What follows belongs to an exercise in optimizing a design on an open flow for small area and a short achievable clock period; a production flow would make more cautious choices. RTL that was checked went through simulation tests only; none was proved equivalent to the original. Some runs may be left out. An edit can pass the tests and still lose a function that they never use. The RTL of runs 3 to 8 and 16 to 20 was laid out without a check of its function.

`design.v`:
```
/*verilator lint_off MULTITOP*/
module num_rpad #(
    parameter int IN_WIDTH  = 32,
    parameter int OUT_WIDTH = 32
) (
    input  logic [ IN_WIDTH-1:0] in,
    output logic [OUT_WIDTH-1:0] out
);
  localparam int EXTEND = OUT_WIDTH - IN_WIDTH;
  assign out = {in, {EXTEND{1'b0}}};
endmodule
module num_sneg #(
    parameter int WIDTH = 32
) (
    input  logic signed [WIDTH-1:0] in,
    output logic signed [WIDTH-1:0] out
);
  assign out = -in;
endmodule
module num_sabs #(
    parameter int WIDTH = 32
) (
    input  logic signed [WIDTH-1:0] in,
    output logic signed [WIDTH-1:0] out
);
  assign out = in[WIDTH-1] ? -in : in;
endmodule
module num_min #(
    parameter int WIDTH = 32
) (
    input  logic [WIDTH-1:0] left,
    input  logic [WIDTH-1:0] right,
    output logic [WIDTH-1:0] out
);
  assign out = (left < right) ? left : right;
endmodule
module num_max #(
    parameter int WIDTH = 32
) (
    input  logic [WIDTH-1:0] left,
    input  logic [WIDTH-1:0] right,
    output logic [WIDTH-1:0] out
);
  assign out = (left > right) ? left : right;
endmodule
module num_smin #(
    parameter int WIDTH = 32
) (
    input  logic signed [WIDTH-1:0] left,
    input  logic signed [WIDTH-1:0] right,
    output logic signed [WIDTH-1:0] out
);
  assign out = (left < right) ? left : right;
endmodule
module num_smax #(
    parameter int WIDTH = 32
) (
    input  logic signed [WIDTH-1:0] left,
    input  logic signed [WIDTH-1:0] right,
    output logic signed [WIDTH-1:0] out
);
  assign out = (left > right) ? left : right;
endmodule
module num_ssignbit #(
    parameter int WIDTH = 32
) (
    input logic signed [WIDTH-1:0] in,
    output logic out
);
  assign out = in[WIDTH-1];
endmodule
module num_sadd #(
    parameter int LEFT_WIDTH = 32,
    parameter int LEFT_LSB = 0,
    parameter int RIGHT_WIDTH = 32,
    parameter int RIGHT_LSB = 0,
    parameter int OUT_WIDTH = 33
) (
    input  logic signed [ LEFT_WIDTH-1:0] left,
    input  logic signed [RIGHT_WIDTH-1:0] right,
    output logic signed [  OUT_WIDTH-1:0] out
);
  logic signed [  LEFT_LSB+LEFT_WIDTH-1:0] left_aligned;
  logic signed [RIGHT_LSB+RIGHT_WIDTH-1:0] right_aligned;
  assign left_aligned = {left, {LEFT_LSB{1'b0}}};
  assign right_aligned = {right, {RIGHT_LSB{1'b0}}};
  assign out = left_aligned + right_aligned;
endmodule
module num_smul #(
    parameter int LEFT_WIDTH = 32,
    parameter int RIGHT_WIDTH = 32,
    parameter int OUT_WIDTH = 64,
    parameter int OUT_LSB = 0
) (
    input  logic signed [ LEFT_WIDTH-1:0] left,
    input  logic signed [RIGHT_WIDTH-1:0] right,
    input  logic                          go,
    input  logic                          reset,
    input  logic                          clk,
    output logic signed [  OUT_WIDTH-1:0] out,
    output logic                          done
);
  logic [1:0] done_buffer;
  assign done = done_buffer[1];
  logic signed [       LEFT_WIDTH-1:0] left_tmp;
  logic signed [      RIGHT_WIDTH-1:0] right_tmp;
  logic signed [OUT_LSB+OUT_WIDTH-1:0] out_tmp;
  assign out = out_tmp[OUT_LSB+OUT_WIDTH-1:OUT_LSB];
  always_ff @(posedge clk) begin
    if (go) begin
      done_buffer[0] <= 1;
      done_buffer[1] <= done_buffer[0];
    end else begin
      done_buffer <= 0;
    end
  end
  always_ff @(posedge clk) begin
    if (!reset && go) begin
      left_tmp  <= left;
      right_tmp <= right;
    end else begin
      left_tmp  <= 0;
      right_tmp <= 0;
    end
  end
  always_ff @(posedge clk) begin
    if (reset) begin
      out_tmp <= 0;
    end else if (go) begin
      out_tmp <= left_tmp * right_tmp;
    end else begin
      out_tmp <= out_tmp;
    end
  end
endmodule
module smul_q31 (
    input  logic        clk,
    input  logic        reset,
    input  logic        go,
    input  logic [31:0] left,
    input  logic [31:0] right,
    output logic [31:0] out,
    output logic        done
);
  logic d0, d1;               
  logic zero;                 
  logic [41:0] sa, sb;        
  logic sl;                   
  wire cyc1 = go & ~d0;       
  wire cyc2 = d0 & ~d1;       
  wire hold = ~go | d1;       
  wire kboth = cyc2 | hold;
  assign done = d1;
  wire [16:0] bs = ({17{cyc2}} & right[31:15]) | ({17{cyc1}} & {right[15:0], 1'b0});
  wire [10:0] qlo = {1'b0, sa[9:0]} + {1'b0, sb[9:0]} + {10'd0, sl};
  wire [47:0] ea, eb;
  assign ea[0] = (cyc2 & sa[10]);
  assign eb[0] = (cyc2 & sb[10]);
  assign ea[1] = (cyc2 & sa[11]);
  assign eb[1] = (cyc2 & sb[11]);
  assign ea[2] = (cyc2 & sa[12]);
  assign eb[2] = (cyc2 & sb[12]);
  assign ea[3] = (cyc2 & sa[13]);
  assign eb[3] = (cyc2 & sb[13]);
  assign ea[4] = (cyc2 & sa[14]);
  assign eb[4] = (cyc2 & sb[14]);
  assign ea[5] = (cyc2 & sa[15]);
  assign eb[5] = (cyc2 & sb[15]);
  assign ea[6] = (cyc2 & sa[16]) | (hold & sa[0]);
  assign eb[6] = (cyc2 & sb[16]) | (hold & sb[0]);
  assign ea[7] = (cyc2 & sa[17]) | (hold & sa[1]);
  assign eb[7] = (cyc2 & sb[17]) | (hold & sb[1]);
  assign ea[8] = (cyc2 & sa[18]) | (hold & sa[2]);
  assign eb[8] = (cyc2 & sb[18]) | (hold & sb[2]);
  assign ea[9] = (cyc2 & sa[19]) | (hold & sa[3]);
  assign eb[9] = (cyc2 & sb[19]) | (hold & sb[3]);
  assign ea[10] = (cyc2 & sa[20]) | (hold & sa[4]);
  assign eb[10] = (cyc2 & sb[20]) | (hold & sb[4]);
  assign ea[11] = (cyc2 & sa[21]) | (hold & sa[5]);
  assign eb[11] = (cyc2 & sb[21]) | (hold & sb[5]);
  assign ea[12] = (cyc2 & sa[22]) | (hold & sa[6]);
  assign eb[12] = (cyc2 & sb[22]) | (hold & sb[6]);
  assign ea[13] = (cyc2 & sa[23]) | (hold & sa[7]);
  assign eb[13] = (cyc2 & sb[23]) | (hold & sb[7]);
  assign ea[14] = (cyc2 & sa[24]) | (hold & sa[8]);
  assign eb[14] = (cyc2 & sb[24]) | (hold & sb[8]);
  assign ea[15] = (cyc2 & sa[25]) | (hold & sa[9]);
  assign eb[15] = (cyc2 & sb[25]) | (hold & sb[9]);
  assign ea[16] = (cyc2 & sa[26]) | (hold & sa[10]);
  assign eb[16] = (cyc2 & sb[26]) | (hold & sb[10]);
  assign ea[17] = (cyc2 & sa[27]) | (hold & sa[11]);
  assign eb[17] = (cyc2 & sb[27]) | (hold & sb[11]);
  assign ea[18] = (cyc2 & sa[28]) | (hold & sa[12]);
  assign eb[18] = (cyc2 & sb[28]) | (hold & sb[12]);
  assign ea[19] = (cyc2 & sa[29]) | (hold & sa[13]);
  assign eb[19] = (cyc2 & sb[29]) | (hold & sb[13]);
  assign ea[20] = (cyc2 & sa[30]) | (hold & sa[14]);
  assign eb[20] = (cyc2 & sb[30]) | (hold & sb[14]);
  assign ea[21] = (cyc2 & sa[31]) | (hold & sa[15]);
  assign eb[21] = (cyc2 & sb[31]) | (hold & sb[15]);
  assign ea[22] = (cyc2 & sa[32]) | (hold & sa[16]);
  assign eb[22] = (cyc2 & sb[32]) | (hold & sb[16]);
  assign ea[23] = (cyc2 & sa[33]) | (hold & sa[17]);
  assign eb[23] = (cyc2 & sb[33]) | (hold & sb[17]);
  assign ea[24] = (cyc2 & sa[34]) | (hold & sa[18]);
  assign eb[24] = (cyc2 & sb[34]) | (hold & sb[18]);
  assign ea[25] = (cyc2 & sa[35]) | (hold & sa[19]);
  assign eb[25] = (cyc2 & sb[35]) | (hold & sb[19]);
  assign ea[26] = (cyc2 & sa[36]) | (hold & sa[20]);
  assign eb[26] = (cyc2 & sb[36]) | (hold & sb[20]);
  assign ea[27] = (cyc2 & sa[37]) | (hold & sa[21]);
  assign eb[27] = (cyc2 & sb[37]) | (hold & sb[21]);
  assign ea[28] = (cyc2 & sa[38]) | (hold & sa[22]);
  assign eb[28] = (cyc2 & sb[38]) | (hold & sb[22]);
  assign ea[29] = (cyc2 & sa[39]) | (hold & sa[23]);
  assign eb[29] = (cyc2 & sb[39]) | (hold & sb[23]);
  assign ea[30] = (cyc2 & sa[40]) | (hold & sa[24]);
  assign eb[30] = (cyc2 & sb[40]) | (hold & sb[24]);
  assign ea[31] = (cyc2 & sa[41]) | (hold & sa[25]);
  assign eb[31] = (cyc2 & sb[41]) | (hold & sb[25]);
  assign ea[32] = (hold & sa[26]);
  assign eb[32] = (hold & sb[26]);
  assign ea[33] = (hold & sa[27]);
  assign eb[33] = (hold & sb[27]);
  assign ea[34] = (hold & sa[28]);
  assign eb[34] = (hold & sb[28]);
  assign ea[35] = (hold & sa[29]);
  assign eb[35] = (hold & sb[29]);
  assign ea[36] = (hold & sa[30]);
  assign eb[36] = (hold & sb[30]);
  assign ea[37] = (hold & sa[31]);
  assign eb[37] = (hold & sb[31]);
  assign ea[38] = (hold & sa[32]);
  assign eb[38] = (hold & sb[32]);
  assign ea[39] = (hold & sa[33]);
  assign eb[39] = (hold & sb[33]);
  assign ea[40] = (hold & sa[34]);
  assign eb[40] = (hold & sb[34]);
  assign ea[41] = (hold & sa[35]);
  assign eb[41] = (hold & sb[35]);
  assign ea[42] = (hold & sa[36]);
  assign eb[42] = (hold & sb[36]);
  assign ea[43] = (hold & sa[37]);
  assign eb[43] = (hold & sb[37]);
  assign ea[44] = (hold & sa[38]);
  assign eb[44] = (hold & sb[38]);
  assign ea[45] = (hold & sa[39]);
  assign eb[45] = (hold & sb[39]);
  assign ea[46] = (hold & sa[40]);
  assign eb[46] = (hold & sb[40]);
  assign ea[47] = (hold & sa[41]);
  assign eb[47] = (hold & sb[41]);
  wire ec = cyc2 & qlo[10];
  wire eh = hold & sl;
  wire neg0, one0, two0;
  sq_benc e0 (.b(bs[2:0]), .neg(neg0), .one(one0), .two(two0));
  wire neg1, one1, two1;
  sq_benc e1 (.b(bs[4:2]), .neg(neg1), .one(one1), .two(two1));
  wire neg2, one2, two2;
  sq_benc e2 (.b(bs[6:4]), .neg(neg2), .one(one2), .two(two2));
  wire neg3, one3, two3;
  sq_benc e3 (.b(bs[8:6]), .neg(neg3), .one(one3), .two(two3));
  wire neg4, one4, two4;
  sq_benc e4 (.b(bs[10:8]), .neg(neg4), .one(one4), .two(two4));
  wire neg5, one5, two5;
  sq_benc e5 (.b(bs[12:10]), .neg(neg5), .one(one5), .two(two5));
  wire neg6, one6, two6;
  sq_benc e6 (.b(bs[14:12]), .neg(neg6), .one(one6), .two(two6));
  wire neg7, one7, two7;
  sq_benc e7 (.b(bs[16:14]), .neg(neg7), .one(one7), .two(two7));
  wire [32:0] pp0, q0;
  sq_bpp b0[32:0] (.x0({left[31], left}), .x1({left, 1'b0}), .neg(neg0), .one(one0), .two(two0), .p(q0));
  assign pp0 = {~q0[32], q0[31:0]};
  wire [32:0] pp1, q1;
  sq_bpp b1[32:0] (.x0({left[31], left}), .x1({left, 1'b0}), .neg(neg1), .one(one1), .two(two1), .p(q1));
  assign pp1 = {~q1[32], q1[31:0]};
  wire [32:0] pp2, q2;
  sq_bpp b2[32:0] (.x0({left[31], left}), .x1({left, 1'b0}), .neg(neg2), .one(one2), .two(two2), .p(q2));
  assign pp2 = {~q2[32], q2[31:0]};
  wire [32:0] pp3, q3;
  sq_bpp b3[32:0] (.x0({left[31], left}), .x1({left, 1'b0}), .neg(neg3), .one(one3), .two(two3), .p(q3));
  assign pp3 = {~q3[32], q3[31:0]};
  wire [32:0] pp4, q4;
  sq_bpp b4[32:0] (.x0({left[31], left}), .x1({left, 1'b0}), .neg(neg4), .one(one4), .two(two4), .p(q4));
  assign pp4 = {~q4[32], q4[31:0]};
  wire [32:0] pp5, q5;
  sq_bpp b5[32:0] (.x0({left[31], left}), .x1({left, 1'b0}), .neg(neg5), .one(one5), .two(two5), .p(q5));
  assign pp5 = {~q5[32], q5[31:0]};
  wire [32:0] pp6, q6;
  sq_bpp b6[32:0] (.x0({left[31], left}), .x1({left, 1'b0}), .neg(neg6), .one(one6), .two(two6), .p(q6));
  assign pp6 = {~q6[32], q6[31:0]};
  wire [32:0] pp7, q7;
  sq_bpp b7[32:0] (.x0({left[31], left}), .x1({left, 1'b0}), .neg(neg7), .one(one7), .two(two7), .p(q7));
  assign pp7 = {~q7[32], q7[31:0]};
  wire s1, c2;
  sq_ha h2 (.a(ea[12]), .b(eb[12]), .s(s1), .co(c2));
  wire s3, c4;
  sq_ha h4 (.a(ea[13]), .b(eb[13]), .s(s3), .co(c4));
  wire s5, c6;
  sq_fa f6 (.a(ea[14]), .b(eb[14]), .c(neg7), .s(s5), .co(c6));
  wire s7, c8;
  sq_ha h8 (.a(pp0[14]), .b(pp1[12]), .s(s7), .co(c8));
  wire s9, c10;
  sq_fa f10 (.a(ea[15]), .b(eb[15]), .c(pp0[15]), .s(s9), .co(c10));
  wire s11, c12;
  sq_ha h12 (.a(pp1[13]), .b(pp2[11]), .s(s11), .co(c12));
  wire s13, c14;
  sq_fa f14 (.a(cyc2), .b(ea[16]), .c(eb[16]), .s(s13), .co(c14));
  wire s15, c16;
  sq_fa f16 (.a(pp0[16]), .b(pp1[14]), .c(pp2[12]), .s(s15), .co(c16));
  wire s17, c18;
  sq_fa f18 (.a(cyc2), .b(ea[17]), .c(eb[17]), .s(s17), .co(c18));
  wire s19, c20;
  sq_fa f20 (.a(pp0[17]), .b(pp1[15]), .c(pp2[13]), .s(s19), .co(c20));
  wire s21, c22;
  sq_fa f22 (.a(ea[18]), .b(eb[18]), .c(pp0[18]), .s(s21), .co(c22));
  wire s23, c24;
  sq_ha h24 (.a(pp1[16]), .b(pp2[14]), .s(s23), .co(c24));
  wire s25, c26;
  sq_fa f26 (.a(cyc2), .b(ea[19]), .c(eb[19]), .s(s25), .co(c26));
  wire s27, c28;
  sq_fa f28 (.a(pp0[19]), .b(pp1[17]), .c(pp2[15]), .s(s27), .co(c28));
  wire s29, c30;
  sq_fa f30 (.a(ea[20]), .b(eb[20]), .c(pp0[20]), .s(s29), .co(c30));
  wire s31, c32;
  sq_ha h32 (.a(pp1[18]), .b(pp2[16]), .s(s31), .co(c32));
  wire s33, c34;
  sq_fa f34 (.a(cyc2), .b(ea[21]), .c(eb[21]), .s(s33), .co(c34));
  wire s35, c36;
  sq_fa f36 (.a(pp0[21]), .b(pp1[19]), .c(pp2[17]), .s(s35), .co(c36));
  wire s37, c38;
  sq_fa f38 (.a(ea[22]), .b(eb[22]), .c(pp0[22]), .s(s37), .co(c38));
  wire s39, c40;
  sq_ha h40 (.a(pp1[20]), .b(pp2[18]), .s(s39), .co(c40));
  wire s41, c42;
  sq_fa f42 (.a(cyc2), .b(ea[23]), .c(eb[23]), .s(s41), .co(c42));
  wire s43, c44;
  sq_fa f44 (.a(pp0[23]), .b(pp1[21]), .c(pp2[19]), .s(s43), .co(c44));
  wire s45, c46;
  sq_fa f46 (.a(ea[24]), .b(eb[24]), .c(pp0[24]), .s(s45), .co(c46));
  wire s47, c48;
  sq_ha h48 (.a(pp1[22]), .b(pp2[20]), .s(s47), .co(c48));
  wire s49, c50;
  sq_fa f50 (.a(cyc2), .b(ea[25]), .c(eb[25]), .s(s49), .co(c50));
  wire s51, c52;
  sq_fa f52 (.a(pp0[25]), .b(pp1[23]), .c(pp2[21]), .s(s51), .co(c52));
  wire s53, c54;
  sq_fa f54 (.a(ea[26]), .b(eb[26]), .c(pp0[26]), .s(s53), .co(c54));
  wire s55, c56;
  sq_ha h56 (.a(pp1[24]), .b(pp2[22]), .s(s55), .co(c56));
  wire s57, c58;
  sq_fa f58 (.a(cyc2), .b(ea[27]), .c(eb[27]), .s(s57), .co(c58));
  wire s59, c60;
  sq_fa f60 (.a(pp0[27]), .b(pp1[25]), .c(pp2[23]), .s(s59), .co(c60));
  wire s61, c62;
  sq_fa f62 (.a(ea[28]), .b(eb[28]), .c(pp0[28]), .s(s61), .co(c62));
  wire s63, c64;
  sq_ha h64 (.a(pp1[26]), .b(pp2[24]), .s(s63), .co(c64));
  wire s65, c66;
  sq_fa f66 (.a(cyc2), .b(ea[29]), .c(eb[29]), .s(s65), .co(c66));
  wire s67, c68;
  sq_fa f68 (.a(pp0[29]), .b(pp1[27]), .c(pp2[25]), .s(s67), .co(c68));
  wire s69, c70;
  sq_fa f70 (.a(ea[30]), .b(eb[30]), .c(pp0[30]), .s(s69), .co(c70));
  wire s71, c72;
  sq_ha h72 (.a(pp1[28]), .b(pp2[26]), .s(s71), .co(c72));
  wire s73, c74;
  sq_fa f74 (.a(cyc2), .b(ea[31]), .c(eb[31]), .s(s73), .co(c74));
  wire s75, c76;
  sq_fa f76 (.a(pp0[31]), .b(pp1[29]), .c(pp2[27]), .s(s75), .co(c76));
  wire s77, c78;
  sq_fa f78 (.a(hold), .b(ea[32]), .c(eb[32]), .s(s77), .co(c78));
  wire s79, c80;
  sq_fa f80 (.a(pp0[32]), .b(pp1[30]), .c(pp2[28]), .s(s79), .co(c80));
  wire s81, c82;
  sq_fa f82 (.a(kboth), .b(ea[33]), .c(eb[33]), .s(s81), .co(c82));
  wire s83, c84;
  sq_ha h84 (.a(pp1[31]), .b(pp2[29]), .s(s83), .co(c84));
  wire s85, c86;
  sq_fa f86 (.a(ea[34]), .b(eb[34]), .c(pp1[32]), .s(s85), .co(c86));
  wire s87, c88;
  sq_ha h88 (.a(kboth), .b(ea[35]), .s(s87), .co(c88));
  wire s89, c90;
  sq_fa f90 (.a(ea[6]), .b(eb[6]), .c(eh), .s(s89), .co(c90));
  wire s91, c92;
  sq_ha h92 (.a(ea[7]), .b(eb[7]), .s(s91), .co(c92));
  wire s93, c94;
  sq_fa f94 (.a(ea[8]), .b(eb[8]), .c(neg4), .s(s93), .co(c94));
  wire s95, c96;
  sq_ha h96 (.a(pp0[8]), .b(pp1[6]), .s(s95), .co(c96));
  wire s97, c98;
  sq_fa f98 (.a(ea[9]), .b(eb[9]), .c(pp0[9]), .s(s97), .co(c98));
  wire s99, c100;
  sq_ha h100 (.a(pp1[7]), .b(pp2[5]), .s(s99), .co(c100));
  wire s101, c102;
  sq_fa f102 (.a(ea[10]), .b(eb[10]), .c(neg5), .s(s101), .co(c102));
  wire s103, c104;
  sq_fa f104 (.a(pp0[10]), .b(pp1[8]), .c(pp2[6]), .s(s103), .co(c104));
  wire s105, c106;
  sq_ha h106 (.a(pp3[4]), .b(pp4[2]), .s(s105), .co(c106));
  wire s107, c108;
  sq_fa f108 (.a(ea[11]), .b(eb[11]), .c(pp0[11]), .s(s107), .co(c108));
  wire s109, c110;
  sq_fa f110 (.a(pp1[9]), .b(pp2[7]), .c(pp3[5]), .s(s109), .co(c110));
  wire s111, c112;
  sq_ha h112 (.a(pp4[3]), .b(pp5[1]), .s(s111), .co(c112));
  wire s113, c114;
  sq_fa f114 (.a(s1), .b(neg6), .c(pp0[12]), .s(s113), .co(c114));
  wire s115, c116;
  sq_fa f116 (.a(pp1[10]), .b(pp2[8]), .c(pp3[6]), .s(s115), .co(c116));
  wire s117, c118;
  sq_fa f118 (.a(pp4[4]), .b(pp5[2]), .c(pp6[0]), .s(s117), .co(c118));
  wire s119, c120;
  sq_fa f120 (.a(c2), .b(s3), .c(pp0[13]), .s(s119), .co(c120));
  wire s121, c122;
  sq_fa f122 (.a(pp1[11]), .b(pp2[9]), .c(pp3[7]), .s(s121), .co(c122));
  wire s123, c124;
  sq_fa f124 (.a(pp4[5]), .b(pp5[3]), .c(pp6[1]), .s(s123), .co(c124));
  wire s125, c126;
  sq_fa f126 (.a(c4), .b(pp2[10]), .c(pp3[8]), .s(s125), .co(c126));
  wire s127, c128;
  sq_fa f128 (.a(pp4[6]), .b(pp5[4]), .c(pp6[2]), .s(s127), .co(c128));
  wire s129, c130;
  sq_fa f130 (.a(pp7[0]), .b(s5), .c(s7), .s(s129), .co(c130));
  wire s131, c132;
  sq_fa f132 (.a(pp3[9]), .b(pp4[7]), .c(pp5[5]), .s(s131), .co(c132));
  wire s133, c134;
  sq_fa f134 (.a(pp6[3]), .b(pp7[1]), .c(c6), .s(s133), .co(c134));
  wire s135, c136;
  sq_fa f136 (.a(c8), .b(s11), .c(s9), .s(s135), .co(c136));
  wire s137, c138;
  sq_fa f138 (.a(s13), .b(pp3[10]), .c(pp4[8]), .s(s137), .co(c138));
  wire s139, c140;
  sq_fa f140 (.a(pp5[6]), .b(pp6[4]), .c(pp7[2]), .s(s139), .co(c140));
  wire s141, c142;
  sq_fa f142 (.a(c12), .b(c10), .c(s15), .s(s141), .co(c142));
  wire s143, c144;
  sq_fa f144 (.a(c14), .b(s17), .c(pp3[11]), .s(s143), .co(c144));
  wire s145, c146;
  sq_fa f146 (.a(pp4[9]), .b(pp5[7]), .c(pp6[5]), .s(s145), .co(c146));
  wire s147, c148;
  sq_fa f148 (.a(pp7[3]), .b(c16), .c(s19), .s(s147), .co(c148));
  wire s149, c150;
  sq_fa f150 (.a(c18), .b(pp3[12]), .c(pp4[10]), .s(s149), .co(c150));
  wire s151, c152;
  sq_fa f152 (.a(pp5[8]), .b(pp6[6]), .c(pp7[4]), .s(s151), .co(c152));
  wire s153, c154;
  sq_fa f154 (.a(s23), .b(c20), .c(s21), .s(s153), .co(c154));
  wire s155, c156;
  sq_fa f156 (.a(s25), .b(pp3[13]), .c(pp4[11]), .s(s155), .co(c156));
  wire s157, c158;
  sq_fa f158 (.a(pp5[9]), .b(pp6[7]), .c(pp7[5]), .s(s157), .co(c158));
  wire s159, c160;
  sq_fa f160 (.a(c24), .b(c22), .c(s27), .s(s159), .co(c160));
  wire s161, c162;
  sq_fa f162 (.a(c26), .b(pp3[14]), .c(pp4[12]), .s(s161), .co(c162));
  wire s163, c164;
  sq_fa f164 (.a(pp5[10]), .b(pp6[8]), .c(pp7[6]), .s(s163), .co(c164));
  wire s165, c166;
  sq_fa f166 (.a(s31), .b(c28), .c(s29), .s(s165), .co(c166));
  wire s167, c168;
  sq_fa f168 (.a(s33), .b(pp3[15]), .c(pp4[13]), .s(s167), .co(c168));
  wire s169, c170;
  sq_fa f170 (.a(pp5[11]), .b(pp6[9]), .c(pp7[7]), .s(s169), .co(c170));
  wire s171, c172;
  sq_fa f172 (.a(c32), .b(c30), .c(s35), .s(s171), .co(c172));
  wire s173, c174;
  sq_fa f174 (.a(c34), .b(pp3[16]), .c(pp4[14]), .s(s173), .co(c174));
  wire s175, c176;
  sq_fa f176 (.a(pp5[12]), .b(pp6[10]), .c(pp7[8]), .s(s175), .co(c176));
  wire s177, c178;
  sq_fa f178 (.a(s39), .b(c36), .c(s37), .s(s177), .co(c178));
  wire s179, c180;
  sq_fa f180 (.a(s41), .b(pp3[17]), .c(pp4[15]), .s(s179), .co(c180));
  wire s181, c182;
  sq_fa f182 (.a(pp5[13]), .b(pp6[11]), .c(pp7[9]), .s(s181), .co(c182));
  wire s183, c184;
  sq_fa f184 (.a(c40), .b(c38), .c(s43), .s(s183), .co(c184));
  wire s185, c186;
  sq_fa f186 (.a(c42), .b(pp3[18]), .c(pp4[16]), .s(s185), .co(c186));
  wire s187, c188;
  sq_fa f188 (.a(pp5[14]), .b(pp6[12]), .c(pp7[10]), .s(s187), .co(c188));
  wire s189, c190;
  sq_fa f190 (.a(s47), .b(c44), .c(s45), .s(s189), .co(c190));
  wire s191, c192;
  sq_fa f192 (.a(s49), .b(pp3[19]), .c(pp4[17]), .s(s191), .co(c192));
  wire s193, c194;
  sq_fa f194 (.a(pp5[15]), .b(pp6[13]), .c(pp7[11]), .s(s193), .co(c194));
  wire s195, c196;
  sq_fa f196 (.a(c48), .b(c46), .c(s51), .s(s195), .co(c196));
  wire s197, c198;
  sq_fa f198 (.a(c50), .b(pp3[20]), .c(pp4[18]), .s(s197), .co(c198));
  wire s199, c200;
  sq_fa f200 (.a(pp5[16]), .b(pp6[14]), .c(pp7[12]), .s(s199), .co(c200));
  wire s201, c202;
  sq_fa f202 (.a(s55), .b(c52), .c(s53), .s(s201), .co(c202));
  wire s203, c204;
  sq_fa f204 (.a(s57), .b(pp3[21]), .c(pp4[19]), .s(s203), .co(c204));
  wire s205, c206;
  sq_fa f206 (.a(pp5[17]), .b(pp6[15]), .c(pp7[13]), .s(s205), .co(c206));
  wire s207, c208;
  sq_fa f208 (.a(c56), .b(c54), .c(s59), .s(s207), .co(c208));
  wire s209, c210;
  sq_fa f210 (.a(c58), .b(pp3[22]), .c(pp4[20]), .s(s209), .co(c210));
  wire s211, c212;
  sq_fa f212 (.a(pp5[18]), .b(pp6[16]), .c(pp7[14]), .s(s211), .co(c212));
  wire s213, c214;
  sq_fa f214 (.a(s63), .b(c60), .c(s61), .s(s213), .co(c214));
  wire s215, c216;
  sq_fa f216 (.a(s65), .b(pp3[23]), .c(pp4[21]), .s(s215), .co(c216));
  wire s217, c218;
  sq_fa f218 (.a(pp5[19]), .b(pp6[17]), .c(pp7[15]), .s(s217), .co(c218));
  wire s219, c220;
  sq_fa f220 (.a(c64), .b(c62), .c(s67), .s(s219), .co(c220));
  wire s221, c222;
  sq_fa f222 (.a(c66), .b(pp3[24]), .c(pp4[22]), .s(s221), .co(c222));
  wire s223, c224;
  sq_fa f224 (.a(pp5[20]), .b(pp6[18]), .c(pp7[16]), .s(s223), .co(c224));
  wire s225, c226;
  sq_fa f226 (.a(s71), .b(c68), .c(s69), .s(s225), .co(c226));
  wire s227, c228;
  sq_fa f228 (.a(s73), .b(pp3[25]), .c(pp4[23]), .s(s227), .co(c228));
  wire s229, c230;
  sq_fa f230 (.a(pp5[21]), .b(pp6[19]), .c(pp7[17]), .s(s229), .co(c230));
  wire s231, c232;
  sq_fa f232 (.a(c72), .b(c70), .c(s75), .s(s231), .co(c232));
  wire s233, c234;
  sq_fa f234 (.a(c74), .b(s77), .c(pp3[26]), .s(s233), .co(c234));
  wire s235, c236;
  sq_fa f236 (.a(pp4[24]), .b(pp5[22]), .c(pp6[20]), .s(s235), .co(c236));
  wire s237, c238;
  sq_fa f238 (.a(pp7[18]), .b(c76), .c(s79), .s(s237), .co(c238));
  wire s239, c240;
  sq_fa f240 (.a(c78), .b(s81), .c(pp3[27]), .s(s239), .co(c240));
  wire s241, c242;
  sq_fa f242 (.a(pp4[25]), .b(pp5[23]), .c(pp6[21]), .s(s241), .co(c242));
  wire s243, c244;
  sq_fa f244 (.a(pp7[19]), .b(s83), .c(c80), .s(s243), .co(c244));
  wire s245, c246;
  sq_fa f246 (.a(c82), .b(pp2[30]), .c(pp3[28]), .s(s245), .co(c246));
  wire s247, c248;
  sq_fa f248 (.a(pp4[26]), .b(pp5[24]), .c(pp6[22]), .s(s247), .co(c248));
  wire s249, c250;
  sq_fa f250 (.a(pp7[20]), .b(c84), .c(s85), .s(s249), .co(c250));
  wire s251, c252;
  sq_fa f252 (.a(eb[35]), .b(s87), .c(pp2[31]), .s(s251), .co(c252));
  wire s253, c254;
  sq_fa f254 (.a(pp3[29]), .b(pp4[27]), .c(pp5[25]), .s(s253), .co(c254));
  wire s255, c256;
  sq_fa f256 (.a(pp6[23]), .b(pp7[21]), .c(c86), .s(s255), .co(c256));
  wire s257, c258;
  sq_fa f258 (.a(ea[36]), .b(eb[36]), .c(c88), .s(s257), .co(c258));
  wire s259, c260;
  sq_fa f260 (.a(pp2[32]), .b(pp3[30]), .c(pp4[28]), .s(s259), .co(c260));
  wire s261, c262;
  sq_fa f262 (.a(pp5[26]), .b(pp6[24]), .c(pp7[22]), .s(s261), .co(c262));
  wire s263, c264;
  sq_fa f264 (.a(kboth), .b(ea[37]), .c(eb[37]), .s(s263), .co(c264));
  wire s265, c266;
  sq_fa f266 (.a(pp3[31]), .b(pp4[29]), .c(pp5[27]), .s(s265), .co(c266));
  wire s267, c268;
  sq_ha h268 (.a(pp6[25]), .b(pp7[23]), .s(s267), .co(c268));
  wire s269, c270;
  sq_fa f270 (.a(ea[38]), .b(eb[38]), .c(pp3[32]), .s(s269), .co(c270));
  wire s271, c272;
  sq_fa f272 (.a(pp4[30]), .b(pp5[28]), .c(pp6[26]), .s(s271), .co(c272));
  wire s273, c274;
  sq_fa f274 (.a(kboth), .b(ea[39]), .c(eb[39]), .s(s273), .co(c274));
  wire s275, c276;
  sq_ha h276 (.a(pp4[31]), .b(pp5[29]), .s(s275), .co(c276));
  wire s277, c278;
  sq_fa f278 (.a(ea[40]), .b(eb[40]), .c(pp4[32]), .s(s277), .co(c278));
  wire s279, c280;
  sq_ha h280 (.a(kboth), .b(ea[41]), .s(s279), .co(c280));
  wire s281, c282;
  sq_ha h282 (.a(ea[0]), .b(eb[0]), .s(s281), .co(c282));
  wire s283, c284;
  sq_ha h284 (.a(ea[2]), .b(eb[2]), .s(s283), .co(c284));
  wire s285, c286;
  sq_ha h286 (.a(ea[3]), .b(eb[3]), .s(s285), .co(c286));
  wire s287, c288;
  sq_fa f288 (.a(ea[4]), .b(eb[4]), .c(neg2), .s(s287), .co(c288));
  wire s289, c290;
  sq_ha h290 (.a(pp0[4]), .b(pp1[2]), .s(s289), .co(c290));
  wire s291, c292;
  sq_fa f292 (.a(ea[5]), .b(eb[5]), .c(pp0[5]), .s(s291), .co(c292));
  wire s293, c294;
  sq_ha h294 (.a(pp1[3]), .b(pp2[1]), .s(s293), .co(c294));
  wire s295, c296;
  sq_fa f296 (.a(s89), .b(neg3), .c(pp0[6]), .s(s295), .co(c296));
  wire s297, c298;
  sq_fa f298 (.a(pp1[4]), .b(pp2[2]), .c(pp3[0]), .s(s297), .co(c298));
  wire s299, c300;
  sq_fa f300 (.a(s91), .b(c90), .c(pp0[7]), .s(s299), .co(c300));
  wire s301, c302;
  sq_fa f302 (.a(pp1[5]), .b(pp2[3]), .c(pp3[1]), .s(s301), .co(c302));
  wire s303, c304;
  sq_fa f304 (.a(c92), .b(pp2[4]), .c(pp3[2]), .s(s303), .co(c304));
  wire s305, c306;
  sq_fa f306 (.a(pp4[0]), .b(s93), .c(s95), .s(s305), .co(c306));
  wire s307, c308;
  sq_fa f308 (.a(pp3[3]), .b(pp4[1]), .c(c94), .s(s307), .co(c308));
  wire s309, c310;
  sq_fa f310 (.a(c96), .b(s99), .c(s97), .s(s309), .co(c310));
  wire s311, c312;
  sq_fa f312 (.a(pp5[0]), .b(s101), .c(c100), .s(s311), .co(c312));
  wire s313, c314;
  sq_fa f314 (.a(s105), .b(c98), .c(s103), .s(s313), .co(c314));
  wire s315, c316;
  sq_fa f316 (.a(c102), .b(c106), .c(s111), .s(s315), .co(c316));
  wire s317, c318;
  sq_fa f318 (.a(c104), .b(s107), .c(s109), .s(s317), .co(c318));
  wire s319, c320;
  sq_fa f320 (.a(c112), .b(c108), .c(c110), .s(s319), .co(c320));
  wire s321, c322;
  sq_fa f322 (.a(s113), .b(s115), .c(s117), .s(s321), .co(c322));
  wire s323, c324;
  sq_fa f324 (.a(c114), .b(c116), .c(c118), .s(s323), .co(c324));
  wire s325, c326;
  sq_fa f326 (.a(s119), .b(s121), .c(s123), .s(s325), .co(c326));
  wire s327, c328;
  sq_fa f328 (.a(c120), .b(c122), .c(c124), .s(s327), .co(c328));
  wire s329, c330;
  sq_fa f330 (.a(s125), .b(s127), .c(s129), .s(s329), .co(c330));
  wire s331, c332;
  sq_fa f332 (.a(c126), .b(c128), .c(s131), .s(s331), .co(c332));
  wire s333, c334;
  sq_fa f334 (.a(s133), .b(c130), .c(s135), .s(s333), .co(c334));
  wire s335, c336;
  sq_fa f336 (.a(c132), .b(s137), .c(s139), .s(s335), .co(c336));
  wire s337, c338;
  sq_fa f338 (.a(c134), .b(c136), .c(s141), .s(s337), .co(c338));
  wire s339, c340;
  sq_fa f340 (.a(c138), .b(c140), .c(s143), .s(s339), .co(c340));
  wire s341, c342;
  sq_fa f342 (.a(s145), .b(c142), .c(s147), .s(s341), .co(c342));
  wire s343, c344;
  sq_fa f344 (.a(c144), .b(c146), .c(s149), .s(s343), .co(c344));
  wire s345, c346;
  sq_fa f346 (.a(s151), .b(c148), .c(s153), .s(s345), .co(c346));
  wire s347, c348;
  sq_fa f348 (.a(c150), .b(c152), .c(s155), .s(s347), .co(c348));
  wire s349, c350;
  sq_fa f350 (.a(s157), .b(c154), .c(s159), .s(s349), .co(c350));
  wire s351, c352;
  sq_fa f352 (.a(c156), .b(c158), .c(s161), .s(s351), .co(c352));
  wire s353, c354;
  sq_fa f354 (.a(s163), .b(c160), .c(s165), .s(s353), .co(c354));
  wire s355, c356;
  sq_fa f356 (.a(c162), .b(c164), .c(s167), .s(s355), .co(c356));
  wire s357, c358;
  sq_fa f358 (.a(s169), .b(c166), .c(s171), .s(s357), .co(c358));
  wire s359, c360;
  sq_fa f360 (.a(c168), .b(c170), .c(s173), .s(s359), .co(c360));
  wire s361, c362;
  sq_fa f362 (.a(s175), .b(c172), .c(s177), .s(s361), .co(c362));
  wire s363, c364;
  sq_fa f364 (.a(c174), .b(c176), .c(s179), .s(s363), .co(c364));
  wire s365, c366;
  sq_fa f366 (.a(s181), .b(c178), .c(s183), .s(s365), .co(c366));
  wire s367, c368;
  sq_fa f368 (.a(c180), .b(c182), .c(s185), .s(s367), .co(c368));
  wire s369, c370;
  sq_fa f370 (.a(s187), .b(c184), .c(s189), .s(s369), .co(c370));
  wire s371, c372;
  sq_fa f372 (.a(c186), .b(c188), .c(s191), .s(s371), .co(c372));
  wire s373, c374;
  sq_fa f374 (.a(s193), .b(c190), .c(s195), .s(s373), .co(c374));
  wire s375, c376;
  sq_fa f376 (.a(c192), .b(c194), .c(s197), .s(s375), .co(c376));
  wire s377, c378;
  sq_fa f378 (.a(s199), .b(c196), .c(s201), .s(s377), .co(c378));
  wire s379, c380;
  sq_fa f380 (.a(c198), .b(c200), .c(s203), .s(s379), .co(c380));
  wire s381, c382;
  sq_fa f382 (.a(s205), .b(c202), .c(s207), .s(s381), .co(c382));
  wire s383, c384;
  sq_fa f384 (.a(c204), .b(c206), .c(s209), .s(s383), .co(c384));
  wire s385, c386;
  sq_fa f386 (.a(s211), .b(c208), .c(s213), .s(s385), .co(c386));
  wire s387, c388;
  sq_fa f388 (.a(c210), .b(c212), .c(s215), .s(s387), .co(c388));
  wire s389, c390;
  sq_fa f390 (.a(s217), .b(c214), .c(s219), .s(s389), .co(c390));
  wire s391, c392;
  sq_fa f392 (.a(c216), .b(c218), .c(s221), .s(s391), .co(c392));
  wire s393, c394;
  sq_fa f394 (.a(s223), .b(c220), .c(s225), .s(s393), .co(c394));
  wire s395, c396;
  sq_fa f396 (.a(c222), .b(c224), .c(s227), .s(s395), .co(c396));
  wire s397, c398;
  sq_fa f398 (.a(s229), .b(c226), .c(s231), .s(s397), .co(c398));
  wire s399, c400;
  sq_fa f400 (.a(c228), .b(c230), .c(s233), .s(s399), .co(c400));
  wire s401, c402;
  sq_fa f402 (.a(s235), .b(c232), .c(s237), .s(s401), .co(c402));
  wire s403, c404;
  sq_fa f404 (.a(c234), .b(c236), .c(s239), .s(s403), .co(c404));
  wire s405, c406;
  sq_fa f406 (.a(s241), .b(c238), .c(s243), .s(s405), .co(c406));
  wire s407, c408;
  sq_fa f408 (.a(c240), .b(c242), .c(s245), .s(s407), .co(c408));
  wire s409, c410;
  sq_fa f410 (.a(s247), .b(c244), .c(s249), .s(s409), .co(c410));
  wire s411, c412;
  sq_fa f412 (.a(c246), .b(c248), .c(s251), .s(s411), .co(c412));
  wire s413, c414;
  sq_fa f414 (.a(s253), .b(c250), .c(s255), .s(s413), .co(c414));
  wire s415, c416;
  sq_fa f416 (.a(s257), .b(c252), .c(c254), .s(s415), .co(c416));
  wire s417, c418;
  sq_fa f418 (.a(s259), .b(s261), .c(c256), .s(s417), .co(c418));
  wire s419, c420;
  sq_fa f420 (.a(s263), .b(c258), .c(s267), .s(s419), .co(c420));
  wire s421, c422;
  sq_fa f422 (.a(c260), .b(c262), .c(s265), .s(s421), .co(c422));
  wire s423, c424;
  sq_fa f424 (.a(c264), .b(pp7[24]), .c(c268), .s(s423), .co(c424));
  wire s425, c426;
  sq_fa f426 (.a(c266), .b(s269), .c(s271), .s(s425), .co(c426));
  wire s427, c428;
  sq_fa f428 (.a(s273), .b(pp6[27]), .c(pp7[25]), .s(s427), .co(c428));
  wire s429, c430;
  sq_fa f430 (.a(s275), .b(c270), .c(c272), .s(s429), .co(c430));
  wire s431, c432;
  sq_fa f432 (.a(c274), .b(pp5[30]), .c(pp6[28]), .s(s431), .co(c432));
  wire s433, c434;
  sq_fa f434 (.a(pp7[26]), .b(c276), .c(s277), .s(s433), .co(c434));
  wire s435, c436;
  sq_fa f436 (.a(eb[41]), .b(s279), .c(pp5[31]), .s(s435), .co(c436));
  wire s437, c438;
  sq_fa f438 (.a(pp6[29]), .b(pp7[27]), .c(c278), .s(s437), .co(c438));
  wire s439, c440;
  sq_fa f440 (.a(ea[42]), .b(eb[42]), .c(c280), .s(s439), .co(c440));
  wire s441, c442;
  sq_fa f442 (.a(pp5[32]), .b(pp6[30]), .c(pp7[28]), .s(s441), .co(c442));
  wire s443, c444;
  sq_fa f444 (.a(kboth), .b(ea[43]), .c(eb[43]), .s(s443), .co(c444));
  wire s445, c446;
  sq_ha h446 (.a(pp6[31]), .b(pp7[29]), .s(s445), .co(c446));
  wire s447, c448;
  sq_fa f448 (.a(ea[44]), .b(eb[44]), .c(pp6[32]), .s(s447), .co(c448));
  wire s449, c450;
  sq_ha h450 (.a(kboth), .b(ea[45]), .s(s449), .co(c450));
  wire s451, c452;
  sq_ha h452 (.a(ec), .b(s281), .s(s451), .co(c452));
  wire s453, c454;
  sq_fa f454 (.a(ea[1]), .b(eb[1]), .c(c282), .s(s453), .co(c454));
  wire s455, c456;
  sq_fa f456 (.a(s283), .b(neg1), .c(pp0[2]), .s(s455), .co(c456));
  wire s457, c458;
  sq_fa f458 (.a(c284), .b(s285), .c(pp0[3]), .s(s457), .co(c458));
  wire s459, c460;
  sq_fa f460 (.a(c286), .b(pp2[0]), .c(s287), .s(s459), .co(c460));
  wire s461, c462;
  sq_fa f462 (.a(c288), .b(c290), .c(s293), .s(s461), .co(c462));
  wire s463, c464;
  sq_fa f464 (.a(c294), .b(c292), .c(s295), .s(s463), .co(c464));
  wire s465, c466;
  sq_fa f466 (.a(c296), .b(c298), .c(s299), .s(s465), .co(c466));
  wire s467, c468;
  sq_fa f468 (.a(c300), .b(c302), .c(s303), .s(s467), .co(c468));
  wire s469, c470;
  sq_fa f470 (.a(c304), .b(s307), .c(c306), .s(s469), .co(c470));
  wire s471, c472;
  sq_fa f472 (.a(c308), .b(s311), .c(c310), .s(s471), .co(c472));
  wire s473, c474;
  sq_fa f474 (.a(c312), .b(s315), .c(c314), .s(s473), .co(c474));
  wire s475, c476;
  sq_fa f476 (.a(c316), .b(c318), .c(s319), .s(s475), .co(c476));
  wire s477, c478;
  sq_fa f478 (.a(c320), .b(c322), .c(s323), .s(s477), .co(c478));
  wire s479, c480;
  sq_fa f480 (.a(c324), .b(c326), .c(s327), .s(s479), .co(c480));
  wire s481, c482;
  sq_fa f482 (.a(c328), .b(s331), .c(c330), .s(s481), .co(c482));
  wire s483, c484;
  sq_fa f484 (.a(c332), .b(s335), .c(c334), .s(s483), .co(c484));
  wire s485, c486;
  sq_fa f486 (.a(c336), .b(s339), .c(c338), .s(s485), .co(c486));
  wire s487, c488;
  sq_fa f488 (.a(c340), .b(s343), .c(c342), .s(s487), .co(c488));
  wire s489, c490;
  sq_fa f490 (.a(c344), .b(s347), .c(c346), .s(s489), .co(c490));
  wire s491, c492;
  sq_fa f492 (.a(c348), .b(s351), .c(c350), .s(s491), .co(c492));
  wire s493, c494;
  sq_fa f494 (.a(c352), .b(s355), .c(c354), .s(s493), .co(c494));
  wire s495, c496;
  sq_fa f496 (.a(c356), .b(s359), .c(c358), .s(s495), .co(c496));
  wire s497, c498;
  sq_fa f498 (.a(c360), .b(s363), .c(c362), .s(s497), .co(c498));
  wire s499, c500;
  sq_fa f500 (.a(c364), .b(s367), .c(c366), .s(s499), .co(c500));
  wire s501, c502;
  sq_fa f502 (.a(c368), .b(s371), .c(c370), .s(s501), .co(c502));
  wire s503, c504;
  sq_fa f504 (.a(c372), .b(s375), .c(c374), .s(s503), .co(c504));
  wire s505, c506;
  sq_fa f506 (.a(c376), .b(s379), .c(c378), .s(s505), .co(c506));
  wire s507, c508;
  sq_fa f508 (.a(c380), .b(s383), .c(c382), .s(s507), .co(c508));
  wire s509, c510;
  sq_fa f510 (.a(c384), .b(s387), .c(c386), .s(s509), .co(c510));
  wire s511, c512;
  sq_fa f512 (.a(c388), .b(s391), .c(c390), .s(s511), .co(c512));
  wire s513, c514;
  sq_fa f514 (.a(c392), .b(s395), .c(c394), .s(s513), .co(c514));
  wire s515, c516;
  sq_fa f516 (.a(c396), .b(s399), .c(c398), .s(s515), .co(c516));
  wire s517, c518;
  sq_fa f518 (.a(c400), .b(s403), .c(c402), .s(s517), .co(c518));
  wire s519, c520;
  sq_fa f520 (.a(c404), .b(s407), .c(c406), .s(s519), .co(c520));
  wire s521, c522;
  sq_fa f522 (.a(c408), .b(s411), .c(c410), .s(s521), .co(c522));
  wire s523, c524;
  sq_fa f524 (.a(c412), .b(s415), .c(c414), .s(s523), .co(c524));
  wire s525, c526;
  sq_fa f526 (.a(s419), .b(c416), .c(s421), .s(s525), .co(c526));
  wire s527, c528;
  sq_fa f528 (.a(c420), .b(s423), .c(c422), .s(s527), .co(c528));
  wire s529, c530;
  sq_fa f530 (.a(s427), .b(c424), .c(c426), .s(s529), .co(c530));
  wire s531, c532;
  sq_fa f532 (.a(c428), .b(s431), .c(c430), .s(s531), .co(c532));
  wire s533, c534;
  sq_fa f534 (.a(c432), .b(s435), .c(c434), .s(s533), .co(c534));
  wire s535, c536;
  sq_fa f536 (.a(s439), .b(c436), .c(s441), .s(s535), .co(c536));
  wire s537, c538;
  sq_fa f538 (.a(s443), .b(c440), .c(s445), .s(s537), .co(c538));
  wire s539, c540;
  sq_fa f540 (.a(c444), .b(pp7[30]), .c(c446), .s(s539), .co(c540));
  wire s541, c542;
  sq_fa f542 (.a(eb[45]), .b(s449), .c(pp7[31]), .s(s541), .co(c542));
  wire s543, c544;
  sq_fa f544 (.a(ea[46]), .b(eb[46]), .c(c450), .s(s543), .co(c544));
  wire s545, c546;
  sq_ha h546 (.a(neg0), .b(s451), .s(s545), .co(c546));
  wire s547, c548;
  sq_fa f548 (.a(c452), .b(s453), .c(pp0[1]), .s(s547), .co(c548));
  wire s549, c550;
  sq_fa f550 (.a(c454), .b(pp1[0]), .c(s455), .s(s549), .co(c550));
  wire s551, c552;
  sq_fa f552 (.a(pp1[1]), .b(c456), .c(s457), .s(s551), .co(c552));
  wire s553, c554;
  sq_fa f554 (.a(s289), .b(c458), .c(s459), .s(s553), .co(c554));
  wire s555, c556;
  sq_fa f556 (.a(s291), .b(c460), .c(s461), .s(s555), .co(c556));
  wire s557, c558;
  sq_fa f558 (.a(s297), .b(c462), .c(s463), .s(s557), .co(c558));
  wire s559, c560;
  sq_fa f560 (.a(s301), .b(c464), .c(s465), .s(s559), .co(c560));
  wire s561, c562;
  sq_fa f562 (.a(s305), .b(c466), .c(s467), .s(s561), .co(c562));
  wire s563, c564;
  sq_fa f564 (.a(c468), .b(s309), .c(s469), .s(s563), .co(c564));
  wire s565, c566;
  sq_fa f566 (.a(s313), .b(c470), .c(s471), .s(s565), .co(c566));
  wire s567, c568;
  sq_fa f568 (.a(s317), .b(c472), .c(s473), .s(s567), .co(c568));
  wire s569, c570;
  sq_fa f570 (.a(s321), .b(c474), .c(s475), .s(s569), .co(c570));
  wire s571, c572;
  sq_fa f572 (.a(s325), .b(c476), .c(s477), .s(s571), .co(c572));
  wire s573, c574;
  sq_fa f574 (.a(s329), .b(c478), .c(s479), .s(s573), .co(c574));
  wire s575, c576;
  sq_fa f576 (.a(c480), .b(s333), .c(s481), .s(s575), .co(c576));
  wire s577, c578;
  sq_fa f578 (.a(s337), .b(c482), .c(s483), .s(s577), .co(c578));
  wire s579, c580;
  sq_fa f580 (.a(s341), .b(c484), .c(s485), .s(s579), .co(c580));
  wire s581, c582;
  sq_fa f582 (.a(s345), .b(c486), .c(s487), .s(s581), .co(c582));
  wire s583, c584;
  sq_fa f584 (.a(s349), .b(c488), .c(s489), .s(s583), .co(c584));
  wire s585, c586;
  sq_fa f586 (.a(s353), .b(c490), .c(s491), .s(s585), .co(c586));
  wire s587, c588;
  sq_fa f588 (.a(s357), .b(c492), .c(s493), .s(s587), .co(c588));
  wire s589, c590;
  sq_fa f590 (.a(s361), .b(c494), .c(s495), .s(s589), .co(c590));
  wire s591, c592;
  sq_fa f592 (.a(s365), .b(c496), .c(s497), .s(s591), .co(c592));
  wire s593, c594;
  sq_fa f594 (.a(s369), .b(c498), .c(s499), .s(s593), .co(c594));
  wire s595, c596;
  sq_fa f596 (.a(s373), .b(c500), .c(s501), .s(s595), .co(c596));
  wire s597, c598;
  sq_fa f598 (.a(s377), .b(c502), .c(s503), .s(s597), .co(c598));
  wire s599, c600;
  sq_fa f600 (.a(s381), .b(c504), .c(s505), .s(s599), .co(c600));
  wire s601, c602;
  sq_fa f602 (.a(s385), .b(c506), .c(s507), .s(s601), .co(c602));
  wire s603, c604;
  sq_fa f604 (.a(s389), .b(c508), .c(s509), .s(s603), .co(c604));
  wire s605, c606;
  sq_fa f606 (.a(s393), .b(c510), .c(s511), .s(s605), .co(c606));
  wire s607, c608;
  sq_fa f608 (.a(s397), .b(c512), .c(s513), .s(s607), .co(c608));
  wire s609, c610;
  sq_fa f610 (.a(s401), .b(c514), .c(s515), .s(s609), .co(c610));
  wire s611, c612;
  sq_fa f612 (.a(s405), .b(c516), .c(s517), .s(s611), .co(c612));
  wire s613, c614;
  sq_fa f614 (.a(s409), .b(s519), .c(c518), .s(s613), .co(c614));
  wire s615, c616;
  sq_fa f616 (.a(s413), .b(c520), .c(s521), .s(s615), .co(c616));
  wire s617, c618;
  sq_fa f618 (.a(s417), .b(s523), .c(c522), .s(s617), .co(c618));
  wire s619, c620;
  sq_fa f620 (.a(c418), .b(s525), .c(c524), .s(s619), .co(c620));
  wire s621, c622;
  sq_fa f622 (.a(s425), .b(c526), .c(s527), .s(s621), .co(c622));
  wire s623, c624;
  sq_fa f624 (.a(s429), .b(c528), .c(s529), .s(s623), .co(c624));
  wire s625, c626;
  sq_fa f626 (.a(s433), .b(c530), .c(s531), .s(s625), .co(c626));
  wire s627, c628;
  sq_fa f628 (.a(s437), .b(c532), .c(s533), .s(s627), .co(c628));
  wire s629, c630;
  sq_fa f630 (.a(c438), .b(s535), .c(c534), .s(s629), .co(c630));
  wire s631, c632;
  sq_fa f632 (.a(c442), .b(s537), .c(c536), .s(s631), .co(c632));
  wire s633, c634;
  sq_fa f634 (.a(s447), .b(c538), .c(s539), .s(s633), .co(c634));
  wire s635, c636;
  sq_fa f636 (.a(c448), .b(s541), .c(c540), .s(s635), .co(c636));
  wire s637, c638;
  sq_fa f638 (.a(s543), .b(pp7[32]), .c(c542), .s(s637), .co(c638));
  wire s639, c640;
  sq_fa f640 (.a(ea[47]), .b(eb[47]), .c(c544), .s(s639), .co(c640));
  wire [47:0] v1 = {s639, s637, c634, s633, s631, s629, c626, s625, c622, s621, c618, c616, c614, c612, c610, c608, c606, c604, c602, c600, c598, c596, c594, c592, c590, c588, c586, c584, c582, c580, c578, c576, c574, c572, c570, c568, c566, c564, c562, c560, c558, c556, c554, c552, c550, c548, c546, pp0[0]};
  wire [47:0] v2 = {c638, c636, s635, c632, c630, c628, s627, c624, s623, c620, s619, s617, s615, s613, s611, s609, s607, s605, s603, s601, s599, s597, s595, s593, s591, s589, s587, s585, s583, s581, s579, s577, s575, s573, s571, s569, s567, s565, s563, s561, s559, s557, s555, s553, s551, s549, s547, s545};
  wire [6:0] vlo = {1'b0, v1[5:0]} + {1'b0, v2[5:0]};
  always_ff @(posedge clk) begin
    d0 <= go;
    d1 <= go & d0;
    sa <= v1[47:6];
    sb <= v2[47:6];
    sl <= vlo[6];
    if (reset) zero <= 1'b1;
    else if (cyc2) zero <= 1'b0;
  end
  wire [40:0] res = sa[40:0] + sb[40:0] + {40'd0, sl};
  assign out = zero ? 32'd0 : res[40:9];
endmodule
module sq_benc (
    input  logic [2:0] b,
    output logic       neg,
    output logic       one,
    output logic       two
);
  assign neg = b[2];
  assign one = b[1] ^ b[0];
  assign two = (b[2] & ~b[1] & ~b[0]) | (~b[2] & b[1] & b[0]);
endmodule
module sq_bpp (
    input  logic x0,
    input  logic x1,
    input  logic neg,
    input  logic one,
    input  logic two,
    output logic p
);
  assign p = ((one & x0) | (two & x1)) ^ neg;
endmodule
module sq_fa (
    input  logic a,
    input  logic b,
    input  logic c,
    output logic s,
    output logic co
);
  assign s = a ^ b ^ c;
  assign co = (a & b) | (a & c) | (b & c);
endmodule
module sq_ha (
    input  logic a,
    input  logic b,
    output logic s,
    output logic co
);
  assign s = a ^ b;
  assign co = a & b;
endmodule
```
`flow/run.sh`:
```
#!/bin/bash
# The standard synthesis and layout, with two changes to how the layout
# is made:
#  - after synthesis, the Booth selector gates (a22oi) are set to their
#    smallest drive strength (the placement's repair steps resize them again
#    where timing needs it);
#  - the input and output ports are buffered with buf_2 cells rather than
#    the flow's default choice;
#  - after global routing, gates off the critical paths are downsized
#    (ORFS's RECOVER_POWER step).
set -euo pipefail
bash standard.sh synth > synth.log 2>&1
R=orfs/results/sky130hd/smul_q31/base
cat > downsize.tcl <<TCL
read_db $R/1_synth.odb
set db [ord::get_db]
set m1 [\$db findMaster sky130_fd_sc_hd__a22oi_1]
set n 0
foreach inst [[ord::get_db_block] getInsts] {
  if {[[\$inst getMaster] getName] eq "sky130_fd_sc_hd__a22oi_2"} {
    \$inst swapMaster \$m1
    incr n
  }
}
puts "downsized \$n a22oi_2 to a22oi_1"
write_db $R/1_synth.odb
TCL
openroad -no_init -exit downsize.tcl > downsize.log 2>&1
export BUFFER_PORTS_ARGS="-buffer_cell sky130_fd_sc_hd__buf_2"
export RECOVER_POWER=100
bash standard.sh > layout.log 2>&1
```
`standard.sh`:
```
#!/bin/bash
# synth_recipe.tcl (not shown) runs the flow's synth.tcl, then flattens the netlist and writes it again
# the make line also repeats each setting of config.mk as NAME=value (left out here)
make -C /OpenROAD-flow-scripts/flow DESIGN_CONFIG=/design/flow/config.mk WORK_HOME=/design/flow/orfs CLKGATE_MAP_FILE= SYNTH_SCRIPT=/design/flow/synth_recipe.tcl "${@:-finish}"
```
`config.mk`:
```
export PLATFORM = sky130hd
export DESIGN_NAME = smul_q31
export DESIGN_NICKNAME = smul_q31
export VERILOG_FILES = /design/flow/design.v
export SDC_FILE = /design/flow/constraint.sdc
export NUM_CORES = 4
export LEC_CHECK = 0
export CAP_MARGIN = 20
export CORE_MARGIN = 2
export CORE_UTILIZATION = 45
export SETUP_SLACK_MARGIN = 2.5
export SLEW_MARGIN = 20
export SYNTH_HIERARCHICAL = 1
export SYNTH_MINIMUM_KEEP_SIZE = 0
```
`constraint.sdc`:
```
create_clock -name core_clock -period 8.0 [get_ports {clk}]
set_input_delay 1.6000 -clock core_clock [delete_from_list [all_inputs] [get_ports {clk}]]
set_output_delay 1.6000 -clock core_clock [all_outputs]
set_load 0.01 [all_outputs]
```
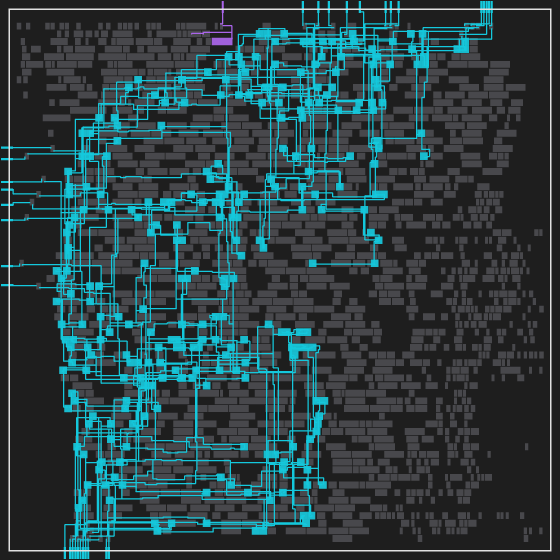
Figure 1: run 1, port wiring.
[`left`] cyan | bits: 32 | direction: input | edge: 13 north, 11 south, 8 west | end cells: 264 | buffers: 32 | wire: 8620 µm
[`done`] purple | bits: 1 | direction: output | edge: north | end cells: 1 | buffers: 1 | wire: 28.8 µm

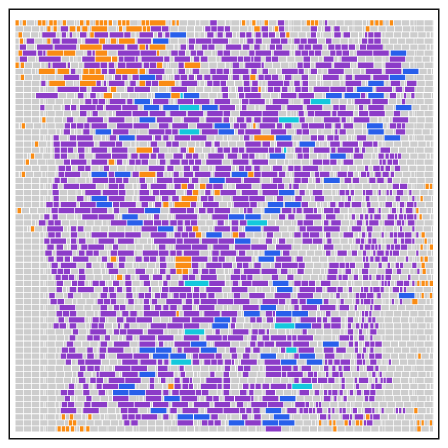
Figure 2: run 1, placed cells, one color a class.
Fill, decap, tap and diode cells in gray.
[clock drivers and dummy loads] cyan | cells: 13 | share of their area: 1.6%
[registers] blue | cells: 88 | share of their area: 9.9%
[remaining buffers and delay cells] orange | cells: 162 | share of their area: 7.1%
[remaining logic cells] purple | cells: 1360 | share of their area: 81%
design area: 18400 µm²
final core occ: 53.0%
core footprint: 34700 µm²
std cell rows: 68
fraction of area in registers: 9.58%

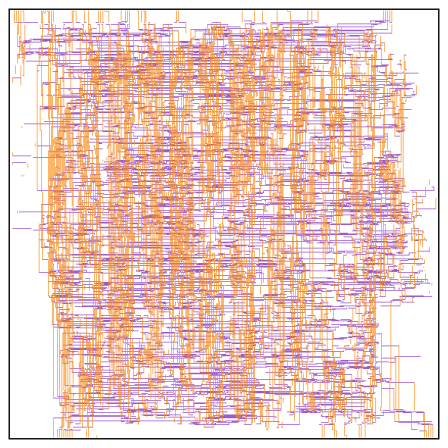
Figure 3: run 1, signal wires by layer.
Two of the layers only.
[M2] orange | wire length: 27.2 mm
[M1] purple | wire length: 23.5 mm
mean routed wirelength per cell: 29.2 µm
Global Route Usage Sum: 33.7%
Routed WL: 60700 µm
vias post-DR: 13564

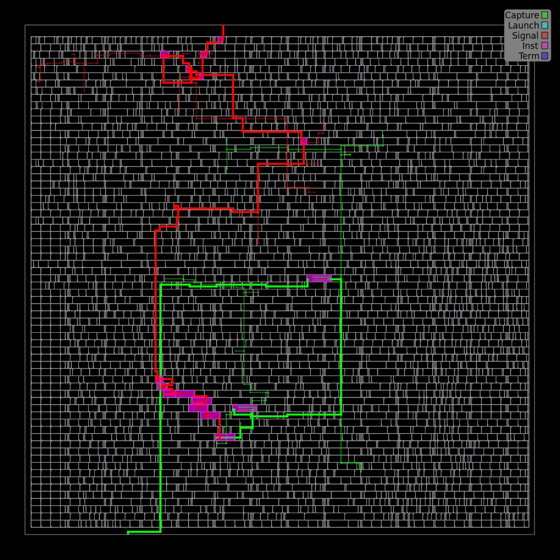
Figure 4: run 1, path with the least slack.
Setup TNS Final: 0 ns
post-layout min period: 6.61 ns

==> results.py, run 1 <==
metrics = {
    "timing": {
        "drv_slew": 0,
        "rsz0062_at_grt": "false",
        "setup_violations": 0,
        "tightest_slew_ns": 1.08,
        "fin_ws_ns": 1.39,
        "fmax_mhz": 151,
        "hold_violations": 0,
        "max-slew-margin-rel_pct": 28.1,
        "period_share_pct": 82.7,
        "finClkSkew_ns": 0.0165,
        "holdWs_ns": 0.614,
    },
    "finish": {
        "area_growth_pct": 15.6,
        "instances_no_fill": 2078,
        "final_cell_mix": "289 x fa_1, 283 x xnor2_1, 254 x a22oi_1",
        "multi_input_area_um2": 14500,
        "seq_cells": 88,
        "multi_input_area_share_pct": 78.6,
        "final_common_cell": "fa_1",
        "finalNetCount": 2053,
        "nClkBuffers": 12,
        "multi_input_gates": 1341,
        "reg.largest.list": "sa: 42 flops, sb: 42 flops",
        "drive_gt1_share_pct": 13.3,
        "top_area_cell_class": "multi-input combinational cells",
        "diodes": 0,
        "inv_count": 19,
        "nonClkBufAreaFrac_pct": 6.85,
        "ff_latch_area_um2": 1760,
        "nonClockBufferCount": 162,
        "clkCellAreaFrac_pct": 1.50,
    },
    "yosys": {
        "avgSynthCellArea_um2": 10.8,
        "synth_cells": 1470,
        "netlist_area_um2": 15900,
        "yosysWarnings": 7,
    },
    "die": {
        "die_h_um": 192,
        "initial_core_util_pct": 45.9,
        "die_area_um2": 36900,
        "die_w_um": 192,
        "n_tap_cell": 455,
        "ioPinCount": 100,
    },
    "worst_setup_path": {
        "endpoint": "sb[28]",
        "cp_top_family": "adder cells",
        "cp-startpoint": "go",
        "cp_data_required_time_ns": 8.24,
        "timing.rr.end": "sb[28]",
        "cp_data_arrival_time_ns": 6.85,
        "slowest_stage": "o22ai_1",
        "worstSetupPathType": "input pin to flip-flop",
        "cp_common_cell": "fa_1",
        "cp_max_fo": 10,
        "start_kind": "input pin",
        "cp.depth": 13,
        "r2r-start": "d0",
        "crit_buf_inv": 2,
        "max_stage_delay_ns": 0.90,
        "cp_cell_sequence": "clkbuf_1, nor2b_1, clkbuf_1, a22o_1, nand2_1, o22ai_1, a22oi_1, xnor2_1, ha_1, fa_1, fa_1, fa_1, fa_1",
        "ff2ff_path_depth": 11,
        "rrSetupSlack_ns": 2.31,
    },
    "clock_network": {
        "ctsResizeCount": 37,
        "tritoncts": "yes",
        "clock_path_buffers": 2,
        "root_buffer": "clkbuf_16",
        "clk_latency_ns": 0.37,
        "cts_sinks": 88,
        "htreeDepth": 3,
        "clkSlewWorstSetupHoldPaths_ns": 0.06,
        "post_cts_buffers": 35,
        "hold_buffers": 0,
    },
    "placement": {
        "io_buffers": 99,
        "post-place-ws_ns": 1.30,
        "place_hpwl_um": 39700,
        "place_inst": 2004,
        "gp_congestion": 0.933,
    },
    "global_route": {
        "gr-total-overflow": 0,
        "grt_use_met1_pct": 43.9,
        "top_usage_layer": "met2",
        "grt_use_met2_pct": 51.5,
        "grt_max_degree": 76,
        "grtUsageMet3_pct": 9.12,
        "antenna_found_initial": 0,
        "grt_pass1_vias": 13861,
    },
    "routing": {
        "viasPerCell": 6.53,
        "drtIter0Drc": 1359,
        "dr_wl_met2_um": 27200,
        "dr.pass1.iters": 7,
        "ant_nets": 0,
        "top_layer": "met4",
        "wirelength_met1_um": 23500,
        "remaining_drc_errors": 0,
        "dr_wl_met3_um": 6440,
    },
    "flow_run": {
        "maxCapViolCount": 0,
    },
    "hold_path": {
        "hold_depth": 1,
        "hold_path_class": "flip-flop to flip-flop",
        "hold_path_end": "d1",
    },
    "run_status": {
        "status": "finished clean",
    },
}
## Run 2: what changed since run 1
--- a/flow/run.sh
+++ b/flow/run.sh
@@ -6,7 +6,5 @@
 #    where timing needs it);
 #  - the input and output ports are buffered with buf_2 cells rather than
-#    the flow's default choice;
-#  - after global routing, gates off the critical paths are downsized
-#    (ORFS's RECOVER_POWER step).
+#    the flow's default choice.
 set -euo pipefail
 bash standard.sh synth > synth.log 2>&1
@@ -28,4 +26,3 @@
 openroad -no_init -exit downsize.tcl > downsize.log 2>&1
 export BUFFER_PORTS_ARGS="-buffer_cell sky130_fd_sc_hd__buf_2"
-export RECOVER_POWER=100
 bash standard.sh > layout.log 2>&1
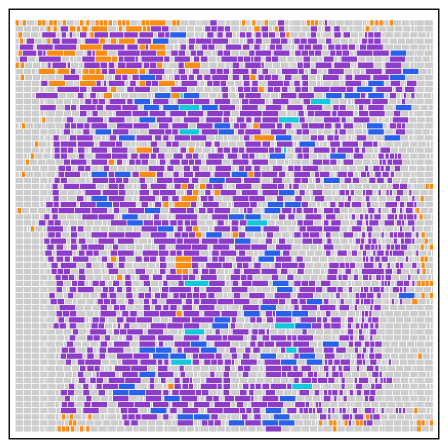
Figure 5: run 2, placed cells, one color a class.
Fill, decap, tap and diode cells in gray.
[remaining logic cells] purple | cells: 1360 | share of their area: 81%
[clock drivers and dummy loads] cyan | cells: 13 | share of their area: 1.5%
[registers] blue | cells: 88 | share of their area: 9.8%
[remaining buffers and delay cells] orange | cells: 162 | share of their area: 7.3%

==> run 2 against run 1 <==
Compared with the run above: via count hardly changed; first-iteration DRC count is 4.2% higher; setup slack better by 1.1 ns; largest cell class unchanged.
==> results.py, run 2 <==
metrics = {
    "placement": {
        "place_hpwl_um": 39700,
        "post-place-ws_ns": 1.30,
        "place_inst": 2004,
        "io_buffers": 99,
    },
    "hold_path": {
        "hold_path_end": "d1",
        "hold_path_class": "flip-flop to flip-flop",
        "hold_depth": 1,
    },
    "worst_setup_path": {
        "cp.depth": 14,
        "cp_cell_sequence": "buf_2, nor2b_2, buf_4, a22o_4, nand2b_1, o22ai_4, buf_6, a22oi_1, xnor2_1, fa_1, fa_1, fa_1, fa_1, fa_1",
        "endpoint": "sb[22]",
        "max_stage_delay_ns": 0.51,
        "rrSetupSlack_ns": 2.93,
        "cp-startpoint": "go",
        "start_kind": "input pin",
        "cp_common_cell": "fa_1",
        "crit_buf_inv": 3,
        "cp_top_family": "adder cells",
        "timing.rr.end": "sb[22]",
        "slowest_stage": "fa_1",
        "cp_data_required_time_ns": 8.23,
        "cp_data_arrival_time_ns": 5.70,
    },
    "global_route": {
        "grt_pass1_vias": 13861,
        "grtUsageMet3_pct": 9.12,
        "antenna_found_initial": 0,
        "grt_use_met2_pct": 51.5,
        "grt_use_met1_pct": 43.9,
        "grt_max_degree": 76,
        "gr-total-overflow": 0,
        "grt.total_usage_pct": 33.7,
        "top_usage_layer": "met2",
    },
    "timing": {
        "tightest_slew_ns": 0.946,
        "fmax_mhz": 183,
        "min_period_ns": 5.46,
        "setup_tns_ns": 0,
        "max-slew-margin-rel_pct": 36.8,
        "period_share_pct": 68.3,
        "holdWs_ns": 0.629,
        "drv_slew": 0,
        "hold_violations": 0,
    },
    "yosys": {
        "avgSynthCellArea_um2": 10.8,
        "synth_cells": 1470,
        "yosysWarnings": 7,
        "netlist_area_um2": 15900,
    },
    "die": {
        "die_area_um2": 36900,
        "die_h_um": 192,
        "die_w_um": 192,
        "initial_core_util_pct": 45.9,
        "row_count": 68,
        "ioPinCount": 100,
        "n_tap_cell": 455,
        "core_area_um2": 34700,
    },
    "routing": {
        "wirelength_met1_um": 23600,
        "dr.pass1.iters": 6,
        "remaining_drc_errors": 0,
        "viasPerCell": 6.53,
        "dr_wl_met3_um": 6340,
        "dr_wl_met2_um": 27400,
        "ant_nets": 0,
        "drt-wirelength-per-cell_um": 29.3,
        "top_layer": "met4",
        "drtIter0Drc": 1416,
    },
    "clock_network": {
        "root_buffer": "clkbuf_16",
        "clk_latency_ns": 0.37,
        "hold_buffers": 0,
        "post_cts_buffers": 35,
        "tritoncts": "yes",
        "ctsResizeCount": 37,
        "clkSlewWorstSetupHoldPaths_ns": 0.06,
    },
    "finish": {
        "nonClkBufAreaFrac_pct": 7.03,
        "reg.largest.list": "sa: 42 flops, sb: 42 flops",
        "clkCellAreaFrac_pct": 1.49,
        "ff_latch_area_um2": 1760,
        "final_cell_mix": "289 x fa_1, 283 x xnor2_1, 254 x a22oi_1",
        "multi_input_area_um2": 14600,
        "top_area_cell_class": "multi-input combinational cells",
        "multi_input_area_share_pct": 78.5,
        "fin_util_pct": 53.5,
        "drive_gt1_share_pct": 15.8,
        "fin_area_um2": 18600,
        "sh_seq_area_pct": 9.49,
        "inv_count": 19,
        "finalNetCount": 2053,
        "diodes": 0,
        "final_common_cell": "fa_1",
        "multi_input_gates": 1341,
        "nClkBuffers": 12,
        "seq_cells": 88,
    },
    "flow_run": {
        "maxCapViolCount": 0,
    },
    "run_status": {
        "status": "finished clean",
    },
}
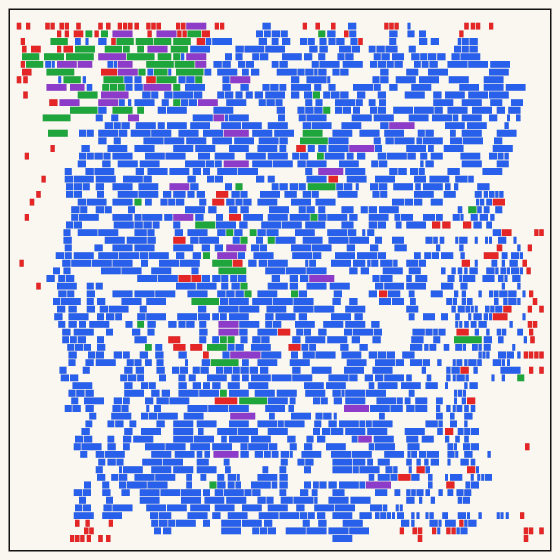
Figure 6: run 2, drive-strength map.
[x6 and larger] purple | cells: 39 | share: 2.4% | most used: buf_12
[x1 and smaller] blue | cells: 1366 | share: 84% | most used: fa_1
[x2] red | cells: 143 | share: 8.8% | most used: buf_2
[x3 and x4] green | cells: 75 | share: 4.6% | most used: buf_4
nonclk buf count: 162
layout overhead on the synthesized area: 16.6%
post-route setup slack: 2.54 ns

## Run 3: what changed since run 2
--- a/design.v
+++ b/design.v
@@ -145,5 +145,5 @@
   logic d0, d1;               
   logic zero;                 
-  logic [41:0] sa, sb;        
+  logic [39:0] sa, sb;        
   logic sl;                   
   wire cyc1 = go & ~d0;       
@@ -153,143 +153,143 @@
   assign done = d1;
   wire [16:0] bs = ({17{cyc2}} & right[31:15]) | ({17{cyc1}} & {right[15:0], 1'b0});
-  wire [10:0] qlo = {1'b0, sa[9:0]} + {1'b0, sb[9:0]} + {10'd0, sl};
+  wire [8:0] qlo = {1'b0, sa[7:0]} + {1'b0, sb[7:0]} + {8'd0, sl};
   wire [47:0] ea, eb;
-  assign ea[0] = (cyc2 & sa[10]);
-  assign eb[0] = (cyc2 & sb[10]);
-  assign ea[1] = (cyc2 & sa[11]);
-  assign eb[1] = (cyc2 & sb[11]);
-  assign ea[2] = (cyc2 & sa[12]);
-  assign eb[2] = (cyc2 & sb[12]);
-  assign ea[3] = (cyc2 & sa[13]);
-  assign eb[3] = (cyc2 & sb[13]);
-  assign ea[4] = (cyc2 & sa[14]);
-  assign eb[4] = (cyc2 & sb[14]);
-  assign ea[5] = (cyc2 & sa[15]);
-  assign eb[5] = (cyc2 & sb[15]);
-  assign ea[6] = (cyc2 & sa[16]) | (hold & sa[0]);
-  assign eb[6] = (cyc2 & sb[16]) | (hold & sb[0]);
-  assign ea[7] = (cyc2 & sa[17]) | (hold & sa[1]);
-  assign eb[7] = (cyc2 & sb[17]) | (hold & sb[1]);
-  assign ea[8] = (cyc2 & sa[18]) | (hold & sa[2]);
-  assign eb[8] = (cyc2 & sb[18]) | (hold & sb[2]);
-  assign ea[9] = (cyc2 & sa[19]) | (hold & sa[3]);
-  assign eb[9] = (cyc2 & sb[19]) | (hold & sb[3]);
-  assign ea[10] = (cyc2 & sa[20]) | (hold & sa[4]);
-  assign eb[10] = (cyc2 & sb[20]) | (hold & sb[4]);
-  assign ea[11] = (cyc2 & sa[21]) | (hold & sa[5]);
-  assign eb[11] = (cyc2 & sb[21]) | (hold & sb[5]);
-  assign ea[12] = (cyc2 & sa[22]) | (hold & sa[6]);
-  assign eb[12] = (cyc2 & sb[22]) | (hold & sb[6]);
-  assign ea[13] = (cyc2 & sa[23]) | (hold & sa[7]);
-  assign eb[13] = (cyc2 & sb[23]) | (hold & sb[7]);
-  assign ea[14] = (cyc2 & sa[24]) | (hold & sa[8]);
-  assign eb[14] = (cyc2 & sb[24]) | (hold & sb[8]);
-  assign ea[15] = (cyc2 & sa[25]) | (hold & sa[9]);
-  assign eb[15] = (cyc2 & sb[25]) | (hold & sb[9]);
-  assign ea[16] = (cyc2 & sa[26]) | (hold & sa[10]);
-  assign eb[16] = (cyc2 & sb[26]) | (hold & sb[10]);
-  assign ea[17] = (cyc2 & sa[27]) | (hold & sa[11]);
-  assign eb[17] = (cyc2 & sb[27]) | (hold & sb[11]);
-  assign ea[18] = (cyc2 & sa[28]) | (hold & sa[12]);
-  assign eb[18] = (cyc2 & sb[28]) | (hold & sb[12]);
-  assign ea[19] = (cyc2 & sa[29]) | (hold & sa[13]);
-  assign eb[19] = (cyc2 & sb[29]) | (hold & sb[13]);
-  assign ea[20] = (cyc2 & sa[30]) | (hold & sa[14]);
-  assign eb[20] = (cyc2 & sb[30]) | (hold & sb[14]);
-  assign ea[21] = (cyc2 & sa[31]) | (hold & sa[15]);
-  assign eb[21] = (cyc2 & sb[31]) | (hold & sb[15]);
-  assign ea[22] = (cyc2 & sa[32]) | (hold & sa[16]);
-  assign eb[22] = (cyc2 & sb[32]) | (hold & sb[16]);
-  assign ea[23] = (cyc2 & sa[33]) | (hold & sa[17]);
-  assign eb[23] = (cyc2 & sb[33]) | (hold & sb[17]);
-  assign ea[24] = (cyc2 & sa[34]) | (hold & sa[18]);
-  assign eb[24] = (cyc2 & sb[34]) | (hold & sb[18]);
-  assign ea[25] = (cyc2 & sa[35]) | (hold & sa[19]);
-  assign eb[25] = (cyc2 & sb[35]) | (hold & sb[19]);
-  assign ea[26] = (cyc2 & sa[36]) | (hold & sa[20]);
-  assign eb[26] = (cyc2 & sb[36]) | (hold & sb[20]);
-  assign ea[27] = (cyc2 & sa[37]) | (hold & sa[21]);
-  assign eb[27] = (cyc2 & sb[37]) | (hold & sb[21]);
-  assign ea[28] = (cyc2 & sa[38]) | (hold & sa[22]);
-  assign eb[28] = (cyc2 & sb[38]) | (hold & sb[22]);
-  assign ea[29] = (cyc2 & sa[39]) | (hold & sa[23]);
-  assign eb[29] = (cyc2 & sb[39]) | (hold & sb[23]);
-  assign ea[30] = (cyc2 & sa[40]) | (hold & sa[24]);
-  assign eb[30] = (cyc2 & sb[40]) | (hold & sb[24]);
-  assign ea[31] = (cyc2 & sa[41]) | (hold & sa[25]);
-  assign eb[31] = (cyc2 & sb[41]) | (hold & sb[25]);
-  assign ea[32] = (hold & sa[26]);
-  assign eb[32] = (hold & sb[26]);
-  assign ea[33] = (hold & sa[27]);
-  assign eb[33] = (hold & sb[27]);
-  assign ea[34] = (hold & sa[28]);
-  assign eb[34] = (hold & sb[28]);
-  assign ea[35] = (hold & sa[29]);
-  assign eb[35] = (hold & sb[29]);
-  assign ea[36] = (hold & sa[30]);
-  assign eb[36] = (hold & sb[30]);
-  assign ea[37] = (hold & sa[31]);
-  assign eb[37] = (hold & sb[31]);
-  assign ea[38] = (hold & sa[32]);
-  assign eb[38] = (hold & sb[32]);
-  assign ea[39] = (hold & sa[33]);
-  assign eb[39] = (hold & sb[33]);
-  assign ea[40] = (hold & sa[34]);
-  assign eb[40] = (hold & sb[34]);
-  assign ea[41] = (hold & sa[35]);
-  assign eb[41] = (hold & sb[35]);
-  assign ea[42] = (hold & sa[36]);
-  assign eb[42] = (hold & sb[36]);
-  assign ea[43] = (hold & sa[37]);
-  assign eb[43] = (hold & sb[37]);
-  assign ea[44] = (hold & sa[38]);
-  assign eb[44] = (hold & sb[38]);
-  assign ea[45] = (hold & sa[39]);
-  assign eb[45] = (hold & sb[39]);
-  assign ea[46] = (hold & sa[40]);
-  assign eb[46] = (hold & sb[40]);
-  assign ea[47] = (hold & sa[41]);
-  assign eb[47] = (hold & sb[41]);
-  wire ec = cyc2 & qlo[10];
+  assign ea[0] = (cyc2 & sa[8]);
+  assign eb[0] = (cyc2 & sb[8]);
+  assign ea[1] = (cyc2 & sa[9]);
+  assign eb[1] = (cyc2 & sb[9]);
+  assign ea[2] = (cyc2 & sa[10]);
+  assign eb[2] = (cyc2 & sb[10]);
+  assign ea[3] = (cyc2 & sa[11]);
+  assign eb[3] = (cyc2 & sb[11]);
+  assign ea[4] = (cyc2 & sa[12]);
+  assign eb[4] = (cyc2 & sb[12]);
+  assign ea[5] = (cyc2 & sa[13]);
+  assign eb[5] = (cyc2 & sb[13]);
+  assign ea[6] = (cyc2 & sa[14]);
+  assign eb[6] = (cyc2 & sb[14]);
+  assign ea[7] = (cyc2 & sa[15]);
+  assign eb[7] = (cyc2 & sb[15]);
+  assign ea[8] = (cyc2 & sa[16]) | (hold & sa[0]);
+  assign eb[8] = (cyc2 & sb[16]) | (hold & sb[0]);
+  assign ea[9] = (cyc2 & sa[17]) | (hold & sa[1]);
+  assign eb[9] = (cyc2 & sb[17]) | (hold & sb[1]);
+  assign ea[10] = (cyc2 & sa[18]) | (hold & sa[2]);
+  assign eb[10] = (cyc2 & sb[18]) | (hold & sb[2]);
+  assign ea[11] = (cyc2 & sa[19]) | (hold & sa[3]);
+  assign eb[11] = (cyc2 & sb[19]) | (hold & sb[3]);
+  assign ea[12] = (cyc2 & sa[20]) | (hold & sa[4]);
+  assign eb[12] = (cyc2 & sb[20]) | (hold & sb[4]);
+  assign ea[13] = (cyc2 & sa[21]) | (hold & sa[5]);
+  assign eb[13] = (cyc2 & sb[21]) | (hold & sb[5]);
+  assign ea[14] = (cyc2 & sa[22]) | (hold & sa[6]);
+  assign eb[14] = (cyc2 & sb[22]) | (hold & sb[6]);
+  assign ea[15] = (cyc2 & sa[23]) | (hold & sa[7]);
+  assign eb[15] = (cyc2 & sb[23]) | (hold & sb[7]);
+  assign ea[16] = (cyc2 & sa[24]) | (hold & sa[8]);
+  assign eb[16] = (cyc2 & sb[24]) | (hold & sb[8]);
+  assign ea[17] = (cyc2 & sa[25]) | (hold & sa[9]);
+  assign eb[17] = (cyc2 & sb[25]) | (hold & sb[9]);
+  assign ea[18] = (cyc2 & sa[26]) | (hold & sa[10]);
+  assign eb[18] = (cyc2 & sb[26]) | (hold & sb[10]);
+  assign ea[19] = (cyc2 & sa[27]) | (hold & sa[11]);
+  assign eb[19] = (cyc2 & sb[27]) | (hold & sb[11]);
+  assign ea[20] = (cyc2 & sa[28]) | (hold & sa[12]);
+  assign eb[20] = (cyc2 & sb[28]) | (hold & sb[12]);
+  assign ea[21] = (cyc2 & sa[29]) | (hold & sa[13]);
+  assign eb[21] = (cyc2 & sb[29]) | (hold & sb[13]);
+  assign ea[22] = (cyc2 & sa[30]) | (hold & sa[14]);
+  assign eb[22] = (cyc2 & sb[30]) | (hold & sb[14]);
+  assign ea[23] = (cyc2 & sa[31]) | (hold & sa[15]);
+  assign eb[23] = (cyc2 & sb[31]) | (hold & sb[15]);
+  assign ea[24] = (cyc2 & sa[32]) | (hold & sa[16]);
+  assign eb[24] = (cyc2 & sb[32]) | (hold & sb[16]);
+  assign ea[25] = (cyc2 & sa[33]) | (hold & sa[17]);
+  assign eb[25] = (cyc2 & sb[33]) | (hold & sb[17]);
+  assign ea[26] = (cyc2 & sa[34]) | (hold & sa[18]);
+  assign eb[26] = (cyc2 & sb[34]) | (hold & sb[18]);
+  assign ea[27] = (cyc2 & sa[35]) | (hold & sa[19]);
+  assign eb[27] = (cyc2 & sb[35]) | (hold & sb[19]);
+  assign ea[28] = (cyc2 & sa[36]) | (hold & sa[20]);
+  assign eb[28] = (cyc2 & sb[36]) | (hold & sb[20]);
+  assign ea[29] = (cyc2 & sa[37]) | (hold & sa[21]);
+  assign eb[29] = (cyc2 & sb[37]) | (hold & sb[21]);
+  assign ea[30] = (cyc2 & sa[38]) | (hold & sa[22]);
+  assign eb[30] = (cyc2 & sb[38]) | (hold & sb[22]);
+  assign ea[31] = (cyc2 & sa[39]) | (hold & sa[23]);
+  assign eb[31] = (cyc2 & sb[39]) | (hold & sb[23]);
+  assign ea[32] = (hold & sa[24]);
+  assign eb[32] = (hold & sb[24]);
+  assign ea[33] = (hold & sa[25]);
+  assign eb[33] = (hold & sb[25]);
+  assign ea[34] = (hold & sa[26]);
+  assign eb[34] = (hold & sb[26]);
+  assign ea[35] = (hold & sa[27]);
+  assign eb[35] = (hold & sb[27]);
+  assign ea[36] = (hold & sa[28]);
+  assign eb[36] = (hold & sb[28]);
+  assign ea[37] = (hold & sa[29]);
+  assign eb[37] = (hold & sb[29]);
+  assign ea[38] = (hold & sa[30]);
+  assign eb[38] = (hold & sb[30]);
+  assign ea[39] = (hold & sa[31]);
+  assign eb[39] = (hold & sb[31]);
+  assign ea[40] = (hold & sa[32]);
+  assign eb[40] = (hold & sb[32]);
+  assign ea[41] = (hold & sa[33]);
+  assign eb[41] = (hold & sb[33]);
+  assign ea[42] = (hold & sa[34]);
+  assign eb[42] = (hold & sb[34]);
+  assign ea[43] = (hold & sa[35]);
+  assign eb[43] = (hold & sb[35]);
+  assign ea[44] = (hold & sa[36]);
+  assign eb[44] = (hold & sb[36]);
+  assign ea[45] = (hold & sa[37]);
+  assign eb[45] = (hold & sb[37]);
+  assign ea[46] = (hold & sa[38]);
+  assign eb[46] = (hold & sb[38]);
+  assign ea[47] = (hold & sa[39]);
+  assign eb[47] = (hold & sb[39]);
+  wire ec = cyc2 & qlo[8];
   wire eh = hold & sl;
-  wire neg0, one0, two0;
-  sq_benc e0 (.b(bs[2:0]), .neg(neg0), .one(one0), .two(two0));
-  wire neg1, one1, two1;
-  sq_benc e1 (.b(bs[4:2]), .neg(neg1), .one(one1), .two(two1));
-  wire neg2, one2, two2;
-  sq_benc e2 (.b(bs[6:4]), .neg(neg2), .one(one2), .two(two2));
-  wire neg3, one3, two3;
-  sq_benc e3 (.b(bs[8:6]), .neg(neg3), .one(one3), .two(two3));
-  wire neg4, one4, two4;
-  sq_benc e4 (.b(bs[10:8]), .neg(neg4), .one(one4), .two(two4));
-  wire neg5, one5, two5;
-  sq_benc e5 (.b(bs[12:10]), .neg(neg5), .one(one5), .two(two5));
-  wire neg6, one6, two6;
-  sq_benc e6 (.b(bs[14:12]), .neg(neg6), .one(one6), .two(two6));
-  wire neg7, one7, two7;
-  sq_benc e7 (.b(bs[16:14]), .neg(neg7), .one(one7), .two(two7));
+  wire [1:0] neg0, one0, two0;
+  sq_benc e0[1:0] (.b(bs[2:0]), .neg(neg0), .one(one0), .two(two0));
+  wire [1:0] neg1, one1, two1;
+  sq_benc e1[1:0] (.b(bs[4:2]), .neg(neg1), .one(one1), .two(two1));
+  wire [1:0] neg2, one2, two2;
+  sq_benc e2[1:0] (.b(bs[6:4]), .neg(neg2), .one(one2), .two(two2));
+  wire [1:0] neg3, one3, two3;
+  sq_benc e3[1:0] (.b(bs[8:6]), .neg(neg3), .one(one3), .two(two3));
+  wire [1:0] neg4, one4, two4;
+  sq_benc e4[1:0] (.b(bs[10:8]), .neg(neg4), .one(one4), .two(two4));
+  wire [1:0] neg5, one5, two5;
+  sq_benc e5[1:0] (.b(bs[12:10]), .neg(neg5), .one(one5), .two(two5));
+  wire [1:0] neg6, one6, two6;
+  sq_benc e6[1:0] (.b(bs[14:12]), .neg(neg6), .one(one6), .two(two6));
+  wire [1:0] neg7, one7, two7;
+  sq_benc e7[1:0] (.b(bs[16:14]), .neg(neg7), .one(one7), .two(two7));
   wire [32:0] pp0, q0;
-  sq_bpp b0[32:0] (.x0({left[31], left}), .x1({left, 1'b0}), .neg(neg0), .one(one0), .two(two0), .p(q0));
+  sq_bpp b0[32:0] (.x0({left[31], left}), .x1({left, 1'b0}), .neg({{17{neg0[1]}}, {16{neg0[0]}}}), .one({{17{one0[1]}}, {16{one0[0]}}}), .two({{17{two0[1]}}, {16{two0[0]}}}), .p(q0));
   assign pp0 = {~q0[32], q0[31:0]};
   wire [32:0] pp1, q1;
-  sq_bpp b1[32:0] (.x0({left[31], left}), .x1({left, 1'b0}), .neg(neg1), .one(one1), .two(two1), .p(q1));
+  sq_bpp b1[32:0] (.x0({left[31], left}), .x1({left, 1'b0}), .neg({{17{neg1[1]}}, {16{neg1[0]}}}), .one({{17{one1[1]}}, {16{one1[0]}}}), .two({{17{two1[1]}}, {16{two1[0]}}}), .p(q1));
   assign pp1 = {~q1[32], q1[31:0]};
   wire [32:0] pp2, q2;
-  sq_bpp b2[32:0] (.x0({left[31], left}), .x1({left, 1'b0}), .neg(neg2), .one(one2), .two(two2), .p(q2));
+  sq_bpp b2[32:0] (.x0({left[31], left}), .x1({left, 1'b0}), .neg({{17{neg2[1]}}, {16{neg2[0]}}}), .one({{17{one2[1]}}, {16{one2[0]}}}), .two({{17{two2[1]}}, {16{two2[0]}}}), .p(q2));
   assign pp2 = {~q2[32], q2[31:0]};
   wire [32:0] pp3, q3;
-  sq_bpp b3[32:0] (.x0({left[31], left}), .x1({left, 1'b0}), .neg(neg3), .one(one3), .two(two3), .p(q3));
+  sq_bpp b3[32:0] (.x0({left[31], left}), .x1({left, 1'b0}), .neg({{17{neg3[1]}}, {16{neg3[0]}}}), .one({{17{one3[1]}}, {16{one3[0]}}}), .two({{17{two3[1]}}, {16{two3[0]}}}), .p(q3));
   assign pp3 = {~q3[32], q3[31:0]};
   wire [32:0] pp4, q4;
-  sq_bpp b4[32:0] (.x0({left[31], left}), .x1({left, 1'b0}), .neg(neg4), .one(one4), .two(two4), .p(q4));
+  sq_bpp b4[32:0] (.x0({left[31], left}), .x1({left, 1'b0}), .neg({{17{neg4[1]}}, {16{neg4[0]}}}), .one({{17{one4[1]}}, {16{one4[0]}}}), .two({{17{two4[1]}}, {16{two4[0]}}}), .p(q4));
   assign pp4 = {~q4[32], q4[31:0]};
   wire [32:0] pp5, q5;
-  sq_bpp b5[32:0] (.x0({left[31], left}), .x1({left, 1'b0}), .neg(neg5), .one(one5), .two(two5), .p(q5));
+  sq_bpp b5[32:0] (.x0({left[31], left}), .x1({left, 1'b0}), .neg({{17{neg5[1]}}, {16{neg5[0]}}}), .one({{17{one5[1]}}, {16{one5[0]}}}), .two({{17{two5[1]}}, {16{two5[0]}}}), .p(q5));
   assign pp5 = {~q5[32], q5[31:0]};
   wire [32:0] pp6, q6;
-  sq_bpp b6[32:0] (.x0({left[31], left}), .x1({left, 1'b0}), .neg(neg6), .one(one6), .two(two6), .p(q6));
+  sq_bpp b6[32:0] (.x0({left[31], left}), .x1({left, 1'b0}), .neg({{17{neg6[1]}}, {16{neg6[0]}}}), .one({{17{one6[1]}}, {16{one6[0]}}}), .two({{17{two6[1]}}, {16{two6[0]}}}), .p(q6));
   assign pp6 = {~q6[32], q6[31:0]};
   wire [32:0] pp7, q7;
-  sq_bpp b7[32:0] (.x0({left[31], left}), .x1({left, 1'b0}), .neg(neg7), .one(one7), .two(two7), .p(q7));
+  sq_bpp b7[32:0] (.x0({left[31], left}), .x1({left, 1'b0}), .neg({{17{neg7[1]}}, {16{neg7[0]}}}), .one({{17{one7[1]}}, {16{one7[0]}}}), .two({{17{two7[1]}}, {16{two7[0]}}}), .p(q7));
   assign pp7 = {~q7[32], q7[31:0]};
   wire s1, c2;
@@ -298,5 +298,5 @@
   sq_ha h4 (.a(ea[13]), .b(eb[13]), .s(s3), .co(c4));
   wire s5, c6;
-  sq_fa f6 (.a(ea[14]), .b(eb[14]), .c(neg7), .s(s5), .co(c6));
+  sq_fa f6 (.a(ea[14]), .b(eb[14]), .c(neg7[0]), .s(s5), .co(c6));
   wire s7, c8;
   sq_ha h8 (.a(pp0[14]), .b(pp1[12]), .s(s7), .co(c8));
@@ -382,11 +382,11 @@
   sq_ha h88 (.a(kboth), .b(ea[35]), .s(s87), .co(c88));
   wire s89, c90;
-  sq_fa f90 (.a(ea[6]), .b(eb[6]), .c(eh), .s(s89), .co(c90));
+  sq_ha h90 (.a(ea[6]), .b(eb[6]), .s(s89), .co(c90));
   wire s91, c92;
   sq_ha h92 (.a(ea[7]), .b(eb[7]), .s(s91), .co(c92));
   wire s93, c94;
-  sq_fa f94 (.a(ea[8]), .b(eb[8]), .c(neg4), .s(s93), .co(c94));
+  sq_fa f94 (.a(ea[8]), .b(eb[8]), .c(eh), .s(s93), .co(c94));
   wire s95, c96;
-  sq_ha h96 (.a(pp0[8]), .b(pp1[6]), .s(s95), .co(c96));
+  sq_fa f96 (.a(neg4[0]), .b(pp0[8]), .c(pp1[6]), .s(s95), .co(c96));
   wire s97, c98;
   sq_fa f98 (.a(ea[9]), .b(eb[9]), .c(pp0[9]), .s(s97), .co(c98));
@@ -394,5 +394,5 @@
   sq_ha h100 (.a(pp1[7]), .b(pp2[5]), .s(s99), .co(c100));
   wire s101, c102;
-  sq_fa f102 (.a(ea[10]), .b(eb[10]), .c(neg5), .s(s101), .co(c102));
+  sq_fa f102 (.a(ea[10]), .b(eb[10]), .c(neg5[0]), .s(s101), .co(c102));
   wire s103, c104;
   sq_fa f104 (.a(pp0[10]), .b(pp1[8]), .c(pp2[6]), .s(s103), .co(c104));
@@ -406,5 +406,5 @@
   sq_ha h112 (.a(pp4[3]), .b(pp5[1]), .s(s111), .co(c112));
   wire s113, c114;
-  sq_fa f114 (.a(s1), .b(neg6), .c(pp0[12]), .s(s113), .co(c114));
+  sq_fa f114 (.a(s1), .b(neg6[0]), .c(pp0[12]), .s(s113), .co(c114));
   wire s115, c116;
   sq_fa f116 (.a(pp1[10]), .b(pp2[8]), .c(pp3[6]), .s(s115), .co(c116));
@@ -580,5 +580,5 @@
   sq_ha h286 (.a(ea[3]), .b(eb[3]), .s(s285), .co(c286));
   wire s287, c288;
-  sq_fa f288 (.a(ea[4]), .b(eb[4]), .c(neg2), .s(s287), .co(c288));
+  sq_fa f288 (.a(ea[4]), .b(eb[4]), .c(neg2[0]), .s(s287), .co(c288));
   wire s289, c290;
   sq_ha h290 (.a(pp0[4]), .b(pp1[2]), .s(s289), .co(c290));
@@ -588,19 +588,19 @@
   sq_ha h294 (.a(pp1[3]), .b(pp2[1]), .s(s293), .co(c294));
   wire s295, c296;
-  sq_fa f296 (.a(s89), .b(neg3), .c(pp0[6]), .s(s295), .co(c296));
+  sq_fa f296 (.a(s89), .b(neg3[0]), .c(pp0[6]), .s(s295), .co(c296));
   wire s297, c298;
   sq_fa f298 (.a(pp1[4]), .b(pp2[2]), .c(pp3[0]), .s(s297), .co(c298));
   wire s299, c300;
-  sq_fa f300 (.a(s91), .b(c90), .c(pp0[7]), .s(s299), .co(c300));
+  sq_fa f300 (.a(c90), .b(s91), .c(pp0[7]), .s(s299), .co(c300));
   wire s301, c302;
   sq_fa f302 (.a(pp1[5]), .b(pp2[3]), .c(pp3[1]), .s(s301), .co(c302));
   wire s303, c304;
-  sq_fa f304 (.a(c92), .b(pp2[4]), .c(pp3[2]), .s(s303), .co(c304));
+  sq_fa f304 (.a(c92), .b(s93), .c(pp2[4]), .s(s303), .co(c304));
   wire s305, c306;
-  sq_fa f306 (.a(pp4[0]), .b(s93), .c(s95), .s(s305), .co(c306));
+  sq_fa f306 (.a(pp3[2]), .b(pp4[0]), .c(s95), .s(s305), .co(c306));
   wire s307, c308;
-  sq_fa f308 (.a(pp3[3]), .b(pp4[1]), .c(c94), .s(s307), .co(c308));
+  sq_fa f308 (.a(c94), .b(pp3[3]), .c(pp4[1]), .s(s307), .co(c308));
   wire s309, c310;
-  sq_fa f310 (.a(c96), .b(s99), .c(s97), .s(s309), .co(c310));
+  sq_fa f310 (.a(s99), .b(c96), .c(s97), .s(s309), .co(c310));
   wire s311, c312;
   sq_fa f312 (.a(pp5[0]), .b(s101), .c(c100), .s(s311), .co(c312));
@@ -748,5 +748,5 @@
   sq_fa f454 (.a(ea[1]), .b(eb[1]), .c(c282), .s(s453), .co(c454));
   wire s455, c456;
-  sq_fa f456 (.a(s283), .b(neg1), .c(pp0[2]), .s(s455), .co(c456));
+  sq_fa f456 (.a(s283), .b(neg1[0]), .c(pp0[2]), .s(s455), .co(c456));
   wire s457, c458;
   sq_fa f458 (.a(c284), .b(s285), .c(pp0[3]), .s(s457), .co(c458));
@@ -838,5 +838,5 @@
   sq_fa f544 (.a(ea[46]), .b(eb[46]), .c(c450), .s(s543), .co(c544));
   wire s545, c546;
-  sq_ha h546 (.a(neg0), .b(s451), .s(s545), .co(c546));
+  sq_ha h546 (.a(neg0[0]), .b(s451), .s(s545), .co(c546));
   wire s547, c548;
   sq_fa f548 (.a(c452), .b(s453), .c(pp0[1]), .s(s547), .co(c548));
@@ -854,5 +854,5 @@
   sq_fa f560 (.a(s301), .b(c464), .c(s465), .s(s559), .co(c560));
   wire s561, c562;
-  sq_fa f562 (.a(s305), .b(c466), .c(s467), .s(s561), .co(c562));
+  sq_fa f562 (.a(c466), .b(s305), .c(s467), .s(s561), .co(c562));
   wire s563, c564;
   sq_fa f564 (.a(c468), .b(s309), .c(s469), .s(s563), .co(c564));
@@ -935,16 +935,16 @@
   wire [47:0] v1 = {s639, s637, c634, s633, s631, s629, c626, s625, c622, s621, c618, c616, c614, c612, c610, c608, c606, c604, c602, c600, c598, c596, c594, c592, c590, c588, c586, c584, c582, c580, c578, c576, c574, c572, c570, c568, c566, c564, c562, c560, c558, c556, c554, c552, c550, c548, c546, pp0[0]};
   wire [47:0] v2 = {c638, c636, s635, c632, c630, c628, s627, c624, s623, c620, s619, s617, s615, s613, s611, s609, s607, s605, s603, s601, s599, s597, s595, s593, s591, s589, s587, s585, s583, s581, s579, s577, s575, s573, s571, s569, s567, s565, s563, s561, s559, s557, s555, s553, s551, s549, s547, s545};
-  wire [6:0] vlo = {1'b0, v1[5:0]} + {1'b0, v2[5:0]};
+  wire [8:0] vlo = {1'b0, v1[7:0]} + {1'b0, v2[7:0]};
   always_ff @(posedge clk) begin
     d0 <= go;
     d1 <= go & d0;
-    sa <= v1[47:6];
-    sb <= v2[47:6];
-    sl <= vlo[6];
+    sa <= v1[47:8];
+    sb <= v2[47:8];
+    sl <= vlo[8];
     if (reset) zero <= 1'b1;
     else if (cyc2) zero <= 1'b0;
   end
-  wire [40:0] res = sa[40:0] + sb[40:0] + {40'd0, sl};
-  assign out = zero ? 32'd0 : res[40:9];
+  wire [38:0] res = sa[38:0] + sb[38:0] + {38'd0, sl};
+  assign out = zero ? 32'd0 : res[38:7];
 endmodule
 module sq_benc (
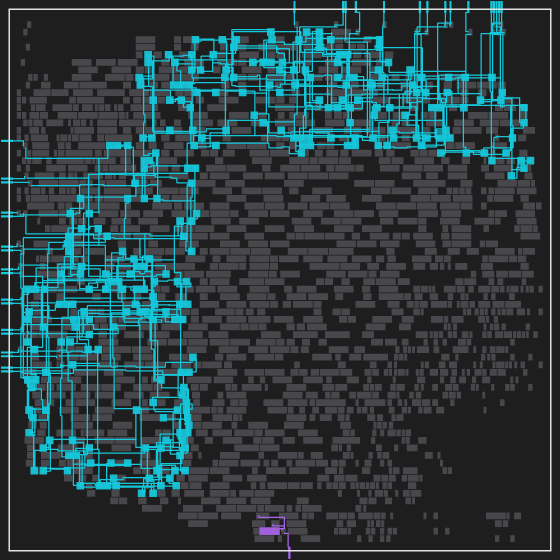
Figure 7: run 3, port wiring.
# IOs: 100
PortBufs: 99

==> run 3 against run 2 <==
Compared with the run above: non-clock buffer count is 23 higher; final area up 2.7%; area after synthesis increased by 2.4%; utilization grew 0.13 points; still clean on timing, DRC and antenna; wire length fell by 6.7%.
==> results.py, run 3 <==
metrics = {
    "timing": {
        "drv_slew": 0,
        "max-slew-margin-rel_pct": 40.7,
        "fmax_mhz": 183,
        "rsz0062_at_grt": "true",
        "tightest_slew_ns": 0.888,
        "fin_ws_ns": 2.54,
        "setup_violations": 0,
        "holdWs_ns": 0.478,
        "setup_tns_ns": 0,
        "finClkSkew_ns": 0.00999,
        "period_share_pct": 68.3,
        "hold_violations": 0,
        "min_period_ns": 5.46,
    },
    "routing": {
        "wirelength_met1_um": 23600,
        "dr.pass1.iters": 6,
        "remaining_drc_errors": 0,
        "dr_wl_met3_um": 4670,
        "top_layer": "met4",
        "drtIter0Drc": 1718,
        "ant_nets": 0,
        "dr_wl_met2_um": 26700,
        "viasPerCell": 6.34,
    },
    "die": {
        "core_area_um2": 35600,
        "die_h_um": 194,
        "row_count": 69,
        "n_tap_cell": 461,
        "die_area_um2": 37700,
        "die_w_um": 194,
        "initial_core_util_pct": 45.8,
    },
    "hold_path": {
        "hold_path_class": "flip-flop to flip-flop",
        "hold_path_end": "zero",
        "hold_depth": 2,
        "holdCritStartpoint": "zero",
    },
    "clock_network": {
        "hold_buffers": 0,
        "ctsResizeCount": 44,
        "htreeDepth": 3,
        "clkSlewWorstSetupHoldPaths_ns": 0.07,
        "tritoncts": "yes",
        "clk_latency_ns": 0.35,
        "cts_buffers": 9,
        "post_cts_buffers": 30,
        "cts_sinks": 84,
        "root_buffer": "clkbuf_16",
        "clock_path_buffers": 2,
    },
    "placement": {
        "place_inst": 2051,
        "post-place-ws_ns": 1.60,
        "place_area_um2": 17400,
        "gp_congestion": 0.925,
        "place_hpwl_um": 41000,
    },
    "worst_setup_path": {
        "endpoint": "sb[20]",
        "slowest_stage": "fa_1",
        "worstSetupPathType": "input pin to flip-flop",
        "rrSetupSlack_ns": 2.86,
        "cp_top_family": "adder cells",
        "start_kind": "input pin",
        "max_stage_delay_ns": 0.58,
        "cp-startpoint": "go",
        "cp_common_cell": "fa_1",
        "cp_cell_sequence": "buf_2, nor2b_4, buf_8, a22o_4, buf_12, buf_4, xor2_4, buf_12, a22oi_1, xnor2_1, fa_1, fa_2, fa_1, fa_1, fa_1",
        "cp.depth": 15,
        "cp_data_required_time_ns": 8.22,
        "cp_data_arrival_time_ns": 5.69,
        "setup.worst_path.end_class": "flip-flop",
        "r2r-start": "d0",
        "ff2ff_path_depth": 12,
        "crit_buf_inv": 5,
        "timing.rr.end": "sb[17]",
        "cp_max_fo": 13,
    },
    "global_route": {
        "grt_use_met2_pct": 47.6,
        "antenna_found_initial": 1,
        "grt_pass1_wl_um": 85400,
        "grt_pass1_vias": 13570,
        "grtUsageMet3_pct": 3.39,
        "top_usage_layer": "met2",
        "grt_use_met1_pct": 42.9,
        "grt_max_degree": 76,
        "grt.total_usage_pct": 29.8,
        "gr-total-overflow": 0,
    },
    "finish": {
        "area_growth_pct": 17.0,
        "clkCellAreaFrac_pct": 1.75,
        "sh_seq_area_pct": 8.82,
        "final_common_cell": "fa_1",
        "final_cell_mix": "288 x fa_1, 276 x xnor2_1, 261 x a22oi_1",
        "multi_input_area_share_pct": 78.0,
        "fin_area_um2": 19100,
        "fin_util_pct": 53.6,
        "inv_count": 13,
        "nonClkBufAreaFrac_pct": 8.10,
        "multi_input_area_um2": 14900,
        "fill_cells": 3246,
        "ff_latch_area_um2": 1680,
        "nClkBuffers": 10,
        "top_area_cell_class": "multi-input combinational cells",
        "drive_gt1_share_pct": 16.5,
        "diodes": 0,
        "nonClockBufferCount": 185,
        "reg.largest.list": "sa: 40 flops, sb: 40 flops",
        "multi_input_gates": 1384,
        "seq_cells": 84,
        "finalNetCount": 2109,
        "instances_no_fill": 2143,
    },
    "yosys": {
        "synth_cells": 1521,
        "yosysWarnings": 7,
        "netlist_area_um2": 16300,
        "avgSynthCellArea_um2": 10.7,
    },
    "run_status": {
        "status": "finished clean",
    },
    "flow_run": {
        "maxCapViolCount": 0,
    },
}
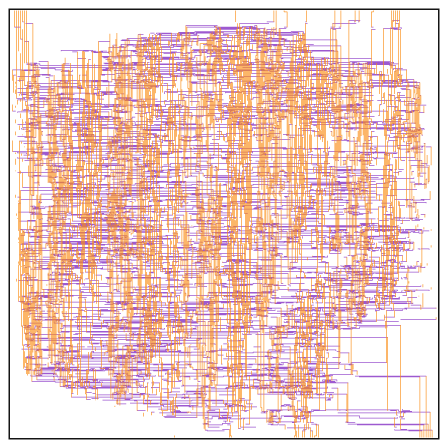
Figure 8: run 3, signal wires by layer.
Two of the layers only.
[M1] purple | wire length: 23.6 mm
[M2] orange | wire length: 26.7 mm
mean routed wirelength per cell: 26.5 µm
vias post-DR: 13588
Routed WL: 56700 µm

## Run 4: what changed since run 3
--- a/design.v
+++ b/design.v
@@ -147,10 +147,11 @@
   logic [39:0] sa, sb;        
   logic sl;                   
-  wire cyc1 = go & ~d0;       
+  wire xen = go & ~d1;        
   wire cyc2 = d0 & ~d1;       
   wire hold = ~go | d1;       
   wire kboth = cyc2 | hold;
   assign done = d1;
-  wire [16:0] bs = ({17{cyc2}} & right[31:15]) | ({17{cyc1}} & {right[15:0], 1'b0});
+  wire [16:0] bs = cyc2 ? right[31:15] : {right[15:0], 1'b0};
+  wire [31:0] x = left & {32{xen}};
   wire [8:0] qlo = {1'b0, sa[7:0]} + {1'b0, sb[7:0]} + {8'd0, sl};
   wire [47:0] ea, eb;
@@ -270,26 +271,26 @@
   sq_benc e7[1:0] (.b(bs[16:14]), .neg(neg7), .one(one7), .two(two7));
   wire [32:0] pp0, q0;
-  sq_bpp b0[32:0] (.x0({left[31], left}), .x1({left, 1'b0}), .neg({{17{neg0[1]}}, {16{neg0[0]}}}), .one({{17{one0[1]}}, {16{one0[0]}}}), .two({{17{two0[1]}}, {16{two0[0]}}}), .p(q0));
+  sq_bpp b0[32:0] (.x0({x[31], x}), .x1({x, 1'b0}), .neg({{17{neg0[1]}}, {16{neg0[0]}}}), .one({{17{one0[1]}}, {16{one0[0]}}}), .two({{17{two0[1]}}, {16{two0[0]}}}), .p(q0));
   assign pp0 = {~q0[32], q0[31:0]};
   wire [32:0] pp1, q1;
-  sq_bpp b1[32:0] (.x0({left[31], left}), .x1({left, 1'b0}), .neg({{17{neg1[1]}}, {16{neg1[0]}}}), .one({{17{one1[1]}}, {16{one1[0]}}}), .two({{17{two1[1]}}, {16{two1[0]}}}), .p(q1));
+  sq_bpp b1[32:0] (.x0({x[31], x}), .x1({x, 1'b0}), .neg({{17{neg1[1]}}, {16{neg1[0]}}}), .one({{17{one1[1]}}, {16{one1[0]}}}), .two({{17{two1[1]}}, {16{two1[0]}}}), .p(q1));
   assign pp1 = {~q1[32], q1[31:0]};
   wire [32:0] pp2, q2;
-  sq_bpp b2[32:0] (.x0({left[31], left}), .x1({left, 1'b0}), .neg({{17{neg2[1]}}, {16{neg2[0]}}}), .one({{17{one2[1]}}, {16{one2[0]}}}), .two({{17{two2[1]}}, {16{two2[0]}}}), .p(q2));
+  sq_bpp b2[32:0] (.x0({x[31], x}), .x1({x, 1'b0}), .neg({{17{neg2[1]}}, {16{neg2[0]}}}), .one({{17{one2[1]}}, {16{one2[0]}}}), .two({{17{two2[1]}}, {16{two2[0]}}}), .p(q2));
   assign pp2 = {~q2[32], q2[31:0]};
   wire [32:0] pp3, q3;
-  sq_bpp b3[32:0] (.x0({left[31], left}), .x1({left, 1'b0}), .neg({{17{neg3[1]}}, {16{neg3[0]}}}), .one({{17{one3[1]}}, {16{one3[0]}}}), .two({{17{two3[1]}}, {16{two3[0]}}}), .p(q3));
+  sq_bpp b3[32:0] (.x0({x[31], x}), .x1({x, 1'b0}), .neg({{17{neg3[1]}}, {16{neg3[0]}}}), .one({{17{one3[1]}}, {16{one3[0]}}}), .two({{17{two3[1]}}, {16{two3[0]}}}), .p(q3));
   assign pp3 = {~q3[32], q3[31:0]};
   wire [32:0] pp4, q4;
-  sq_bpp b4[32:0] (.x0({left[31], left}), .x1({left, 1'b0}), .neg({{17{neg4[1]}}, {16{neg4[0]}}}), .one({{17{one4[1]}}, {16{one4[0]}}}), .two({{17{two4[1]}}, {16{two4[0]}}}), .p(q4));
+  sq_bpp b4[32:0] (.x0({x[31], x}), .x1({x, 1'b0}), .neg({{17{neg4[1]}}, {16{neg4[0]}}}), .one({{17{one4[1]}}, {16{one4[0]}}}), .two({{17{two4[1]}}, {16{two4[0]}}}), .p(q4));
   assign pp4 = {~q4[32], q4[31:0]};
   wire [32:0] pp5, q5;
-  sq_bpp b5[32:0] (.x0({left[31], left}), .x1({left, 1'b0}), .neg({{17{neg5[1]}}, {16{neg5[0]}}}), .one({{17{one5[1]}}, {16{one5[0]}}}), .two({{17{two5[1]}}, {16{two5[0]}}}), .p(q5));
+  sq_bpp b5[32:0] (.x0({x[31], x}), .x1({x, 1'b0}), .neg({{17{neg5[1]}}, {16{neg5[0]}}}), .one({{17{one5[1]}}, {16{one5[0]}}}), .two({{17{two5[1]}}, {16{two5[0]}}}), .p(q5));
   assign pp5 = {~q5[32], q5[31:0]};
   wire [32:0] pp6, q6;
-  sq_bpp b6[32:0] (.x0({left[31], left}), .x1({left, 1'b0}), .neg({{17{neg6[1]}}, {16{neg6[0]}}}), .one({{17{one6[1]}}, {16{one6[0]}}}), .two({{17{two6[1]}}, {16{two6[0]}}}), .p(q6));
+  sq_bpp b6[32:0] (.x0({x[31], x}), .x1({x, 1'b0}), .neg({{17{neg6[1]}}, {16{neg6[0]}}}), .one({{17{one6[1]}}, {16{one6[0]}}}), .two({{17{two6[1]}}, {16{two6[0]}}}), .p(q6));
   assign pp6 = {~q6[32], q6[31:0]};
   wire [32:0] pp7, q7;
-  sq_bpp b7[32:0] (.x0({left[31], left}), .x1({left, 1'b0}), .neg({{17{neg7[1]}}, {16{neg7[0]}}}), .one({{17{one7[1]}}, {16{one7[0]}}}), .two({{17{two7[1]}}, {16{two7[0]}}}), .p(q7));
+  sq_bpp b7[32:0] (.x0({x[31], x}), .x1({x, 1'b0}), .neg({{17{neg7[1]}}, {16{neg7[0]}}}), .one({{17{one7[1]}}, {16{one7[0]}}}), .two({{17{two7[1]}}, {16{two7[0]}}}), .p(q7));
   assign pp7 = {~q7[32], q7[31:0]};
   wire s1, c2;
--- a/config.mk
+++ b/config.mk
@@ -9,5 +9,5 @@
 export CORE_MARGIN = 2
 export CORE_UTILIZATION = 45
-export SETUP_SLACK_MARGIN = 2.5
+export SETUP_SLACK_MARGIN = 2.8
 export SLEW_MARGIN = 20
 export SYNTH_HIERARCHICAL = 1
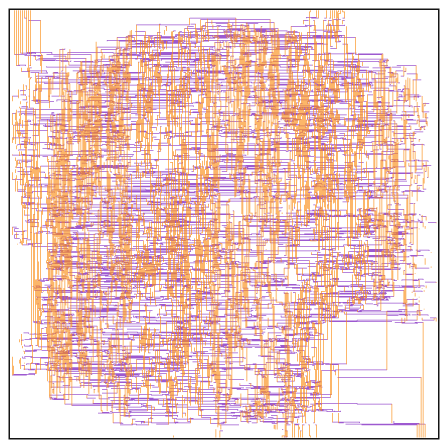
Figure 9: run 4, signal wires by layer.
Two of the layers only.
[M1] purple | wire length: 24.2 mm
[M2] orange | wire length: 25.9 mm
Routed WL: 56400 µm
vias post-DR: 13720
mean routed wirelength per cell: 25.7 µm
Global Route Usage Sum: 29.9%

==> run 4 against run 3 <==
Compared with the run above: clock skew up 0.0030 ns; wire length down 0.52%; first-iteration DRC count down 14%; setup slack better by 0.30 ns; still clean on timing, DRC and antenna; critical path depth down 3; die area up 1.4%; critical endpoint is now sb[22].
==> results.py, run 4 <==
metrics = {
    "routing": {
        "dr.pass1.iters": 6,
        "wirelength_met1_um": 24200,
        "remaining_drc_errors": 0,
        "viasPerCell": 6.25,
        "dr_wl_met3_um": 4200,
        "dr_wl_met2_um": 25900,
        "top_layer": "met4",
    },
    "finish": {
        "reg.largest.list": "sa: 40 flops, sb: 40 flops",
        "multi_input_gates": 1411,
        "final_common_cell": "fa_1",
        "multi_input_area_um2": 15000,
        "multi_input_area_share_pct": 78.3,
        "fin_util_pct": 52.8,
        "finalNetCount": 2154,
        "clkCellAreaFrac_pct": 1.62,
        "seq_cells": 84,
        "inv_count": 14,
        "final_cell_mix": "288 x fa_1, 274 x xnor2_1, 264 x a22oi_1",
        "sh_seq_area_pct": 8.76,
        "nonClkBufAreaFrac_pct": 7.93,
        "drive_gt1_share_pct": 17.8,
        "diodes": 0,
        "fill_cells": 3233,
        "top_area_cell_class": "multi-input combinational cells",
    },
    "timing": {
        "setup_violations": 0,
        "max-slew-margin-rel_pct": 44.4,
        "setup_tns_ns": 0,
        "fmax_mhz": 194,
        "finClkSkew_ns": 0.0129,
        "hold_violations": 0,
        "period_share_pct": 64.6,
        "tightest_slew_ns": 0.834,
        "min_period_ns": 5.16,
        "holdWs_ns": 0.480,
        "drv_slew": 0,
    },
    "hold_path": {
        "holdCritStartpoint": "d0",
        "hold_path_class": "flip-flop to flip-flop",
        "hold_path_end": "d1",
    },
    "clock_network": {
        "post_cts_buffers": 48,
        "clkSlewWorstSetupHoldPaths_ns": 0.07,
        "hold_buffers": 0,
        "cts_sinks": 84,
        "clock_path_buffers": 2,
        "root_buffer": "clkbuf_16",
        "ctsResizeCount": 60,
        "clk_latency_ns": 0.35,
        "htreeDepth": 3,
    },
    "global_route": {
        "gr-total-overflow": 0,
        "grt_pass1_wl_um": 87000,
        "grt_use_met2_pct": 47.0,
        "grt_max_degree": 76,
        "grt_use_met1_pct": 43.0,
        "grt_pass1_vias": 13974,
        "top_usage_layer": "met2",
        "antenna_found_initial": 0,
        "grtUsageMet3_pct": 3.56,
    },
    "worst_setup_path": {
        "cp_top_family": "adder cells",
        "cp_data_arrival_time_ns": 5.38,
        "max_stage_delay_ns": 0.52,
        "cp.depth": 12,
        "setup.worst_path.end_class": "flip-flop",
        "cp_data_required_time_ns": 8.22,
        "r2r-start": "d1",
        "cp_cell_sequence": "buf_2, mux2_4, nand2b_1, o22ai_4, buf_4, a22oi_1, xnor2_2, fa_1, fa_1, fa_1, fa_1, fa_1",
        "timing.rr.end": "sb[22]",
        "worstSetupPathType": "input pin to flip-flop",
        "ff2ff_path_depth": 12,
        "start_kind": "input pin",
        "slowest_stage": "fa_1",
        "cp_common_cell": "fa_1",
        "rrSetupSlack_ns": 3.02,
        "cp-startpoint": "right[2]",
    },
    "die": {
        "die_h_um": 196,
        "ioPinCount": 100,
        "die_area_um2": 38300,
        "row_count": 70,
        "initial_core_util_pct": 45.5,
        "die_w_um": 196,
        "core_area_um2": 36300,
        "n_tap_cell": 468,
    },
    "placement": {
        "io_buffers": 99,
        "place_hpwl_um": 41900,
        "gp_congestion": 0.925,
        "post-place-ws_ns": 1.60,
        "place_inst": 2095,
    },
    "yosys": {
        "yosysWarnings": 7,
        "avgSynthCellArea_um2": 10.6,
        "synth_cells": 1553,
    },
    "run_status": {
        "status": "finished clean",
    },
    "flow_run": {
        "maxCapViolCount": 0,
    },
}
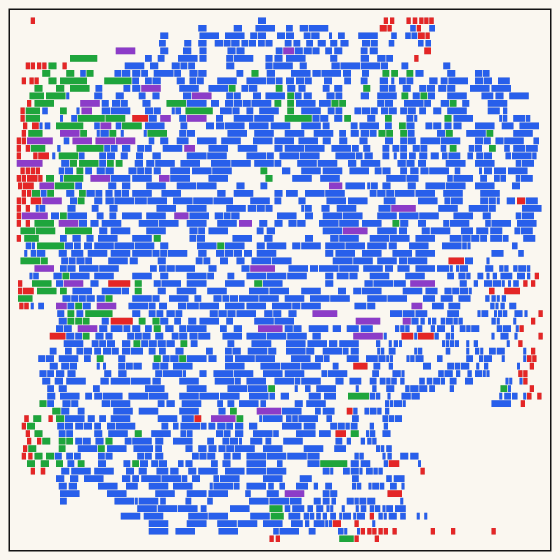
Figure 10: run 4, drive-strength map.
design area: 19200 µm²
layout overhead on the synthesized area: 16.2%
nonclk buf count: 202
post-route setup slack: 2.84 ns

## Run 5: what changed since run 4
--- a/design.v
+++ b/design.v
@@ -254,43 +254,43 @@
   wire ec = cyc2 & qlo[8];
   wire eh = hold & sl;
-  wire [1:0] neg0, one0, two0;
-  sq_benc e0[1:0] (.b(bs[2:0]), .neg(neg0), .one(one0), .two(two0));
-  wire [1:0] neg1, one1, two1;
-  sq_benc e1[1:0] (.b(bs[4:2]), .neg(neg1), .one(one1), .two(two1));
-  wire [1:0] neg2, one2, two2;
-  sq_benc e2[1:0] (.b(bs[6:4]), .neg(neg2), .one(one2), .two(two2));
-  wire [1:0] neg3, one3, two3;
-  sq_benc e3[1:0] (.b(bs[8:6]), .neg(neg3), .one(one3), .two(two3));
-  wire [1:0] neg4, one4, two4;
-  sq_benc e4[1:0] (.b(bs[10:8]), .neg(neg4), .one(one4), .two(two4));
-  wire [1:0] neg5, one5, two5;
-  sq_benc e5[1:0] (.b(bs[12:10]), .neg(neg5), .one(one5), .two(two5));
-  wire [1:0] neg6, one6, two6;
-  sq_benc e6[1:0] (.b(bs[14:12]), .neg(neg6), .one(one6), .two(two6));
-  wire [1:0] neg7, one7, two7;
-  sq_benc e7[1:0] (.b(bs[16:14]), .neg(neg7), .one(one7), .two(two7));
+  wire [0:0] neg0, one0, two0;
+  sq_benc e0 (.b(bs[2:0]), .neg(neg0), .one(one0), .two(two0));
+  wire [0:0] neg1, one1, two1;
+  sq_benc e1 (.b(bs[4:2]), .neg(neg1), .one(one1), .two(two1));
+  wire [0:0] neg2, one2, two2;
+  sq_benc e2 (.b(bs[6:4]), .neg(neg2), .one(one2), .two(two2));
+  wire [0:0] neg3, one3, two3;
+  sq_benc e3 (.b(bs[8:6]), .neg(neg3), .one(one3), .two(two3));
+  wire [0:0] neg4, one4, two4;
+  sq_benc e4 (.b(bs[10:8]), .neg(neg4), .one(one4), .two(two4));
+  wire [0:0] neg5, one5, two5;
+  sq_benc e5 (.b(bs[12:10]), .neg(neg5), .one(one5), .two(two5));
+  wire [0:0] neg6, one6, two6;
+  sq_benc e6 (.b(bs[14:12]), .neg(neg6), .one(one6), .two(two6));
+  wire [0:0] neg7, one7, two7;
+  sq_benc e7 (.b(bs[16:14]), .neg(neg7), .one(one7), .two(two7));
   wire [32:0] pp0, q0;
-  sq_bpp b0[32:0] (.x0({x[31], x}), .x1({x, 1'b0}), .neg({{17{neg0[1]}}, {16{neg0[0]}}}), .one({{17{one0[1]}}, {16{one0[0]}}}), .two({{17{two0[1]}}, {16{two0[0]}}}), .p(q0));
+  sq_bpp b0[32:0] (.x0({x[31], x}), .x1({x, 1'b0}), .neg({{17{neg0[0]}}, {16{neg0[0]}}}), .one({{17{one0[0]}}, {16{one0[0]}}}), .two({{17{two0[0]}}, {16{two0[0]}}}), .p(q0));
   assign pp0 = {~q0[32], q0[31:0]};
   wire [32:0] pp1, q1;
-  sq_bpp b1[32:0] (.x0({x[31], x}), .x1({x, 1'b0}), .neg({{17{neg1[1]}}, {16{neg1[0]}}}), .one({{17{one1[1]}}, {16{one1[0]}}}), .two({{17{two1[1]}}, {16{two1[0]}}}), .p(q1));
+  sq_bpp b1[32:0] (.x0({x[31], x}), .x1({x, 1'b0}), .neg({{17{neg1[0]}}, {16{neg1[0]}}}), .one({{17{one1[0]}}, {16{one1[0]}}}), .two({{17{two1[0]}}, {16{two1[0]}}}), .p(q1));
   assign pp1 = {~q1[32], q1[31:0]};
   wire [32:0] pp2, q2;
-  sq_bpp b2[32:0] (.x0({x[31], x}), .x1({x, 1'b0}), .neg({{17{neg2[1]}}, {16{neg2[0]}}}), .one({{17{one2[1]}}, {16{one2[0]}}}), .two({{17{two2[1]}}, {16{two2[0]}}}), .p(q2));
+  sq_bpp b2[32:0] (.x0({x[31], x}), .x1({x, 1'b0}), .neg({{17{neg2[0]}}, {16{neg2[0]}}}), .one({{17{one2[0]}}, {16{one2[0]}}}), .two({{17{two2[0]}}, {16{two2[0]}}}), .p(q2));
   assign pp2 = {~q2[32], q2[31:0]};
   wire [32:0] pp3, q3;
-  sq_bpp b3[32:0] (.x0({x[31], x}), .x1({x, 1'b0}), .neg({{17{neg3[1]}}, {16{neg3[0]}}}), .one({{17{one3[1]}}, {16{one3[0]}}}), .two({{17{two3[1]}}, {16{two3[0]}}}), .p(q3));
+  sq_bpp b3[32:0] (.x0({x[31], x}), .x1({x, 1'b0}), .neg({{17{neg3[0]}}, {16{neg3[0]}}}), .one({{17{one3[0]}}, {16{one3[0]}}}), .two({{17{two3[0]}}, {16{two3[0]}}}), .p(q3));
   assign pp3 = {~q3[32], q3[31:0]};
   wire [32:0] pp4, q4;
-  sq_bpp b4[32:0] (.x0({x[31], x}), .x1({x, 1'b0}), .neg({{17{neg4[1]}}, {16{neg4[0]}}}), .one({{17{one4[1]}}, {16{one4[0]}}}), .two({{17{two4[1]}}, {16{two4[0]}}}), .p(q4));
+  sq_bpp b4[32:0] (.x0({x[31], x}), .x1({x, 1'b0}), .neg({{17{neg4[0]}}, {16{neg4[0]}}}), .one({{17{one4[0]}}, {16{one4[0]}}}), .two({{17{two4[0]}}, {16{two4[0]}}}), .p(q4));
   assign pp4 = {~q4[32], q4[31:0]};
   wire [32:0] pp5, q5;
-  sq_bpp b5[32:0] (.x0({x[31], x}), .x1({x, 1'b0}), .neg({{17{neg5[1]}}, {16{neg5[0]}}}), .one({{17{one5[1]}}, {16{one5[0]}}}), .two({{17{two5[1]}}, {16{two5[0]}}}), .p(q5));
+  sq_bpp b5[32:0] (.x0({x[31], x}), .x1({x, 1'b0}), .neg({{17{neg5[0]}}, {16{neg5[0]}}}), .one({{17{one5[0]}}, {16{one5[0]}}}), .two({{17{two5[0]}}, {16{two5[0]}}}), .p(q5));
   assign pp5 = {~q5[32], q5[31:0]};
   wire [32:0] pp6, q6;
-  sq_bpp b6[32:0] (.x0({x[31], x}), .x1({x, 1'b0}), .neg({{17{neg6[1]}}, {16{neg6[0]}}}), .one({{17{one6[1]}}, {16{one6[0]}}}), .two({{17{two6[1]}}, {16{two6[0]}}}), .p(q6));
+  sq_bpp b6[32:0] (.x0({x[31], x}), .x1({x, 1'b0}), .neg({{17{neg6[0]}}, {16{neg6[0]}}}), .one({{17{one6[0]}}, {16{one6[0]}}}), .two({{17{two6[0]}}, {16{two6[0]}}}), .p(q6));
   assign pp6 = {~q6[32], q6[31:0]};
   wire [32:0] pp7, q7;
-  sq_bpp b7[32:0] (.x0({x[31], x}), .x1({x, 1'b0}), .neg({{17{neg7[1]}}, {16{neg7[0]}}}), .one({{17{one7[1]}}, {16{one7[0]}}}), .two({{17{two7[1]}}, {16{two7[0]}}}), .p(q7));
+  sq_bpp b7[32:0] (.x0({x[31], x}), .x1({x, 1'b0}), .neg({{17{neg7[0]}}, {16{neg7[0]}}}), .one({{17{one7[0]}}, {16{one7[0]}}}), .two({{17{two7[0]}}, {16{two7[0]}}}), .p(q7));
   assign pp7 = {~q7[32], q7[31:0]};
   wire s1, c2;
--- a/config.mk
+++ b/config.mk
@@ -9,5 +9,5 @@
 export CORE_MARGIN = 2
 export CORE_UTILIZATION = 45
-export SETUP_SLACK_MARGIN = 2.8
+export SETUP_SLACK_MARGIN = 2.5
 export SLEW_MARGIN = 20
 export SYNTH_HIERARCHICAL = 1
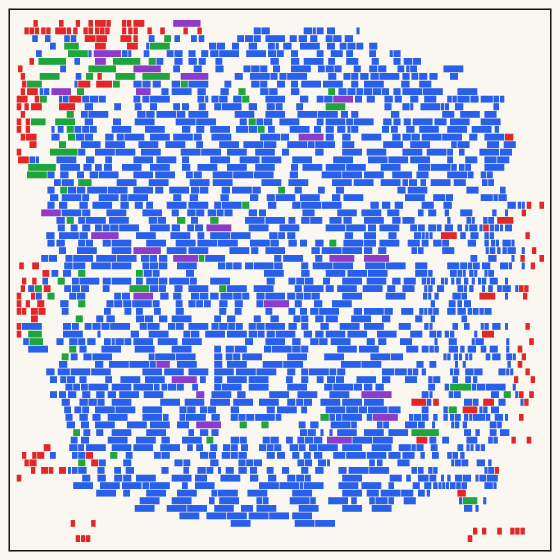
Figure 11: run 5, drive-strength map.
[x3 and x4] green | cells: 66 | share: 4.0% | most used: buf_4
[x2] red | cells: 143 | share: 8.7% | most used: buf_2
[x6 and larger] purple | cells: 25 | share: 1.5% | most used: clkbuf_16
[x1 and smaller] blue | cells: 1410 | share: 86% | most used: fa_1

==> run 5 against run 4 <==
Compared with the run above: still clean on timing, DRC and antenna; setup slack worse by 0.20 ns; maximum frequency down 3.7%; register-to-register slack worse by 0.17 ns; hold slack better by 0.024 ns; synthesized cell count down 2.6%; wire length up 0.49%; sequential cell count unchanged; die area down 1.8%; final area down 4.9%; critical endpoint is now sa[17]; non-clock buffer count down 53.
==> results.py, run 5 <==
metrics = {
    "worst_setup_path": {
        "cp_data_required_time_ns": 8.21,
        "cp_top_family": "adder cells",
        "slowest_stage": "fa_1",
        "worstSetupPathType": "input pin to flip-flop",
        "cp-startpoint": "right[25]",
        "max_stage_delay_ns": 0.60,
        "cp_cell_sequence": "buf_2, mux2_2, buf_6, nand2b_1, o22ai_4, buf_4, a22oi_1, xnor2_1, fa_1, fa_1, fa_1, fa_1",
        "start_kind": "input pin",
        "ff2ff_path_depth": 11,
    },
    "finish": {
        "fin_area_um2": 18300,
        "seq_cells": 84,
        "multi_input_area_um2": 14600,
        "drive_gt1_share_pct": 14.2,
        "finalNetCount": 2071,
        "inv_count": 14,
        "sh_seq_area_pct": 9.21,
        "clkCellAreaFrac_pct": 1.71,
        "diodes": 0,
        "fill_cells": 3312,
        "multi_input_gates": 1381,
        "fin_util_pct": 51.3,
        "reg.largest.list": "sa: 40 flops, sb: 40 flops",
    },
    "placement": {
        "gp_congestion": 0.927,
        "place_inst": 2075,
        "post-place-ws_ns": 1.38,
        "place_hpwl_um": 40900,
    },
    "routing": {
        "wirelength_um": 56700,
        "dr.pass1.iters": 6,
        "remaining_drc_errors": 0,
        "via_count": 13461,
        "drt-wirelength-per-cell_um": 26.9,
        "top_layer": "met4",
        "wirelength_met1_um": 23500,
    },
    "clock_network": {
        "ctsResizeCount": 25,
        "root_buffer": "clkbuf_16",
        "htreeDepth": 3,
        "hold_buffers": 0,
        "cts_sinks": 84,
        "clkSlewWorstSetupHoldPaths_ns": 0.07,
        "clock_path_buffers": 2,
        "post_cts_buffers": 3,
    },
    "hold_path": {
        "holdCritStartpoint": "d0",
    },
    "timing": {
        "fmax_mhz": 186,
        "drv_slew": 0,
        "hold_violations": 0,
        "setup_tns_ns": 0,
        "max-slew-margin-rel_pct": 27.6,
        "holdWs_ns": 0.504,
        "period_share_pct": 67.1,
        "setup_violations": 0,
        "finClkSkew_ns": 0.00976,
        "tightest_slew_ns": 1.09,
    },
    "die": {
        "die_area_um2": 37600,
        "row_count": 69,
        "n_tap_cell": 461,
        "core_area_um2": 35600,
        "ioPinCount": 100,
        "initial_core_util_pct": 45.6,
    },
    "yosys": {
        "synth_cells": 1513,
        "yosysWarnings": 7,
        "avgSynthCellArea_um2": 10.7,
    },
    "global_route": {
        "grt_use_met1_pct": 42.9,
        "grt.total_usage_pct": 30.0,
        "grt_pass1_wl_um": 85900,
        "antenna_found_initial": 1,
        "top_usage_layer": "met2",
        "grt_max_degree": 76,
        "grt_use_met2_pct": 45.7,
        "grt_pass1_vias": 13975,
    },
    "flow_run": {
        "maxCapViolCount": 0,
    },
    "run_status": {
        "status": "finished clean",
    },
}
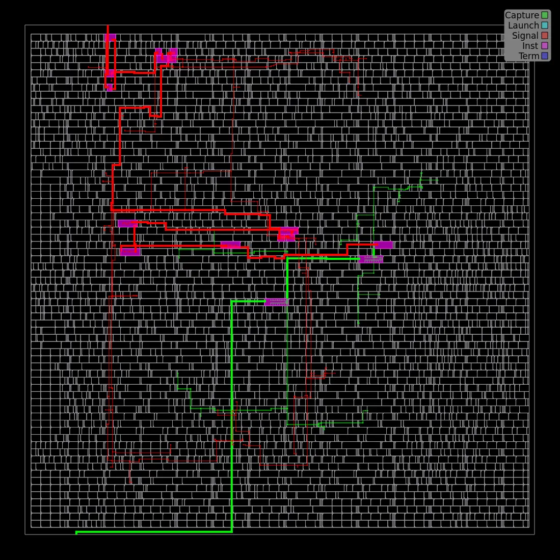
Figure 12: run 5, path with the least slack.
post-layout min period: 5.37 ns
post-route setup slack: 2.63 ns
Finished Layout Cells: 2105

## Run 6: what changed since run 5
--- a/config.mk
+++ b/config.mk
@@ -9,5 +9,5 @@
 export CORE_MARGIN = 2
 export CORE_UTILIZATION = 45
-export SETUP_SLACK_MARGIN = 2.5
+export SETUP_SLACK_MARGIN = 2.8
 export SLEW_MARGIN = 20
 export SYNTH_HIERARCHICAL = 1
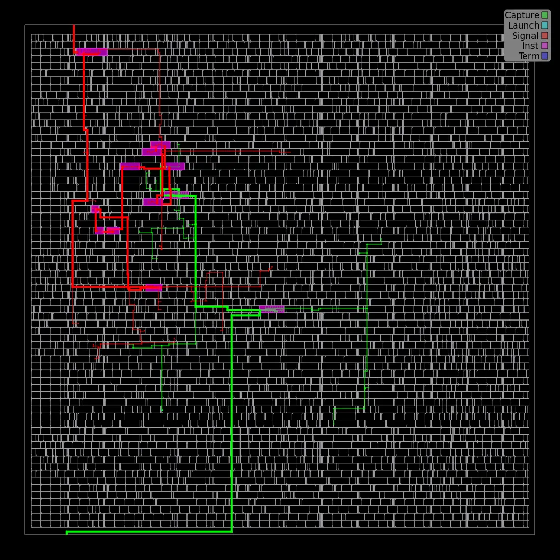
Figure 13: run 6, path with the least slack.
Finished Layout Cells: 2123
final core occ: 52.6%
post-layout min period: 5.17 ns

==> run 6 against run 5 <==
Compared with the run above: still clean on timing, DRC and antenna; wire length grew 3.8%; register-to-register slack gained 0.19 ns; die area is the same; via count grew 1.5%; global-route usage grew 1.2 points; clock skew shrank 0.0026 ns; critical endpoint is now sb[11].
==> results.py, run 6 <==
metrics = {
    "run_status": {
        "status": "finished clean",
    },
    "finish": {
        "nClkBuffers": 9,
        "final_cell_mix": "277 x fa_1, 274 x xnor2_1, 244 x a22oi_1",
        "top_area_cell_class": "multi-input combinational cells",
        "inv_count": 14,
        "diodes": 3,
        "fin_area_um2": 18700,
        "clkCellAreaFrac_pct": 1.98,
        "reg.largest.list": "sa: 40 flops, sb: 40 flops",
        "drive_gt1_share_pct": 17.5,
        "ff_latch_area_um2": 1680,
        "sh_seq_area_pct": 9.00,
        "fill_cells": 3266,
        "multi_input_area_share_pct": 79.7,
        "nonClockBufferCount": 158,
        "nonClkBufAreaFrac_pct": 5.85,
        "final_common_cell": "fa_1",
        "multi_input_area_um2": 14900,
        "seq_cells": 84,
        "finalNetCount": 2086,
        "area_growth_pct": 15.3,
        "multi_input_gates": 1387,
    },
    "clock_network": {
        "hold_buffers": 0,
        "cts_sinks": 84,
        "cts_buffers": 9,
        "clk_latency_ns": 0.36,
        "clock_path_buffers": 2,
        "post_cts_buffers": 18,
        "clkSlewWorstSetupHoldPaths_ns": 0.07,
        "htreeDepth": 3,
        "ctsResizeCount": 27,
        "tritoncts": "yes",
        "root_buffer": "clkbuf_16",
    },
    "worst_setup_path": {
        "cp_top_family": "adder cells",
        "slowest_stage": "xor2_2",
        "r2r-start": "d0",
        "endpoint": "sb[11]",
        "crit_buf_inv": 1,
        "cp_data_arrival_time_ns": 5.41,
        "cp_cell_sequence": "buf_2, mux2_8, xor2_2, a22oi_1, xnor2_1, ha_1, fa_1, fa_1, fa_1, fa_1",
        "rrSetupSlack_ns": 3.04,
        "worstSetupPathType": "input pin to flip-flop",
        "cp_max_fo": 11,
        "cp_common_cell": "fa_1",
        "cp.depth": 10,
        "cp_data_required_time_ns": 8.24,
        "max_stage_delay_ns": 0.61,
        "cp-startpoint": "right[3]",
        "setup.worst_path.end_class": "flip-flop",
        "timing.rr.end": "sb[13]",
        "start_kind": "input pin",
        "ff2ff_path_depth": 12,
    },
    "hold_path": {
        "hold_depth": 1,
        "hold_path_class": "flip-flop to flip-flop",
        "holdCritStartpoint": "d0",
        "hold_path_end": "d1",
    },
    "timing": {
        "max-slew-margin-rel_pct": 41.0,
        "rsz0062_at_grt": "true",
        "setup_tns_ns": 0,
        "holdWs_ns": 0.513,
        "hold_violations": 0,
        "tightest_slew_ns": 0.883,
        "period_share_pct": 64.7,
        "fmax_mhz": 193,
        "drv_slew": 0,
        "setup_violations": 0,
        "finClkSkew_ns": 0.00720,
        "fin_ws_ns": 2.83,
    },
    "routing": {
        "dr_wl_met2_um": 25900,
        "viasPerCell": 6.44,
        "dr_wl_met3_um": 6400,
        "wirelength_met1_um": 24100,
        "top_layer": "met5",
        "remaining_drc_errors": 0,
        "ant_nets": 0,
        "dr.pass1.iters": 6,
        "drtIter0Drc": 1558,
    },
    "placement": {
        "place_inst": 2072,
        "post-place-ws_ns": 1.81,
        "place_area_um2": 17800,
        "io_buffers": 99,
        "gp_congestion": 0.908,
        "place_hpwl_um": 41000,
    },
    "yosys": {
        "yosysWarnings": 7,
        "synth_cells": 1513,
        "netlist_area_um2": 16200,
        "avgSynthCellArea_um2": 10.7,
    },
    "flow_run": {
        "maxCapViolCount": 0,
    },
    "die": {
        "die_area_um2": 37600,
        "ioPinCount": 100,
        "die_h_um": 194,
        "core_area_um2": 35600,
        "n_tap_cell": 461,
        "die_w_um": 194,
        "initial_core_util_pct": 45.6,
        "row_count": 69,
    },
    "global_route": {
        "grt_use_met2_pct": 47.0,
        "grt_pass1_wl_um": 89000,
        "antenna_found_initial": 2,
        "grt_use_met1_pct": 44.7,
        "grtUsageMet3_pct": 6.96,
        "grt_pass1_vias": 14098,
        "grt_max_degree": 77,
        "gr-total-overflow": 0,
        "top_usage_layer": "met2",
    },
}
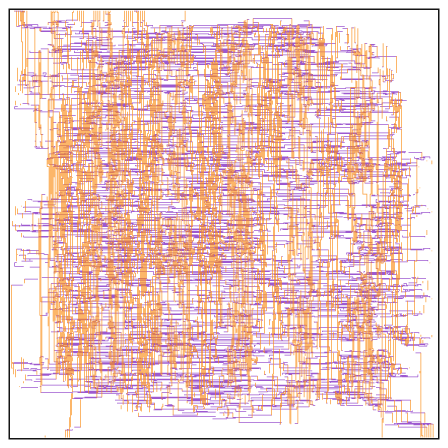
Figure 14: run 6, signal wires by layer.
Two of the layers only.
Routed WL: 58900 µm
Global Route Usage Sum: 31.3%
vias post-DR: 13668
mean routed wirelength per cell: 27.7 µm

## Run 7: what changed since run 6
--- a/config.mk
+++ b/config.mk
@@ -9,5 +9,5 @@
 export CORE_MARGIN = 2
 export CORE_UTILIZATION = 45
-export SETUP_SLACK_MARGIN = 2.8
+export SETUP_SLACK_MARGIN = 3.1
 export SLEW_MARGIN = 20
 export SYNTH_HIERARCHICAL = 1
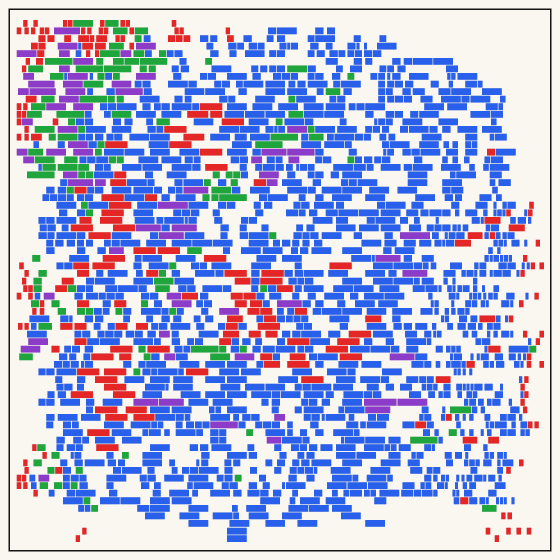
Figure 15: run 7, drive-strength map.
[x2] red | cells: 218 | share: 13% | most used: buf_2
[x6 and larger] purple | cells: 67 | share: 3.9% | most used: buf_12
[x1 and smaller] blue | cells: 1298 | share: 76% | most used: xnor2_1
[x3 and x4] green | cells: 121 | share: 7.1% | most used: buf_4
nonclk buf count: 199
post-route setup slack: 2.95 ns

==> run 7 against run 6 <==
Compared with the run above: sequential share of layout area fell by 0.47 points; register-to-register slack improved by 0.08 ns; synthesized cell count did not move; wire length rose by 9.2%; via count rose by 3.7%; critical path type unchanged; setup slack improved by 0.13 ns; clock-buffer cell count rose by 3.
==> results.py, run 7 <==
metrics = {
    "global_route": {
        "grt_use_met1_pct": 45.5,
        "grtUsageMet3_pct": 10.2,
        "grt_max_degree": 76,
        "grt_use_met2_pct": 49.1,
        "gr-total-overflow": 0,
        "grt_pass1_vias": 14559,
        "grt_pass1_wl_um": 94300,
        "top_usage_layer": "met2",
        "antenna_found_initial": 1,
        "grt.total_usage_pct": 33.5,
    },
    "yosys": {
        "avgSynthCellArea_um2": 10.7,
        "netlist_area_um2": 16200,
        "yosysWarnings": 7,
        "synth_cells": 1513,
    },
    "worst_setup_path": {
        "ff2ff_path_depth": 13,
        "slowest_stage": "fa_1",
        "worstSetupPathType": "input pin to flip-flop",
        "cp_common_cell": "fa_2",
        "start_kind": "input pin",
        "cp_cell_sequence": "buf_6, mux2_8, nand2b_4, o22ai_4, buf_12, buf_8, a22oi_2, xnor2_2, fa_1, fa_2, fa_2, fa_2, fa_1",
        "endpoint": "sb[15]",
        "timing.rr.end": "sb[15]",
        "r2r-start": "d0",
        "cp-startpoint": "right[1]",
        "cp_data_required_time_ns": 8.25,
        "max_stage_delay_ns": 0.61,
        "cp_data_arrival_time_ns": 5.29,
        "setup.worst_path.end_class": "flip-flop",
        "crit_buf_inv": 3,
        "cp_max_fo": 6,
        "cp_top_family": "adder cells",
        "cp.depth": 13,
        "rrSetupSlack_ns": 3.12,
    },
    "hold_path": {
        "hold_depth": 1,
        "holdCritStartpoint": "d0",
        "hold_path_end": "d1",
        "hold_path_class": "flip-flop to flip-flop",
    },
    "clock_network": {
        "tritoncts": "yes",
        "root_buffer": "clkbuf_16",
        "clock_path_buffers": 2,
        "cts_buffers": 9,
        "cts_sinks": 84,
        "clkSlewWorstSetupHoldPaths_ns": 0.07,
        "ctsResizeCount": 94,
        "hold_buffers": 0,
        "clk_latency_ns": 0.36,
        "post_cts_buffers": 47,
        "htreeDepth": 3,
    },
    "finish": {
        "inv_count": 14,
        "multi_input_area_um2": 15300,
        "top_area_cell_class": "multi-input combinational cells",
        "ff_latch_area_um2": 1690,
        "sh_seq_area_pct": 8.53,
        "seq_cells": 84,
        "reg.largest.list": "sa: 40 flops, sb: 40 flops",
        "final_common_cell": "xnor2_1",
        "fill_cells": 3124,
        "nonClkBufAreaFrac_pct": 9.07,
        "fin_area_um2": 19800,
        "final_cell_mix": "266 x xnor2_1, 245 x fa_1, 233 x a22oi_1",
        "multi_input_area_share_pct": 77.5,
        "multi_input_gates": 1391,
        "drive_gt1_share_pct": 23.8,
        "instances_no_fill": 2165,
        "area_growth_pct": 21.9,
        "nClkBuffers": 12,
        "diodes": 0,
        "finalNetCount": 2131,
        "clkCellAreaFrac_pct": 1.69,
        "fin_util_pct": 55.6,
    },
    "timing": {
        "period_share_pct": 63.1,
        "setup_tns_ns": 0,
        "setup_violations": 0,
        "min_period_ns": 5.05,
        "finClkSkew_ns": 0.0114,
        "drv_slew": 0,
        "rsz0062_at_grt": "true",
        "holdWs_ns": 0.644,
        "hold_violations": 0,
        "tightest_slew_ns": 0.865,
        "max-slew-margin-rel_pct": 42.4,
        "fmax_mhz": 198,
    },
    "die": {
        "n_tap_cell": 461,
        "initial_core_util_pct": 45.6,
        "die_w_um": 194,
        "ioPinCount": 100,
        "die_area_um2": 37600,
        "core_area_um2": 35600,
        "die_h_um": 194,
        "row_count": 69,
    },
    "placement": {
        "place_hpwl_um": 41200,
        "gp_congestion": 0.935,
        "io_buffers": 99,
        "post-place-ws_ns": 1.81,
        "place_area_um2": 17800,
        "place_inst": 2069,
    },
    "routing": {
        "via_count": 14169,
        "viasPerCell": 6.54,
        "drtIter0Drc": 1475,
        "wirelength_met1_um": 25200,
        "drt-wirelength-per-cell_um": 29.7,
        "ant_nets": 0,
        "dr.pass1.iters": 7,
        "wirelength_um": 64300,
        "top_layer": "met4",
        "dr_wl_met2_um": 27700,
        "remaining_drc_errors": 0,
        "dr_wl_met3_um": 7880,
    },
    "flow_run": {
        "maxCapViolCount": 0,
    },
    "run_status": {
        "status": "finished clean",
    },
}
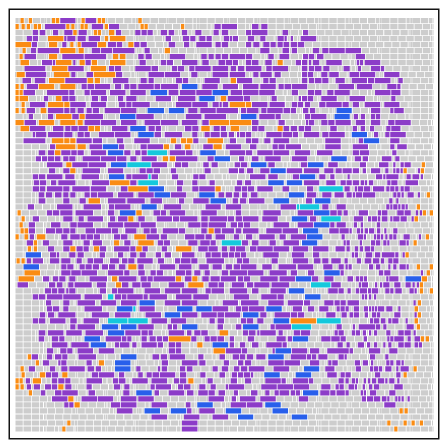
Figure 16: run 7, placed cells, one color a class.
Fill, decap, tap and diode cells in gray.
[clock drivers and dummy loads] cyan | cells: 16 | share of their area: 1.7%
[remaining buffers and delay cells] orange | cells: 199 | share of their area: 9.3%
[registers] blue | cells: 84 | share of their area: 8.8%
[remaining logic cells] purple | cells: 1405 | share of their area: 80%

## Run 8: what changed since run 7
--- a/config.mk
+++ b/config.mk
@@ -8,6 +8,6 @@
 export CAP_MARGIN = 20
 export CORE_MARGIN = 2
-export CORE_UTILIZATION = 45
-export SETUP_SLACK_MARGIN = 3.1
+export CORE_UTILIZATION = 60
+export SETUP_SLACK_MARGIN = 2.8
 export SLEW_MARGIN = 20
 export SYNTH_HIERARCHICAL = 1
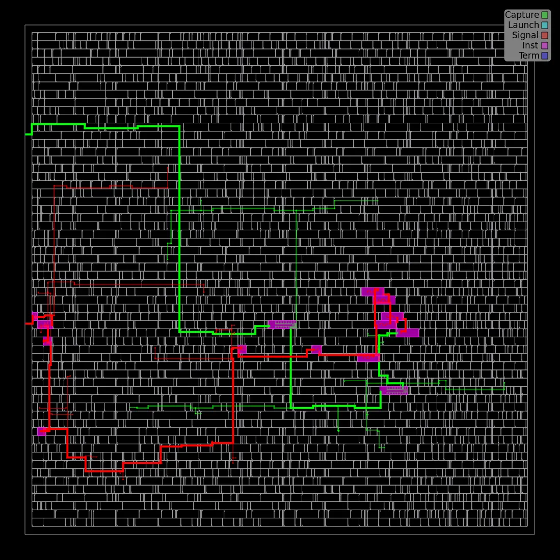
Figure 17: run 8, path with the least slack.
post-route setup slack: 2.85 ns
Finished Layout Cells: 1997
final core occ: 69.3%

==> run 8 against run 7 <==
Compared with the run above: still clean on timing, DRC and antenna; maximum frequency down 2.0%; area after synthesis is the same; sequential share of layout area grew 0.55 points; critical path type unchanged; critical endpoint is now sb[19].
==> results.py, run 8 <==
metrics = {
    "worst_setup_path": {
        "start_kind": "input pin",
        "setup.worst_path.end_class": "flip-flop",
        "cp_top_family": "adder cells",
        "slowest_stage": "fa_1",
        "ff2ff_path_depth": 12,
        "worstSetupPathType": "input pin to flip-flop",
        "crit_buf_inv": 2,
        "cp-startpoint": "go",
        "max_stage_delay_ns": 0.50,
        "cp_cell_sequence": "buf_2, nor2b_4, buf_4, and2_2, a22oi_1, xnor2_1, fa_1, fa_1, fa_1, fa_1, fa_1",
        "cp_max_fo": 16,
        "cp_data_arrival_time_ns": 5.39,
        "cp.depth": 11,
        "r2r-start": "d0",
    },
    "die": {
        "die_area_um2": 28400,
        "n_tap_cell": 341,
        "initial_core_util_pct": 60.7,
        "die_w_um": 168,
        "die_h_um": 168,
        "ioPinCount": 100,
    },
    "global_route": {
        "grt_max_degree": 76,
        "top_usage_layer": "met2",
        "grt.total_usage_pct": 40.3,
        "antenna_found_initial": 0,
        "gr-total-overflow": 0,
        "grt_pass1_vias": 14276,
        "grt_pass1_wl_um": 85400,
        "grt_use_met2_pct": 59.4,
        "grtUsageMet3_pct": 14.2,
        "grt_use_met1_pct": 53.9,
    },
    "timing": {
        "rsz0062_at_grt": "true",
        "min_period_ns": 5.15,
        "fmax_mhz": 194,
        "setup_violations": 0,
        "holdWs_ns": 0.604,
        "setup_tns_ns": 0,
        "drv_slew": 0,
        "period_share_pct": 64.4,
        "hold_violations": 0,
        "max-slew-margin-rel_pct": 41.6,
    },
    "clock_network": {
        "htreeDepth": 3,
        "ctsResizeCount": 30,
        "hold_buffers": 0,
        "clock_path_buffers": 2,
        "cts_sinks": 84,
        "clk_latency_ns": 0.36,
        "cts_buffers": 9,
        "clkSlewWorstSetupHoldPaths_ns": 0.07,
        "root_buffer": "clkbuf_16",
        "tritoncts": "yes",
    },
    "run_status": {
        "status": "finished clean",
    },
    "yosys": {
        "yosysWarnings": 7,
        "avgSynthCellArea_um2": 10.7,
        "netlist_area_um2": 16200,
        "synth_cells": 1513,
    },
    "finish": {
        "multi_input_area_share_pct": 80.8,
        "drive_gt1_share_pct": 17.4,
        "ff_latch_area_um2": 1680,
        "diodes": 2,
        "final_common_cell": "fa_1",
        "multi_input_gates": 1391,
        "reg.largest.list": "sa: 40 flops, sb: 40 flops",
        "multi_input_area_um2": 15000,
        "top_area_cell_class": "multi-input combinational cells",
        "nonClockBufferCount": 150,
        "area_growth_pct": 14.2,
        "clkCellAreaFrac_pct": 1.83,
        "nClkBuffers": 9,
        "nonClkBufAreaFrac_pct": 5.64,
        "fill_cells": 2107,
        "finalNetCount": 2082,
        "seq_cells": 84,
        "final_cell_mix": "277 x fa_1, 276 x xnor2_1, 244 x a22oi_1",
    },
    "routing": {
        "top_layer": "met4",
        "wirelength_met1_um": 21200,
        "dr_wl_met3_um": 8030,
        "remaining_drc_errors": 0,
        "via_count": 13878,
        "drtIter0Drc": 1711,
        "drt-wirelength-per-cell_um": 28.3,
        "dr.pass1.iters": 6,
        "wirelength_um": 56500,
        "ant_nets": 0,
        "viasPerCell": 6.95,
    },
    "placement": {
        "io_buffers": 99,
        "gp_congestion": 0.934,
        "place_hpwl_um": 37900,
        "post-place-ws_ns": 1.50,
        "place_area_um2": 17600,
        "place_inst": 1942,
    },
    "hold_path": {
        "hold_path_class": "flip-flop to flip-flop",
        "hold_path_end": "d1",
        "hold_depth": 1,
    },
    "flow_run": {
        "maxCapViolCount": 0,
    },
}
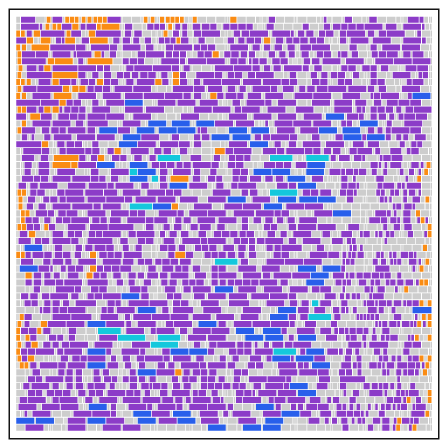
Figure 18: run 8, placed cells, one color a class.
Fill, decap, tap and diode cells in gray.
[remaining buffers and delay cells] orange | cells: 150 | share of their area: 5.8%
[clock drivers and dummy loads] cyan | cells: 15 | share of their area: 1.9%
[registers] blue | cells: 84 | share of their area: 9.3%
[remaining logic cells] purple | cells: 1405 | share of their area: 83%
fraction of area in registers: 9.08%
std cell rows: 60
core footprint: 26700 µm²
design area: 18500 µm²

## Run 9: what changed since run 8
--- a/design.v
+++ b/design.v
@@ -144,5 +144,4 @@
 );
   logic d0, d1;               
-  logic zero;                 
   logic [39:0] sa, sb;        
   logic sl;                   
@@ -150,5 +149,7 @@
   wire cyc2 = d0 & ~d1;       
   wire hold = ~go | d1;       
-  wire kboth = cyc2 | hold;
+  wire keep = hold & ~reset;
+  wire add2 = cyc2 & ~reset;  
+  wire kboth = add2 | hold;
   assign done = d1;
   wire [16:0] bs = cyc2 ? right[31:15] : {right[15:0], 1'b0};
@@ -156,102 +157,102 @@
   wire [8:0] qlo = {1'b0, sa[7:0]} + {1'b0, sb[7:0]} + {8'd0, sl};
   wire [47:0] ea, eb;
-  assign ea[0] = (cyc2 & sa[8]);
-  assign eb[0] = (cyc2 & sb[8]);
-  assign ea[1] = (cyc2 & sa[9]);
-  assign eb[1] = (cyc2 & sb[9]);
-  assign ea[2] = (cyc2 & sa[10]);
-  assign eb[2] = (cyc2 & sb[10]);
-  assign ea[3] = (cyc2 & sa[11]);
-  assign eb[3] = (cyc2 & sb[11]);
-  assign ea[4] = (cyc2 & sa[12]);
-  assign eb[4] = (cyc2 & sb[12]);
-  assign ea[5] = (cyc2 & sa[13]);
-  assign eb[5] = (cyc2 & sb[13]);
-  assign ea[6] = (cyc2 & sa[14]);
-  assign eb[6] = (cyc2 & sb[14]);
-  assign ea[7] = (cyc2 & sa[15]);
-  assign eb[7] = (cyc2 & sb[15]);
-  assign ea[8] = (cyc2 & sa[16]) | (hold & sa[0]);
-  assign eb[8] = (cyc2 & sb[16]) | (hold & sb[0]);
-  assign ea[9] = (cyc2 & sa[17]) | (hold & sa[1]);
-  assign eb[9] = (cyc2 & sb[17]) | (hold & sb[1]);
-  assign ea[10] = (cyc2 & sa[18]) | (hold & sa[2]);
-  assign eb[10] = (cyc2 & sb[18]) | (hold & sb[2]);
-  assign ea[11] = (cyc2 & sa[19]) | (hold & sa[3]);
-  assign eb[11] = (cyc2 & sb[19]) | (hold & sb[3]);
-  assign ea[12] = (cyc2 & sa[20]) | (hold & sa[4]);
-  assign eb[12] = (cyc2 & sb[20]) | (hold & sb[4]);
-  assign ea[13] = (cyc2 & sa[21]) | (hold & sa[5]);
-  assign eb[13] = (cyc2 & sb[21]) | (hold & sb[5]);
-  assign ea[14] = (cyc2 & sa[22]) | (hold & sa[6]);
-  assign eb[14] = (cyc2 & sb[22]) | (hold & sb[6]);
-  assign ea[15] = (cyc2 & sa[23]) | (hold & sa[7]);
-  assign eb[15] = (cyc2 & sb[23]) | (hold & sb[7]);
-  assign ea[16] = (cyc2 & sa[24]) | (hold & sa[8]);
-  assign eb[16] = (cyc2 & sb[24]) | (hold & sb[8]);
-  assign ea[17] = (cyc2 & sa[25]) | (hold & sa[9]);
-  assign eb[17] = (cyc2 & sb[25]) | (hold & sb[9]);
-  assign ea[18] = (cyc2 & sa[26]) | (hold & sa[10]);
-  assign eb[18] = (cyc2 & sb[26]) | (hold & sb[10]);
-  assign ea[19] = (cyc2 & sa[27]) | (hold & sa[11]);
-  assign eb[19] = (cyc2 & sb[27]) | (hold & sb[11]);
-  assign ea[20] = (cyc2 & sa[28]) | (hold & sa[12]);
-  assign eb[20] = (cyc2 & sb[28]) | (hold & sb[12]);
-  assign ea[21] = (cyc2 & sa[29]) | (hold & sa[13]);
-  assign eb[21] = (cyc2 & sb[29]) | (hold & sb[13]);
-  assign ea[22] = (cyc2 & sa[30]) | (hold & sa[14]);
-  assign eb[22] = (cyc2 & sb[30]) | (hold & sb[14]);
-  assign ea[23] = (cyc2 & sa[31]) | (hold & sa[15]);
-  assign eb[23] = (cyc2 & sb[31]) | (hold & sb[15]);
-  assign ea[24] = (cyc2 & sa[32]) | (hold & sa[16]);
-  assign eb[24] = (cyc2 & sb[32]) | (hold & sb[16]);
-  assign ea[25] = (cyc2 & sa[33]) | (hold & sa[17]);
-  assign eb[25] = (cyc2 & sb[33]) | (hold & sb[17]);
-  assign ea[26] = (cyc2 & sa[34]) | (hold & sa[18]);
-  assign eb[26] = (cyc2 & sb[34]) | (hold & sb[18]);
-  assign ea[27] = (cyc2 & sa[35]) | (hold & sa[19]);
-  assign eb[27] = (cyc2 & sb[35]) | (hold & sb[19]);
-  assign ea[28] = (cyc2 & sa[36]) | (hold & sa[20]);
-  assign eb[28] = (cyc2 & sb[36]) | (hold & sb[20]);
-  assign ea[29] = (cyc2 & sa[37]) | (hold & sa[21]);
-  assign eb[29] = (cyc2 & sb[37]) | (hold & sb[21]);
-  assign ea[30] = (cyc2 & sa[38]) | (hold & sa[22]);
-  assign eb[30] = (cyc2 & sb[38]) | (hold & sb[22]);
-  assign ea[31] = (cyc2 & sa[39]) | (hold & sa[23]);
-  assign eb[31] = (cyc2 & sb[39]) | (hold & sb[23]);
-  assign ea[32] = (hold & sa[24]);
-  assign eb[32] = (hold & sb[24]);
-  assign ea[33] = (hold & sa[25]);
-  assign eb[33] = (hold & sb[25]);
-  assign ea[34] = (hold & sa[26]);
-  assign eb[34] = (hold & sb[26]);
-  assign ea[35] = (hold & sa[27]);
-  assign eb[35] = (hold & sb[27]);
-  assign ea[36] = (hold & sa[28]);
-  assign eb[36] = (hold & sb[28]);
-  assign ea[37] = (hold & sa[29]);
-  assign eb[37] = (hold & sb[29]);
-  assign ea[38] = (hold & sa[30]);
-  assign eb[38] = (hold & sb[30]);
-  assign ea[39] = (hold & sa[31]);
-  assign eb[39] = (hold & sb[31]);
-  assign ea[40] = (hold & sa[32]);
-  assign eb[40] = (hold & sb[32]);
-  assign ea[41] = (hold & sa[33]);
-  assign eb[41] = (hold & sb[33]);
-  assign ea[42] = (hold & sa[34]);
-  assign eb[42] = (hold & sb[34]);
-  assign ea[43] = (hold & sa[35]);
-  assign eb[43] = (hold & sb[35]);
-  assign ea[44] = (hold & sa[36]);
-  assign eb[44] = (hold & sb[36]);
-  assign ea[45] = (hold & sa[37]);
-  assign eb[45] = (hold & sb[37]);
-  assign ea[46] = (hold & sa[38]);
-  assign eb[46] = (hold & sb[38]);
-  assign ea[47] = (hold & sa[39]);
-  assign eb[47] = (hold & sb[39]);
-  wire ec = cyc2 & qlo[8];
-  wire eh = hold & sl;
+  assign ea[0] = (add2 & sa[8]);
+  assign eb[0] = (add2 & sb[8]);
+  assign ea[1] = (add2 & sa[9]);
+  assign eb[1] = (add2 & sb[9]);
+  assign ea[2] = (add2 & sa[10]);
+  assign eb[2] = (add2 & sb[10]);
+  assign ea[3] = (add2 & sa[11]);
+  assign eb[3] = (add2 & sb[11]);
+  assign ea[4] = (add2 & sa[12]);
+  assign eb[4] = (add2 & sb[12]);
+  assign ea[5] = (add2 & sa[13]);
+  assign eb[5] = (add2 & sb[13]);
+  assign ea[6] = (add2 & sa[14]);
+  assign eb[6] = (add2 & sb[14]);
+  assign ea[7] = (add2 & sa[15]);
+  assign eb[7] = (add2 & sb[15]);
+  assign ea[8] = (add2 & sa[16]) | (keep & sa[0]);
+  assign eb[8] = (add2 & sb[16]) | (keep & sb[0]);
+  assign ea[9] = (add2 & sa[17]) | (keep & sa[1]);
+  assign eb[9] = (add2 & sb[17]) | (keep & sb[1]);
+  assign ea[10] = (add2 & sa[18]) | (keep & sa[2]);
+  assign eb[10] = (add2 & sb[18]) | (keep & sb[2]);
+  assign ea[11] = (add2 & sa[19]) | (keep & sa[3]);
+  assign eb[11] = (add2 & sb[19]) | (keep & sb[3]);
+  assign ea[12] = (add2 & sa[20]) | (keep & sa[4]);
+  assign eb[12] = (add2 & sb[20]) | (keep & sb[4]);
+  assign ea[13] = (add2 & sa[21]) | (keep & sa[5]);
+  assign eb[13] = (add2 & sb[21]) | (keep & sb[5]);
+  assign ea[14] = (add2 & sa[22]) | (keep & sa[6]);
+  assign eb[14] = (add2 & sb[22]) | (keep & sb[6]);
+  assign ea[15] = (add2 & sa[23]) | (keep & sa[7]);
+  assign eb[15] = (add2 & sb[23]) | (keep & sb[7]);
+  assign ea[16] = (add2 & sa[24]) | (keep & sa[8]);
+  assign eb[16] = (add2 & sb[24]) | (keep & sb[8]);
+  assign ea[17] = (add2 & sa[25]) | (keep & sa[9]);
+  assign eb[17] = (add2 & sb[25]) | (keep & sb[9]);
+  assign ea[18] = (add2 & sa[26]) | (keep & sa[10]);
+  assign eb[18] = (add2 & sb[26]) | (keep & sb[10]);
+  assign ea[19] = (add2 & sa[27]) | (keep & sa[11]);
+  assign eb[19] = (add2 & sb[27]) | (keep & sb[11]);
+  assign ea[20] = (add2 & sa[28]) | (keep & sa[12]);
+  assign eb[20] = (add2 & sb[28]) | (keep & sb[12]);
+  assign ea[21] = (add2 & sa[29]) | (keep & sa[13]);
+  assign eb[21] = (add2 & sb[29]) | (keep & sb[13]);
+  assign ea[22] = (add2 & sa[30]) | (keep & sa[14]);
+  assign eb[22] = (add2 & sb[30]) | (keep & sb[14]);
+  assign ea[23] = (add2 & sa[31]) | (keep & sa[15]);
+  assign eb[23] = (add2 & sb[31]) | (keep & sb[15]);
+  assign ea[24] = (add2 & sa[32]) | (keep & sa[16]);
+  assign eb[24] = (add2 & sb[32]) | (keep & sb[16]);
+  assign ea[25] = (add2 & sa[33]) | (keep & sa[17]);
+  assign eb[25] = (add2 & sb[33]) | (keep & sb[17]);
+  assign ea[26] = (add2 & sa[34]) | (keep & sa[18]);
+  assign eb[26] = (add2 & sb[34]) | (keep & sb[18]);
+  assign ea[27] = (add2 & sa[35]) | (keep & sa[19]);
+  assign eb[27] = (add2 & sb[35]) | (keep & sb[19]);
+  assign ea[28] = (add2 & sa[36]) | (keep & sa[20]);
+  assign eb[28] = (add2 & sb[36]) | (keep & sb[20]);
+  assign ea[29] = (add2 & sa[37]) | (keep & sa[21]);
+  assign eb[29] = (add2 & sb[37]) | (keep & sb[21]);
+  assign ea[30] = (add2 & sa[38]) | (keep & sa[22]);
+  assign eb[30] = (add2 & sb[38]) | (keep & sb[22]);
+  assign ea[31] = (add2 & sa[39]) | (keep & sa[23]);
+  assign eb[31] = (add2 & sb[39]) | (keep & sb[23]);
+  assign ea[32] = (keep & sa[24]);
+  assign eb[32] = (keep & sb[24]);
+  assign ea[33] = (keep & sa[25]);
+  assign eb[33] = (keep & sb[25]);
+  assign ea[34] = (keep & sa[26]);
+  assign eb[34] = (keep & sb[26]);
+  assign ea[35] = (keep & sa[27]);
+  assign eb[35] = (keep & sb[27]);
+  assign ea[36] = (keep & sa[28]);
+  assign eb[36] = (keep & sb[28]);
+  assign ea[37] = (keep & sa[29]);
+  assign eb[37] = (keep & sb[29]);
+  assign ea[38] = (keep & sa[30]);
+  assign eb[38] = (keep & sb[30]);
+  assign ea[39] = (keep & sa[31]);
+  assign eb[39] = (keep & sb[31]);
+  assign ea[40] = (keep & sa[32]);
+  assign eb[40] = (keep & sb[32]);
+  assign ea[41] = (keep & sa[33]);
+  assign eb[41] = (keep & sb[33]);
+  assign ea[42] = (keep & sa[34]);
+  assign eb[42] = (keep & sb[34]);
+  assign ea[43] = (keep & sa[35]);
+  assign eb[43] = (keep & sb[35]);
+  assign ea[44] = (keep & sa[36]);
+  assign eb[44] = (keep & sb[36]);
+  assign ea[45] = (keep & sa[37]);
+  assign eb[45] = (keep & sb[37]);
+  assign ea[46] = (keep & sa[38]);
+  assign eb[46] = (keep & sb[38]);
+  assign ea[47] = (keep & sa[39]);
+  assign eb[47] = (keep & sb[39]);
+  wire ec = add2 & qlo[8];
+  wire eh = keep & sl;
   wire [0:0] neg0, one0, two0;
   sq_benc e0 (.b(bs[2:0]), .neg(neg0), .one(one0), .two(two0));
@@ -307,9 +308,9 @@
   sq_ha h12 (.a(pp1[13]), .b(pp2[11]), .s(s11), .co(c12));
   wire s13, c14;
-  sq_fa f14 (.a(cyc2), .b(ea[16]), .c(eb[16]), .s(s13), .co(c14));
+  sq_fa f14 (.a(add2), .b(ea[16]), .c(eb[16]), .s(s13), .co(c14));
   wire s15, c16;
   sq_fa f16 (.a(pp0[16]), .b(pp1[14]), .c(pp2[12]), .s(s15), .co(c16));
   wire s17, c18;
-  sq_fa f18 (.a(cyc2), .b(ea[17]), .c(eb[17]), .s(s17), .co(c18));
+  sq_fa f18 (.a(add2), .b(ea[17]), .c(eb[17]), .s(s17), .co(c18));
   wire s19, c20;
   sq_fa f20 (.a(pp0[17]), .b(pp1[15]), .c(pp2[13]), .s(s19), .co(c20));
@@ -319,5 +320,5 @@
   sq_ha h24 (.a(pp1[16]), .b(pp2[14]), .s(s23), .co(c24));
   wire s25, c26;
-  sq_fa f26 (.a(cyc2), .b(ea[19]), .c(eb[19]), .s(s25), .co(c26));
+  sq_fa f26 (.a(add2), .b(ea[19]), .c(eb[19]), .s(s25), .co(c26));
   wire s27, c28;
   sq_fa f28 (.a(pp0[19]), .b(pp1[17]), .c(pp2[15]), .s(s27), .co(c28));
@@ -327,5 +328,5 @@
   sq_ha h32 (.a(pp1[18]), .b(pp2[16]), .s(s31), .co(c32));
   wire s33, c34;
-  sq_fa f34 (.a(cyc2), .b(ea[21]), .c(eb[21]), .s(s33), .co(c34));
+  sq_fa f34 (.a(add2), .b(ea[21]), .c(eb[21]), .s(s33), .co(c34));
   wire s35, c36;
   sq_fa f36 (.a(pp0[21]), .b(pp1[19]), .c(pp2[17]), .s(s35), .co(c36));
@@ -335,5 +336,5 @@
   sq_ha h40 (.a(pp1[20]), .b(pp2[18]), .s(s39), .co(c40));
   wire s41, c42;
-  sq_fa f42 (.a(cyc2), .b(ea[23]), .c(eb[23]), .s(s41), .co(c42));
+  sq_fa f42 (.a(add2), .b(ea[23]), .c(eb[23]), .s(s41), .co(c42));
   wire s43, c44;
   sq_fa f44 (.a(pp0[23]), .b(pp1[21]), .c(pp2[19]), .s(s43), .co(c44));
@@ -343,5 +344,5 @@
   sq_ha h48 (.a(pp1[22]), .b(pp2[20]), .s(s47), .co(c48));
   wire s49, c50;
-  sq_fa f50 (.a(cyc2), .b(ea[25]), .c(eb[25]), .s(s49), .co(c50));
+  sq_fa f50 (.a(add2), .b(ea[25]), .c(eb[25]), .s(s49), .co(c50));
   wire s51, c52;
   sq_fa f52 (.a(pp0[25]), .b(pp1[23]), .c(pp2[21]), .s(s51), .co(c52));
@@ -351,5 +352,5 @@
   sq_ha h56 (.a(pp1[24]), .b(pp2[22]), .s(s55), .co(c56));
   wire s57, c58;
-  sq_fa f58 (.a(cyc2), .b(ea[27]), .c(eb[27]), .s(s57), .co(c58));
+  sq_fa f58 (.a(add2), .b(ea[27]), .c(eb[27]), .s(s57), .co(c58));
   wire s59, c60;
   sq_fa f60 (.a(pp0[27]), .b(pp1[25]), .c(pp2[23]), .s(s59), .co(c60));
@@ -359,5 +360,5 @@
   sq_ha h64 (.a(pp1[26]), .b(pp2[24]), .s(s63), .co(c64));
   wire s65, c66;
-  sq_fa f66 (.a(cyc2), .b(ea[29]), .c(eb[29]), .s(s65), .co(c66));
+  sq_fa f66 (.a(add2), .b(ea[29]), .c(eb[29]), .s(s65), .co(c66));
   wire s67, c68;
   sq_fa f68 (.a(pp0[29]), .b(pp1[27]), .c(pp2[25]), .s(s67), .co(c68));
@@ -367,5 +368,5 @@
   sq_ha h72 (.a(pp1[28]), .b(pp2[26]), .s(s71), .co(c72));
   wire s73, c74;
-  sq_fa f74 (.a(cyc2), .b(ea[31]), .c(eb[31]), .s(s73), .co(c74));
+  sq_fa f74 (.a(add2), .b(ea[31]), .c(eb[31]), .s(s73), .co(c74));
   wire s75, c76;
   sq_fa f76 (.a(pp0[31]), .b(pp1[29]), .c(pp2[27]), .s(s75), .co(c76));
@@ -943,9 +944,7 @@
     sb <= v2[47:8];
     sl <= vlo[8];
-    if (reset) zero <= 1'b1;
-    else if (cyc2) zero <= 1'b0;
   end
   wire [38:0] res = sa[38:0] + sb[38:0] + {38'd0, sl};
-  assign out = zero ? 32'd0 : res[38:7];
+  assign out = res[38:7];
 endmodule
 module sq_benc (
@@ -955,5 +954,5 @@
     output logic       two
 );
-  assign neg = b[2];
+  assign neg = b[2] & ~(b[1] & b[0]);    
   assign one = b[1] ^ b[0];
   assign two = (b[2] & ~b[1] & ~b[0]) | (~b[2] & b[1] & b[0]);
--- a/config.mk
+++ b/config.mk
@@ -8,5 +8,5 @@
 export CAP_MARGIN = 20
 export CORE_MARGIN = 2
-export CORE_UTILIZATION = 60
+export CORE_UTILIZATION = 45
 export SETUP_SLACK_MARGIN = 2.8
 export SLEW_MARGIN = 20
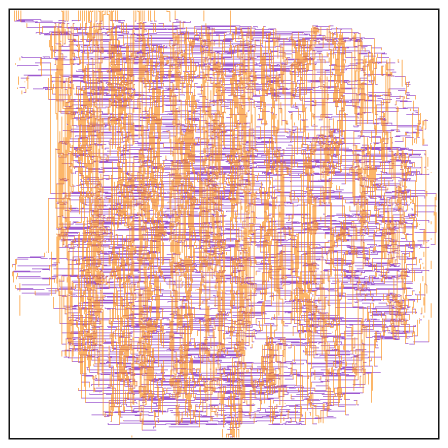
Figure 19: run 9, signal wires by layer.
Two of the layers only.
[M2] orange | wire length: 25.3 mm
[M1] purple | wire length: 23.9 mm
Routed WL: 57300 µm
Global Route Usage Sum: 31.7%
mean routed wirelength per cell: 27.6 µm
vias post-DR: 13273

==> run 9 against run 8 <==
Compared with the run above: sequential cell count is 1 lower; critical endpoint is now sb[18]; first-iteration DRC count is 23% lower; setup slack worse by 0.073 ns; utilization is 17 points lower; via count is 4.4% lower; die area is 29% higher; global-route usage is 8.5 points lower; clock-buffer cell count stayed put; highest routed layer unchanged.
==> results.py, run 9 <==
metrics = {
    "clock_network": {
        "clkSlewWorstSetupHoldPaths_ns": 0.07,
        "clk_latency_ns": 0.37,
        "cts_sinks": 83,
        "htreeDepth": 3,
        "hold_buffers": 0,
        "clock_path_buffers": 2,
        "ctsResizeCount": 26,
        "tritoncts": "yes",
        "cts_buffers": 9,
    },
    "worst_setup_path": {
        "max_stage_delay_ns": 0.57,
        "cp.depth": 12,
        "cp_top_family": "adder cells",
        "worstSetupPathType": "input pin to flip-flop",
        "ff2ff_path_depth": 10,
        "cp_cell_sequence": "buf_2, nor2b_4, buf_12, buf_4, and2_2, a22oi_1, xnor2_1, fa_1, fa_1, fa_1, fa_1, fa_1",
        "r2r-start": "d1",
        "crit_buf_inv": 3,
        "cp_max_fo": 16,
        "start_kind": "input pin",
        "cp_data_arrival_time_ns": 5.46,
        "slowest_stage": "fa_1",
    },
    "finish": {
        "multi_input_gates": 1335,
        "ff_latch_area_um2": 1660,
        "fin_area_um2": 18200,
        "finalNetCount": 2053,
        "diodes": 4,
        "clkCellAreaFrac_pct": 1.70,
        "nClkBuffers": 9,
        "instances_no_fill": 2077,
        "area_growth_pct": 15.2,
        "fill_cells": 3116,
        "nonClkBufAreaFrac_pct": 6.68,
        "sh_seq_area_pct": 9.12,
        "drive_gt1_share_pct": 17.8,
        "reg.largest.list": "sa: 40 flops, sb: 40 flops",
        "top_area_cell_class": "multi-input combinational cells",
        "multi_input_area_um2": 14400,
        "final_cell_mix": "279 x xnor2_1, 276 x fa_1, 264 x a22oi_1",
        "seq_cells": 83,
    },
    "routing": {
        "top_layer": "met4",
        "wirelength_met1_um": 23900,
        "remaining_drc_errors": 0,
        "dr.pass1.iters": 6,
        "drtIter0Drc": 1315,
        "dr_wl_met3_um": 6350,
    },
    "hold_path": {
        "hold_path_end": "d1",
        "hold_depth": 1,
        "holdCritStartpoint": "d0",
        "hold_path_class": "flip-flop to flip-flop",
    },
    "timing": {
        "fmax_mhz": 191,
        "hold_violations": 0,
        "holdWs_ns": 0.492,
        "rsz0062_at_grt": "true",
        "setup_violations": 0,
        "drv_slew": 0,
        "min_period_ns": 5.22,
        "max-slew-margin-rel_pct": 35.8,
    },
    "global_route": {
        "grt_pass1_vias": 13485,
        "top_usage_layer": "met2",
        "grt_use_met2_pct": 47.3,
        "grt_max_degree": 82,
        "grt_pass1_wl_um": 85700,
        "antenna_found_initial": 1,
        "grt_use_met1_pct": 44.9,
        "gr-total-overflow": 0,
        "grtUsageMet3_pct": 8.15,
    },
    "die": {
        "core_area_um2": 34500,
        "row_count": 68,
        "die_w_um": 192,
        "die_area_um2": 36700,
        "initial_core_util_pct": 45.8,
        "n_tap_cell": 455,
        "ioPinCount": 100,
    },
    "placement": {
        "gp_congestion": 0.889,
        "place_hpwl_um": 39700,
        "io_buffers": 99,
        "place_area_um2": 17200,
        "place_inst": 2009,
        "post-place-ws_ns": 1.68,
    },
    "yosys": {
        "yosysWarnings": 7,
        "avgSynthCellArea_um2": 10.9,
        "netlist_area_um2": 15800,
        "synth_cells": 1452,
    },
    "run_status": {
        "status": "finished clean",
    },
    "flow_run": {
        "maxCapViolCount": 0,
    },
}
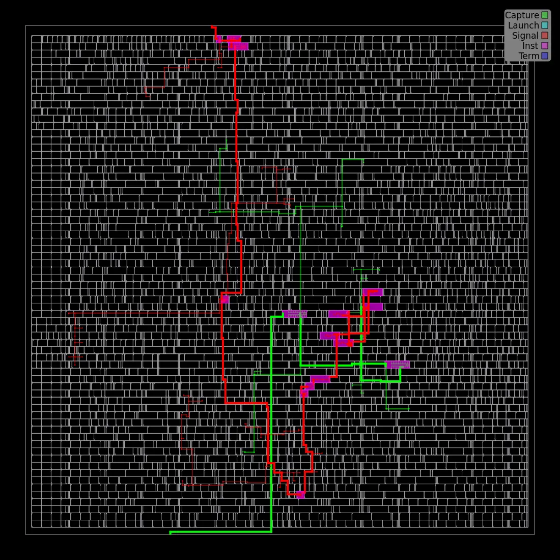
Figure 20: run 9, path with the least slack.
final core occ: 52.7%
post-route setup slack: 2.78 ns

## Run 10: what changed since run 9
--- a/design.v
+++ b/design.v
@@ -954,5 +954,5 @@
     output logic       two
 );
-  assign neg = b[2] & ~(b[1] & b[0]);    
+  assign neg = b[2];
   assign one = b[1] ^ b[0];
   assign two = (b[2] & ~b[1] & ~b[0]) | (~b[2] & b[1] & b[0]);
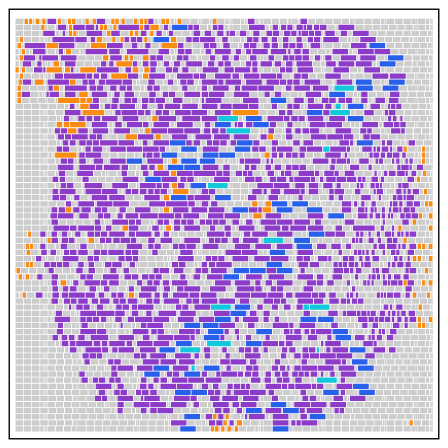
Figure 21: run 10, placed cells, one color a class.
Fill, decap, tap and diode cells in gray.
core footprint: 34500 µm²
std cell rows: 68
fraction of area in registers: 9.06%
design area: 18300 µm²

==> run 10 against run 9 <==
Compared with the run above: still clean on timing, DRC and antenna; first-iteration DRC count up 2.4%; maximum frequency up 1.3%; hold slack worse by 0.024 ns; setup slack better by 0.068 ns; global-route usage up 0.11 points; highest routed layer unchanged.
==> results.py, run 10 <==
metrics = {
    "finish": {
        "area_growth_pct": 16.0,
        "top_area_cell_class": "multi-input combinational cells",
        "multi_input_area_share_pct": 79.5,
        "inv_count": 17,
        "clkCellAreaFrac_pct": 1.73,
        "nonClkBufAreaFrac_pct": 6.27,
        "drive_gt1_share_pct": 18.0,
        "fill_cells": 3173,
        "diodes": 0,
        "finalNetCount": 2029,
        "final_cell_mix": "283 x xnor2_1, 278 x fa_1, 247 x a22oi_1",
        "fin_util_pct": 53.1,
        "multi_input_area_um2": 14600,
        "reg.largest.list": "sa: 40 flops, sb: 40 flops",
        "seq_cells": 83,
        "nClkBuffers": 10,
        "multi_input_gates": 1330,
    },
    "worst_setup_path": {
        "cp_cell_sequence": "buf_2, mux2_4, nand2b_4, o22ai_2, a22oi_1, xnor2_1, ha_1, fa_1, fa_1, fa_1, fa_1",
        "r2r-start": "d1",
        "cp_data_arrival_time_ns": 5.39,
        "max_stage_delay_ns": 0.54,
        "cp_top_family": "adder cells",
        "worstSetupPathType": "input pin to flip-flop",
        "crit_buf_inv": 1,
        "cp.depth": 11,
        "slowest_stage": "o22ai_2",
        "cp_max_fo": 10,
        "ff2ff_path_depth": 12,
        "start_kind": "input pin",
    },
    "die": {
        "die_area_um2": 36600,
        "n_tap_cell": 455,
        "die_w_um": 191,
        "ioPinCount": 100,
        "initial_core_util_pct": 45.7,
    },
    "placement": {
        "place_area_um2": 17300,
        "place_inst": 2001,
        "gp_congestion": 0.902,
        "place_hpwl_um": 40300,
        "post-place-ws_ns": 1.47,
        "io_buffers": 99,
    },
    "global_route": {
        "grt.total_usage_pct": 31.8,
        "grt_pass1_vias": 13193,
        "grt_use_met1_pct": 46.2,
        "antenna_found_initial": 1,
        "grt_max_degree": 52,
        "grt_use_met2_pct": 46.5,
        "top_usage_layer": "met2",
        "grtUsageMet3_pct": 8.32,
        "gr-total-overflow": 0,
        "grt_pass1_wl_um": 85600,
    },
    "routing": {
        "dr_wl_met3_um": 6230,
        "top_layer": "met4",
        "wirelength_met1_um": 24100,
        "dr.pass1.iters": 6,
        "via_count": 13132,
        "drtIter0Drc": 1347,
        "ant_nets": 0,
        "wirelength_um": 56900,
        "remaining_drc_errors": 0,
    },
    "timing": {
        "period_share_pct": 64.4,
        "hold_violations": 0,
        "min_period_ns": 5.15,
        "holdWs_ns": 0.467,
        "setup_violations": 0,
        "fmax_mhz": 194,
        "rsz0062_at_grt": "true",
        "max-slew-margin-rel_pct": 42.0,
        "drv_slew": 0,
    },
    "hold_path": {
        "hold_depth": 1,
        "holdCritStartpoint": "d0",
        "hold_path_class": "flip-flop to flip-flop",
    },
    "yosys": {
        "synth_cells": 1452,
        "yosysWarnings": 7,
        "avgSynthCellArea_um2": 10.9,
        "netlist_area_um2": 15800,
    },
    "clock_network": {
        "clock_path_buffers": 2,
        "htreeDepth": 3,
        "clk_latency_ns": 0.36,
        "tritoncts": "yes",
        "cts_buffers": 9,
        "cts_sinks": 83,
        "clkSlewWorstSetupHoldPaths_ns": 0.07,
        "hold_buffers": 0,
    },
    "run_status": {
        "status": "finished clean",
    },
    "flow_run": {
        "maxCapViolCount": 0,
    },
}
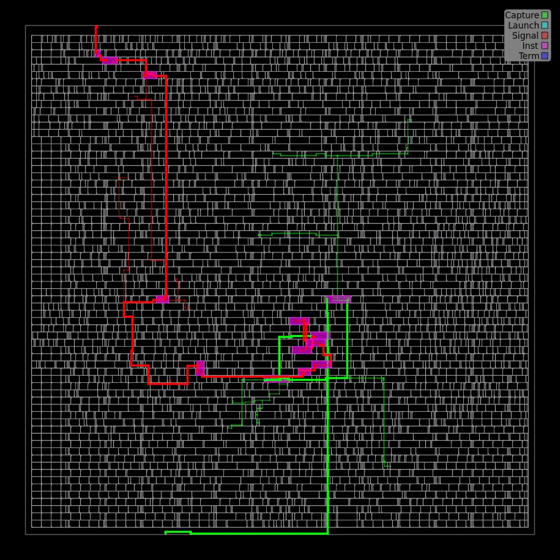
Figure 22: run 10, path with the least slack.
post-route setup slack: 2.85 ns
Finished Layout Cells: 2057

## Run 11: what changed since run 10
--- a/config.mk
+++ b/config.mk
@@ -8,5 +8,6 @@
 export CAP_MARGIN = 20
 export CORE_MARGIN = 2
-export CORE_UTILIZATION = 45
+export CORE_UTILIZATION = 60
+export PLACE_DENSITY = 0.75
 export SETUP_SLACK_MARGIN = 2.8
 export SLEW_MARGIN = 20
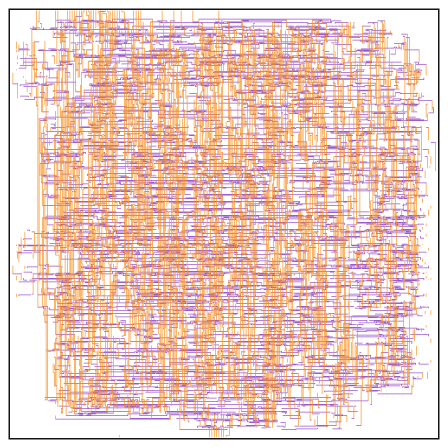
Figure 23: run 11, signal wires by layer.
Two of the layers only.
mean routed wirelength per cell: 28.9 µm
vias post-DR: 13554
Global Route Usage Sum: 39.7%
Routed WL: 55700 µm

==> run 11 against run 10 <==
Compared with the run above: die area shrank 25%; final area down 1.7%; global-route usage rose by 7.9 points; hold slack better by 0.071 ns; still clean; maximum frequency grew 0.15%; final cell count is 6.4% lower; via count is 3.2% higher.
==> results.py, run 11 <==
metrics = {
    "run_status": {
        "status": "finished clean",
    },
    "global_route": {
        "grt_use_met2_pct": 58.5,
        "gr-total-overflow": 0,
        "antenna_found_initial": 1,
        "grt_pass1_vias": 13843,
        "grt_max_degree": 74,
        "grtUsageMet3_pct": 12.9,
        "grt_pass1_wl_um": 83400,
    },
    "finish": {
        "nClkBuffers": 10,
        "multi_input_area_share_pct": 80.2,
        "multi_input_area_um2": 14500,
        "drive_gt1_share_pct": 16.8,
        "finalNetCount": 2014,
        "seq_cells": 83,
        "reg.largest.list": "sa: 40 flops, sb: 40 flops",
        "clkCellAreaFrac_pct": 1.82,
        "nonClkBufAreaFrac_pct": 6.02,
        "top_area_cell_class": "multi-input combinational cells",
        "instances_no_fill": 1925,
        "diodes": 3,
    },
    "routing": {
        "top_layer": "met5",
        "drtIter0Drc": 1700,
        "remaining_drc_errors": 0,
        "ant_nets": 0,
        "dr_wl_met3_um": 8440,
        "wirelength_met1_um": 19900,
        "dr.pass1.iters": 8,
    },
    "hold_path": {
        "hold_depth": 1,
        "hold_path_class": "flip-flop to flip-flop",
        "holdCritStartpoint": "d0",
    },
    "die": {
        "n_tap_cell": 335,
        "initial_core_util_pct": 60.8,
        "ioPinCount": 100,
        "die_area_um2": 27600,
    },
    "worst_setup_path": {
        "ff2ff_path_depth": 12,
        "r2r-start": "d1",
        "crit_buf_inv": 2,
        "cp_cell_sequence": "buf_2, mux2_8, o22ai_4, buf_4, a22oi_1, xnor2_1, fa_1, fa_1, fa_2, fa_1, fa_1",
        "cp_data_arrival_time_ns": 5.38,
        "start_kind": "input pin",
        "cp.depth": 11,
        "worstSetupPathType": "input pin to flip-flop",
        "cp_max_fo": 16,
    },
    "yosys": {
        "yosysWarnings": 7,
        "synth_cells": 1452,
        "avgSynthCellArea_um2": 10.9,
    },
    "placement": {
        "place_area_um2": 17200,
        "place_hpwl_um": 37500,
        "gp_congestion": 1.00,
        "io_buffers": 99,
    },
    "timing": {
        "rsz0062_at_grt": "true",
        "holdWs_ns": 0.538,
        "fmax_mhz": 194,
        "drv_slew": 0,
        "min_period_ns": 5.15,
        "fin_ws_ns": 2.85,
        "period_share_pct": 64.3,
    },
    "clock_network": {
        "cts_buffers": 9,
        "clkSlewWorstSetupHoldPaths_ns": 0.06,
        "cts_sinks": 83,
        "hold_buffers": 0,
    },
}
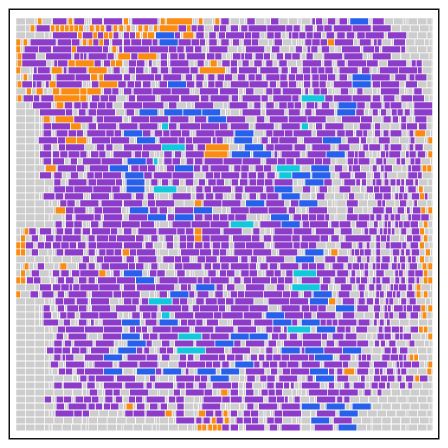
Figure 24: run 11, placed cells, one color a class.
Fill, decap, tap and diode cells in gray.
[remaining buffers and delay cells] orange | cells: 147 | share of their area: 6.2%
[registers] blue | cells: 83 | share of their area: 9.4%
[remaining logic cells] purple | cells: 1341 | share of their area: 83%
[clock drivers and dummy loads] cyan | cells: 16 | share of their area: 1.9%
std cell rows: 59
core footprint: 26000 µm²
fraction of area in registers: 9.22%
design area: 18000 µm²
final core occ: 69.4%

## Run 12: what changed since run 11
--- a/design.v
+++ b/design.v
@@ -954,5 +954,5 @@
     output logic       two
 );
-  assign neg = b[2];
+  assign neg = b[2] & ~(b[1] & b[0]);    
   assign one = b[1] ^ b[0];
   assign two = (b[2] & ~b[1] & ~b[0]) | (~b[2] & b[1] & b[0]);
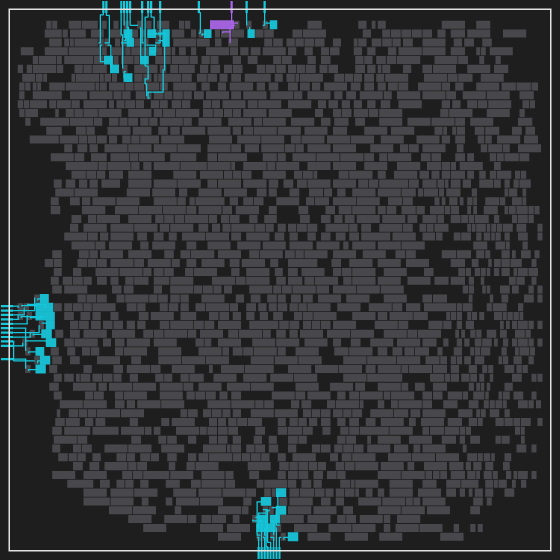
Figure 25: run 12, port wiring.

==> run 12 against run 11 <==
Compared with the run above: still clean on timing, DRC and antenna; sequential share of layout area barely moved; clock skew rose by 0.011 ns; largest cell class unchanged.
==> results.py, run 12 <==
metrics = {
    "finish": {
        "drive_gt1_share_pct": 16.5,
        "fin_area_um2": 17900,
        "seq_cells": 83,
        "nonClockBufferCount": 154,
        "fin_util_pct": 69.0,
        "sh_seq_area_pct": 9.26,
        "multi_input_area_share_pct": 80.2,
        "inv_count": 17,
        "nonClkBufAreaFrac_pct": 6.12,
        "instances_no_fill": 1939,
        "top_area_cell_class": "multi-input combinational cells",
        "nClkBuffers": 9,
        "multi_input_area_um2": 14400,
        "fill_cells": 1956,
        "clkCellAreaFrac_pct": 1.68,
        "reg.largest.list": "sa: 40 flops, sb: 40 flops",
        "final_cell_mix": "280 x fa_1, 279 x xnor2_1, 264 x a22oi_1",
        "finalNetCount": 2037,
        "diodes": 2,
        "area_growth_pct": 13.4,
    },
    "worst_setup_path": {
        "rrSetupSlack_ns": 3.10,
        "cp_common_cell": "fa_1",
        "r2r-start": "d1",
        "setup.worst_path.end_class": "flip-flop",
        "endpoint": "sb[12]",
        "worstSetupPathType": "input pin to flip-flop",
        "crit_buf_inv": 1,
        "ff2ff_path_depth": 11,
        "cp_max_fo": 16,
        "cp.depth": 10,
        "start_kind": "input pin",
        "timing.rr.end": "sb[12]",
        "cp-startpoint": "right[9]",
        "cp_cell_sequence": "buf_2, mux2_2, nand2_1, o22ai_4, a22oi_1, xnor2_1, fa_1, fa_1, fa_1, fa_1",
        "cp_data_arrival_time_ns": 5.39,
    },
    "placement": {
        "place_inst": 1884,
        "post-place-ws_ns": 2.06,
        "place_hpwl_um": 37400,
        "gp_congestion": 0.973,
        "place_area_um2": 17000,
        "io_buffers": 99,
    },
    "flow_run": {
        "maxCapViolCount": 0,
    },
    "timing": {
        "holdWs_ns": 0.494,
        "min_period_ns": 5.15,
        "fin_ws_ns": 2.85,
        "period_share_pct": 64.4,
        "fmax_mhz": 194,
        "max-slew-margin-rel_pct": 39.8,
        "drv_slew": 0,
        "rsz0062_at_grt": "true",
    },
    "yosys": {
        "yosysWarnings": 7,
        "synth_cells": 1452,
        "avgSynthCellArea_um2": 10.9,
    },
    "clock_network": {
        "hold_buffers": 0,
        "clk_latency_ns": 0.36,
        "ctsResizeCount": 34,
        "clkSlewWorstSetupHoldPaths_ns": 0.07,
        "cts_buffers": 9,
        "cts_sinks": 83,
        "htreeDepth": 3,
    },
    "hold_path": {
        "holdCritStartpoint": "d0",
        "hold_depth": 1,
        "hold_path_class": "flip-flop to flip-flop",
    },
    "global_route": {
        "grt_use_met1_pct": 49.4,
        "grt_max_degree": 82,
        "gr-total-overflow": 0,
        "grt_use_met2_pct": 57.7,
        "top_usage_layer": "met2",
        "grt_pass1_wl_um": 81000,
        "grt.total_usage_pct": 38.2,
        "antenna_found_initial": 2,
        "grt_pass1_vias": 13736,
        "grtUsageMet3_pct": 14.4,
    },
    "routing": {
        "ant_nets": 0,
        "dr_wl_met2_um": 23700,
        "dr_wl_met3_um": 7900,
        "drtIter0Drc": 1629,
        "via_count": 13499,
        "wirelength_met1_um": 19600,
        "dr.pass1.iters": 7,
        "drt-wirelength-per-cell_um": 28.0,
        "wirelength_um": 54300,
        "remaining_drc_errors": 0,
        "top_layer": "met5",
    },
    "die": {
        "die_area_um2": 27700,
        "row_count": 59,
        "initial_core_util_pct": 60.9,
        "ioPinCount": 100,
        "core_area_um2": 26000,
        "n_tap_cell": 335,
    },
    "run_status": {
        "status": "finished clean",
    },
}
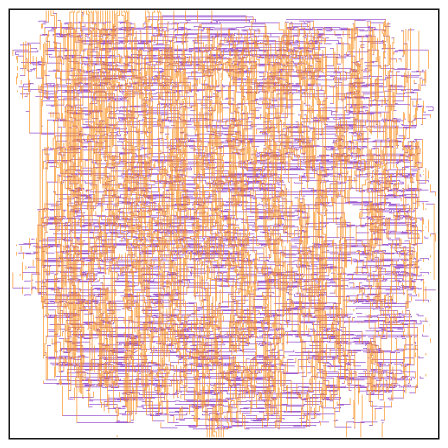
Figure 26: run 12, signal wires by layer.
Two of the layers only.
[M2] orange | wire length: 23.7 mm
[M1] purple | wire length: 19600 µm

## Run 13: what changed since run 12
--- a/config.mk
+++ b/config.mk
@@ -10,5 +10,5 @@
 export CORE_UTILIZATION = 60
 export PLACE_DENSITY = 0.75
-export SETUP_SLACK_MARGIN = 2.8
+export SETUP_SLACK_MARGIN = 2.95
 export SLEW_MARGIN = 20
 export SYNTH_HIERARCHICAL = 1
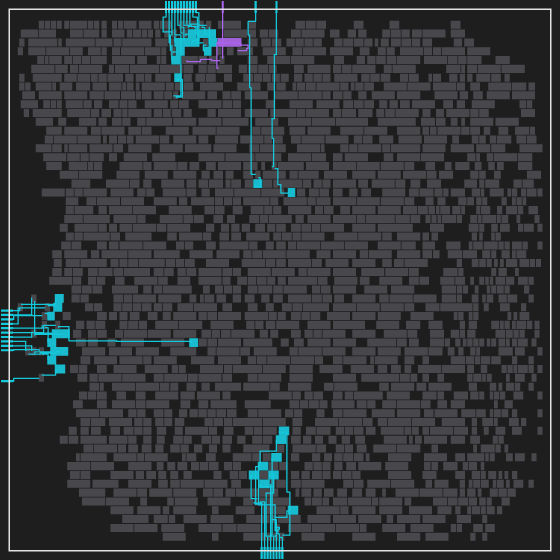
Figure 27: run 13, port wiring.

==> run 13 against run 12 <==
Compared with the run above: first-iteration DRC count up 35%; clock-buffer cell count unchanged; via count up 4.5%; critical path type unchanged; synthesized cell count unchanged.
==> results.py, run 13 <==
metrics = {
    "die": {
        "die_h_um": 166,
        "die_area_um2": 27700,
        "core_area_um2": 26000,
        "initial_core_util_pct": 60.9,
        "die_w_um": 166,
        "row_count": 59,
        "ioPinCount": 100,
        "n_tap_cell": 335,
    },
    "finish": {
        "nClkBuffers": 9,
        "diodes": 7,
        "nonClockBufferCount": 189,
        "finalNetCount": 2074,
        "nonClkBufAreaFrac_pct": 8.54,
        "multi_input_gates": 1334,
        "fin_util_pct": 71.7,
        "clkCellAreaFrac_pct": 1.63,
        "inv_count": 17,
        "area_growth_pct": 17.8,
        "reg.largest.list": "sa: 40 flops, sb: 40 flops",
        "seq_cells": 83,
        "final_common_cell": "xnor2_1",
        "top_area_cell_class": "multi-input combinational cells",
        "fill_cells": 1853,
        "multi_input_area_share_pct": 78.2,
        "fin_area_um2": 18600,
        "final_cell_mix": "274 x xnor2_1, 263 x a22oi_1, 259 x fa_1",
        "sh_seq_area_pct": 8.92,
        "multi_input_area_um2": 14600,
        "instances_no_fill": 1981,
        "drive_gt1_share_pct": 20.5,
    },
    "timing": {
        "drv_slew": 0,
        "min_period_ns": 5.12,
        "holdWs_ns": 0.540,
        "setup_violations": 0,
        "fmax_mhz": 195,
        "finClkSkew_ns": 0.0105,
        "rsz0062_at_grt": "true",
        "setup_tns_ns": 0,
        "period_share_pct": 64.0,
        "fin_ws_ns": 2.88,
        "max-slew-margin-rel_pct": 48.4,
    },
    "global_route": {
        "antenna_found_initial": 4,
        "gr-total-overflow": 0,
        "grt_pass1_wl_um": 85100,
        "grt_use_met1_pct": 52.3,
        "top_usage_layer": "met2",
        "grt_max_degree": 41,
        "grt_pass1_vias": 14215,
        "grtUsageMet3_pct": 14.1,
        "grt_use_met2_pct": 59.4,
    },
    "placement": {
        "post-place-ws_ns": 1.87,
        "place_area_um2": 17100,
        "gp_congestion": 0.970,
        "place_inst": 1884,
        "io_buffers": 99,
        "place_hpwl_um": 37200,
    },
    "hold_path": {
        "hold_path_end": "d1",
        "hold_depth": 1,
        "hold_path_class": "flip-flop to flip-flop",
        "holdCritStartpoint": "d0",
    },
    "flow_run": {
        "maxCapViolCount": 0,
    },
    "clock_network": {
        "cts_sinks": 83,
        "clkSlewWorstSetupHoldPaths_ns": 0.07,
        "htreeDepth": 3,
        "ctsResizeCount": 45,
        "clock_path_buffers": 2,
        "cts_buffers": 9,
        "post_cts_buffers": 30,
        "hold_buffers": 0,
        "clk_latency_ns": 0.36,
        "tritoncts": "yes",
    },
    "worst_setup_path": {
        "cp_max_fo": 8,
        "cp.depth": 13,
        "cp-startpoint": "right[20]",
        "crit_buf_inv": 3,
        "cp_common_cell": "fa_2",
        "r2r-start": "d1",
        "rrSetupSlack_ns": 3.04,
        "slowest_stage": "fa_2",
        "timing.rr.end": "sb[22]",
        "cp_cell_sequence": "buf_2, mux2_4, nand2b_4, o22ai_4, buf_12, clkbuf_16, a22oi_1, xnor2_2, fa_2, fa_2, fa_2, fa_1, fa_1",
        "max_stage_delay_ns": 0.56,
        "ff2ff_path_depth": 14,
        "cp_data_arrival_time_ns": 5.36,
        "endpoint": "sb[10]",
        "setup.worst_path.end_class": "flip-flop",
        "worstSetupPathType": "input pin to flip-flop",
        "start_kind": "input pin",
        "cp_top_family": "adder cells",
    },
    "yosys": {
        "yosysWarnings": 7,
        "synth_cells": 1452,
        "avgSynthCellArea_um2": 10.9,
    },
    "run_status": {
        "status": "finished clean",
    },
    "routing": {
        "dr_wl_met2_um": 24500,
        "top_layer": "met4",
        "ant_nets": 0,
        "dr.pass1.iters": 10,
        "dr_wl_met3_um": 8870,
        "remaining_drc_errors": 0,
        "wirelength_met1_um": 20300,
        "drtIter0Drc": 2199,
    },
}
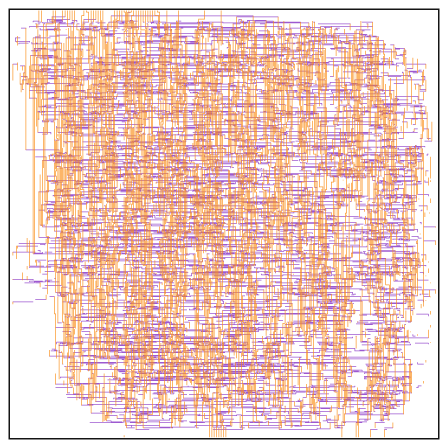
Figure 28: run 13, signal wires by layer.
Two of the layers only.
[M1] purple | wire length: 20.3 mm
[M2] orange | wire length: 24.5 mm
mean routed wirelength per cell: 29.3 µm
vias post-DR: 14101
Routed WL: 58100 µm
Global Route Usage Sum: 40.4%

## Run 14: what changed since run 13
--- a/config.mk
+++ b/config.mk
@@ -10,5 +10,5 @@
 export CORE_UTILIZATION = 60
 export PLACE_DENSITY = 0.75
-export SETUP_SLACK_MARGIN = 2.95
+export SETUP_SLACK_MARGIN = 2.7
 export SLEW_MARGIN = 20
 export SYNTH_HIERARCHICAL = 1
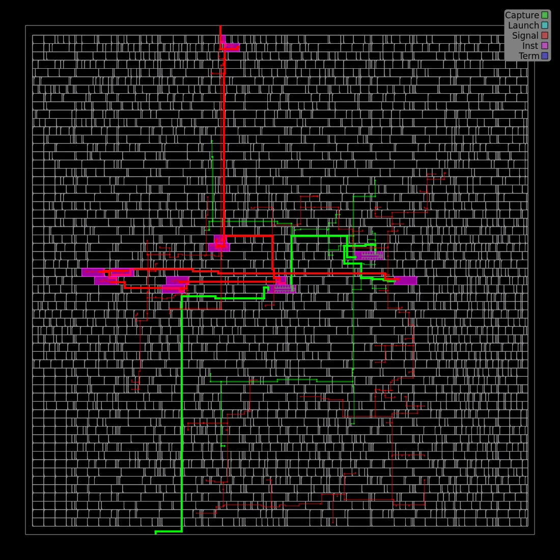
Figure 29: run 14, path with the least slack.
post-layout min period: 5.27 ns
post-route setup slack: 2.73 ns
Finished Layout Cells: 1919
final core occ: 67.9%

==> run 14 against run 13 <==
Compared with the run above: still clean on timing, DRC and antenna; clock-buffer cell count grew 2; clock skew up 0.0050 ns; sequential share of layout area grew 0.49 points; die area unchanged; area after synthesis is the same; setup slack worse by 0.15 ns; via count fell by 3.9%; critical path type unchanged; largest cell class unchanged.
==> results.py, run 14 <==
metrics = {
    "run_status": {
        "status": "finished clean",
    },
    "finish": {
        "fill_cells": 1992,
        "nonClockBufferCount": 136,
        "nClkBuffers": 11,
        "drive_gt1_share_pct": 15.3,
        "sh_seq_area_pct": 9.41,
        "area_growth_pct": 11.6,
        "multi_input_gates": 1332,
        "multi_input_area_share_pct": 81.1,
        "ff_latch_area_um2": 1660,
        "fin_area_um2": 17700,
        "diodes": 0,
        "reg.largest.list": "sa: 40 flops, sb: 40 flops",
        "top_area_cell_class": "multi-input combinational cells",
        "final_cell_mix": "285 x fa_1, 280 x xnor2_1, 264 x a22oi_1",
        "seq_cells": 83,
        "inv_count": 17,
        "multi_input_area_um2": 14300,
        "finalNetCount": 2019,
        "clkCellAreaFrac_pct": 1.77,
        "final_common_cell": "fa_1",
        "nonClkBufAreaFrac_pct": 5.02,
    },
    "die": {
        "initial_core_util_pct": 60.9,
        "n_tap_cell": 335,
        "die_area_um2": 27700,
        "die_w_um": 166,
        "core_area_um2": 26000,
        "ioPinCount": 100,
        "row_count": 59,
        "die_h_um": 166,
    },
    "routing": {
        "drtIter0Drc": 1746,
        "wirelength_um": 53300,
        "dr_wl_met2_um": 23200,
        "top_layer": "met5",
        "dr.pass1.iters": 8,
        "remaining_drc_errors": 0,
        "via_count": 13547,
        "ant_nets": 0,
        "wirelength_met1_um": 19600,
        "drt-wirelength-per-cell_um": 27.8,
        "viasPerCell": 7.06,
        "dr_wl_met3_um": 7460,
    },
    "clock_network": {
        "clk_latency_ns": 0.37,
        "htreeDepth": 3,
        "hold_buffers": 0,
        "clock_path_buffers": 2,
        "tritoncts": "yes",
        "root_buffer": "clkbuf_16",
        "cts_buffers": 9,
        "ctsResizeCount": 27,
        "clkSlewWorstSetupHoldPaths_ns": 0.07,
        "cts_sinks": 83,
        "post_cts_buffers": 8,
    },
    "timing": {
        "rsz0062_at_grt": "false",
        "drv_slew": 0,
        "hold_violations": 0,
        "tightest_slew_ns": 1.10,
        "setup_violations": 0,
        "setup_tns_ns": 0,
        "max-slew-margin-rel_pct": 26.3,
        "holdWs_ns": 0.537,
        "period_share_pct": 65.9,
        "finClkSkew_ns": 0.0155,
        "fmax_mhz": 190,
    },
    "worst_setup_path": {
        "max_stage_delay_ns": 0.61,
        "crit_buf_inv": 3,
        "cp_common_cell": "fa_1",
        "slowest_stage": "fa_1",
        "cp_max_fo": 81,
        "r2r-start": "d1",
        "cp_top_family": "adder cells",
        "endpoint": "sa[16]",
        "cp_data_arrival_time_ns": 5.46,
        "ff2ff_path_depth": 11,
        "setup.worst_path.end_class": "flip-flop",
        "cp.depth": 11,
        "rrSetupSlack_ns": 2.77,
        "cp_data_required_time_ns": 8.19,
        "cp_cell_sequence": "buf_2, nor2b_4, buf_4, nor2_4, buf_6, a22o_1, fa_1, fa_1, fa_1, fa_1, fa_1",
        "worstSetupPathType": "input pin to flip-flop",
        "timing.rr.end": "sb[10]",
        "start_kind": "input pin",
        "cp-startpoint": "go",
    },
    "global_route": {
        "gr-total-overflow": 0,
        "grt_use_met2_pct": 58.4,
        "grtUsageMet3_pct": 13.5,
        "antenna_found_initial": 3,
        "grt_pass1_wl_um": 81700,
        "grt_max_degree": 82,
        "top_usage_layer": "met2",
        "grt_pass1_vias": 14155,
        "grt_use_met1_pct": 50.2,
        "grt.total_usage_pct": 38.6,
    },
    "placement": {
        "place_hpwl_um": 37500,
        "io_buffers": 99,
        "place_inst": 1887,
        "gp_congestion": 0.942,
        "place_area_um2": 17000,
        "post-place-ws_ns": 1.76,
    },
    "hold_path": {
        "hold_depth": 1,
        "hold_path_class": "flip-flop to flip-flop",
        "hold_path_end": "d1",
        "holdCritStartpoint": "d0",
    },
    "yosys": {
        "avgSynthCellArea_um2": 10.9,
        "yosysWarnings": 7,
        "synth_cells": 1452,
        "netlist_area_um2": 15800,
    },
    "flow_run": {
        "maxCapViolCount": 0,
    },
}
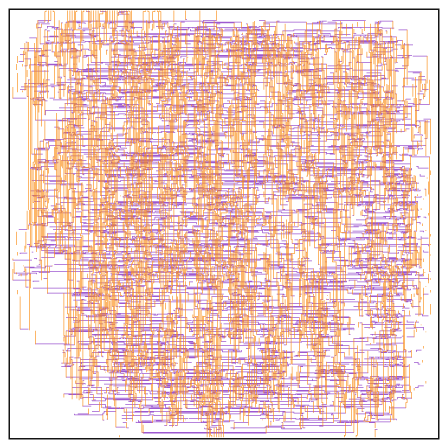
Figure 30: run 14, signal wires by layer.
Two of the layers only.
[M2] orange | wire length: 23.2 mm
[M1] purple | wire length: 19600 µm

## Run 15: what changed since run 14
--- a/config.mk
+++ b/config.mk
@@ -8,7 +8,7 @@
 export CAP_MARGIN = 20
 export CORE_MARGIN = 2
-export CORE_UTILIZATION = 60
-export PLACE_DENSITY = 0.75
-export SETUP_SLACK_MARGIN = 2.7
+export CORE_UTILIZATION = 65
+export PLACE_DENSITY = 0.82
+export SETUP_SLACK_MARGIN = 2.8
 export SLEW_MARGIN = 20
 export SYNTH_HIERARCHICAL = 1
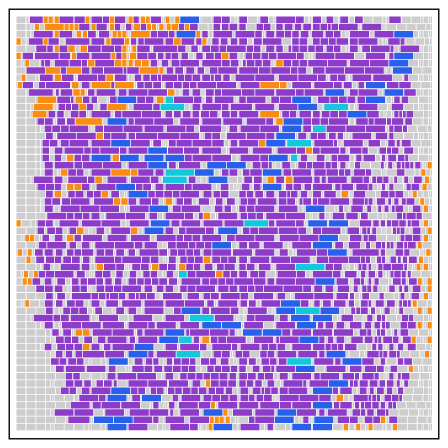
Figure 31: run 15, placed cells, one color a class.
Fill, decap, tap and diode cells in gray.
[registers] blue | cells: 83 | share of their area: 9.4%
[remaining buffers and delay cells] orange | cells: 168 | share of their area: 6.7%
[remaining logic cells] purple | cells: 1354 | share of their area: 82%
[clock drivers and dummy loads] cyan | cells: 16 | share of their area: 1.9%

==> run 15 against run 14 <==
Compared with the run above: still clean; hold slack got worse by 0.044 ns; wire length rose by 4.5%; die area fell by 7.5%; highest routed layer unchanged.
==> results.py, run 15 <==
metrics = {
    "clock_network": {
        "post_cts_buffers": 20,
        "ctsResizeCount": 48,
        "htreeDepth": 3,
        "tritoncts": "yes",
        "cts_buffers": 9,
        "clock_path_buffers": 2,
        "clkSlewWorstSetupHoldPaths_ns": 0.07,
        "cts_sinks": 83,
        "hold_buffers": 0,
        "root_buffer": "clkbuf_16",
        "clk_latency_ns": 0.36,
    },
    "timing": {
        "tightest_slew_ns": 0.963,
        "hold_violations": 0,
        "drv_slew": 0,
        "setup_tns_ns": 0,
        "period_share_pct": 65.5,
        "setup_violations": 0,
        "finClkSkew_ns": 0.00912,
        "fin_ws_ns": 2.76,
        "rsz0062_at_grt": "true",
    },
    "routing": {
        "wirelength_met1_um": 19100,
        "viasPerCell": 7.16,
        "dr.pass1.iters": 8,
        "dr_wl_met3_um": 8990,
        "remaining_drc_errors": 0,
        "top_layer": "met5",
        "wirelength_um": 55700,
        "drt-wirelength-per-cell_um": 28.6,
        "drtIter0Drc": 1921,
        "dr_wl_met2_um": 23500,
    },
    "hold_path": {
        "hold_depth": 1,
        "holdCritStartpoint": "d0",
        "hold_path_class": "flip-flop to flip-flop",
        "hold_path_end": "d1",
    },
    "global_route": {
        "grt_use_met1_pct": 55.2,
        "grt.total_usage_pct": 42.5,
        "grt_pass1_wl_um": 82200,
        "gr-total-overflow": 0,
        "grt_use_met2_pct": 63.3,
        "grt_max_degree": 34,
        "antenna_found_initial": 5,
        "grt_pass1_vias": 13949,
    },
    "finish": {
        "reg.largest.list": "sa: 40 flops, sb: 40 flops",
        "top_area_cell_class": "multi-input combinational cells",
        "multi_input_area_um2": 14500,
        "sh_seq_area_pct": 9.16,
        "inv_count": 17,
        "area_growth_pct": 14.7,
        "nonClkBufAreaFrac_pct": 6.58,
        "final_common_cell": "fa_1",
        "seq_cells": 83,
        "fill_cells": 1625,
        "nonClockBufferCount": 168,
        "multi_input_gates": 1337,
        "diodes": 3,
        "final_cell_mix": "280 x fa_1, 279 x xnor2_1, 264 x a22oi_1",
        "finalNetCount": 2056,
        "fin_util_pct": 75.3,
        "drive_gt1_share_pct": 17.6,
        "nClkBuffers": 11,
    },
    "die": {
        "row_count": 57,
        "die_w_um": 160,
        "die_area_um2": 25600,
        "n_tap_cell": 324,
        "die_h_um": 160,
        "ioPinCount": 100,
        "initial_core_util_pct": 65.6,
    },
    "placement": {
        "place_inst": 1872,
        "post-place-ws_ns": 1.94,
        "io_buffers": 99,
        "gp_congestion": 0.973,
        "place_hpwl_um": 37500,
        "place_area_um2": 17000,
    },
    "worst_setup_path": {
        "cp.depth": 11,
        "timing.rr.end": "sb[12]",
        "max_stage_delay_ns": 0.59,
        "cp_max_fo": 16,
        "ff2ff_path_depth": 12,
        "worstSetupPathType": "input pin to flip-flop",
        "setup.worst_path.end_class": "flip-flop",
        "cp_common_cell": "fa_1",
        "cp_data_required_time_ns": 8.23,
        "cp_top_family": "adder cells",
        "cp-startpoint": "right[21]",
        "crit_buf_inv": 1,
        "slowest_stage": "o22ai_4",
        "start_kind": "input pin",
        "cp_data_arrival_time_ns": 5.48,
        "r2r-start": "d1",
        "endpoint": "sb[12]",
        "rrSetupSlack_ns": 2.92,
        "cp_cell_sequence": "buf_2, mux2_2, nand2b_4, o22ai_4, a22oi_1, xnor2_1, ha_1, fa_1, fa_1, fa_1, fa_1",
    },
    "flow_run": {
        "maxCapViolCount": 0,
    },
    "yosys": {
        "avgSynthCellArea_um2": 10.9,
        "yosysWarnings": 7,
        "synth_cells": 1452,
        "netlist_area_um2": 15800,
    },
    "run_status": {
        "status": "finished clean",
    },
}
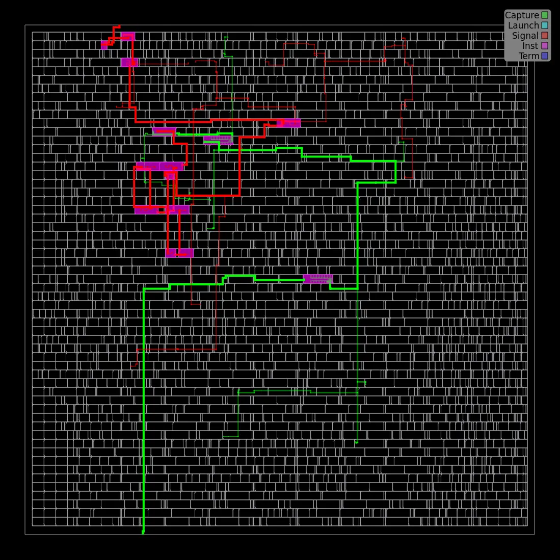
Figure 32: run 15, path with the least slack.
post-layout min period: 5.24 ns
Finished Layout Cells: 1948

## Run 16: what changed since run 15
--- a/design.v
+++ b/design.v
@@ -144,4 +144,5 @@
 );
   logic d0, d1;               
+  logic hi;                   
   logic [39:0] sa, sb;        
   logic sl;                   
@@ -153,5 +154,5 @@
   wire kboth = add2 | hold;
   assign done = d1;
-  wire [16:0] bs = cyc2 ? right[31:15] : {right[15:0], 1'b0};
+  wire [16:0] bs = hi ? right[31:15] : {right[15:0], 1'b0};
   wire [31:0] x = left & {32{xen}};
   wire [8:0] qlo = {1'b0, sa[7:0]} + {1'b0, sb[7:0]} + {8'd0, sl};
@@ -940,4 +941,5 @@
   always_ff @(posedge clk) begin
     d0 <= go;
+    hi <= go & ~d0;
     d1 <= go & d0;
     sa <= v1[47:8];
--- a/config.mk
+++ b/config.mk
@@ -8,6 +8,6 @@
 export CAP_MARGIN = 20
 export CORE_MARGIN = 2
-export CORE_UTILIZATION = 65
-export PLACE_DENSITY = 0.82
+export CORE_UTILIZATION = 60
+export PLACE_DENSITY = 0.75
 export SETUP_SLACK_MARGIN = 2.8
 export SLEW_MARGIN = 20
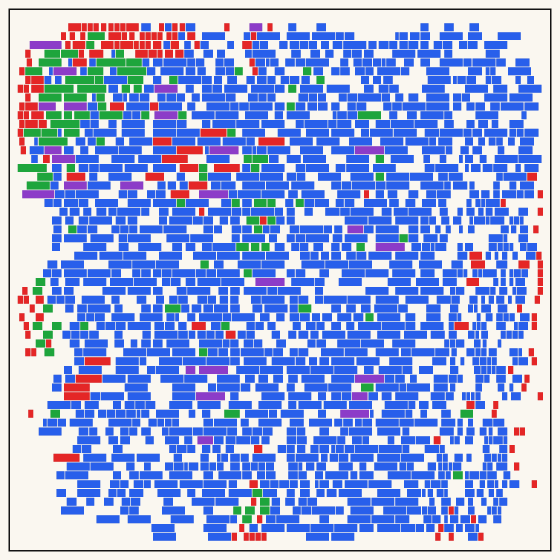
Figure 33: run 16, drive-strength map.
[x6 and larger] purple | cells: 25 | share: 1.5% | most used: clkbuf_16
[x2] red | cells: 157 | share: 9.6% | most used: buf_2
[x1 and smaller] blue | cells: 1351 | share: 83% | most used: fa_1
[x3 and x4] green | cells: 94 | share: 5.8% | most used: buf_4
nonclk buf count: 154
post-route setup slack: 2.82 ns
layout overhead on the synthesized area: 13.4%
design area: 18100 µm²

==> run 16 against run 15 <==
Compared with the run above: via count is 0.26% lower; wire length is 1.3% higher; global-route usage is 2.5 points lower; hold slack better by 0.055 ns; critical endpoint is now sb[8]; highest routed layer unchanged.
==> results.py, run 16 <==
metrics = {
    "timing": {
        "min_period_ns": 5.18,
        "rsz0062_at_grt": "false",
        "setup_tns_ns": 0,
        "hold_violations": 0,
        "period_share_pct": 64.8,
        "drv_slew": 0,
        "holdWs_ns": 0.549,
        "max-slew-margin-rel_pct": 31.7,
        "fmax_mhz": 193,
        "setup_violations": 0,
        "finClkSkew_ns": 0.0131,
        "tightest_slew_ns": 1.02,
    },
    "routing": {
        "ant_nets": 0,
        "wirelength_um": 56400,
        "dr_wl_met3_um": 8530,
        "viasPerCell": 7.08,
        "wirelength_met1_um": 20000,
        "drt-wirelength-per-cell_um": 28.7,
        "via_count": 13908,
        "top_layer": "met5",
        "drtIter0Drc": 1927,
        "dr_wl_met2_um": 24400,
        "remaining_drc_errors": 0,
        "dr.pass1.iters": 19,
    },
    "worst_setup_path": {
        "cp_cell_sequence": "buf_2, mux2_2, ha_4, nor2b_4, buf_4, xnor2_1, fa_1, fa_1, fa_1, fa_1",
        "cp_max_fo": 13,
        "setup.worst_path.end_class": "flip-flop",
        "max_stage_delay_ns": 0.61,
        "cp_data_required_time_ns": 8.23,
        "cp-startpoint": "right[27]",
        "r2r-start": "hi",
        "cp_data_arrival_time_ns": 5.41,
        "worstSetupPathType": "input pin to flip-flop",
        "endpoint": "sb[8]",
        "cp_common_cell": "fa_1",
        "cp_top_family": "adder cells",
        "rrSetupSlack_ns": 3.17,
        "start_kind": "input pin",
        "crit_buf_inv": 2,
        "slowest_stage": "nor2b_4",
        "ff2ff_path_depth": 9,
        "timing.rr.end": "sb[8]",
        "cp.depth": 10,
    },
    "clock_network": {
        "htreeDepth": 3,
        "tritoncts": "yes",
        "clock_path_buffers": 2,
        "root_buffer": "clkbuf_16",
        "cts_sinks": 84,
        "clkSlewWorstSetupHoldPaths_ns": 0.07,
        "clk_latency_ns": 0.36,
        "cts_buffers": 9,
        "post_cts_buffers": 10,
        "hold_buffers": 0,
        "ctsResizeCount": 32,
    },
    "finish": {
        "final_cell_mix": "280 x fa_1, 275 x xnor2_1, 264 x a22oi_1",
        "diodes": 3,
        "nonClkBufAreaFrac_pct": 5.82,
        "multi_input_gates": 1359,
        "sh_seq_area_pct": 9.28,
        "top_area_cell_class": "multi-input combinational cells",
        "seq_cells": 84,
        "multi_input_area_share_pct": 80.7,
        "clkCellAreaFrac_pct": 1.59,
        "fin_util_pct": 69.4,
        "ff_latch_area_um2": 1680,
        "finalNetCount": 2062,
        "final_common_cell": "fa_1",
        "reg.largest.list": "sa: 40 flops, sb: 40 flops",
        "instances_no_fill": 1965,
        "fill_cells": 2032,
        "nClkBuffers": 13,
        "inv_count": 14,
        "multi_input_area_um2": 14600,
        "drive_gt1_share_pct": 17.0,
    },
    "hold_path": {
        "holdCritStartpoint": "d0",
        "hold_path_end": "hi",
        "hold_depth": 1,
        "hold_path_class": "flip-flop to flip-flop",
    },
    "die": {
        "ioPinCount": 100,
        "n_tap_cell": 335,
        "core_area_um2": 26100,
        "die_w_um": 167,
        "die_area_um2": 28000,
        "die_h_um": 167,
        "initial_core_util_pct": 61.2,
        "row_count": 59,
    },
    "global_route": {
        "gr-total-overflow": 0,
        "grt.total_usage_pct": 40.0,
        "grt_pass1_wl_um": 84200,
        "antenna_found_initial": 3,
        "grt_use_met1_pct": 51.5,
        "top_usage_layer": "met2",
        "grt_pass1_vias": 14088,
        "grtUsageMet3_pct": 15.8,
        "grt_max_degree": 38,
        "grt_use_met2_pct": 59.9,
    },
    "flow_run": {
        "maxCapViolCount": 0,
    },
    "run_status": {
        "status": "finished clean",
    },
    "yosys": {
        "netlist_area_um2": 16000,
        "avgSynthCellArea_um2": 10.9,
        "synth_cells": 1472,
        "yosysWarnings": 7,
    },
    "placement": {
        "place_hpwl_um": 37400,
        "post-place-ws_ns": 1.98,
        "place_inst": 1907,
        "place_area_um2": 17200,
        "io_buffers": 99,
        "gp_congestion": 1.00,
    },
}
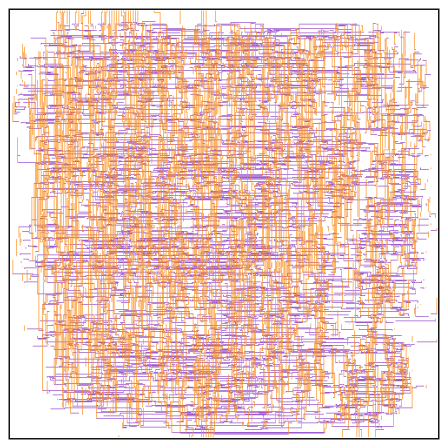
Figure 34: run 16, signal wires by layer.
Two of the layers only.
[M2] orange | wire length: 24.4 mm
[M1] purple | wire length: 20.0 mm

## Run 17: what changed since run 16
--- a/design.v
+++ b/design.v
@@ -256,43 +256,43 @@
   wire ec = add2 & qlo[8];
   wire eh = keep & sl;
-  wire [0:0] neg0, one0, two0;
-  sq_benc e0 (.b(bs[2:0]), .neg(neg0), .one(one0), .two(two0));
-  wire [0:0] neg1, one1, two1;
-  sq_benc e1 (.b(bs[4:2]), .neg(neg1), .one(one1), .two(two1));
-  wire [0:0] neg2, one2, two2;
-  sq_benc e2 (.b(bs[6:4]), .neg(neg2), .one(one2), .two(two2));
-  wire [0:0] neg3, one3, two3;
-  sq_benc e3 (.b(bs[8:6]), .neg(neg3), .one(one3), .two(two3));
-  wire [0:0] neg4, one4, two4;
-  sq_benc e4 (.b(bs[10:8]), .neg(neg4), .one(one4), .two(two4));
-  wire [0:0] neg5, one5, two5;
-  sq_benc e5 (.b(bs[12:10]), .neg(neg5), .one(one5), .two(two5));
-  wire [0:0] neg6, one6, two6;
-  sq_benc e6 (.b(bs[14:12]), .neg(neg6), .one(one6), .two(two6));
-  wire [0:0] neg7, one7, two7;
-  sq_benc e7 (.b(bs[16:14]), .neg(neg7), .one(one7), .two(two7));
+  wire [1:0] neg0, one0, two0;
+  sq_benc e0[1:0] (.b(bs[2:0]), .neg(neg0), .one(one0), .two(two0));
+  wire [1:0] neg1, one1, two1;
+  sq_benc e1[1:0] (.b(bs[4:2]), .neg(neg1), .one(one1), .two(two1));
+  wire [1:0] neg2, one2, two2;
+  sq_benc e2[1:0] (.b(bs[6:4]), .neg(neg2), .one(one2), .two(two2));
+  wire [1:0] neg3, one3, two3;
+  sq_benc e3[1:0] (.b(bs[8:6]), .neg(neg3), .one(one3), .two(two3));
+  wire [1:0] neg4, one4, two4;
+  sq_benc e4[1:0] (.b(bs[10:8]), .neg(neg4), .one(one4), .two(two4));
+  wire [1:0] neg5, one5, two5;
+  sq_benc e5[1:0] (.b(bs[12:10]), .neg(neg5), .one(one5), .two(two5));
+  wire [1:0] neg6, one6, two6;
+  sq_benc e6[1:0] (.b(bs[14:12]), .neg(neg6), .one(one6), .two(two6));
+  wire [1:0] neg7, one7, two7;
+  sq_benc e7[1:0] (.b(bs[16:14]), .neg(neg7), .one(one7), .two(two7));
   wire [32:0] pp0, q0;
-  sq_bpp b0[32:0] (.x0({x[31], x}), .x1({x, 1'b0}), .neg({{17{neg0[0]}}, {16{neg0[0]}}}), .one({{17{one0[0]}}, {16{one0[0]}}}), .two({{17{two0[0]}}, {16{two0[0]}}}), .p(q0));
+  sq_bpp b0[32:0] (.x0({x[31], x}), .x1({x, 1'b0}), .neg({{17{neg0[1]}}, {16{neg0[0]}}}), .one({{17{one0[1]}}, {16{one0[0]}}}), .two({{17{two0[1]}}, {16{two0[0]}}}), .p(q0));
   assign pp0 = {~q0[32], q0[31:0]};
   wire [32:0] pp1, q1;
-  sq_bpp b1[32:0] (.x0({x[31], x}), .x1({x, 1'b0}), .neg({{17{neg1[0]}}, {16{neg1[0]}}}), .one({{17{one1[0]}}, {16{one1[0]}}}), .two({{17{two1[0]}}, {16{two1[0]}}}), .p(q1));
+  sq_bpp b1[32:0] (.x0({x[31], x}), .x1({x, 1'b0}), .neg({{17{neg1[1]}}, {16{neg1[0]}}}), .one({{17{one1[1]}}, {16{one1[0]}}}), .two({{17{two1[1]}}, {16{two1[0]}}}), .p(q1));
   assign pp1 = {~q1[32], q1[31:0]};
   wire [32:0] pp2, q2;
-  sq_bpp b2[32:0] (.x0({x[31], x}), .x1({x, 1'b0}), .neg({{17{neg2[0]}}, {16{neg2[0]}}}), .one({{17{one2[0]}}, {16{one2[0]}}}), .two({{17{two2[0]}}, {16{two2[0]}}}), .p(q2));
+  sq_bpp b2[32:0] (.x0({x[31], x}), .x1({x, 1'b0}), .neg({{17{neg2[1]}}, {16{neg2[0]}}}), .one({{17{one2[1]}}, {16{one2[0]}}}), .two({{17{two2[1]}}, {16{two2[0]}}}), .p(q2));
   assign pp2 = {~q2[32], q2[31:0]};
   wire [32:0] pp3, q3;
-  sq_bpp b3[32:0] (.x0({x[31], x}), .x1({x, 1'b0}), .neg({{17{neg3[0]}}, {16{neg3[0]}}}), .one({{17{one3[0]}}, {16{one3[0]}}}), .two({{17{two3[0]}}, {16{two3[0]}}}), .p(q3));
+  sq_bpp b3[32:0] (.x0({x[31], x}), .x1({x, 1'b0}), .neg({{17{neg3[1]}}, {16{neg3[0]}}}), .one({{17{one3[1]}}, {16{one3[0]}}}), .two({{17{two3[1]}}, {16{two3[0]}}}), .p(q3));
   assign pp3 = {~q3[32], q3[31:0]};
   wire [32:0] pp4, q4;
-  sq_bpp b4[32:0] (.x0({x[31], x}), .x1({x, 1'b0}), .neg({{17{neg4[0]}}, {16{neg4[0]}}}), .one({{17{one4[0]}}, {16{one4[0]}}}), .two({{17{two4[0]}}, {16{two4[0]}}}), .p(q4));
+  sq_bpp b4[32:0] (.x0({x[31], x}), .x1({x, 1'b0}), .neg({{17{neg4[1]}}, {16{neg4[0]}}}), .one({{17{one4[1]}}, {16{one4[0]}}}), .two({{17{two4[1]}}, {16{two4[0]}}}), .p(q4));
   assign pp4 = {~q4[32], q4[31:0]};
   wire [32:0] pp5, q5;
-  sq_bpp b5[32:0] (.x0({x[31], x}), .x1({x, 1'b0}), .neg({{17{neg5[0]}}, {16{neg5[0]}}}), .one({{17{one5[0]}}, {16{one5[0]}}}), .two({{17{two5[0]}}, {16{two5[0]}}}), .p(q5));
+  sq_bpp b5[32:0] (.x0({x[31], x}), .x1({x, 1'b0}), .neg({{17{neg5[1]}}, {16{neg5[0]}}}), .one({{17{one5[1]}}, {16{one5[0]}}}), .two({{17{two5[1]}}, {16{two5[0]}}}), .p(q5));
   assign pp5 = {~q5[32], q5[31:0]};
   wire [32:0] pp6, q6;
-  sq_bpp b6[32:0] (.x0({x[31], x}), .x1({x, 1'b0}), .neg({{17{neg6[0]}}, {16{neg6[0]}}}), .one({{17{one6[0]}}, {16{one6[0]}}}), .two({{17{two6[0]}}, {16{two6[0]}}}), .p(q6));
+  sq_bpp b6[32:0] (.x0({x[31], x}), .x1({x, 1'b0}), .neg({{17{neg6[1]}}, {16{neg6[0]}}}), .one({{17{one6[1]}}, {16{one6[0]}}}), .two({{17{two6[1]}}, {16{two6[0]}}}), .p(q6));
   assign pp6 = {~q6[32], q6[31:0]};
   wire [32:0] pp7, q7;
-  sq_bpp b7[32:0] (.x0({x[31], x}), .x1({x, 1'b0}), .neg({{17{neg7[0]}}, {16{neg7[0]}}}), .one({{17{one7[0]}}, {16{one7[0]}}}), .two({{17{two7[0]}}, {16{two7[0]}}}), .p(q7));
+  sq_bpp b7[32:0] (.x0({x[31], x}), .x1({x, 1'b0}), .neg({{17{neg7[1]}}, {16{neg7[0]}}}), .one({{17{one7[1]}}, {16{one7[0]}}}), .two({{17{two7[1]}}, {16{two7[0]}}}), .p(q7));
   assign pp7 = {~q7[32], q7[31:0]};
   wire s1, c2;
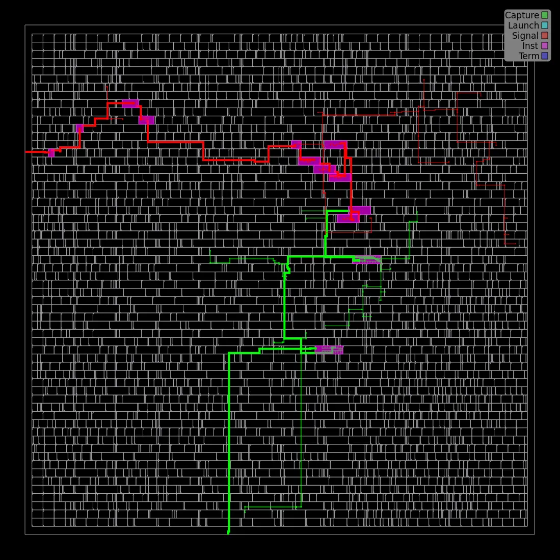
Figure 35: run 17, path with the least slack.
Finished Layout Cells: 2004
post-layout min period: 5.19 ns
post-route setup slack: 2.81 ns
final core occ: 68.5%

==> run 17 against run 16 <==
Compared with the run above: global-route usage is 2.4 points lower; critical path depth did not move; still clean.
==> results.py, run 17 <==
metrics = {
    "global_route": {
        "grt_pass1_vias": 13717,
        "grt_use_met2_pct": 58.4,
        "grt_max_degree": 57,
        "grt_pass1_wl_um": 81400,
        "gr-total-overflow": 0,
        "grt.total_usage_pct": 37.7,
        "grt_use_met1_pct": 52.2,
        "grtUsageMet3_pct": 7.95,
        "top_usage_layer": "met2",
    },
    "finish": {
        "sh_seq_area_pct": 9.15,
        "finalNetCount": 2106,
        "clkCellAreaFrac_pct": 1.51,
        "top_area_cell_class": "multi-input combinational cells",
        "diodes": 0,
        "drive_gt1_share_pct": 16.8,
        "fill_cells": 2066,
        "area_growth_pct": 12.6,
        "reg.largest.list": "sa: 40 flops, sb: 40 flops",
        "seq_cells": 84,
        "nonClkBufAreaFrac_pct": 5.84,
        "multi_input_area_share_pct": 80.9,
        "final_cell_mix": "290 x fa_1, 281 x xnor2_1, 264 x a22oi_1",
        "nonClockBufferCount": 155,
        "fin_area_um2": 18400,
        "nClkBuffers": 11,
        "multi_input_area_um2": 14900,
        "ff_latch_area_um2": 1680,
        "multi_input_gates": 1394,
        "inv_count": 14,
        "final_common_cell": "fa_1",
    },
    "die": {
        "ioPinCount": 100,
        "row_count": 60,
        "n_tap_cell": 341,
        "die_w_um": 169,
        "initial_core_util_pct": 60.9,
        "die_h_um": 169,
        "core_area_um2": 26800,
        "die_area_um2": 28500,
    },
    "timing": {
        "period_share_pct": 64.9,
        "finClkSkew_ns": 0.00835,
        "setup_tns_ns": 0,
        "rsz0062_at_grt": "true",
        "setup_violations": 0,
        "max-slew-margin-rel_pct": 34.9,
        "fmax_mhz": 193,
        "hold_violations": 0,
        "holdWs_ns": 0.458,
        "tightest_slew_ns": 0.975,
        "drv_slew": 0,
    },
    "clock_network": {
        "clkSlewWorstSetupHoldPaths_ns": 0.06,
        "clk_latency_ns": 0.35,
        "post_cts_buffers": 21,
        "clock_path_buffers": 2,
        "cts_sinks": 84,
        "htreeDepth": 3,
        "cts_buffers": 9,
        "tritoncts": "yes",
        "hold_buffers": 0,
        "ctsResizeCount": 27,
        "root_buffer": "clkbuf_16",
    },
    "worst_setup_path": {
        "crit_buf_inv": 1,
        "cp_top_family": "adder cells",
        "max_stage_delay_ns": 0.64,
        "worstSetupPathType": "input pin to flip-flop",
        "cp_common_cell": "fa_1",
        "cp.depth": 10,
        "ff2ff_path_depth": 9,
        "rrSetupSlack_ns": 3.01,
        "slowest_stage": "nor2b_4",
        "cp_cell_sequence": "buf_2, and2_1, ha_2, nor2b_4, xnor2_1, fa_1, fa_1, fa_1, fa_1, fa_1",
        "start_kind": "input pin",
        "cp_max_fo": 17,
        "timing.rr.end": "sb[8]",
        "endpoint": "sb[8]",
        "cp_data_required_time_ns": 8.23,
        "cp_data_arrival_time_ns": 5.42,
        "cp-startpoint": "right[15]",
    },
    "routing": {
        "drtIter0Drc": 1714,
        "wirelength_met1_um": 20900,
        "viasPerCell": 6.92,
        "via_count": 13867,
        "dr.pass1.iters": 8,
        "drt-wirelength-per-cell_um": 26.6,
        "top_layer": "met4",
        "dr_wl_met2_um": 23900,
        "dr_wl_met3_um": 5960,
        "remaining_drc_errors": 0,
        "ant_nets": 0,
    },
    "placement": {
        "io_buffers": 99,
        "place_area_um2": 17300,
        "place_inst": 1937,
        "post-place-ws_ns": 1.91,
        "gp_congestion": 1.01,
        "place_hpwl_um": 40300,
    },
    "yosys": {
        "yosysWarnings": 7,
        "netlist_area_um2": 16300,
        "avgSynthCellArea_um2": 10.8,
        "synth_cells": 1512,
    },
    "hold_path": {
        "hold_path_class": "flip-flop to flip-flop",
        "hold_depth": 1,
        "hold_path_end": "hi",
        "holdCritStartpoint": "d0",
    },
    "flow_run": {
        "maxCapViolCount": 0,
    },
    "run_status": {
        "status": "finished clean",
    },
}
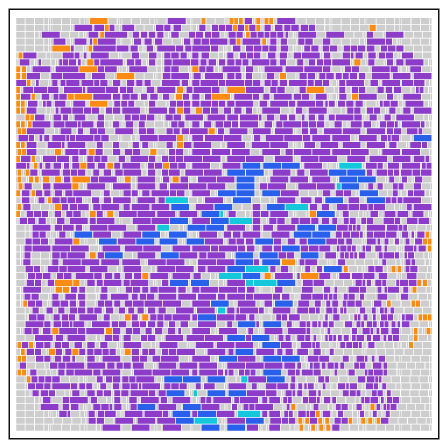
Figure 36: run 17, placed cells, one color a class.
Fill, decap, tap and diode cells in gray.
[remaining logic cells] purple | cells: 1408 | share of their area: 83%
[registers] blue | cells: 84 | share of their area: 9.4%
[remaining buffers and delay cells] orange | cells: 155 | share of their area: 6.0%
[clock drivers and dummy loads] cyan | cells: 16 | share of their area: 1.5%

## Run 18: what changed since run 17
--- a/design.v
+++ b/design.v
@@ -256,44 +256,52 @@
   wire ec = add2 & qlo[8];
   wire eh = keep & sl;
-  wire [1:0] neg0, one0, two0;
-  sq_benc e0[1:0] (.b(bs[2:0]), .neg(neg0), .one(one0), .two(two0));
-  wire [1:0] neg1, one1, two1;
-  sq_benc e1[1:0] (.b(bs[4:2]), .neg(neg1), .one(one1), .two(two1));
-  wire [1:0] neg2, one2, two2;
-  sq_benc e2[1:0] (.b(bs[6:4]), .neg(neg2), .one(one2), .two(two2));
-  wire [1:0] neg3, one3, two3;
-  sq_benc e3[1:0] (.b(bs[8:6]), .neg(neg3), .one(one3), .two(two3));
-  wire [1:0] neg4, one4, two4;
-  sq_benc e4[1:0] (.b(bs[10:8]), .neg(neg4), .one(one4), .two(two4));
-  wire [1:0] neg5, one5, two5;
-  sq_benc e5[1:0] (.b(bs[12:10]), .neg(neg5), .one(one5), .two(two5));
-  wire [1:0] neg6, one6, two6;
-  sq_benc e6[1:0] (.b(bs[14:12]), .neg(neg6), .one(one6), .two(two6));
-  wire [1:0] neg7, one7, two7;
-  sq_benc e7[1:0] (.b(bs[16:14]), .neg(neg7), .one(one7), .two(two7));
-  wire [32:0] pp0, q0;
-  sq_bpp b0[32:0] (.x0({x[31], x}), .x1({x, 1'b0}), .neg({{17{neg0[1]}}, {16{neg0[0]}}}), .one({{17{one0[1]}}, {16{one0[0]}}}), .two({{17{two0[1]}}, {16{two0[0]}}}), .p(q0));
-  assign pp0 = {~q0[32], q0[31:0]};
-  wire [32:0] pp1, q1;
-  sq_bpp b1[32:0] (.x0({x[31], x}), .x1({x, 1'b0}), .neg({{17{neg1[1]}}, {16{neg1[0]}}}), .one({{17{one1[1]}}, {16{one1[0]}}}), .two({{17{two1[1]}}, {16{two1[0]}}}), .p(q1));
-  assign pp1 = {~q1[32], q1[31:0]};
-  wire [32:0] pp2, q2;
-  sq_bpp b2[32:0] (.x0({x[31], x}), .x1({x, 1'b0}), .neg({{17{neg2[1]}}, {16{neg2[0]}}}), .one({{17{one2[1]}}, {16{one2[0]}}}), .two({{17{two2[1]}}, {16{two2[0]}}}), .p(q2));
-  assign pp2 = {~q2[32], q2[31:0]};
-  wire [32:0] pp3, q3;
-  sq_bpp b3[32:0] (.x0({x[31], x}), .x1({x, 1'b0}), .neg({{17{neg3[1]}}, {16{neg3[0]}}}), .one({{17{one3[1]}}, {16{one3[0]}}}), .two({{17{two3[1]}}, {16{two3[0]}}}), .p(q3));
-  assign pp3 = {~q3[32], q3[31:0]};
-  wire [32:0] pp4, q4;
-  sq_bpp b4[32:0] (.x0({x[31], x}), .x1({x, 1'b0}), .neg({{17{neg4[1]}}, {16{neg4[0]}}}), .one({{17{one4[1]}}, {16{one4[0]}}}), .two({{17{two4[1]}}, {16{two4[0]}}}), .p(q4));
-  assign pp4 = {~q4[32], q4[31:0]};
-  wire [32:0] pp5, q5;
-  sq_bpp b5[32:0] (.x0({x[31], x}), .x1({x, 1'b0}), .neg({{17{neg5[1]}}, {16{neg5[0]}}}), .one({{17{one5[1]}}, {16{one5[0]}}}), .two({{17{two5[1]}}, {16{two5[0]}}}), .p(q5));
-  assign pp5 = {~q5[32], q5[31:0]};
-  wire [32:0] pp6, q6;
-  sq_bpp b6[32:0] (.x0({x[31], x}), .x1({x, 1'b0}), .neg({{17{neg6[1]}}, {16{neg6[0]}}}), .one({{17{one6[1]}}, {16{one6[0]}}}), .two({{17{two6[1]}}, {16{two6[0]}}}), .p(q6));
-  assign pp6 = {~q6[32], q6[31:0]};
-  wire [32:0] pp7, q7;
-  sq_bpp b7[32:0] (.x0({x[31], x}), .x1({x, 1'b0}), .neg({{17{neg7[1]}}, {16{neg7[0]}}}), .one({{17{one7[1]}}, {16{one7[0]}}}), .two({{17{two7[1]}}, {16{two7[0]}}}), .p(q7));
-  assign pp7 = {~q7[32], q7[31:0]};
+  wire [0:0] neg0, one0, two0;
+  sq_benc e0 (.b(bs[2:0]), .neg(neg0), .one(one0), .two(two0));
+  wire [0:0] neg1, one1, two1;
+  sq_benc e1 (.b(bs[4:2]), .neg(neg1), .one(one1), .two(two1));
+  wire [0:0] neg2, one2, two2;
+  sq_benc e2 (.b(bs[6:4]), .neg(neg2), .one(one2), .two(two2));
+  wire [0:0] neg3, one3, two3;
+  sq_benc e3 (.b(bs[8:6]), .neg(neg3), .one(one3), .two(two3));
+  wire [0:0] neg4, one4, two4;
+  sq_benc e4 (.b(bs[10:8]), .neg(neg4), .one(one4), .two(two4));
+  wire [0:0] neg5, one5, two5;
+  sq_benc e5 (.b(bs[12:10]), .neg(neg5), .one(one5), .two(two5));
+  wire [0:0] neg6, one6, two6;
+  sq_benc e6 (.b(bs[14:12]), .neg(neg6), .one(one6), .two(two6));
+  wire [0:0] neg7, one7, two7;
+  sq_benc e7 (.b(bs[16:14]), .neg(neg7), .one(one7), .two(two7));
+  wire [32:0] pp0;
+  sq_bpp0 bl0 (.x0(x[0]), .neg(neg0[0]), .one(one0[0]), .p(pp0[0]));
+  sq_bpp b0[31:1] (.x0(x[31:1]), .x1(x[30:0]), .neg({{15{neg0[0]}}, {16{neg0[0]}}}), .one({{15{one0[0]}}, {16{one0[0]}}}), .two({{15{two0[0]}}, {16{two0[0]}}}), .p(pp0[31:1]));
+  sq_bpps bs0 (.x31(x[31]), .neg(neg0[0]), .one(one0[0]), .two(two0[0]), .pn(pp0[32]));
+  wire [32:0] pp1;
+  sq_bpp0 bl1 (.x0(x[0]), .neg(neg1[0]), .one(one1[0]), .p(pp1[0]));
+  sq_bpp b1[31:1] (.x0(x[31:1]), .x1(x[30:0]), .neg({{15{neg1[0]}}, {16{neg1[0]}}}), .one({{15{one1[0]}}, {16{one1[0]}}}), .two({{15{two1[0]}}, {16{two1[0]}}}), .p(pp1[31:1]));
+  sq_bpps bs1 (.x31(x[31]), .neg(neg1[0]), .one(one1[0]), .two(two1[0]), .pn(pp1[32]));
+  wire [32:0] pp2;
+  sq_bpp0 bl2 (.x0(x[0]), .neg(neg2[0]), .one(one2[0]), .p(pp2[0]));
+  sq_bpp b2[31:1] (.x0(x[31:1]), .x1(x[30:0]), .neg({{15{neg2[0]}}, {16{neg2[0]}}}), .one({{15{one2[0]}}, {16{one2[0]}}}), .two({{15{two2[0]}}, {16{two2[0]}}}), .p(pp2[31:1]));
+  sq_bpps bs2 (.x31(x[31]), .neg(neg2[0]), .one(one2[0]), .two(two2[0]), .pn(pp2[32]));
+  wire [32:0] pp3;
+  sq_bpp0 bl3 (.x0(x[0]), .neg(neg3[0]), .one(one3[0]), .p(pp3[0]));
+  sq_bpp b3[31:1] (.x0(x[31:1]), .x1(x[30:0]), .neg({{15{neg3[0]}}, {16{neg3[0]}}}), .one({{15{one3[0]}}, {16{one3[0]}}}), .two({{15{two3[0]}}, {16{two3[0]}}}), .p(pp3[31:1]));
+  sq_bpps bs3 (.x31(x[31]), .neg(neg3[0]), .one(one3[0]), .two(two3[0]), .pn(pp3[32]));
+  wire [32:0] pp4;
+  sq_bpp0 bl4 (.x0(x[0]), .neg(neg4[0]), .one(one4[0]), .p(pp4[0]));
+  sq_bpp b4[31:1] (.x0(x[31:1]), .x1(x[30:0]), .neg({{15{neg4[0]}}, {16{neg4[0]}}}), .one({{15{one4[0]}}, {16{one4[0]}}}), .two({{15{two4[0]}}, {16{two4[0]}}}), .p(pp4[31:1]));
+  sq_bpps bs4 (.x31(x[31]), .neg(neg4[0]), .one(one4[0]), .two(two4[0]), .pn(pp4[32]));
+  wire [32:0] pp5;
+  sq_bpp0 bl5 (.x0(x[0]), .neg(neg5[0]), .one(one5[0]), .p(pp5[0]));
+  sq_bpp b5[31:1] (.x0(x[31:1]), .x1(x[30:0]), .neg({{15{neg5[0]}}, {16{neg5[0]}}}), .one({{15{one5[0]}}, {16{one5[0]}}}), .two({{15{two5[0]}}, {16{two5[0]}}}), .p(pp5[31:1]));
+  sq_bpps bs5 (.x31(x[31]), .neg(neg5[0]), .one(one5[0]), .two(two5[0]), .pn(pp5[32]));
+  wire [32:0] pp6;
+  sq_bpp0 bl6 (.x0(x[0]), .neg(neg6[0]), .one(one6[0]), .p(pp6[0]));
+  sq_bpp b6[31:1] (.x0(x[31:1]), .x1(x[30:0]), .neg({{15{neg6[0]}}, {16{neg6[0]}}}), .one({{15{one6[0]}}, {16{one6[0]}}}), .two({{15{two6[0]}}, {16{two6[0]}}}), .p(pp6[31:1]));
+  sq_bpps bs6 (.x31(x[31]), .neg(neg6[0]), .one(one6[0]), .two(two6[0]), .pn(pp6[32]));
+  wire [32:0] pp7;
+  sq_bpp0 bl7 (.x0(x[0]), .neg(neg7[0]), .one(one7[0]), .p(pp7[0]));
+  sq_bpp b7[31:1] (.x0(x[31:1]), .x1(x[30:0]), .neg({{15{neg7[0]}}, {16{neg7[0]}}}), .one({{15{one7[0]}}, {16{one7[0]}}}), .two({{15{two7[0]}}, {16{two7[0]}}}), .p(pp7[31:1]));
+  sq_bpps bs7 (.x31(x[31]), .neg(neg7[0]), .one(one7[0]), .two(two7[0]), .pn(pp7[32]));
   wire s1, c2;
   sq_ha h2 (.a(ea[12]), .b(eb[12]), .s(s1), .co(c2));
@@ -970,4 +978,21 @@
   assign p = ((one & x0) | (two & x1)) ^ neg;
 endmodule
+module sq_bpp0 (
+    input  logic x0,
+    input  logic neg,
+    input  logic one,
+    output logic p
+);
+  assign p = (one & x0) ^ neg;
+endmodule
+module sq_bpps (
+    input  logic x31,
+    input  logic neg,
+    input  logic one,
+    input  logic two,
+    output logic pn
+);
+  assign pn = ~(((one | two) & x31) ^ neg);
+endmodule
 module sq_fa (
     input  logic a,
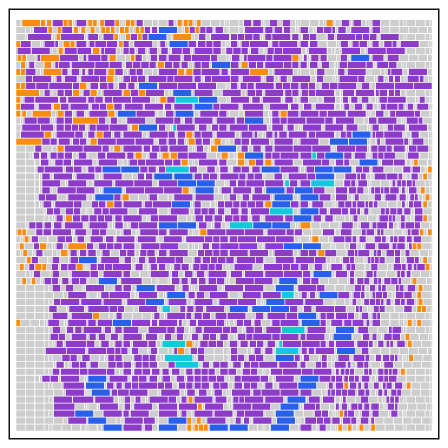
Figure 37: run 18, placed cells, one color a class.
Fill, decap, tap and diode cells in gray.
design area: 18100 µm²
final core occ: 69.5%
fraction of area in registers: 9.28%

==> run 18 against run 17 <==
Compared with the run above: hold slack gained 0.021 ns; clock skew grew 0.011 ns; clock-buffer cell count grew 1; wire length grew 2.4%; setup slack gained 0.027 ns; sequential cell count is the same; critical endpoint is now sb[16]; register-to-register slack gained 0.17 ns; final area shrank 1.4%; first-iteration DRC count grew 8.9%.
==> results.py, run 18 <==
metrics = {
    "die": {
        "core_area_um2": 26100,
        "die_h_um": 167,
        "row_count": 59,
        "die_area_um2": 27900,
        "die_w_um": 167,
        "n_tap_cell": 335,
        "initial_core_util_pct": 61.1,
    },
    "finish": {
        "multi_input_area_um2": 14500,
        "inv_count": 6,
        "diodes": 2,
        "area_growth_pct": 13.7,
        "clkCellAreaFrac_pct": 1.63,
        "nClkBuffers": 12,
        "final_cell_mix": "278 x fa_1, 267 x xnor2_1, 248 x a22oi_1",
        "nonClockBufferCount": 167,
        "fill_cells": 1965,
        "final_common_cell": "fa_1",
        "multi_input_gates": 1349,
        "top_area_cell_class": "multi-input combinational cells",
        "ff_latch_area_um2": 1680,
        "reg.largest.list": "sa: 40 flops, sb: 40 flops",
    },
    "routing": {
        "wirelength_met1_um": 19900,
        "top_layer": "met5",
        "dr_wl_met3_um": 8100,
        "dr_wl_met2_um": 23800,
        "drtIter0Drc": 1866,
        "ant_nets": 0,
        "remaining_drc_errors": 0,
        "drt-wirelength-per-cell_um": 27.9,
        "dr.pass1.iters": 8,
    },
    "worst_setup_path": {
        "slowest_stage": "fa_1",
        "cp_top_family": "adder cells",
        "max_stage_delay_ns": 0.56,
        "endpoint": "sb[16]",
        "cp_data_arrival_time_ns": 5.40,
        "cp_cell_sequence": "buf_2, mux2_2, nand2b_1, o22ai_4, buf_4, a22oi_1, xnor2_1, fa_1, fa_1, fa_1, fa_1",
        "worstSetupPathType": "input pin to flip-flop",
        "cp_common_cell": "fa_1",
        "start_kind": "input pin",
    },
    "clock_network": {
        "post_cts_buffers": 23,
        "clkSlewWorstSetupHoldPaths_ns": 0.08,
        "clk_latency_ns": 0.36,
        "htreeDepth": 3,
        "cts_sinks": 84,
        "root_buffer": "clkbuf_16",
        "tritoncts": "yes",
        "ctsResizeCount": 30,
    },
    "global_route": {
        "grt.total_usage_pct": 39.3,
        "grt_use_met1_pct": 51.7,
        "grt_pass1_wl_um": 83000,
        "grt_pass1_vias": 13989,
        "grt_max_degree": 34,
    },
    "timing": {
        "drv_slew": 0,
        "fin_ws_ns": 2.83,
        "min_period_ns": 5.17,
        "finClkSkew_ns": 0.0191,
        "fmax_mhz": 194,
        "max-slew-margin-rel_pct": 25.7,
        "hold_violations": 0,
    },
    "yosys": {
        "yosysWarnings": 7,
        "synth_cells": 1463,
        "netlist_area_um2": 15900,
        "avgSynthCellArea_um2": 10.9,
    },
    "placement": {
        "place_hpwl_um": 37700,
        "gp_congestion": 0.992,
        "io_buffers": 99,
        "post-place-ws_ns": 1.96,
    },
    "hold_path": {
        "hold_path_end": "hi",
    },
    "run_status": {
        "status": "finished clean",
    },
}
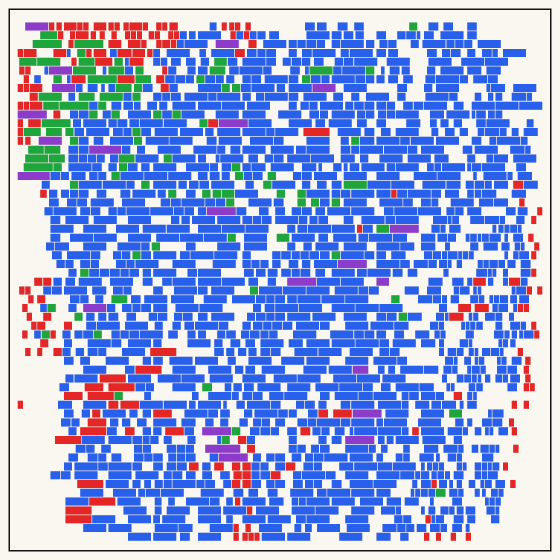
Figure 38: run 18, drive-strength map.
[x6 and larger] purple | cells: 22 | share: 1.4% | most used: clkbuf_16
[x3 and x4] green | cells: 93 | share: 5.7% | most used: buf_4
[x2] red | cells: 181 | share: 11% | most used: buf_2
[x1 and smaller] blue | cells: 1326 | share: 82% | most used: fa_1

==> run 19: too many edits to list; what changed since run 18 <==
design.v: 1015 -> 798 lines; modules unchanged: 13
  smul_q31: edited, 824 -> 615 lines
  sq_benc: edited, 10 -> 10 lines
  sq_fa1: new, 9 lines
  removed: sq_bpp0, sq_bpps
==> module sq_fa1 as of run 19 <==
module sq_fa1 (
    input  logic a,
    input  logic b,
    output logic s,
    output logic co
);
  assign s = ~(a ^ b);
  assign co = a | b;
endmodule
==> module sq_benc as of run 19 <==
module sq_benc (
    input  logic [2:0] b,
    output logic       neg,
    output logic       one,
    output logic       two
);
  assign neg = b[2];
  assign one = b[1] ^ b[0];
  assign two = (b[2] & ~b[1] & ~b[0]) | (~b[2] & b[1] & b[0]);
endmodule
==> run.sh (new file) <==
#!/bin/bash
# synth_recipe.tcl (not shown) runs the flow's synth.tcl, then flattens the netlist and writes it again
# the make line also repeats each setting of config.mk as NAME=value (left out here)
make -C /OpenROAD-flow-scripts/flow DESIGN_CONFIG=/design/flow/config.mk WORK_HOME=/design/flow/orfs CLKGATE_MAP_FILE= SYNTH_SCRIPT=/design/flow/synth_recipe.tcl finish
--- a/config.mk
+++ b/config.mk
@@ -8,7 +8,6 @@
 export CAP_MARGIN = 20
 export CORE_MARGIN = 2
-export CORE_UTILIZATION = 60
-export PLACE_DENSITY = 0.75
-export SETUP_SLACK_MARGIN = 2.8
+export CORE_UTILIZATION = 45
+export SETUP_SLACK_MARGIN = 2.5
 export SLEW_MARGIN = 20
 export SYNTH_HIERARCHICAL = 1
removed: flow/run.sh
removed: standard.sh
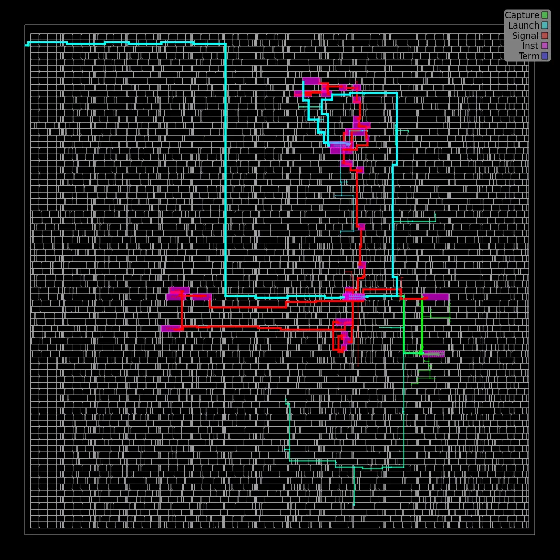
Figure 39: run 19, path with the least slack.
Finished Layout Cells: 2578
post-route setup slack: 1.46 ns
final core occ: 55.4%

==> run 19 against run 18 <==
Compared with the run above: critical path depth increased by 15; non-clock buffer count increased by 44; clock skew increased by 0.0063 ns; clock-buffer cell count increased by 6; synthesized cell count increased by 19%; final cell count increased by 32%; via count increased by 9.8%; wire length increased by 11%; critical path type is now flip-flop to flip-flop.
==> results.py, run 19 <==
metrics = {
    "clock_network": {
        "htreeDepth": 4,
        "post_cts_buffers": 40,
        "clkSlewWorstSetupHoldPaths_ns": 0.07,
        "clock_path_buffers": 2,
        "clk_latency_ns": 0.45,
        "ctsResizeCount": 119,
        "cts_sinks": 172,
        "hold_buffers": 0,
        "root_buffer": "clkbuf_16",
        "tritoncts": "yes",
        "cts_buffers": 17,
    },
    "finish": {
        "clkCellAreaFrac_pct": 2.24,
        "top_area_cell_class": "multi-input combinational cells",
        "fill_cells": 3890,
        "diodes": 0,
        "inv_count": 77,
        "final_common_cell": "xnor2_1",
        "nonClockBufferCount": 211,
        "nonClkBufAreaFrac_pct": 7.94,
        "nClkBuffers": 18,
        "multi_input_gates": 1486,
        "area_growth_pct": 21.4,
        "final_cell_mix": "280 x xnor2_1, 264 x a22oi_2, 202 x ha_1",
        "sh_seq_area_pct": 17.0,
        "drive_gt1_share_pct": 33.6,
        "multi_input_area_um2": 17300,
        "largest_reg_flops": 42,
        "ff_latch_area_um2": 4290,
        "seq_cells": 172,
        "finalNetCount": 2475,
        "top_register": "p2",
        "fin_area_um2": 25200,
        "multi_input_area_share_pct": 68.7,
    },
    "yosys": {
        "seq_area_frac_synth_pct": 20.7,
        "synthMuxAreaShare_pct": 1.38,
        "synth_edf_count": 84,
        "yosysWarnings": 7,
        "synth_cells": 1737,
        "synth_top_family_by_area": "adder cells",
        "yosysUniqueCellTypes": 67,
        "synth_simple_gate_area_share_pct": 5.12,
        "netlist_area_um2": 20700,
        "avgSynthCellArea_um2": 11.9,
        "synth_fa_ha_area_share_pct": 35.0,
        "synth_area_leaders": "fa_1 22%, a22oi_2 16%, ha_1 13%, edfxtp_1 12%, xnor2_1 12%",
        "yosys.area.top_type_share_pct": 21.9,
        "synthXorXnorAreaFrac_pct": 12.9,
        "ys_async_sr_fraction_pct": 0,
        "ys_ff_latch": 172,
        "yosys.area.top_type": "fa_1",
        "synth_ff_type": "dfxtp_1",
        "synth-compound-area-share_pct": 23.0,
        "synth_common_cells": "284 x xnor2_1, 264 x a22oi_2, 227 x fa_1",
    },
    "timing": {
        "setup_tns_ns": 0,
        "fmax_mhz": 153,
        "max-slew-margin-rel_pct": 21.1,
        "tightest_slew_ns": 1.18,
        "min_period_ns": 6.54,
        "rsz0062_at_grt": "true",
        "setup_violations": 0,
        "period_share_pct": 81.7,
        "drv_slew": 0,
        "hold_violations": 0,
        "holdWs_ns": 0.661,
        "finClkSkew_ns": 0.0255,
    },
    "hold_path": {
        "holdCritStartpoint": "d1",
        "hold_path_class": "flip-flop to flip-flop",
        "hold_path_end": "zero",
        "hold_depth": 2,
    },
    "worst_setup_path": {
        "r2r-start": "p2[3]",
        "cp_data_required_time_ns": 8.15,
        "start_kind": "flip-flop",
        "cp_max_fo": 2,
        "cp-startpoint": "p2[3]",
        "crit_buf_inv": 4,
        "rrSetupSlack_ns": 1.46,
        "setup.worst_path.end_class": "flip-flop",
        "slowest_stage": "fa_2",
        "max_stage_delay_ns": 0.54,
        "worstSetupPathType": "flip-flop to flip-flop",
        "timing.rr.end": "a2[20]",
        "cp_top_family": "adder cells",
        "cp_data_arrival_time_ns": 6.69,
        "ff2ff_path_depth": 26,
        "endpoint": "a2[20]",
        "cp.depth": 26,
        "cp_common_cell": "fa_2",
    },
    "global_route": {
        "grt_use_met2_pct": 38.5,
        "grt_max_degree": 69,
        "grt_use_met1_pct": 38.6,
        "antenna_found_initial": 2,
        "gr-total-overflow": 0,
        "grt.total_usage_pct": 25.8,
        "grt_pass1_wl_um": 92900,
        "grtUsageMet3_pct": 5.41,
        "grt_pass1_vias": 15418,
        "top_usage_layer": "met1",
    },
    "die": {
        "die_w_um": 219,
        "die_area_um2": 47800,
        "row_count": 78,
        "core_area_um2": 45400,
        "initial_core_util_pct": 45.7,
        "ioPinCount": 100,
        "n_tap_cell": 600,
        "die_h_um": 219,
    },
    "routing": {
        "dr_wl_met3_um": 4450,
        "drtIter0Drc": 1242,
        "via_count": 15108,
        "drt-wirelength-per-cell_um": 23.4,
        "wirelength_um": 60400,
        "remaining_drc_errors": 0,
        "dr_wl_met2_um": 26000,
        "viasPerCell": 5.86,
        "top_layer": "met4",
        "dr.pass1.iters": 5,
        "wirelength_met1_um": 29200,
        "ant_nets": 0,
    },
    "placement": {
        "place_hpwl_um": 44800,
        "place_area_um2": 23200,
        "io_buffers": 99,
        "gp_congestion": 0.888,
        "post-place-ws_ns": 0.949,
        "place_inst": 2475,
    },
    "run_status": {
        "status": "finished clean",
    },
    "flow_run": {
        "maxCapViolCount": 0,
    },
}
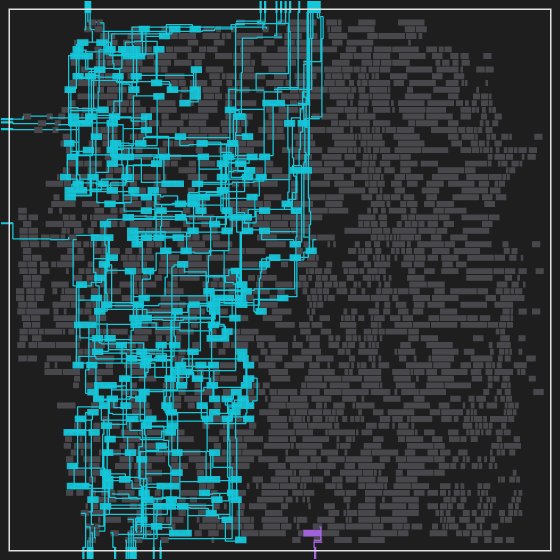
Figure 40: run 19, port wiring.

## Run 20: what changed since run 19
--- a/design.v
+++ b/design.v
@@ -147,5 +147,4 @@
   logic [41:0] p1, p2;       
   logic pl;                   
-  logic pn;                   
   logic [40:0] a1, a2;       
   logic al;                   
@@ -155,5 +154,5 @@
   assign done = d1;
   wire [16:0] bs = phase ? right[31:15] : {right[15:0], 1'b0};
-  wire [11:0] plo = {2'b0, p1[9:0]} + {2'b0, p2[9:0]} + {11'd0, pl} + ({11'd0, pn} << 8);
+  wire [10:0] plo = {1'b0, p1[9:0]} + {1'b0, p2[9:0]} + {10'd0, pl};
   wire [31:0] ph1 = p1[41:10];
   wire [31:0] ph2 = p2[41:10];
@@ -192,8 +191,7 @@
   sq_fa1 k31 (.a(ph1[31]), .b(ph2[31]), .s(ks0[31]), .co(kc0[31]));
   wire [46:0] ks = {15'd10922, ks0};
-  wire [46:0] kc = {14'd0, kc0, 1'b0};
-  wire [46:0] rsum = ks + kc + {45'd0, plo[11:10]};
-  wire [46:0] rg = phase ? rsum : 47'd0;
-  wire [46:0] rr = rg;
+  wire [46:0] kc = {14'd0, kc0, plo[10]};
+  wire [46:0] rsum = ks + kc;
+  wire [46:0] rr = phase ? rsum : {32'd0, neg7, 14'd0};
   wire neg0, one0, two0;
   sq_benc e0 (.b(bs[2:0]), .neg(neg0), .one(one0), .two(two0));
@@ -736,5 +734,4 @@
     p2 <= v2[47:6];
     pl <= c1lo[6];
-    pn <= neg7;
     if (reset) zero <= 1'b1;
     else if (load) zero <= 1'b0;
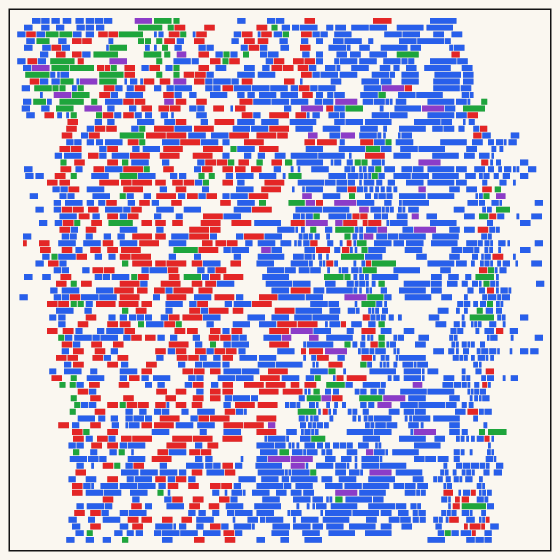
Figure 41: run 20, drive-strength map.
[x3 and x4] green | cells: 149 | share: 7.5% | most used: buf_4
[x2] red | cells: 426 | share: 21% | most used: a22oi_2
[x6 and larger] purple | cells: 46 | share: 2.3% | most used: clkbuf_16
[x1 and smaller] blue | cells: 1367 | share: 69% | most used: xnor2_1
design area: 24800 µm²
nonclk buf count: 207
post-route setup slack: 1.72 ns
layout overhead on the synthesized area: 20.5%

==> run 20 against run 19 <==
Compared with the run above: still clean; sequential share of layout area up 0.16 points; non-clock buffer count down 4.
==> results.py, run 20 <==
metrics = {
    "worst_setup_path": {
        "cp_top_family": "adder cells",
        "slowest_stage": "fa_2",
        "ff2ff_path_depth": 26,
        "cp_data_arrival_time_ns": 6.44,
        "cp_common_cell": "fa_2",
        "crit_buf_inv": 3,
        "max_stage_delay_ns": 0.54,
        "start_kind": "flip-flop",
        "cp_data_required_time_ns": 8.17,
        "setup.worst_path.end_class": "flip-flop",
        "rrSetupSlack_ns": 1.72,
        "endpoint": "a2[27]",
        "cp-startpoint": "p1[0]",
    },
    "timing": {
        "max-slew-margin-rel_pct": 18.9,
        "hold_violations": 0,
        "period_share_pct": 78.4,
        "min_period_ns": 6.28,
        "tightest_slew_ns": 1.21,
        "setup_violations": 0,
        "drv_slew": 0,
        "fmax_mhz": 159,
        "setup_tns_ns": 0,
        "finClkSkew_ns": 0.00900,
        "holdWs_ns": 0.785,
        "rsz0062_at_grt": "true",
    },
    "clock_network": {
        "clock_path_buffers": 2,
        "cts_sinks": 171,
        "root_buffer": "clkbuf_16",
        "clk_latency_ns": 0.44,
        "tritoncts": "yes",
        "post_cts_buffers": 29,
        "cts_buffers": 17,
        "clkSlewWorstSetupHoldPaths_ns": 0.07,
    },
    "yosys": {
        "ys_async_sr_fraction_pct": 0,
        "yosysUniqueCellTypes": 69,
        "yosys.area.top_type_share_pct": 21.9,
        "synth_fa_ha_area_share_pct": 32.7,
        "synth_ff_type": "dfxtp_1",
        "netlist_area_um2": 20600,
        "seq_area_frac_synth_pct": 20.7,
        "synth-compound-area-share_pct": 24.3,
        "avgSynthCellArea_um2": 11.7,
        "synth_simple_gate_area_share_pct": 5.63,
        "synth_top_family_by_area": "adder cells",
        "synth_edf_count": 84,
        "synth_cells": 1756,
        "yosys.area.top_type": "fa_1",
        "synth_common_cells": "288 x xnor2_1, 264 x a22oi_2, 225 x fa_1",
        "yosysWarnings": 7,
    },
    "die": {
        "initial_core_util_pct": 45.5,
        "row_count": 78,
        "die_w_um": 218,
        "die_area_um2": 47500,
        "core_area_um2": 45300,
        "n_tap_cell": 600,
        "ioPinCount": 100,
        "die_h_um": 218,
    },
    "routing": {
        "wirelength_met1_um": 28800,
        "drtIter0Drc": 1384,
        "dr.pass1.iters": 5,
        "dr_wl_met2_um": 28200,
        "dr_wl_met3_um": 4500,
        "ant_nets": 0,
        "via_count": 15391,
        "viasPerCell": 5.94,
        "drt-wirelength-per-cell_um": 24.4,
    },
    "global_route": {
        "grt_use_met2_pct": 40.7,
        "grt_pass1_wl_um": 96400,
        "grt_max_degree": 63,
        "top_usage_layer": "met2",
        "antenna_found_initial": 0,
        "grtUsageMet3_pct": 4.38,
        "gr-total-overflow": 0,
    },
    "finish": {
        "nonClkBufAreaFrac_pct": 7.66,
        "instances_no_fill": 2589,
        "multi_input_area_um2": 17000,
        "ff_latch_area_um2": 4270,
        "multi_input_area_share_pct": 68.7,
        "sh_seq_area_pct": 17.2,
        "fin_util_pct": 54.8,
        "drive_gt1_share_pct": 31.2,
        "seq_cells": 171,
        "nClkBuffers": 17,
        "top_area_cell_class": "multi-input combinational cells",
        "inv_count": 68,
        "final_cell_mix": "285 x xnor2_1, 264 x a22oi_2, 174 x ha_1",
        "clkCellAreaFrac_pct": 2.39,
        "finalNetCount": 2445,
        "top_register": "p2",
    },
    "hold_path": {
        "hold_depth": 1,
    },
    "placement": {
        "place_inst": 2479,
        "post-place-ws_ns": 1.44,
        "place_area_um2": 22900,
        "place_hpwl_um": 45200,
        "io_buffers": 99,
    },
    "flow_run": {
        "maxCapViolCount": 0,
    },
    "run_status": {
        "status": "finished clean",
    },
}
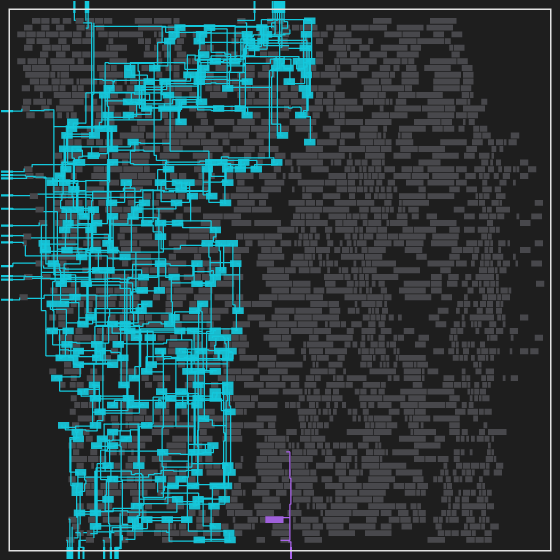
Figure 42: run 20, port wiring.
[`done`] purple | bits: 1 | direction: output | edge: south | end cells: 1 | buffers: 1 | wire: 48.2 µm
[`left`] cyan | bits: 32 | direction: input | edge: 13 west, 10 north, 9 south | end cells: 264 | buffers: 38 | wire: 8310 µm

[re-timing with driven ports]
How much do the figures lean on ideal ports? The routed layouts below were timed once more, with nothing changed but the port constraints. Step 1 sets driving cells, clkbuf_16 on the clock port and buf_2 on the other inputs (assumed; they add their load-dependent delay and slew). Step 2 times the ports against the registers' clock, not the clock port: input delays grow and output delays shrink by t, the midpoint of the rising clock arrivals with the driver on. Three values: ideal ports, drivers, drivers and shift; two values: the first two.
run	shift t [ns]	setup slack, ns	worst setup path after step 2	worst data-port slew with drivers (ns)
run 1	0.413	1.388 / 1.419 / 1.006	input to register	0.03
run 2	0.413	2.538 / 2.572 / 2.159	input to register	0.03
run 3	0.384	2.536 / 2.556 / 2.172	input to register	0.04
run 4	0.387	2.836 / 2.859 / 2.472	input to register	0.05
run 5	0.400	2.635 / 2.643 / 2.243	input to register	0.04
run 6	0.407	2.828 / 2.851 / 2.443	input to register	0.04
run 7	0.401	2.954 / 2.968 / 2.567	input to register	0.06
run 8	0.409	2.850 / 2.883 / 2.474	input to register	0.04
run 9	0.407	2.777 / 2.797 / 2.390	input to register	0.04
run 10	0.405	2.845 / 2.868 / 2.463	input to register	0.04
run 11	0.401	2.853 / 2.880 / 2.480	input to register	0.04
run 12	0.395	2.851 / 2.863 / 2.468	input to register	0.05
run 13	0.400	2.881 / 2.902 / 2.503	input to register	0.07
run 14	0.403	2.732 / 2.759 / 2.355	input to register	0.04
run 15	0.408	2.757 / 2.779 / 2.371	input to register	0.06
run 16	0.394	2.816 / 2.838 / 2.444	input to register	0.04
run 17	0.384	2.807 / 2.824 / 2.440	input to register	0.05
run 18	0.399	2.834 / 2.862 / 2.462	input to register	0.03
run 19	0.506	1.462 / 1.462 / 1.462	register to register	0.09
run 20	0.482	1.724 / 1.724 / 1.702	input to register	0.05
After both steps setup and hold are still met in every run listed. The setup slack of run 5, which loses most, moves by +0.008 ns with the drivers and by -0.392 ns with both steps.
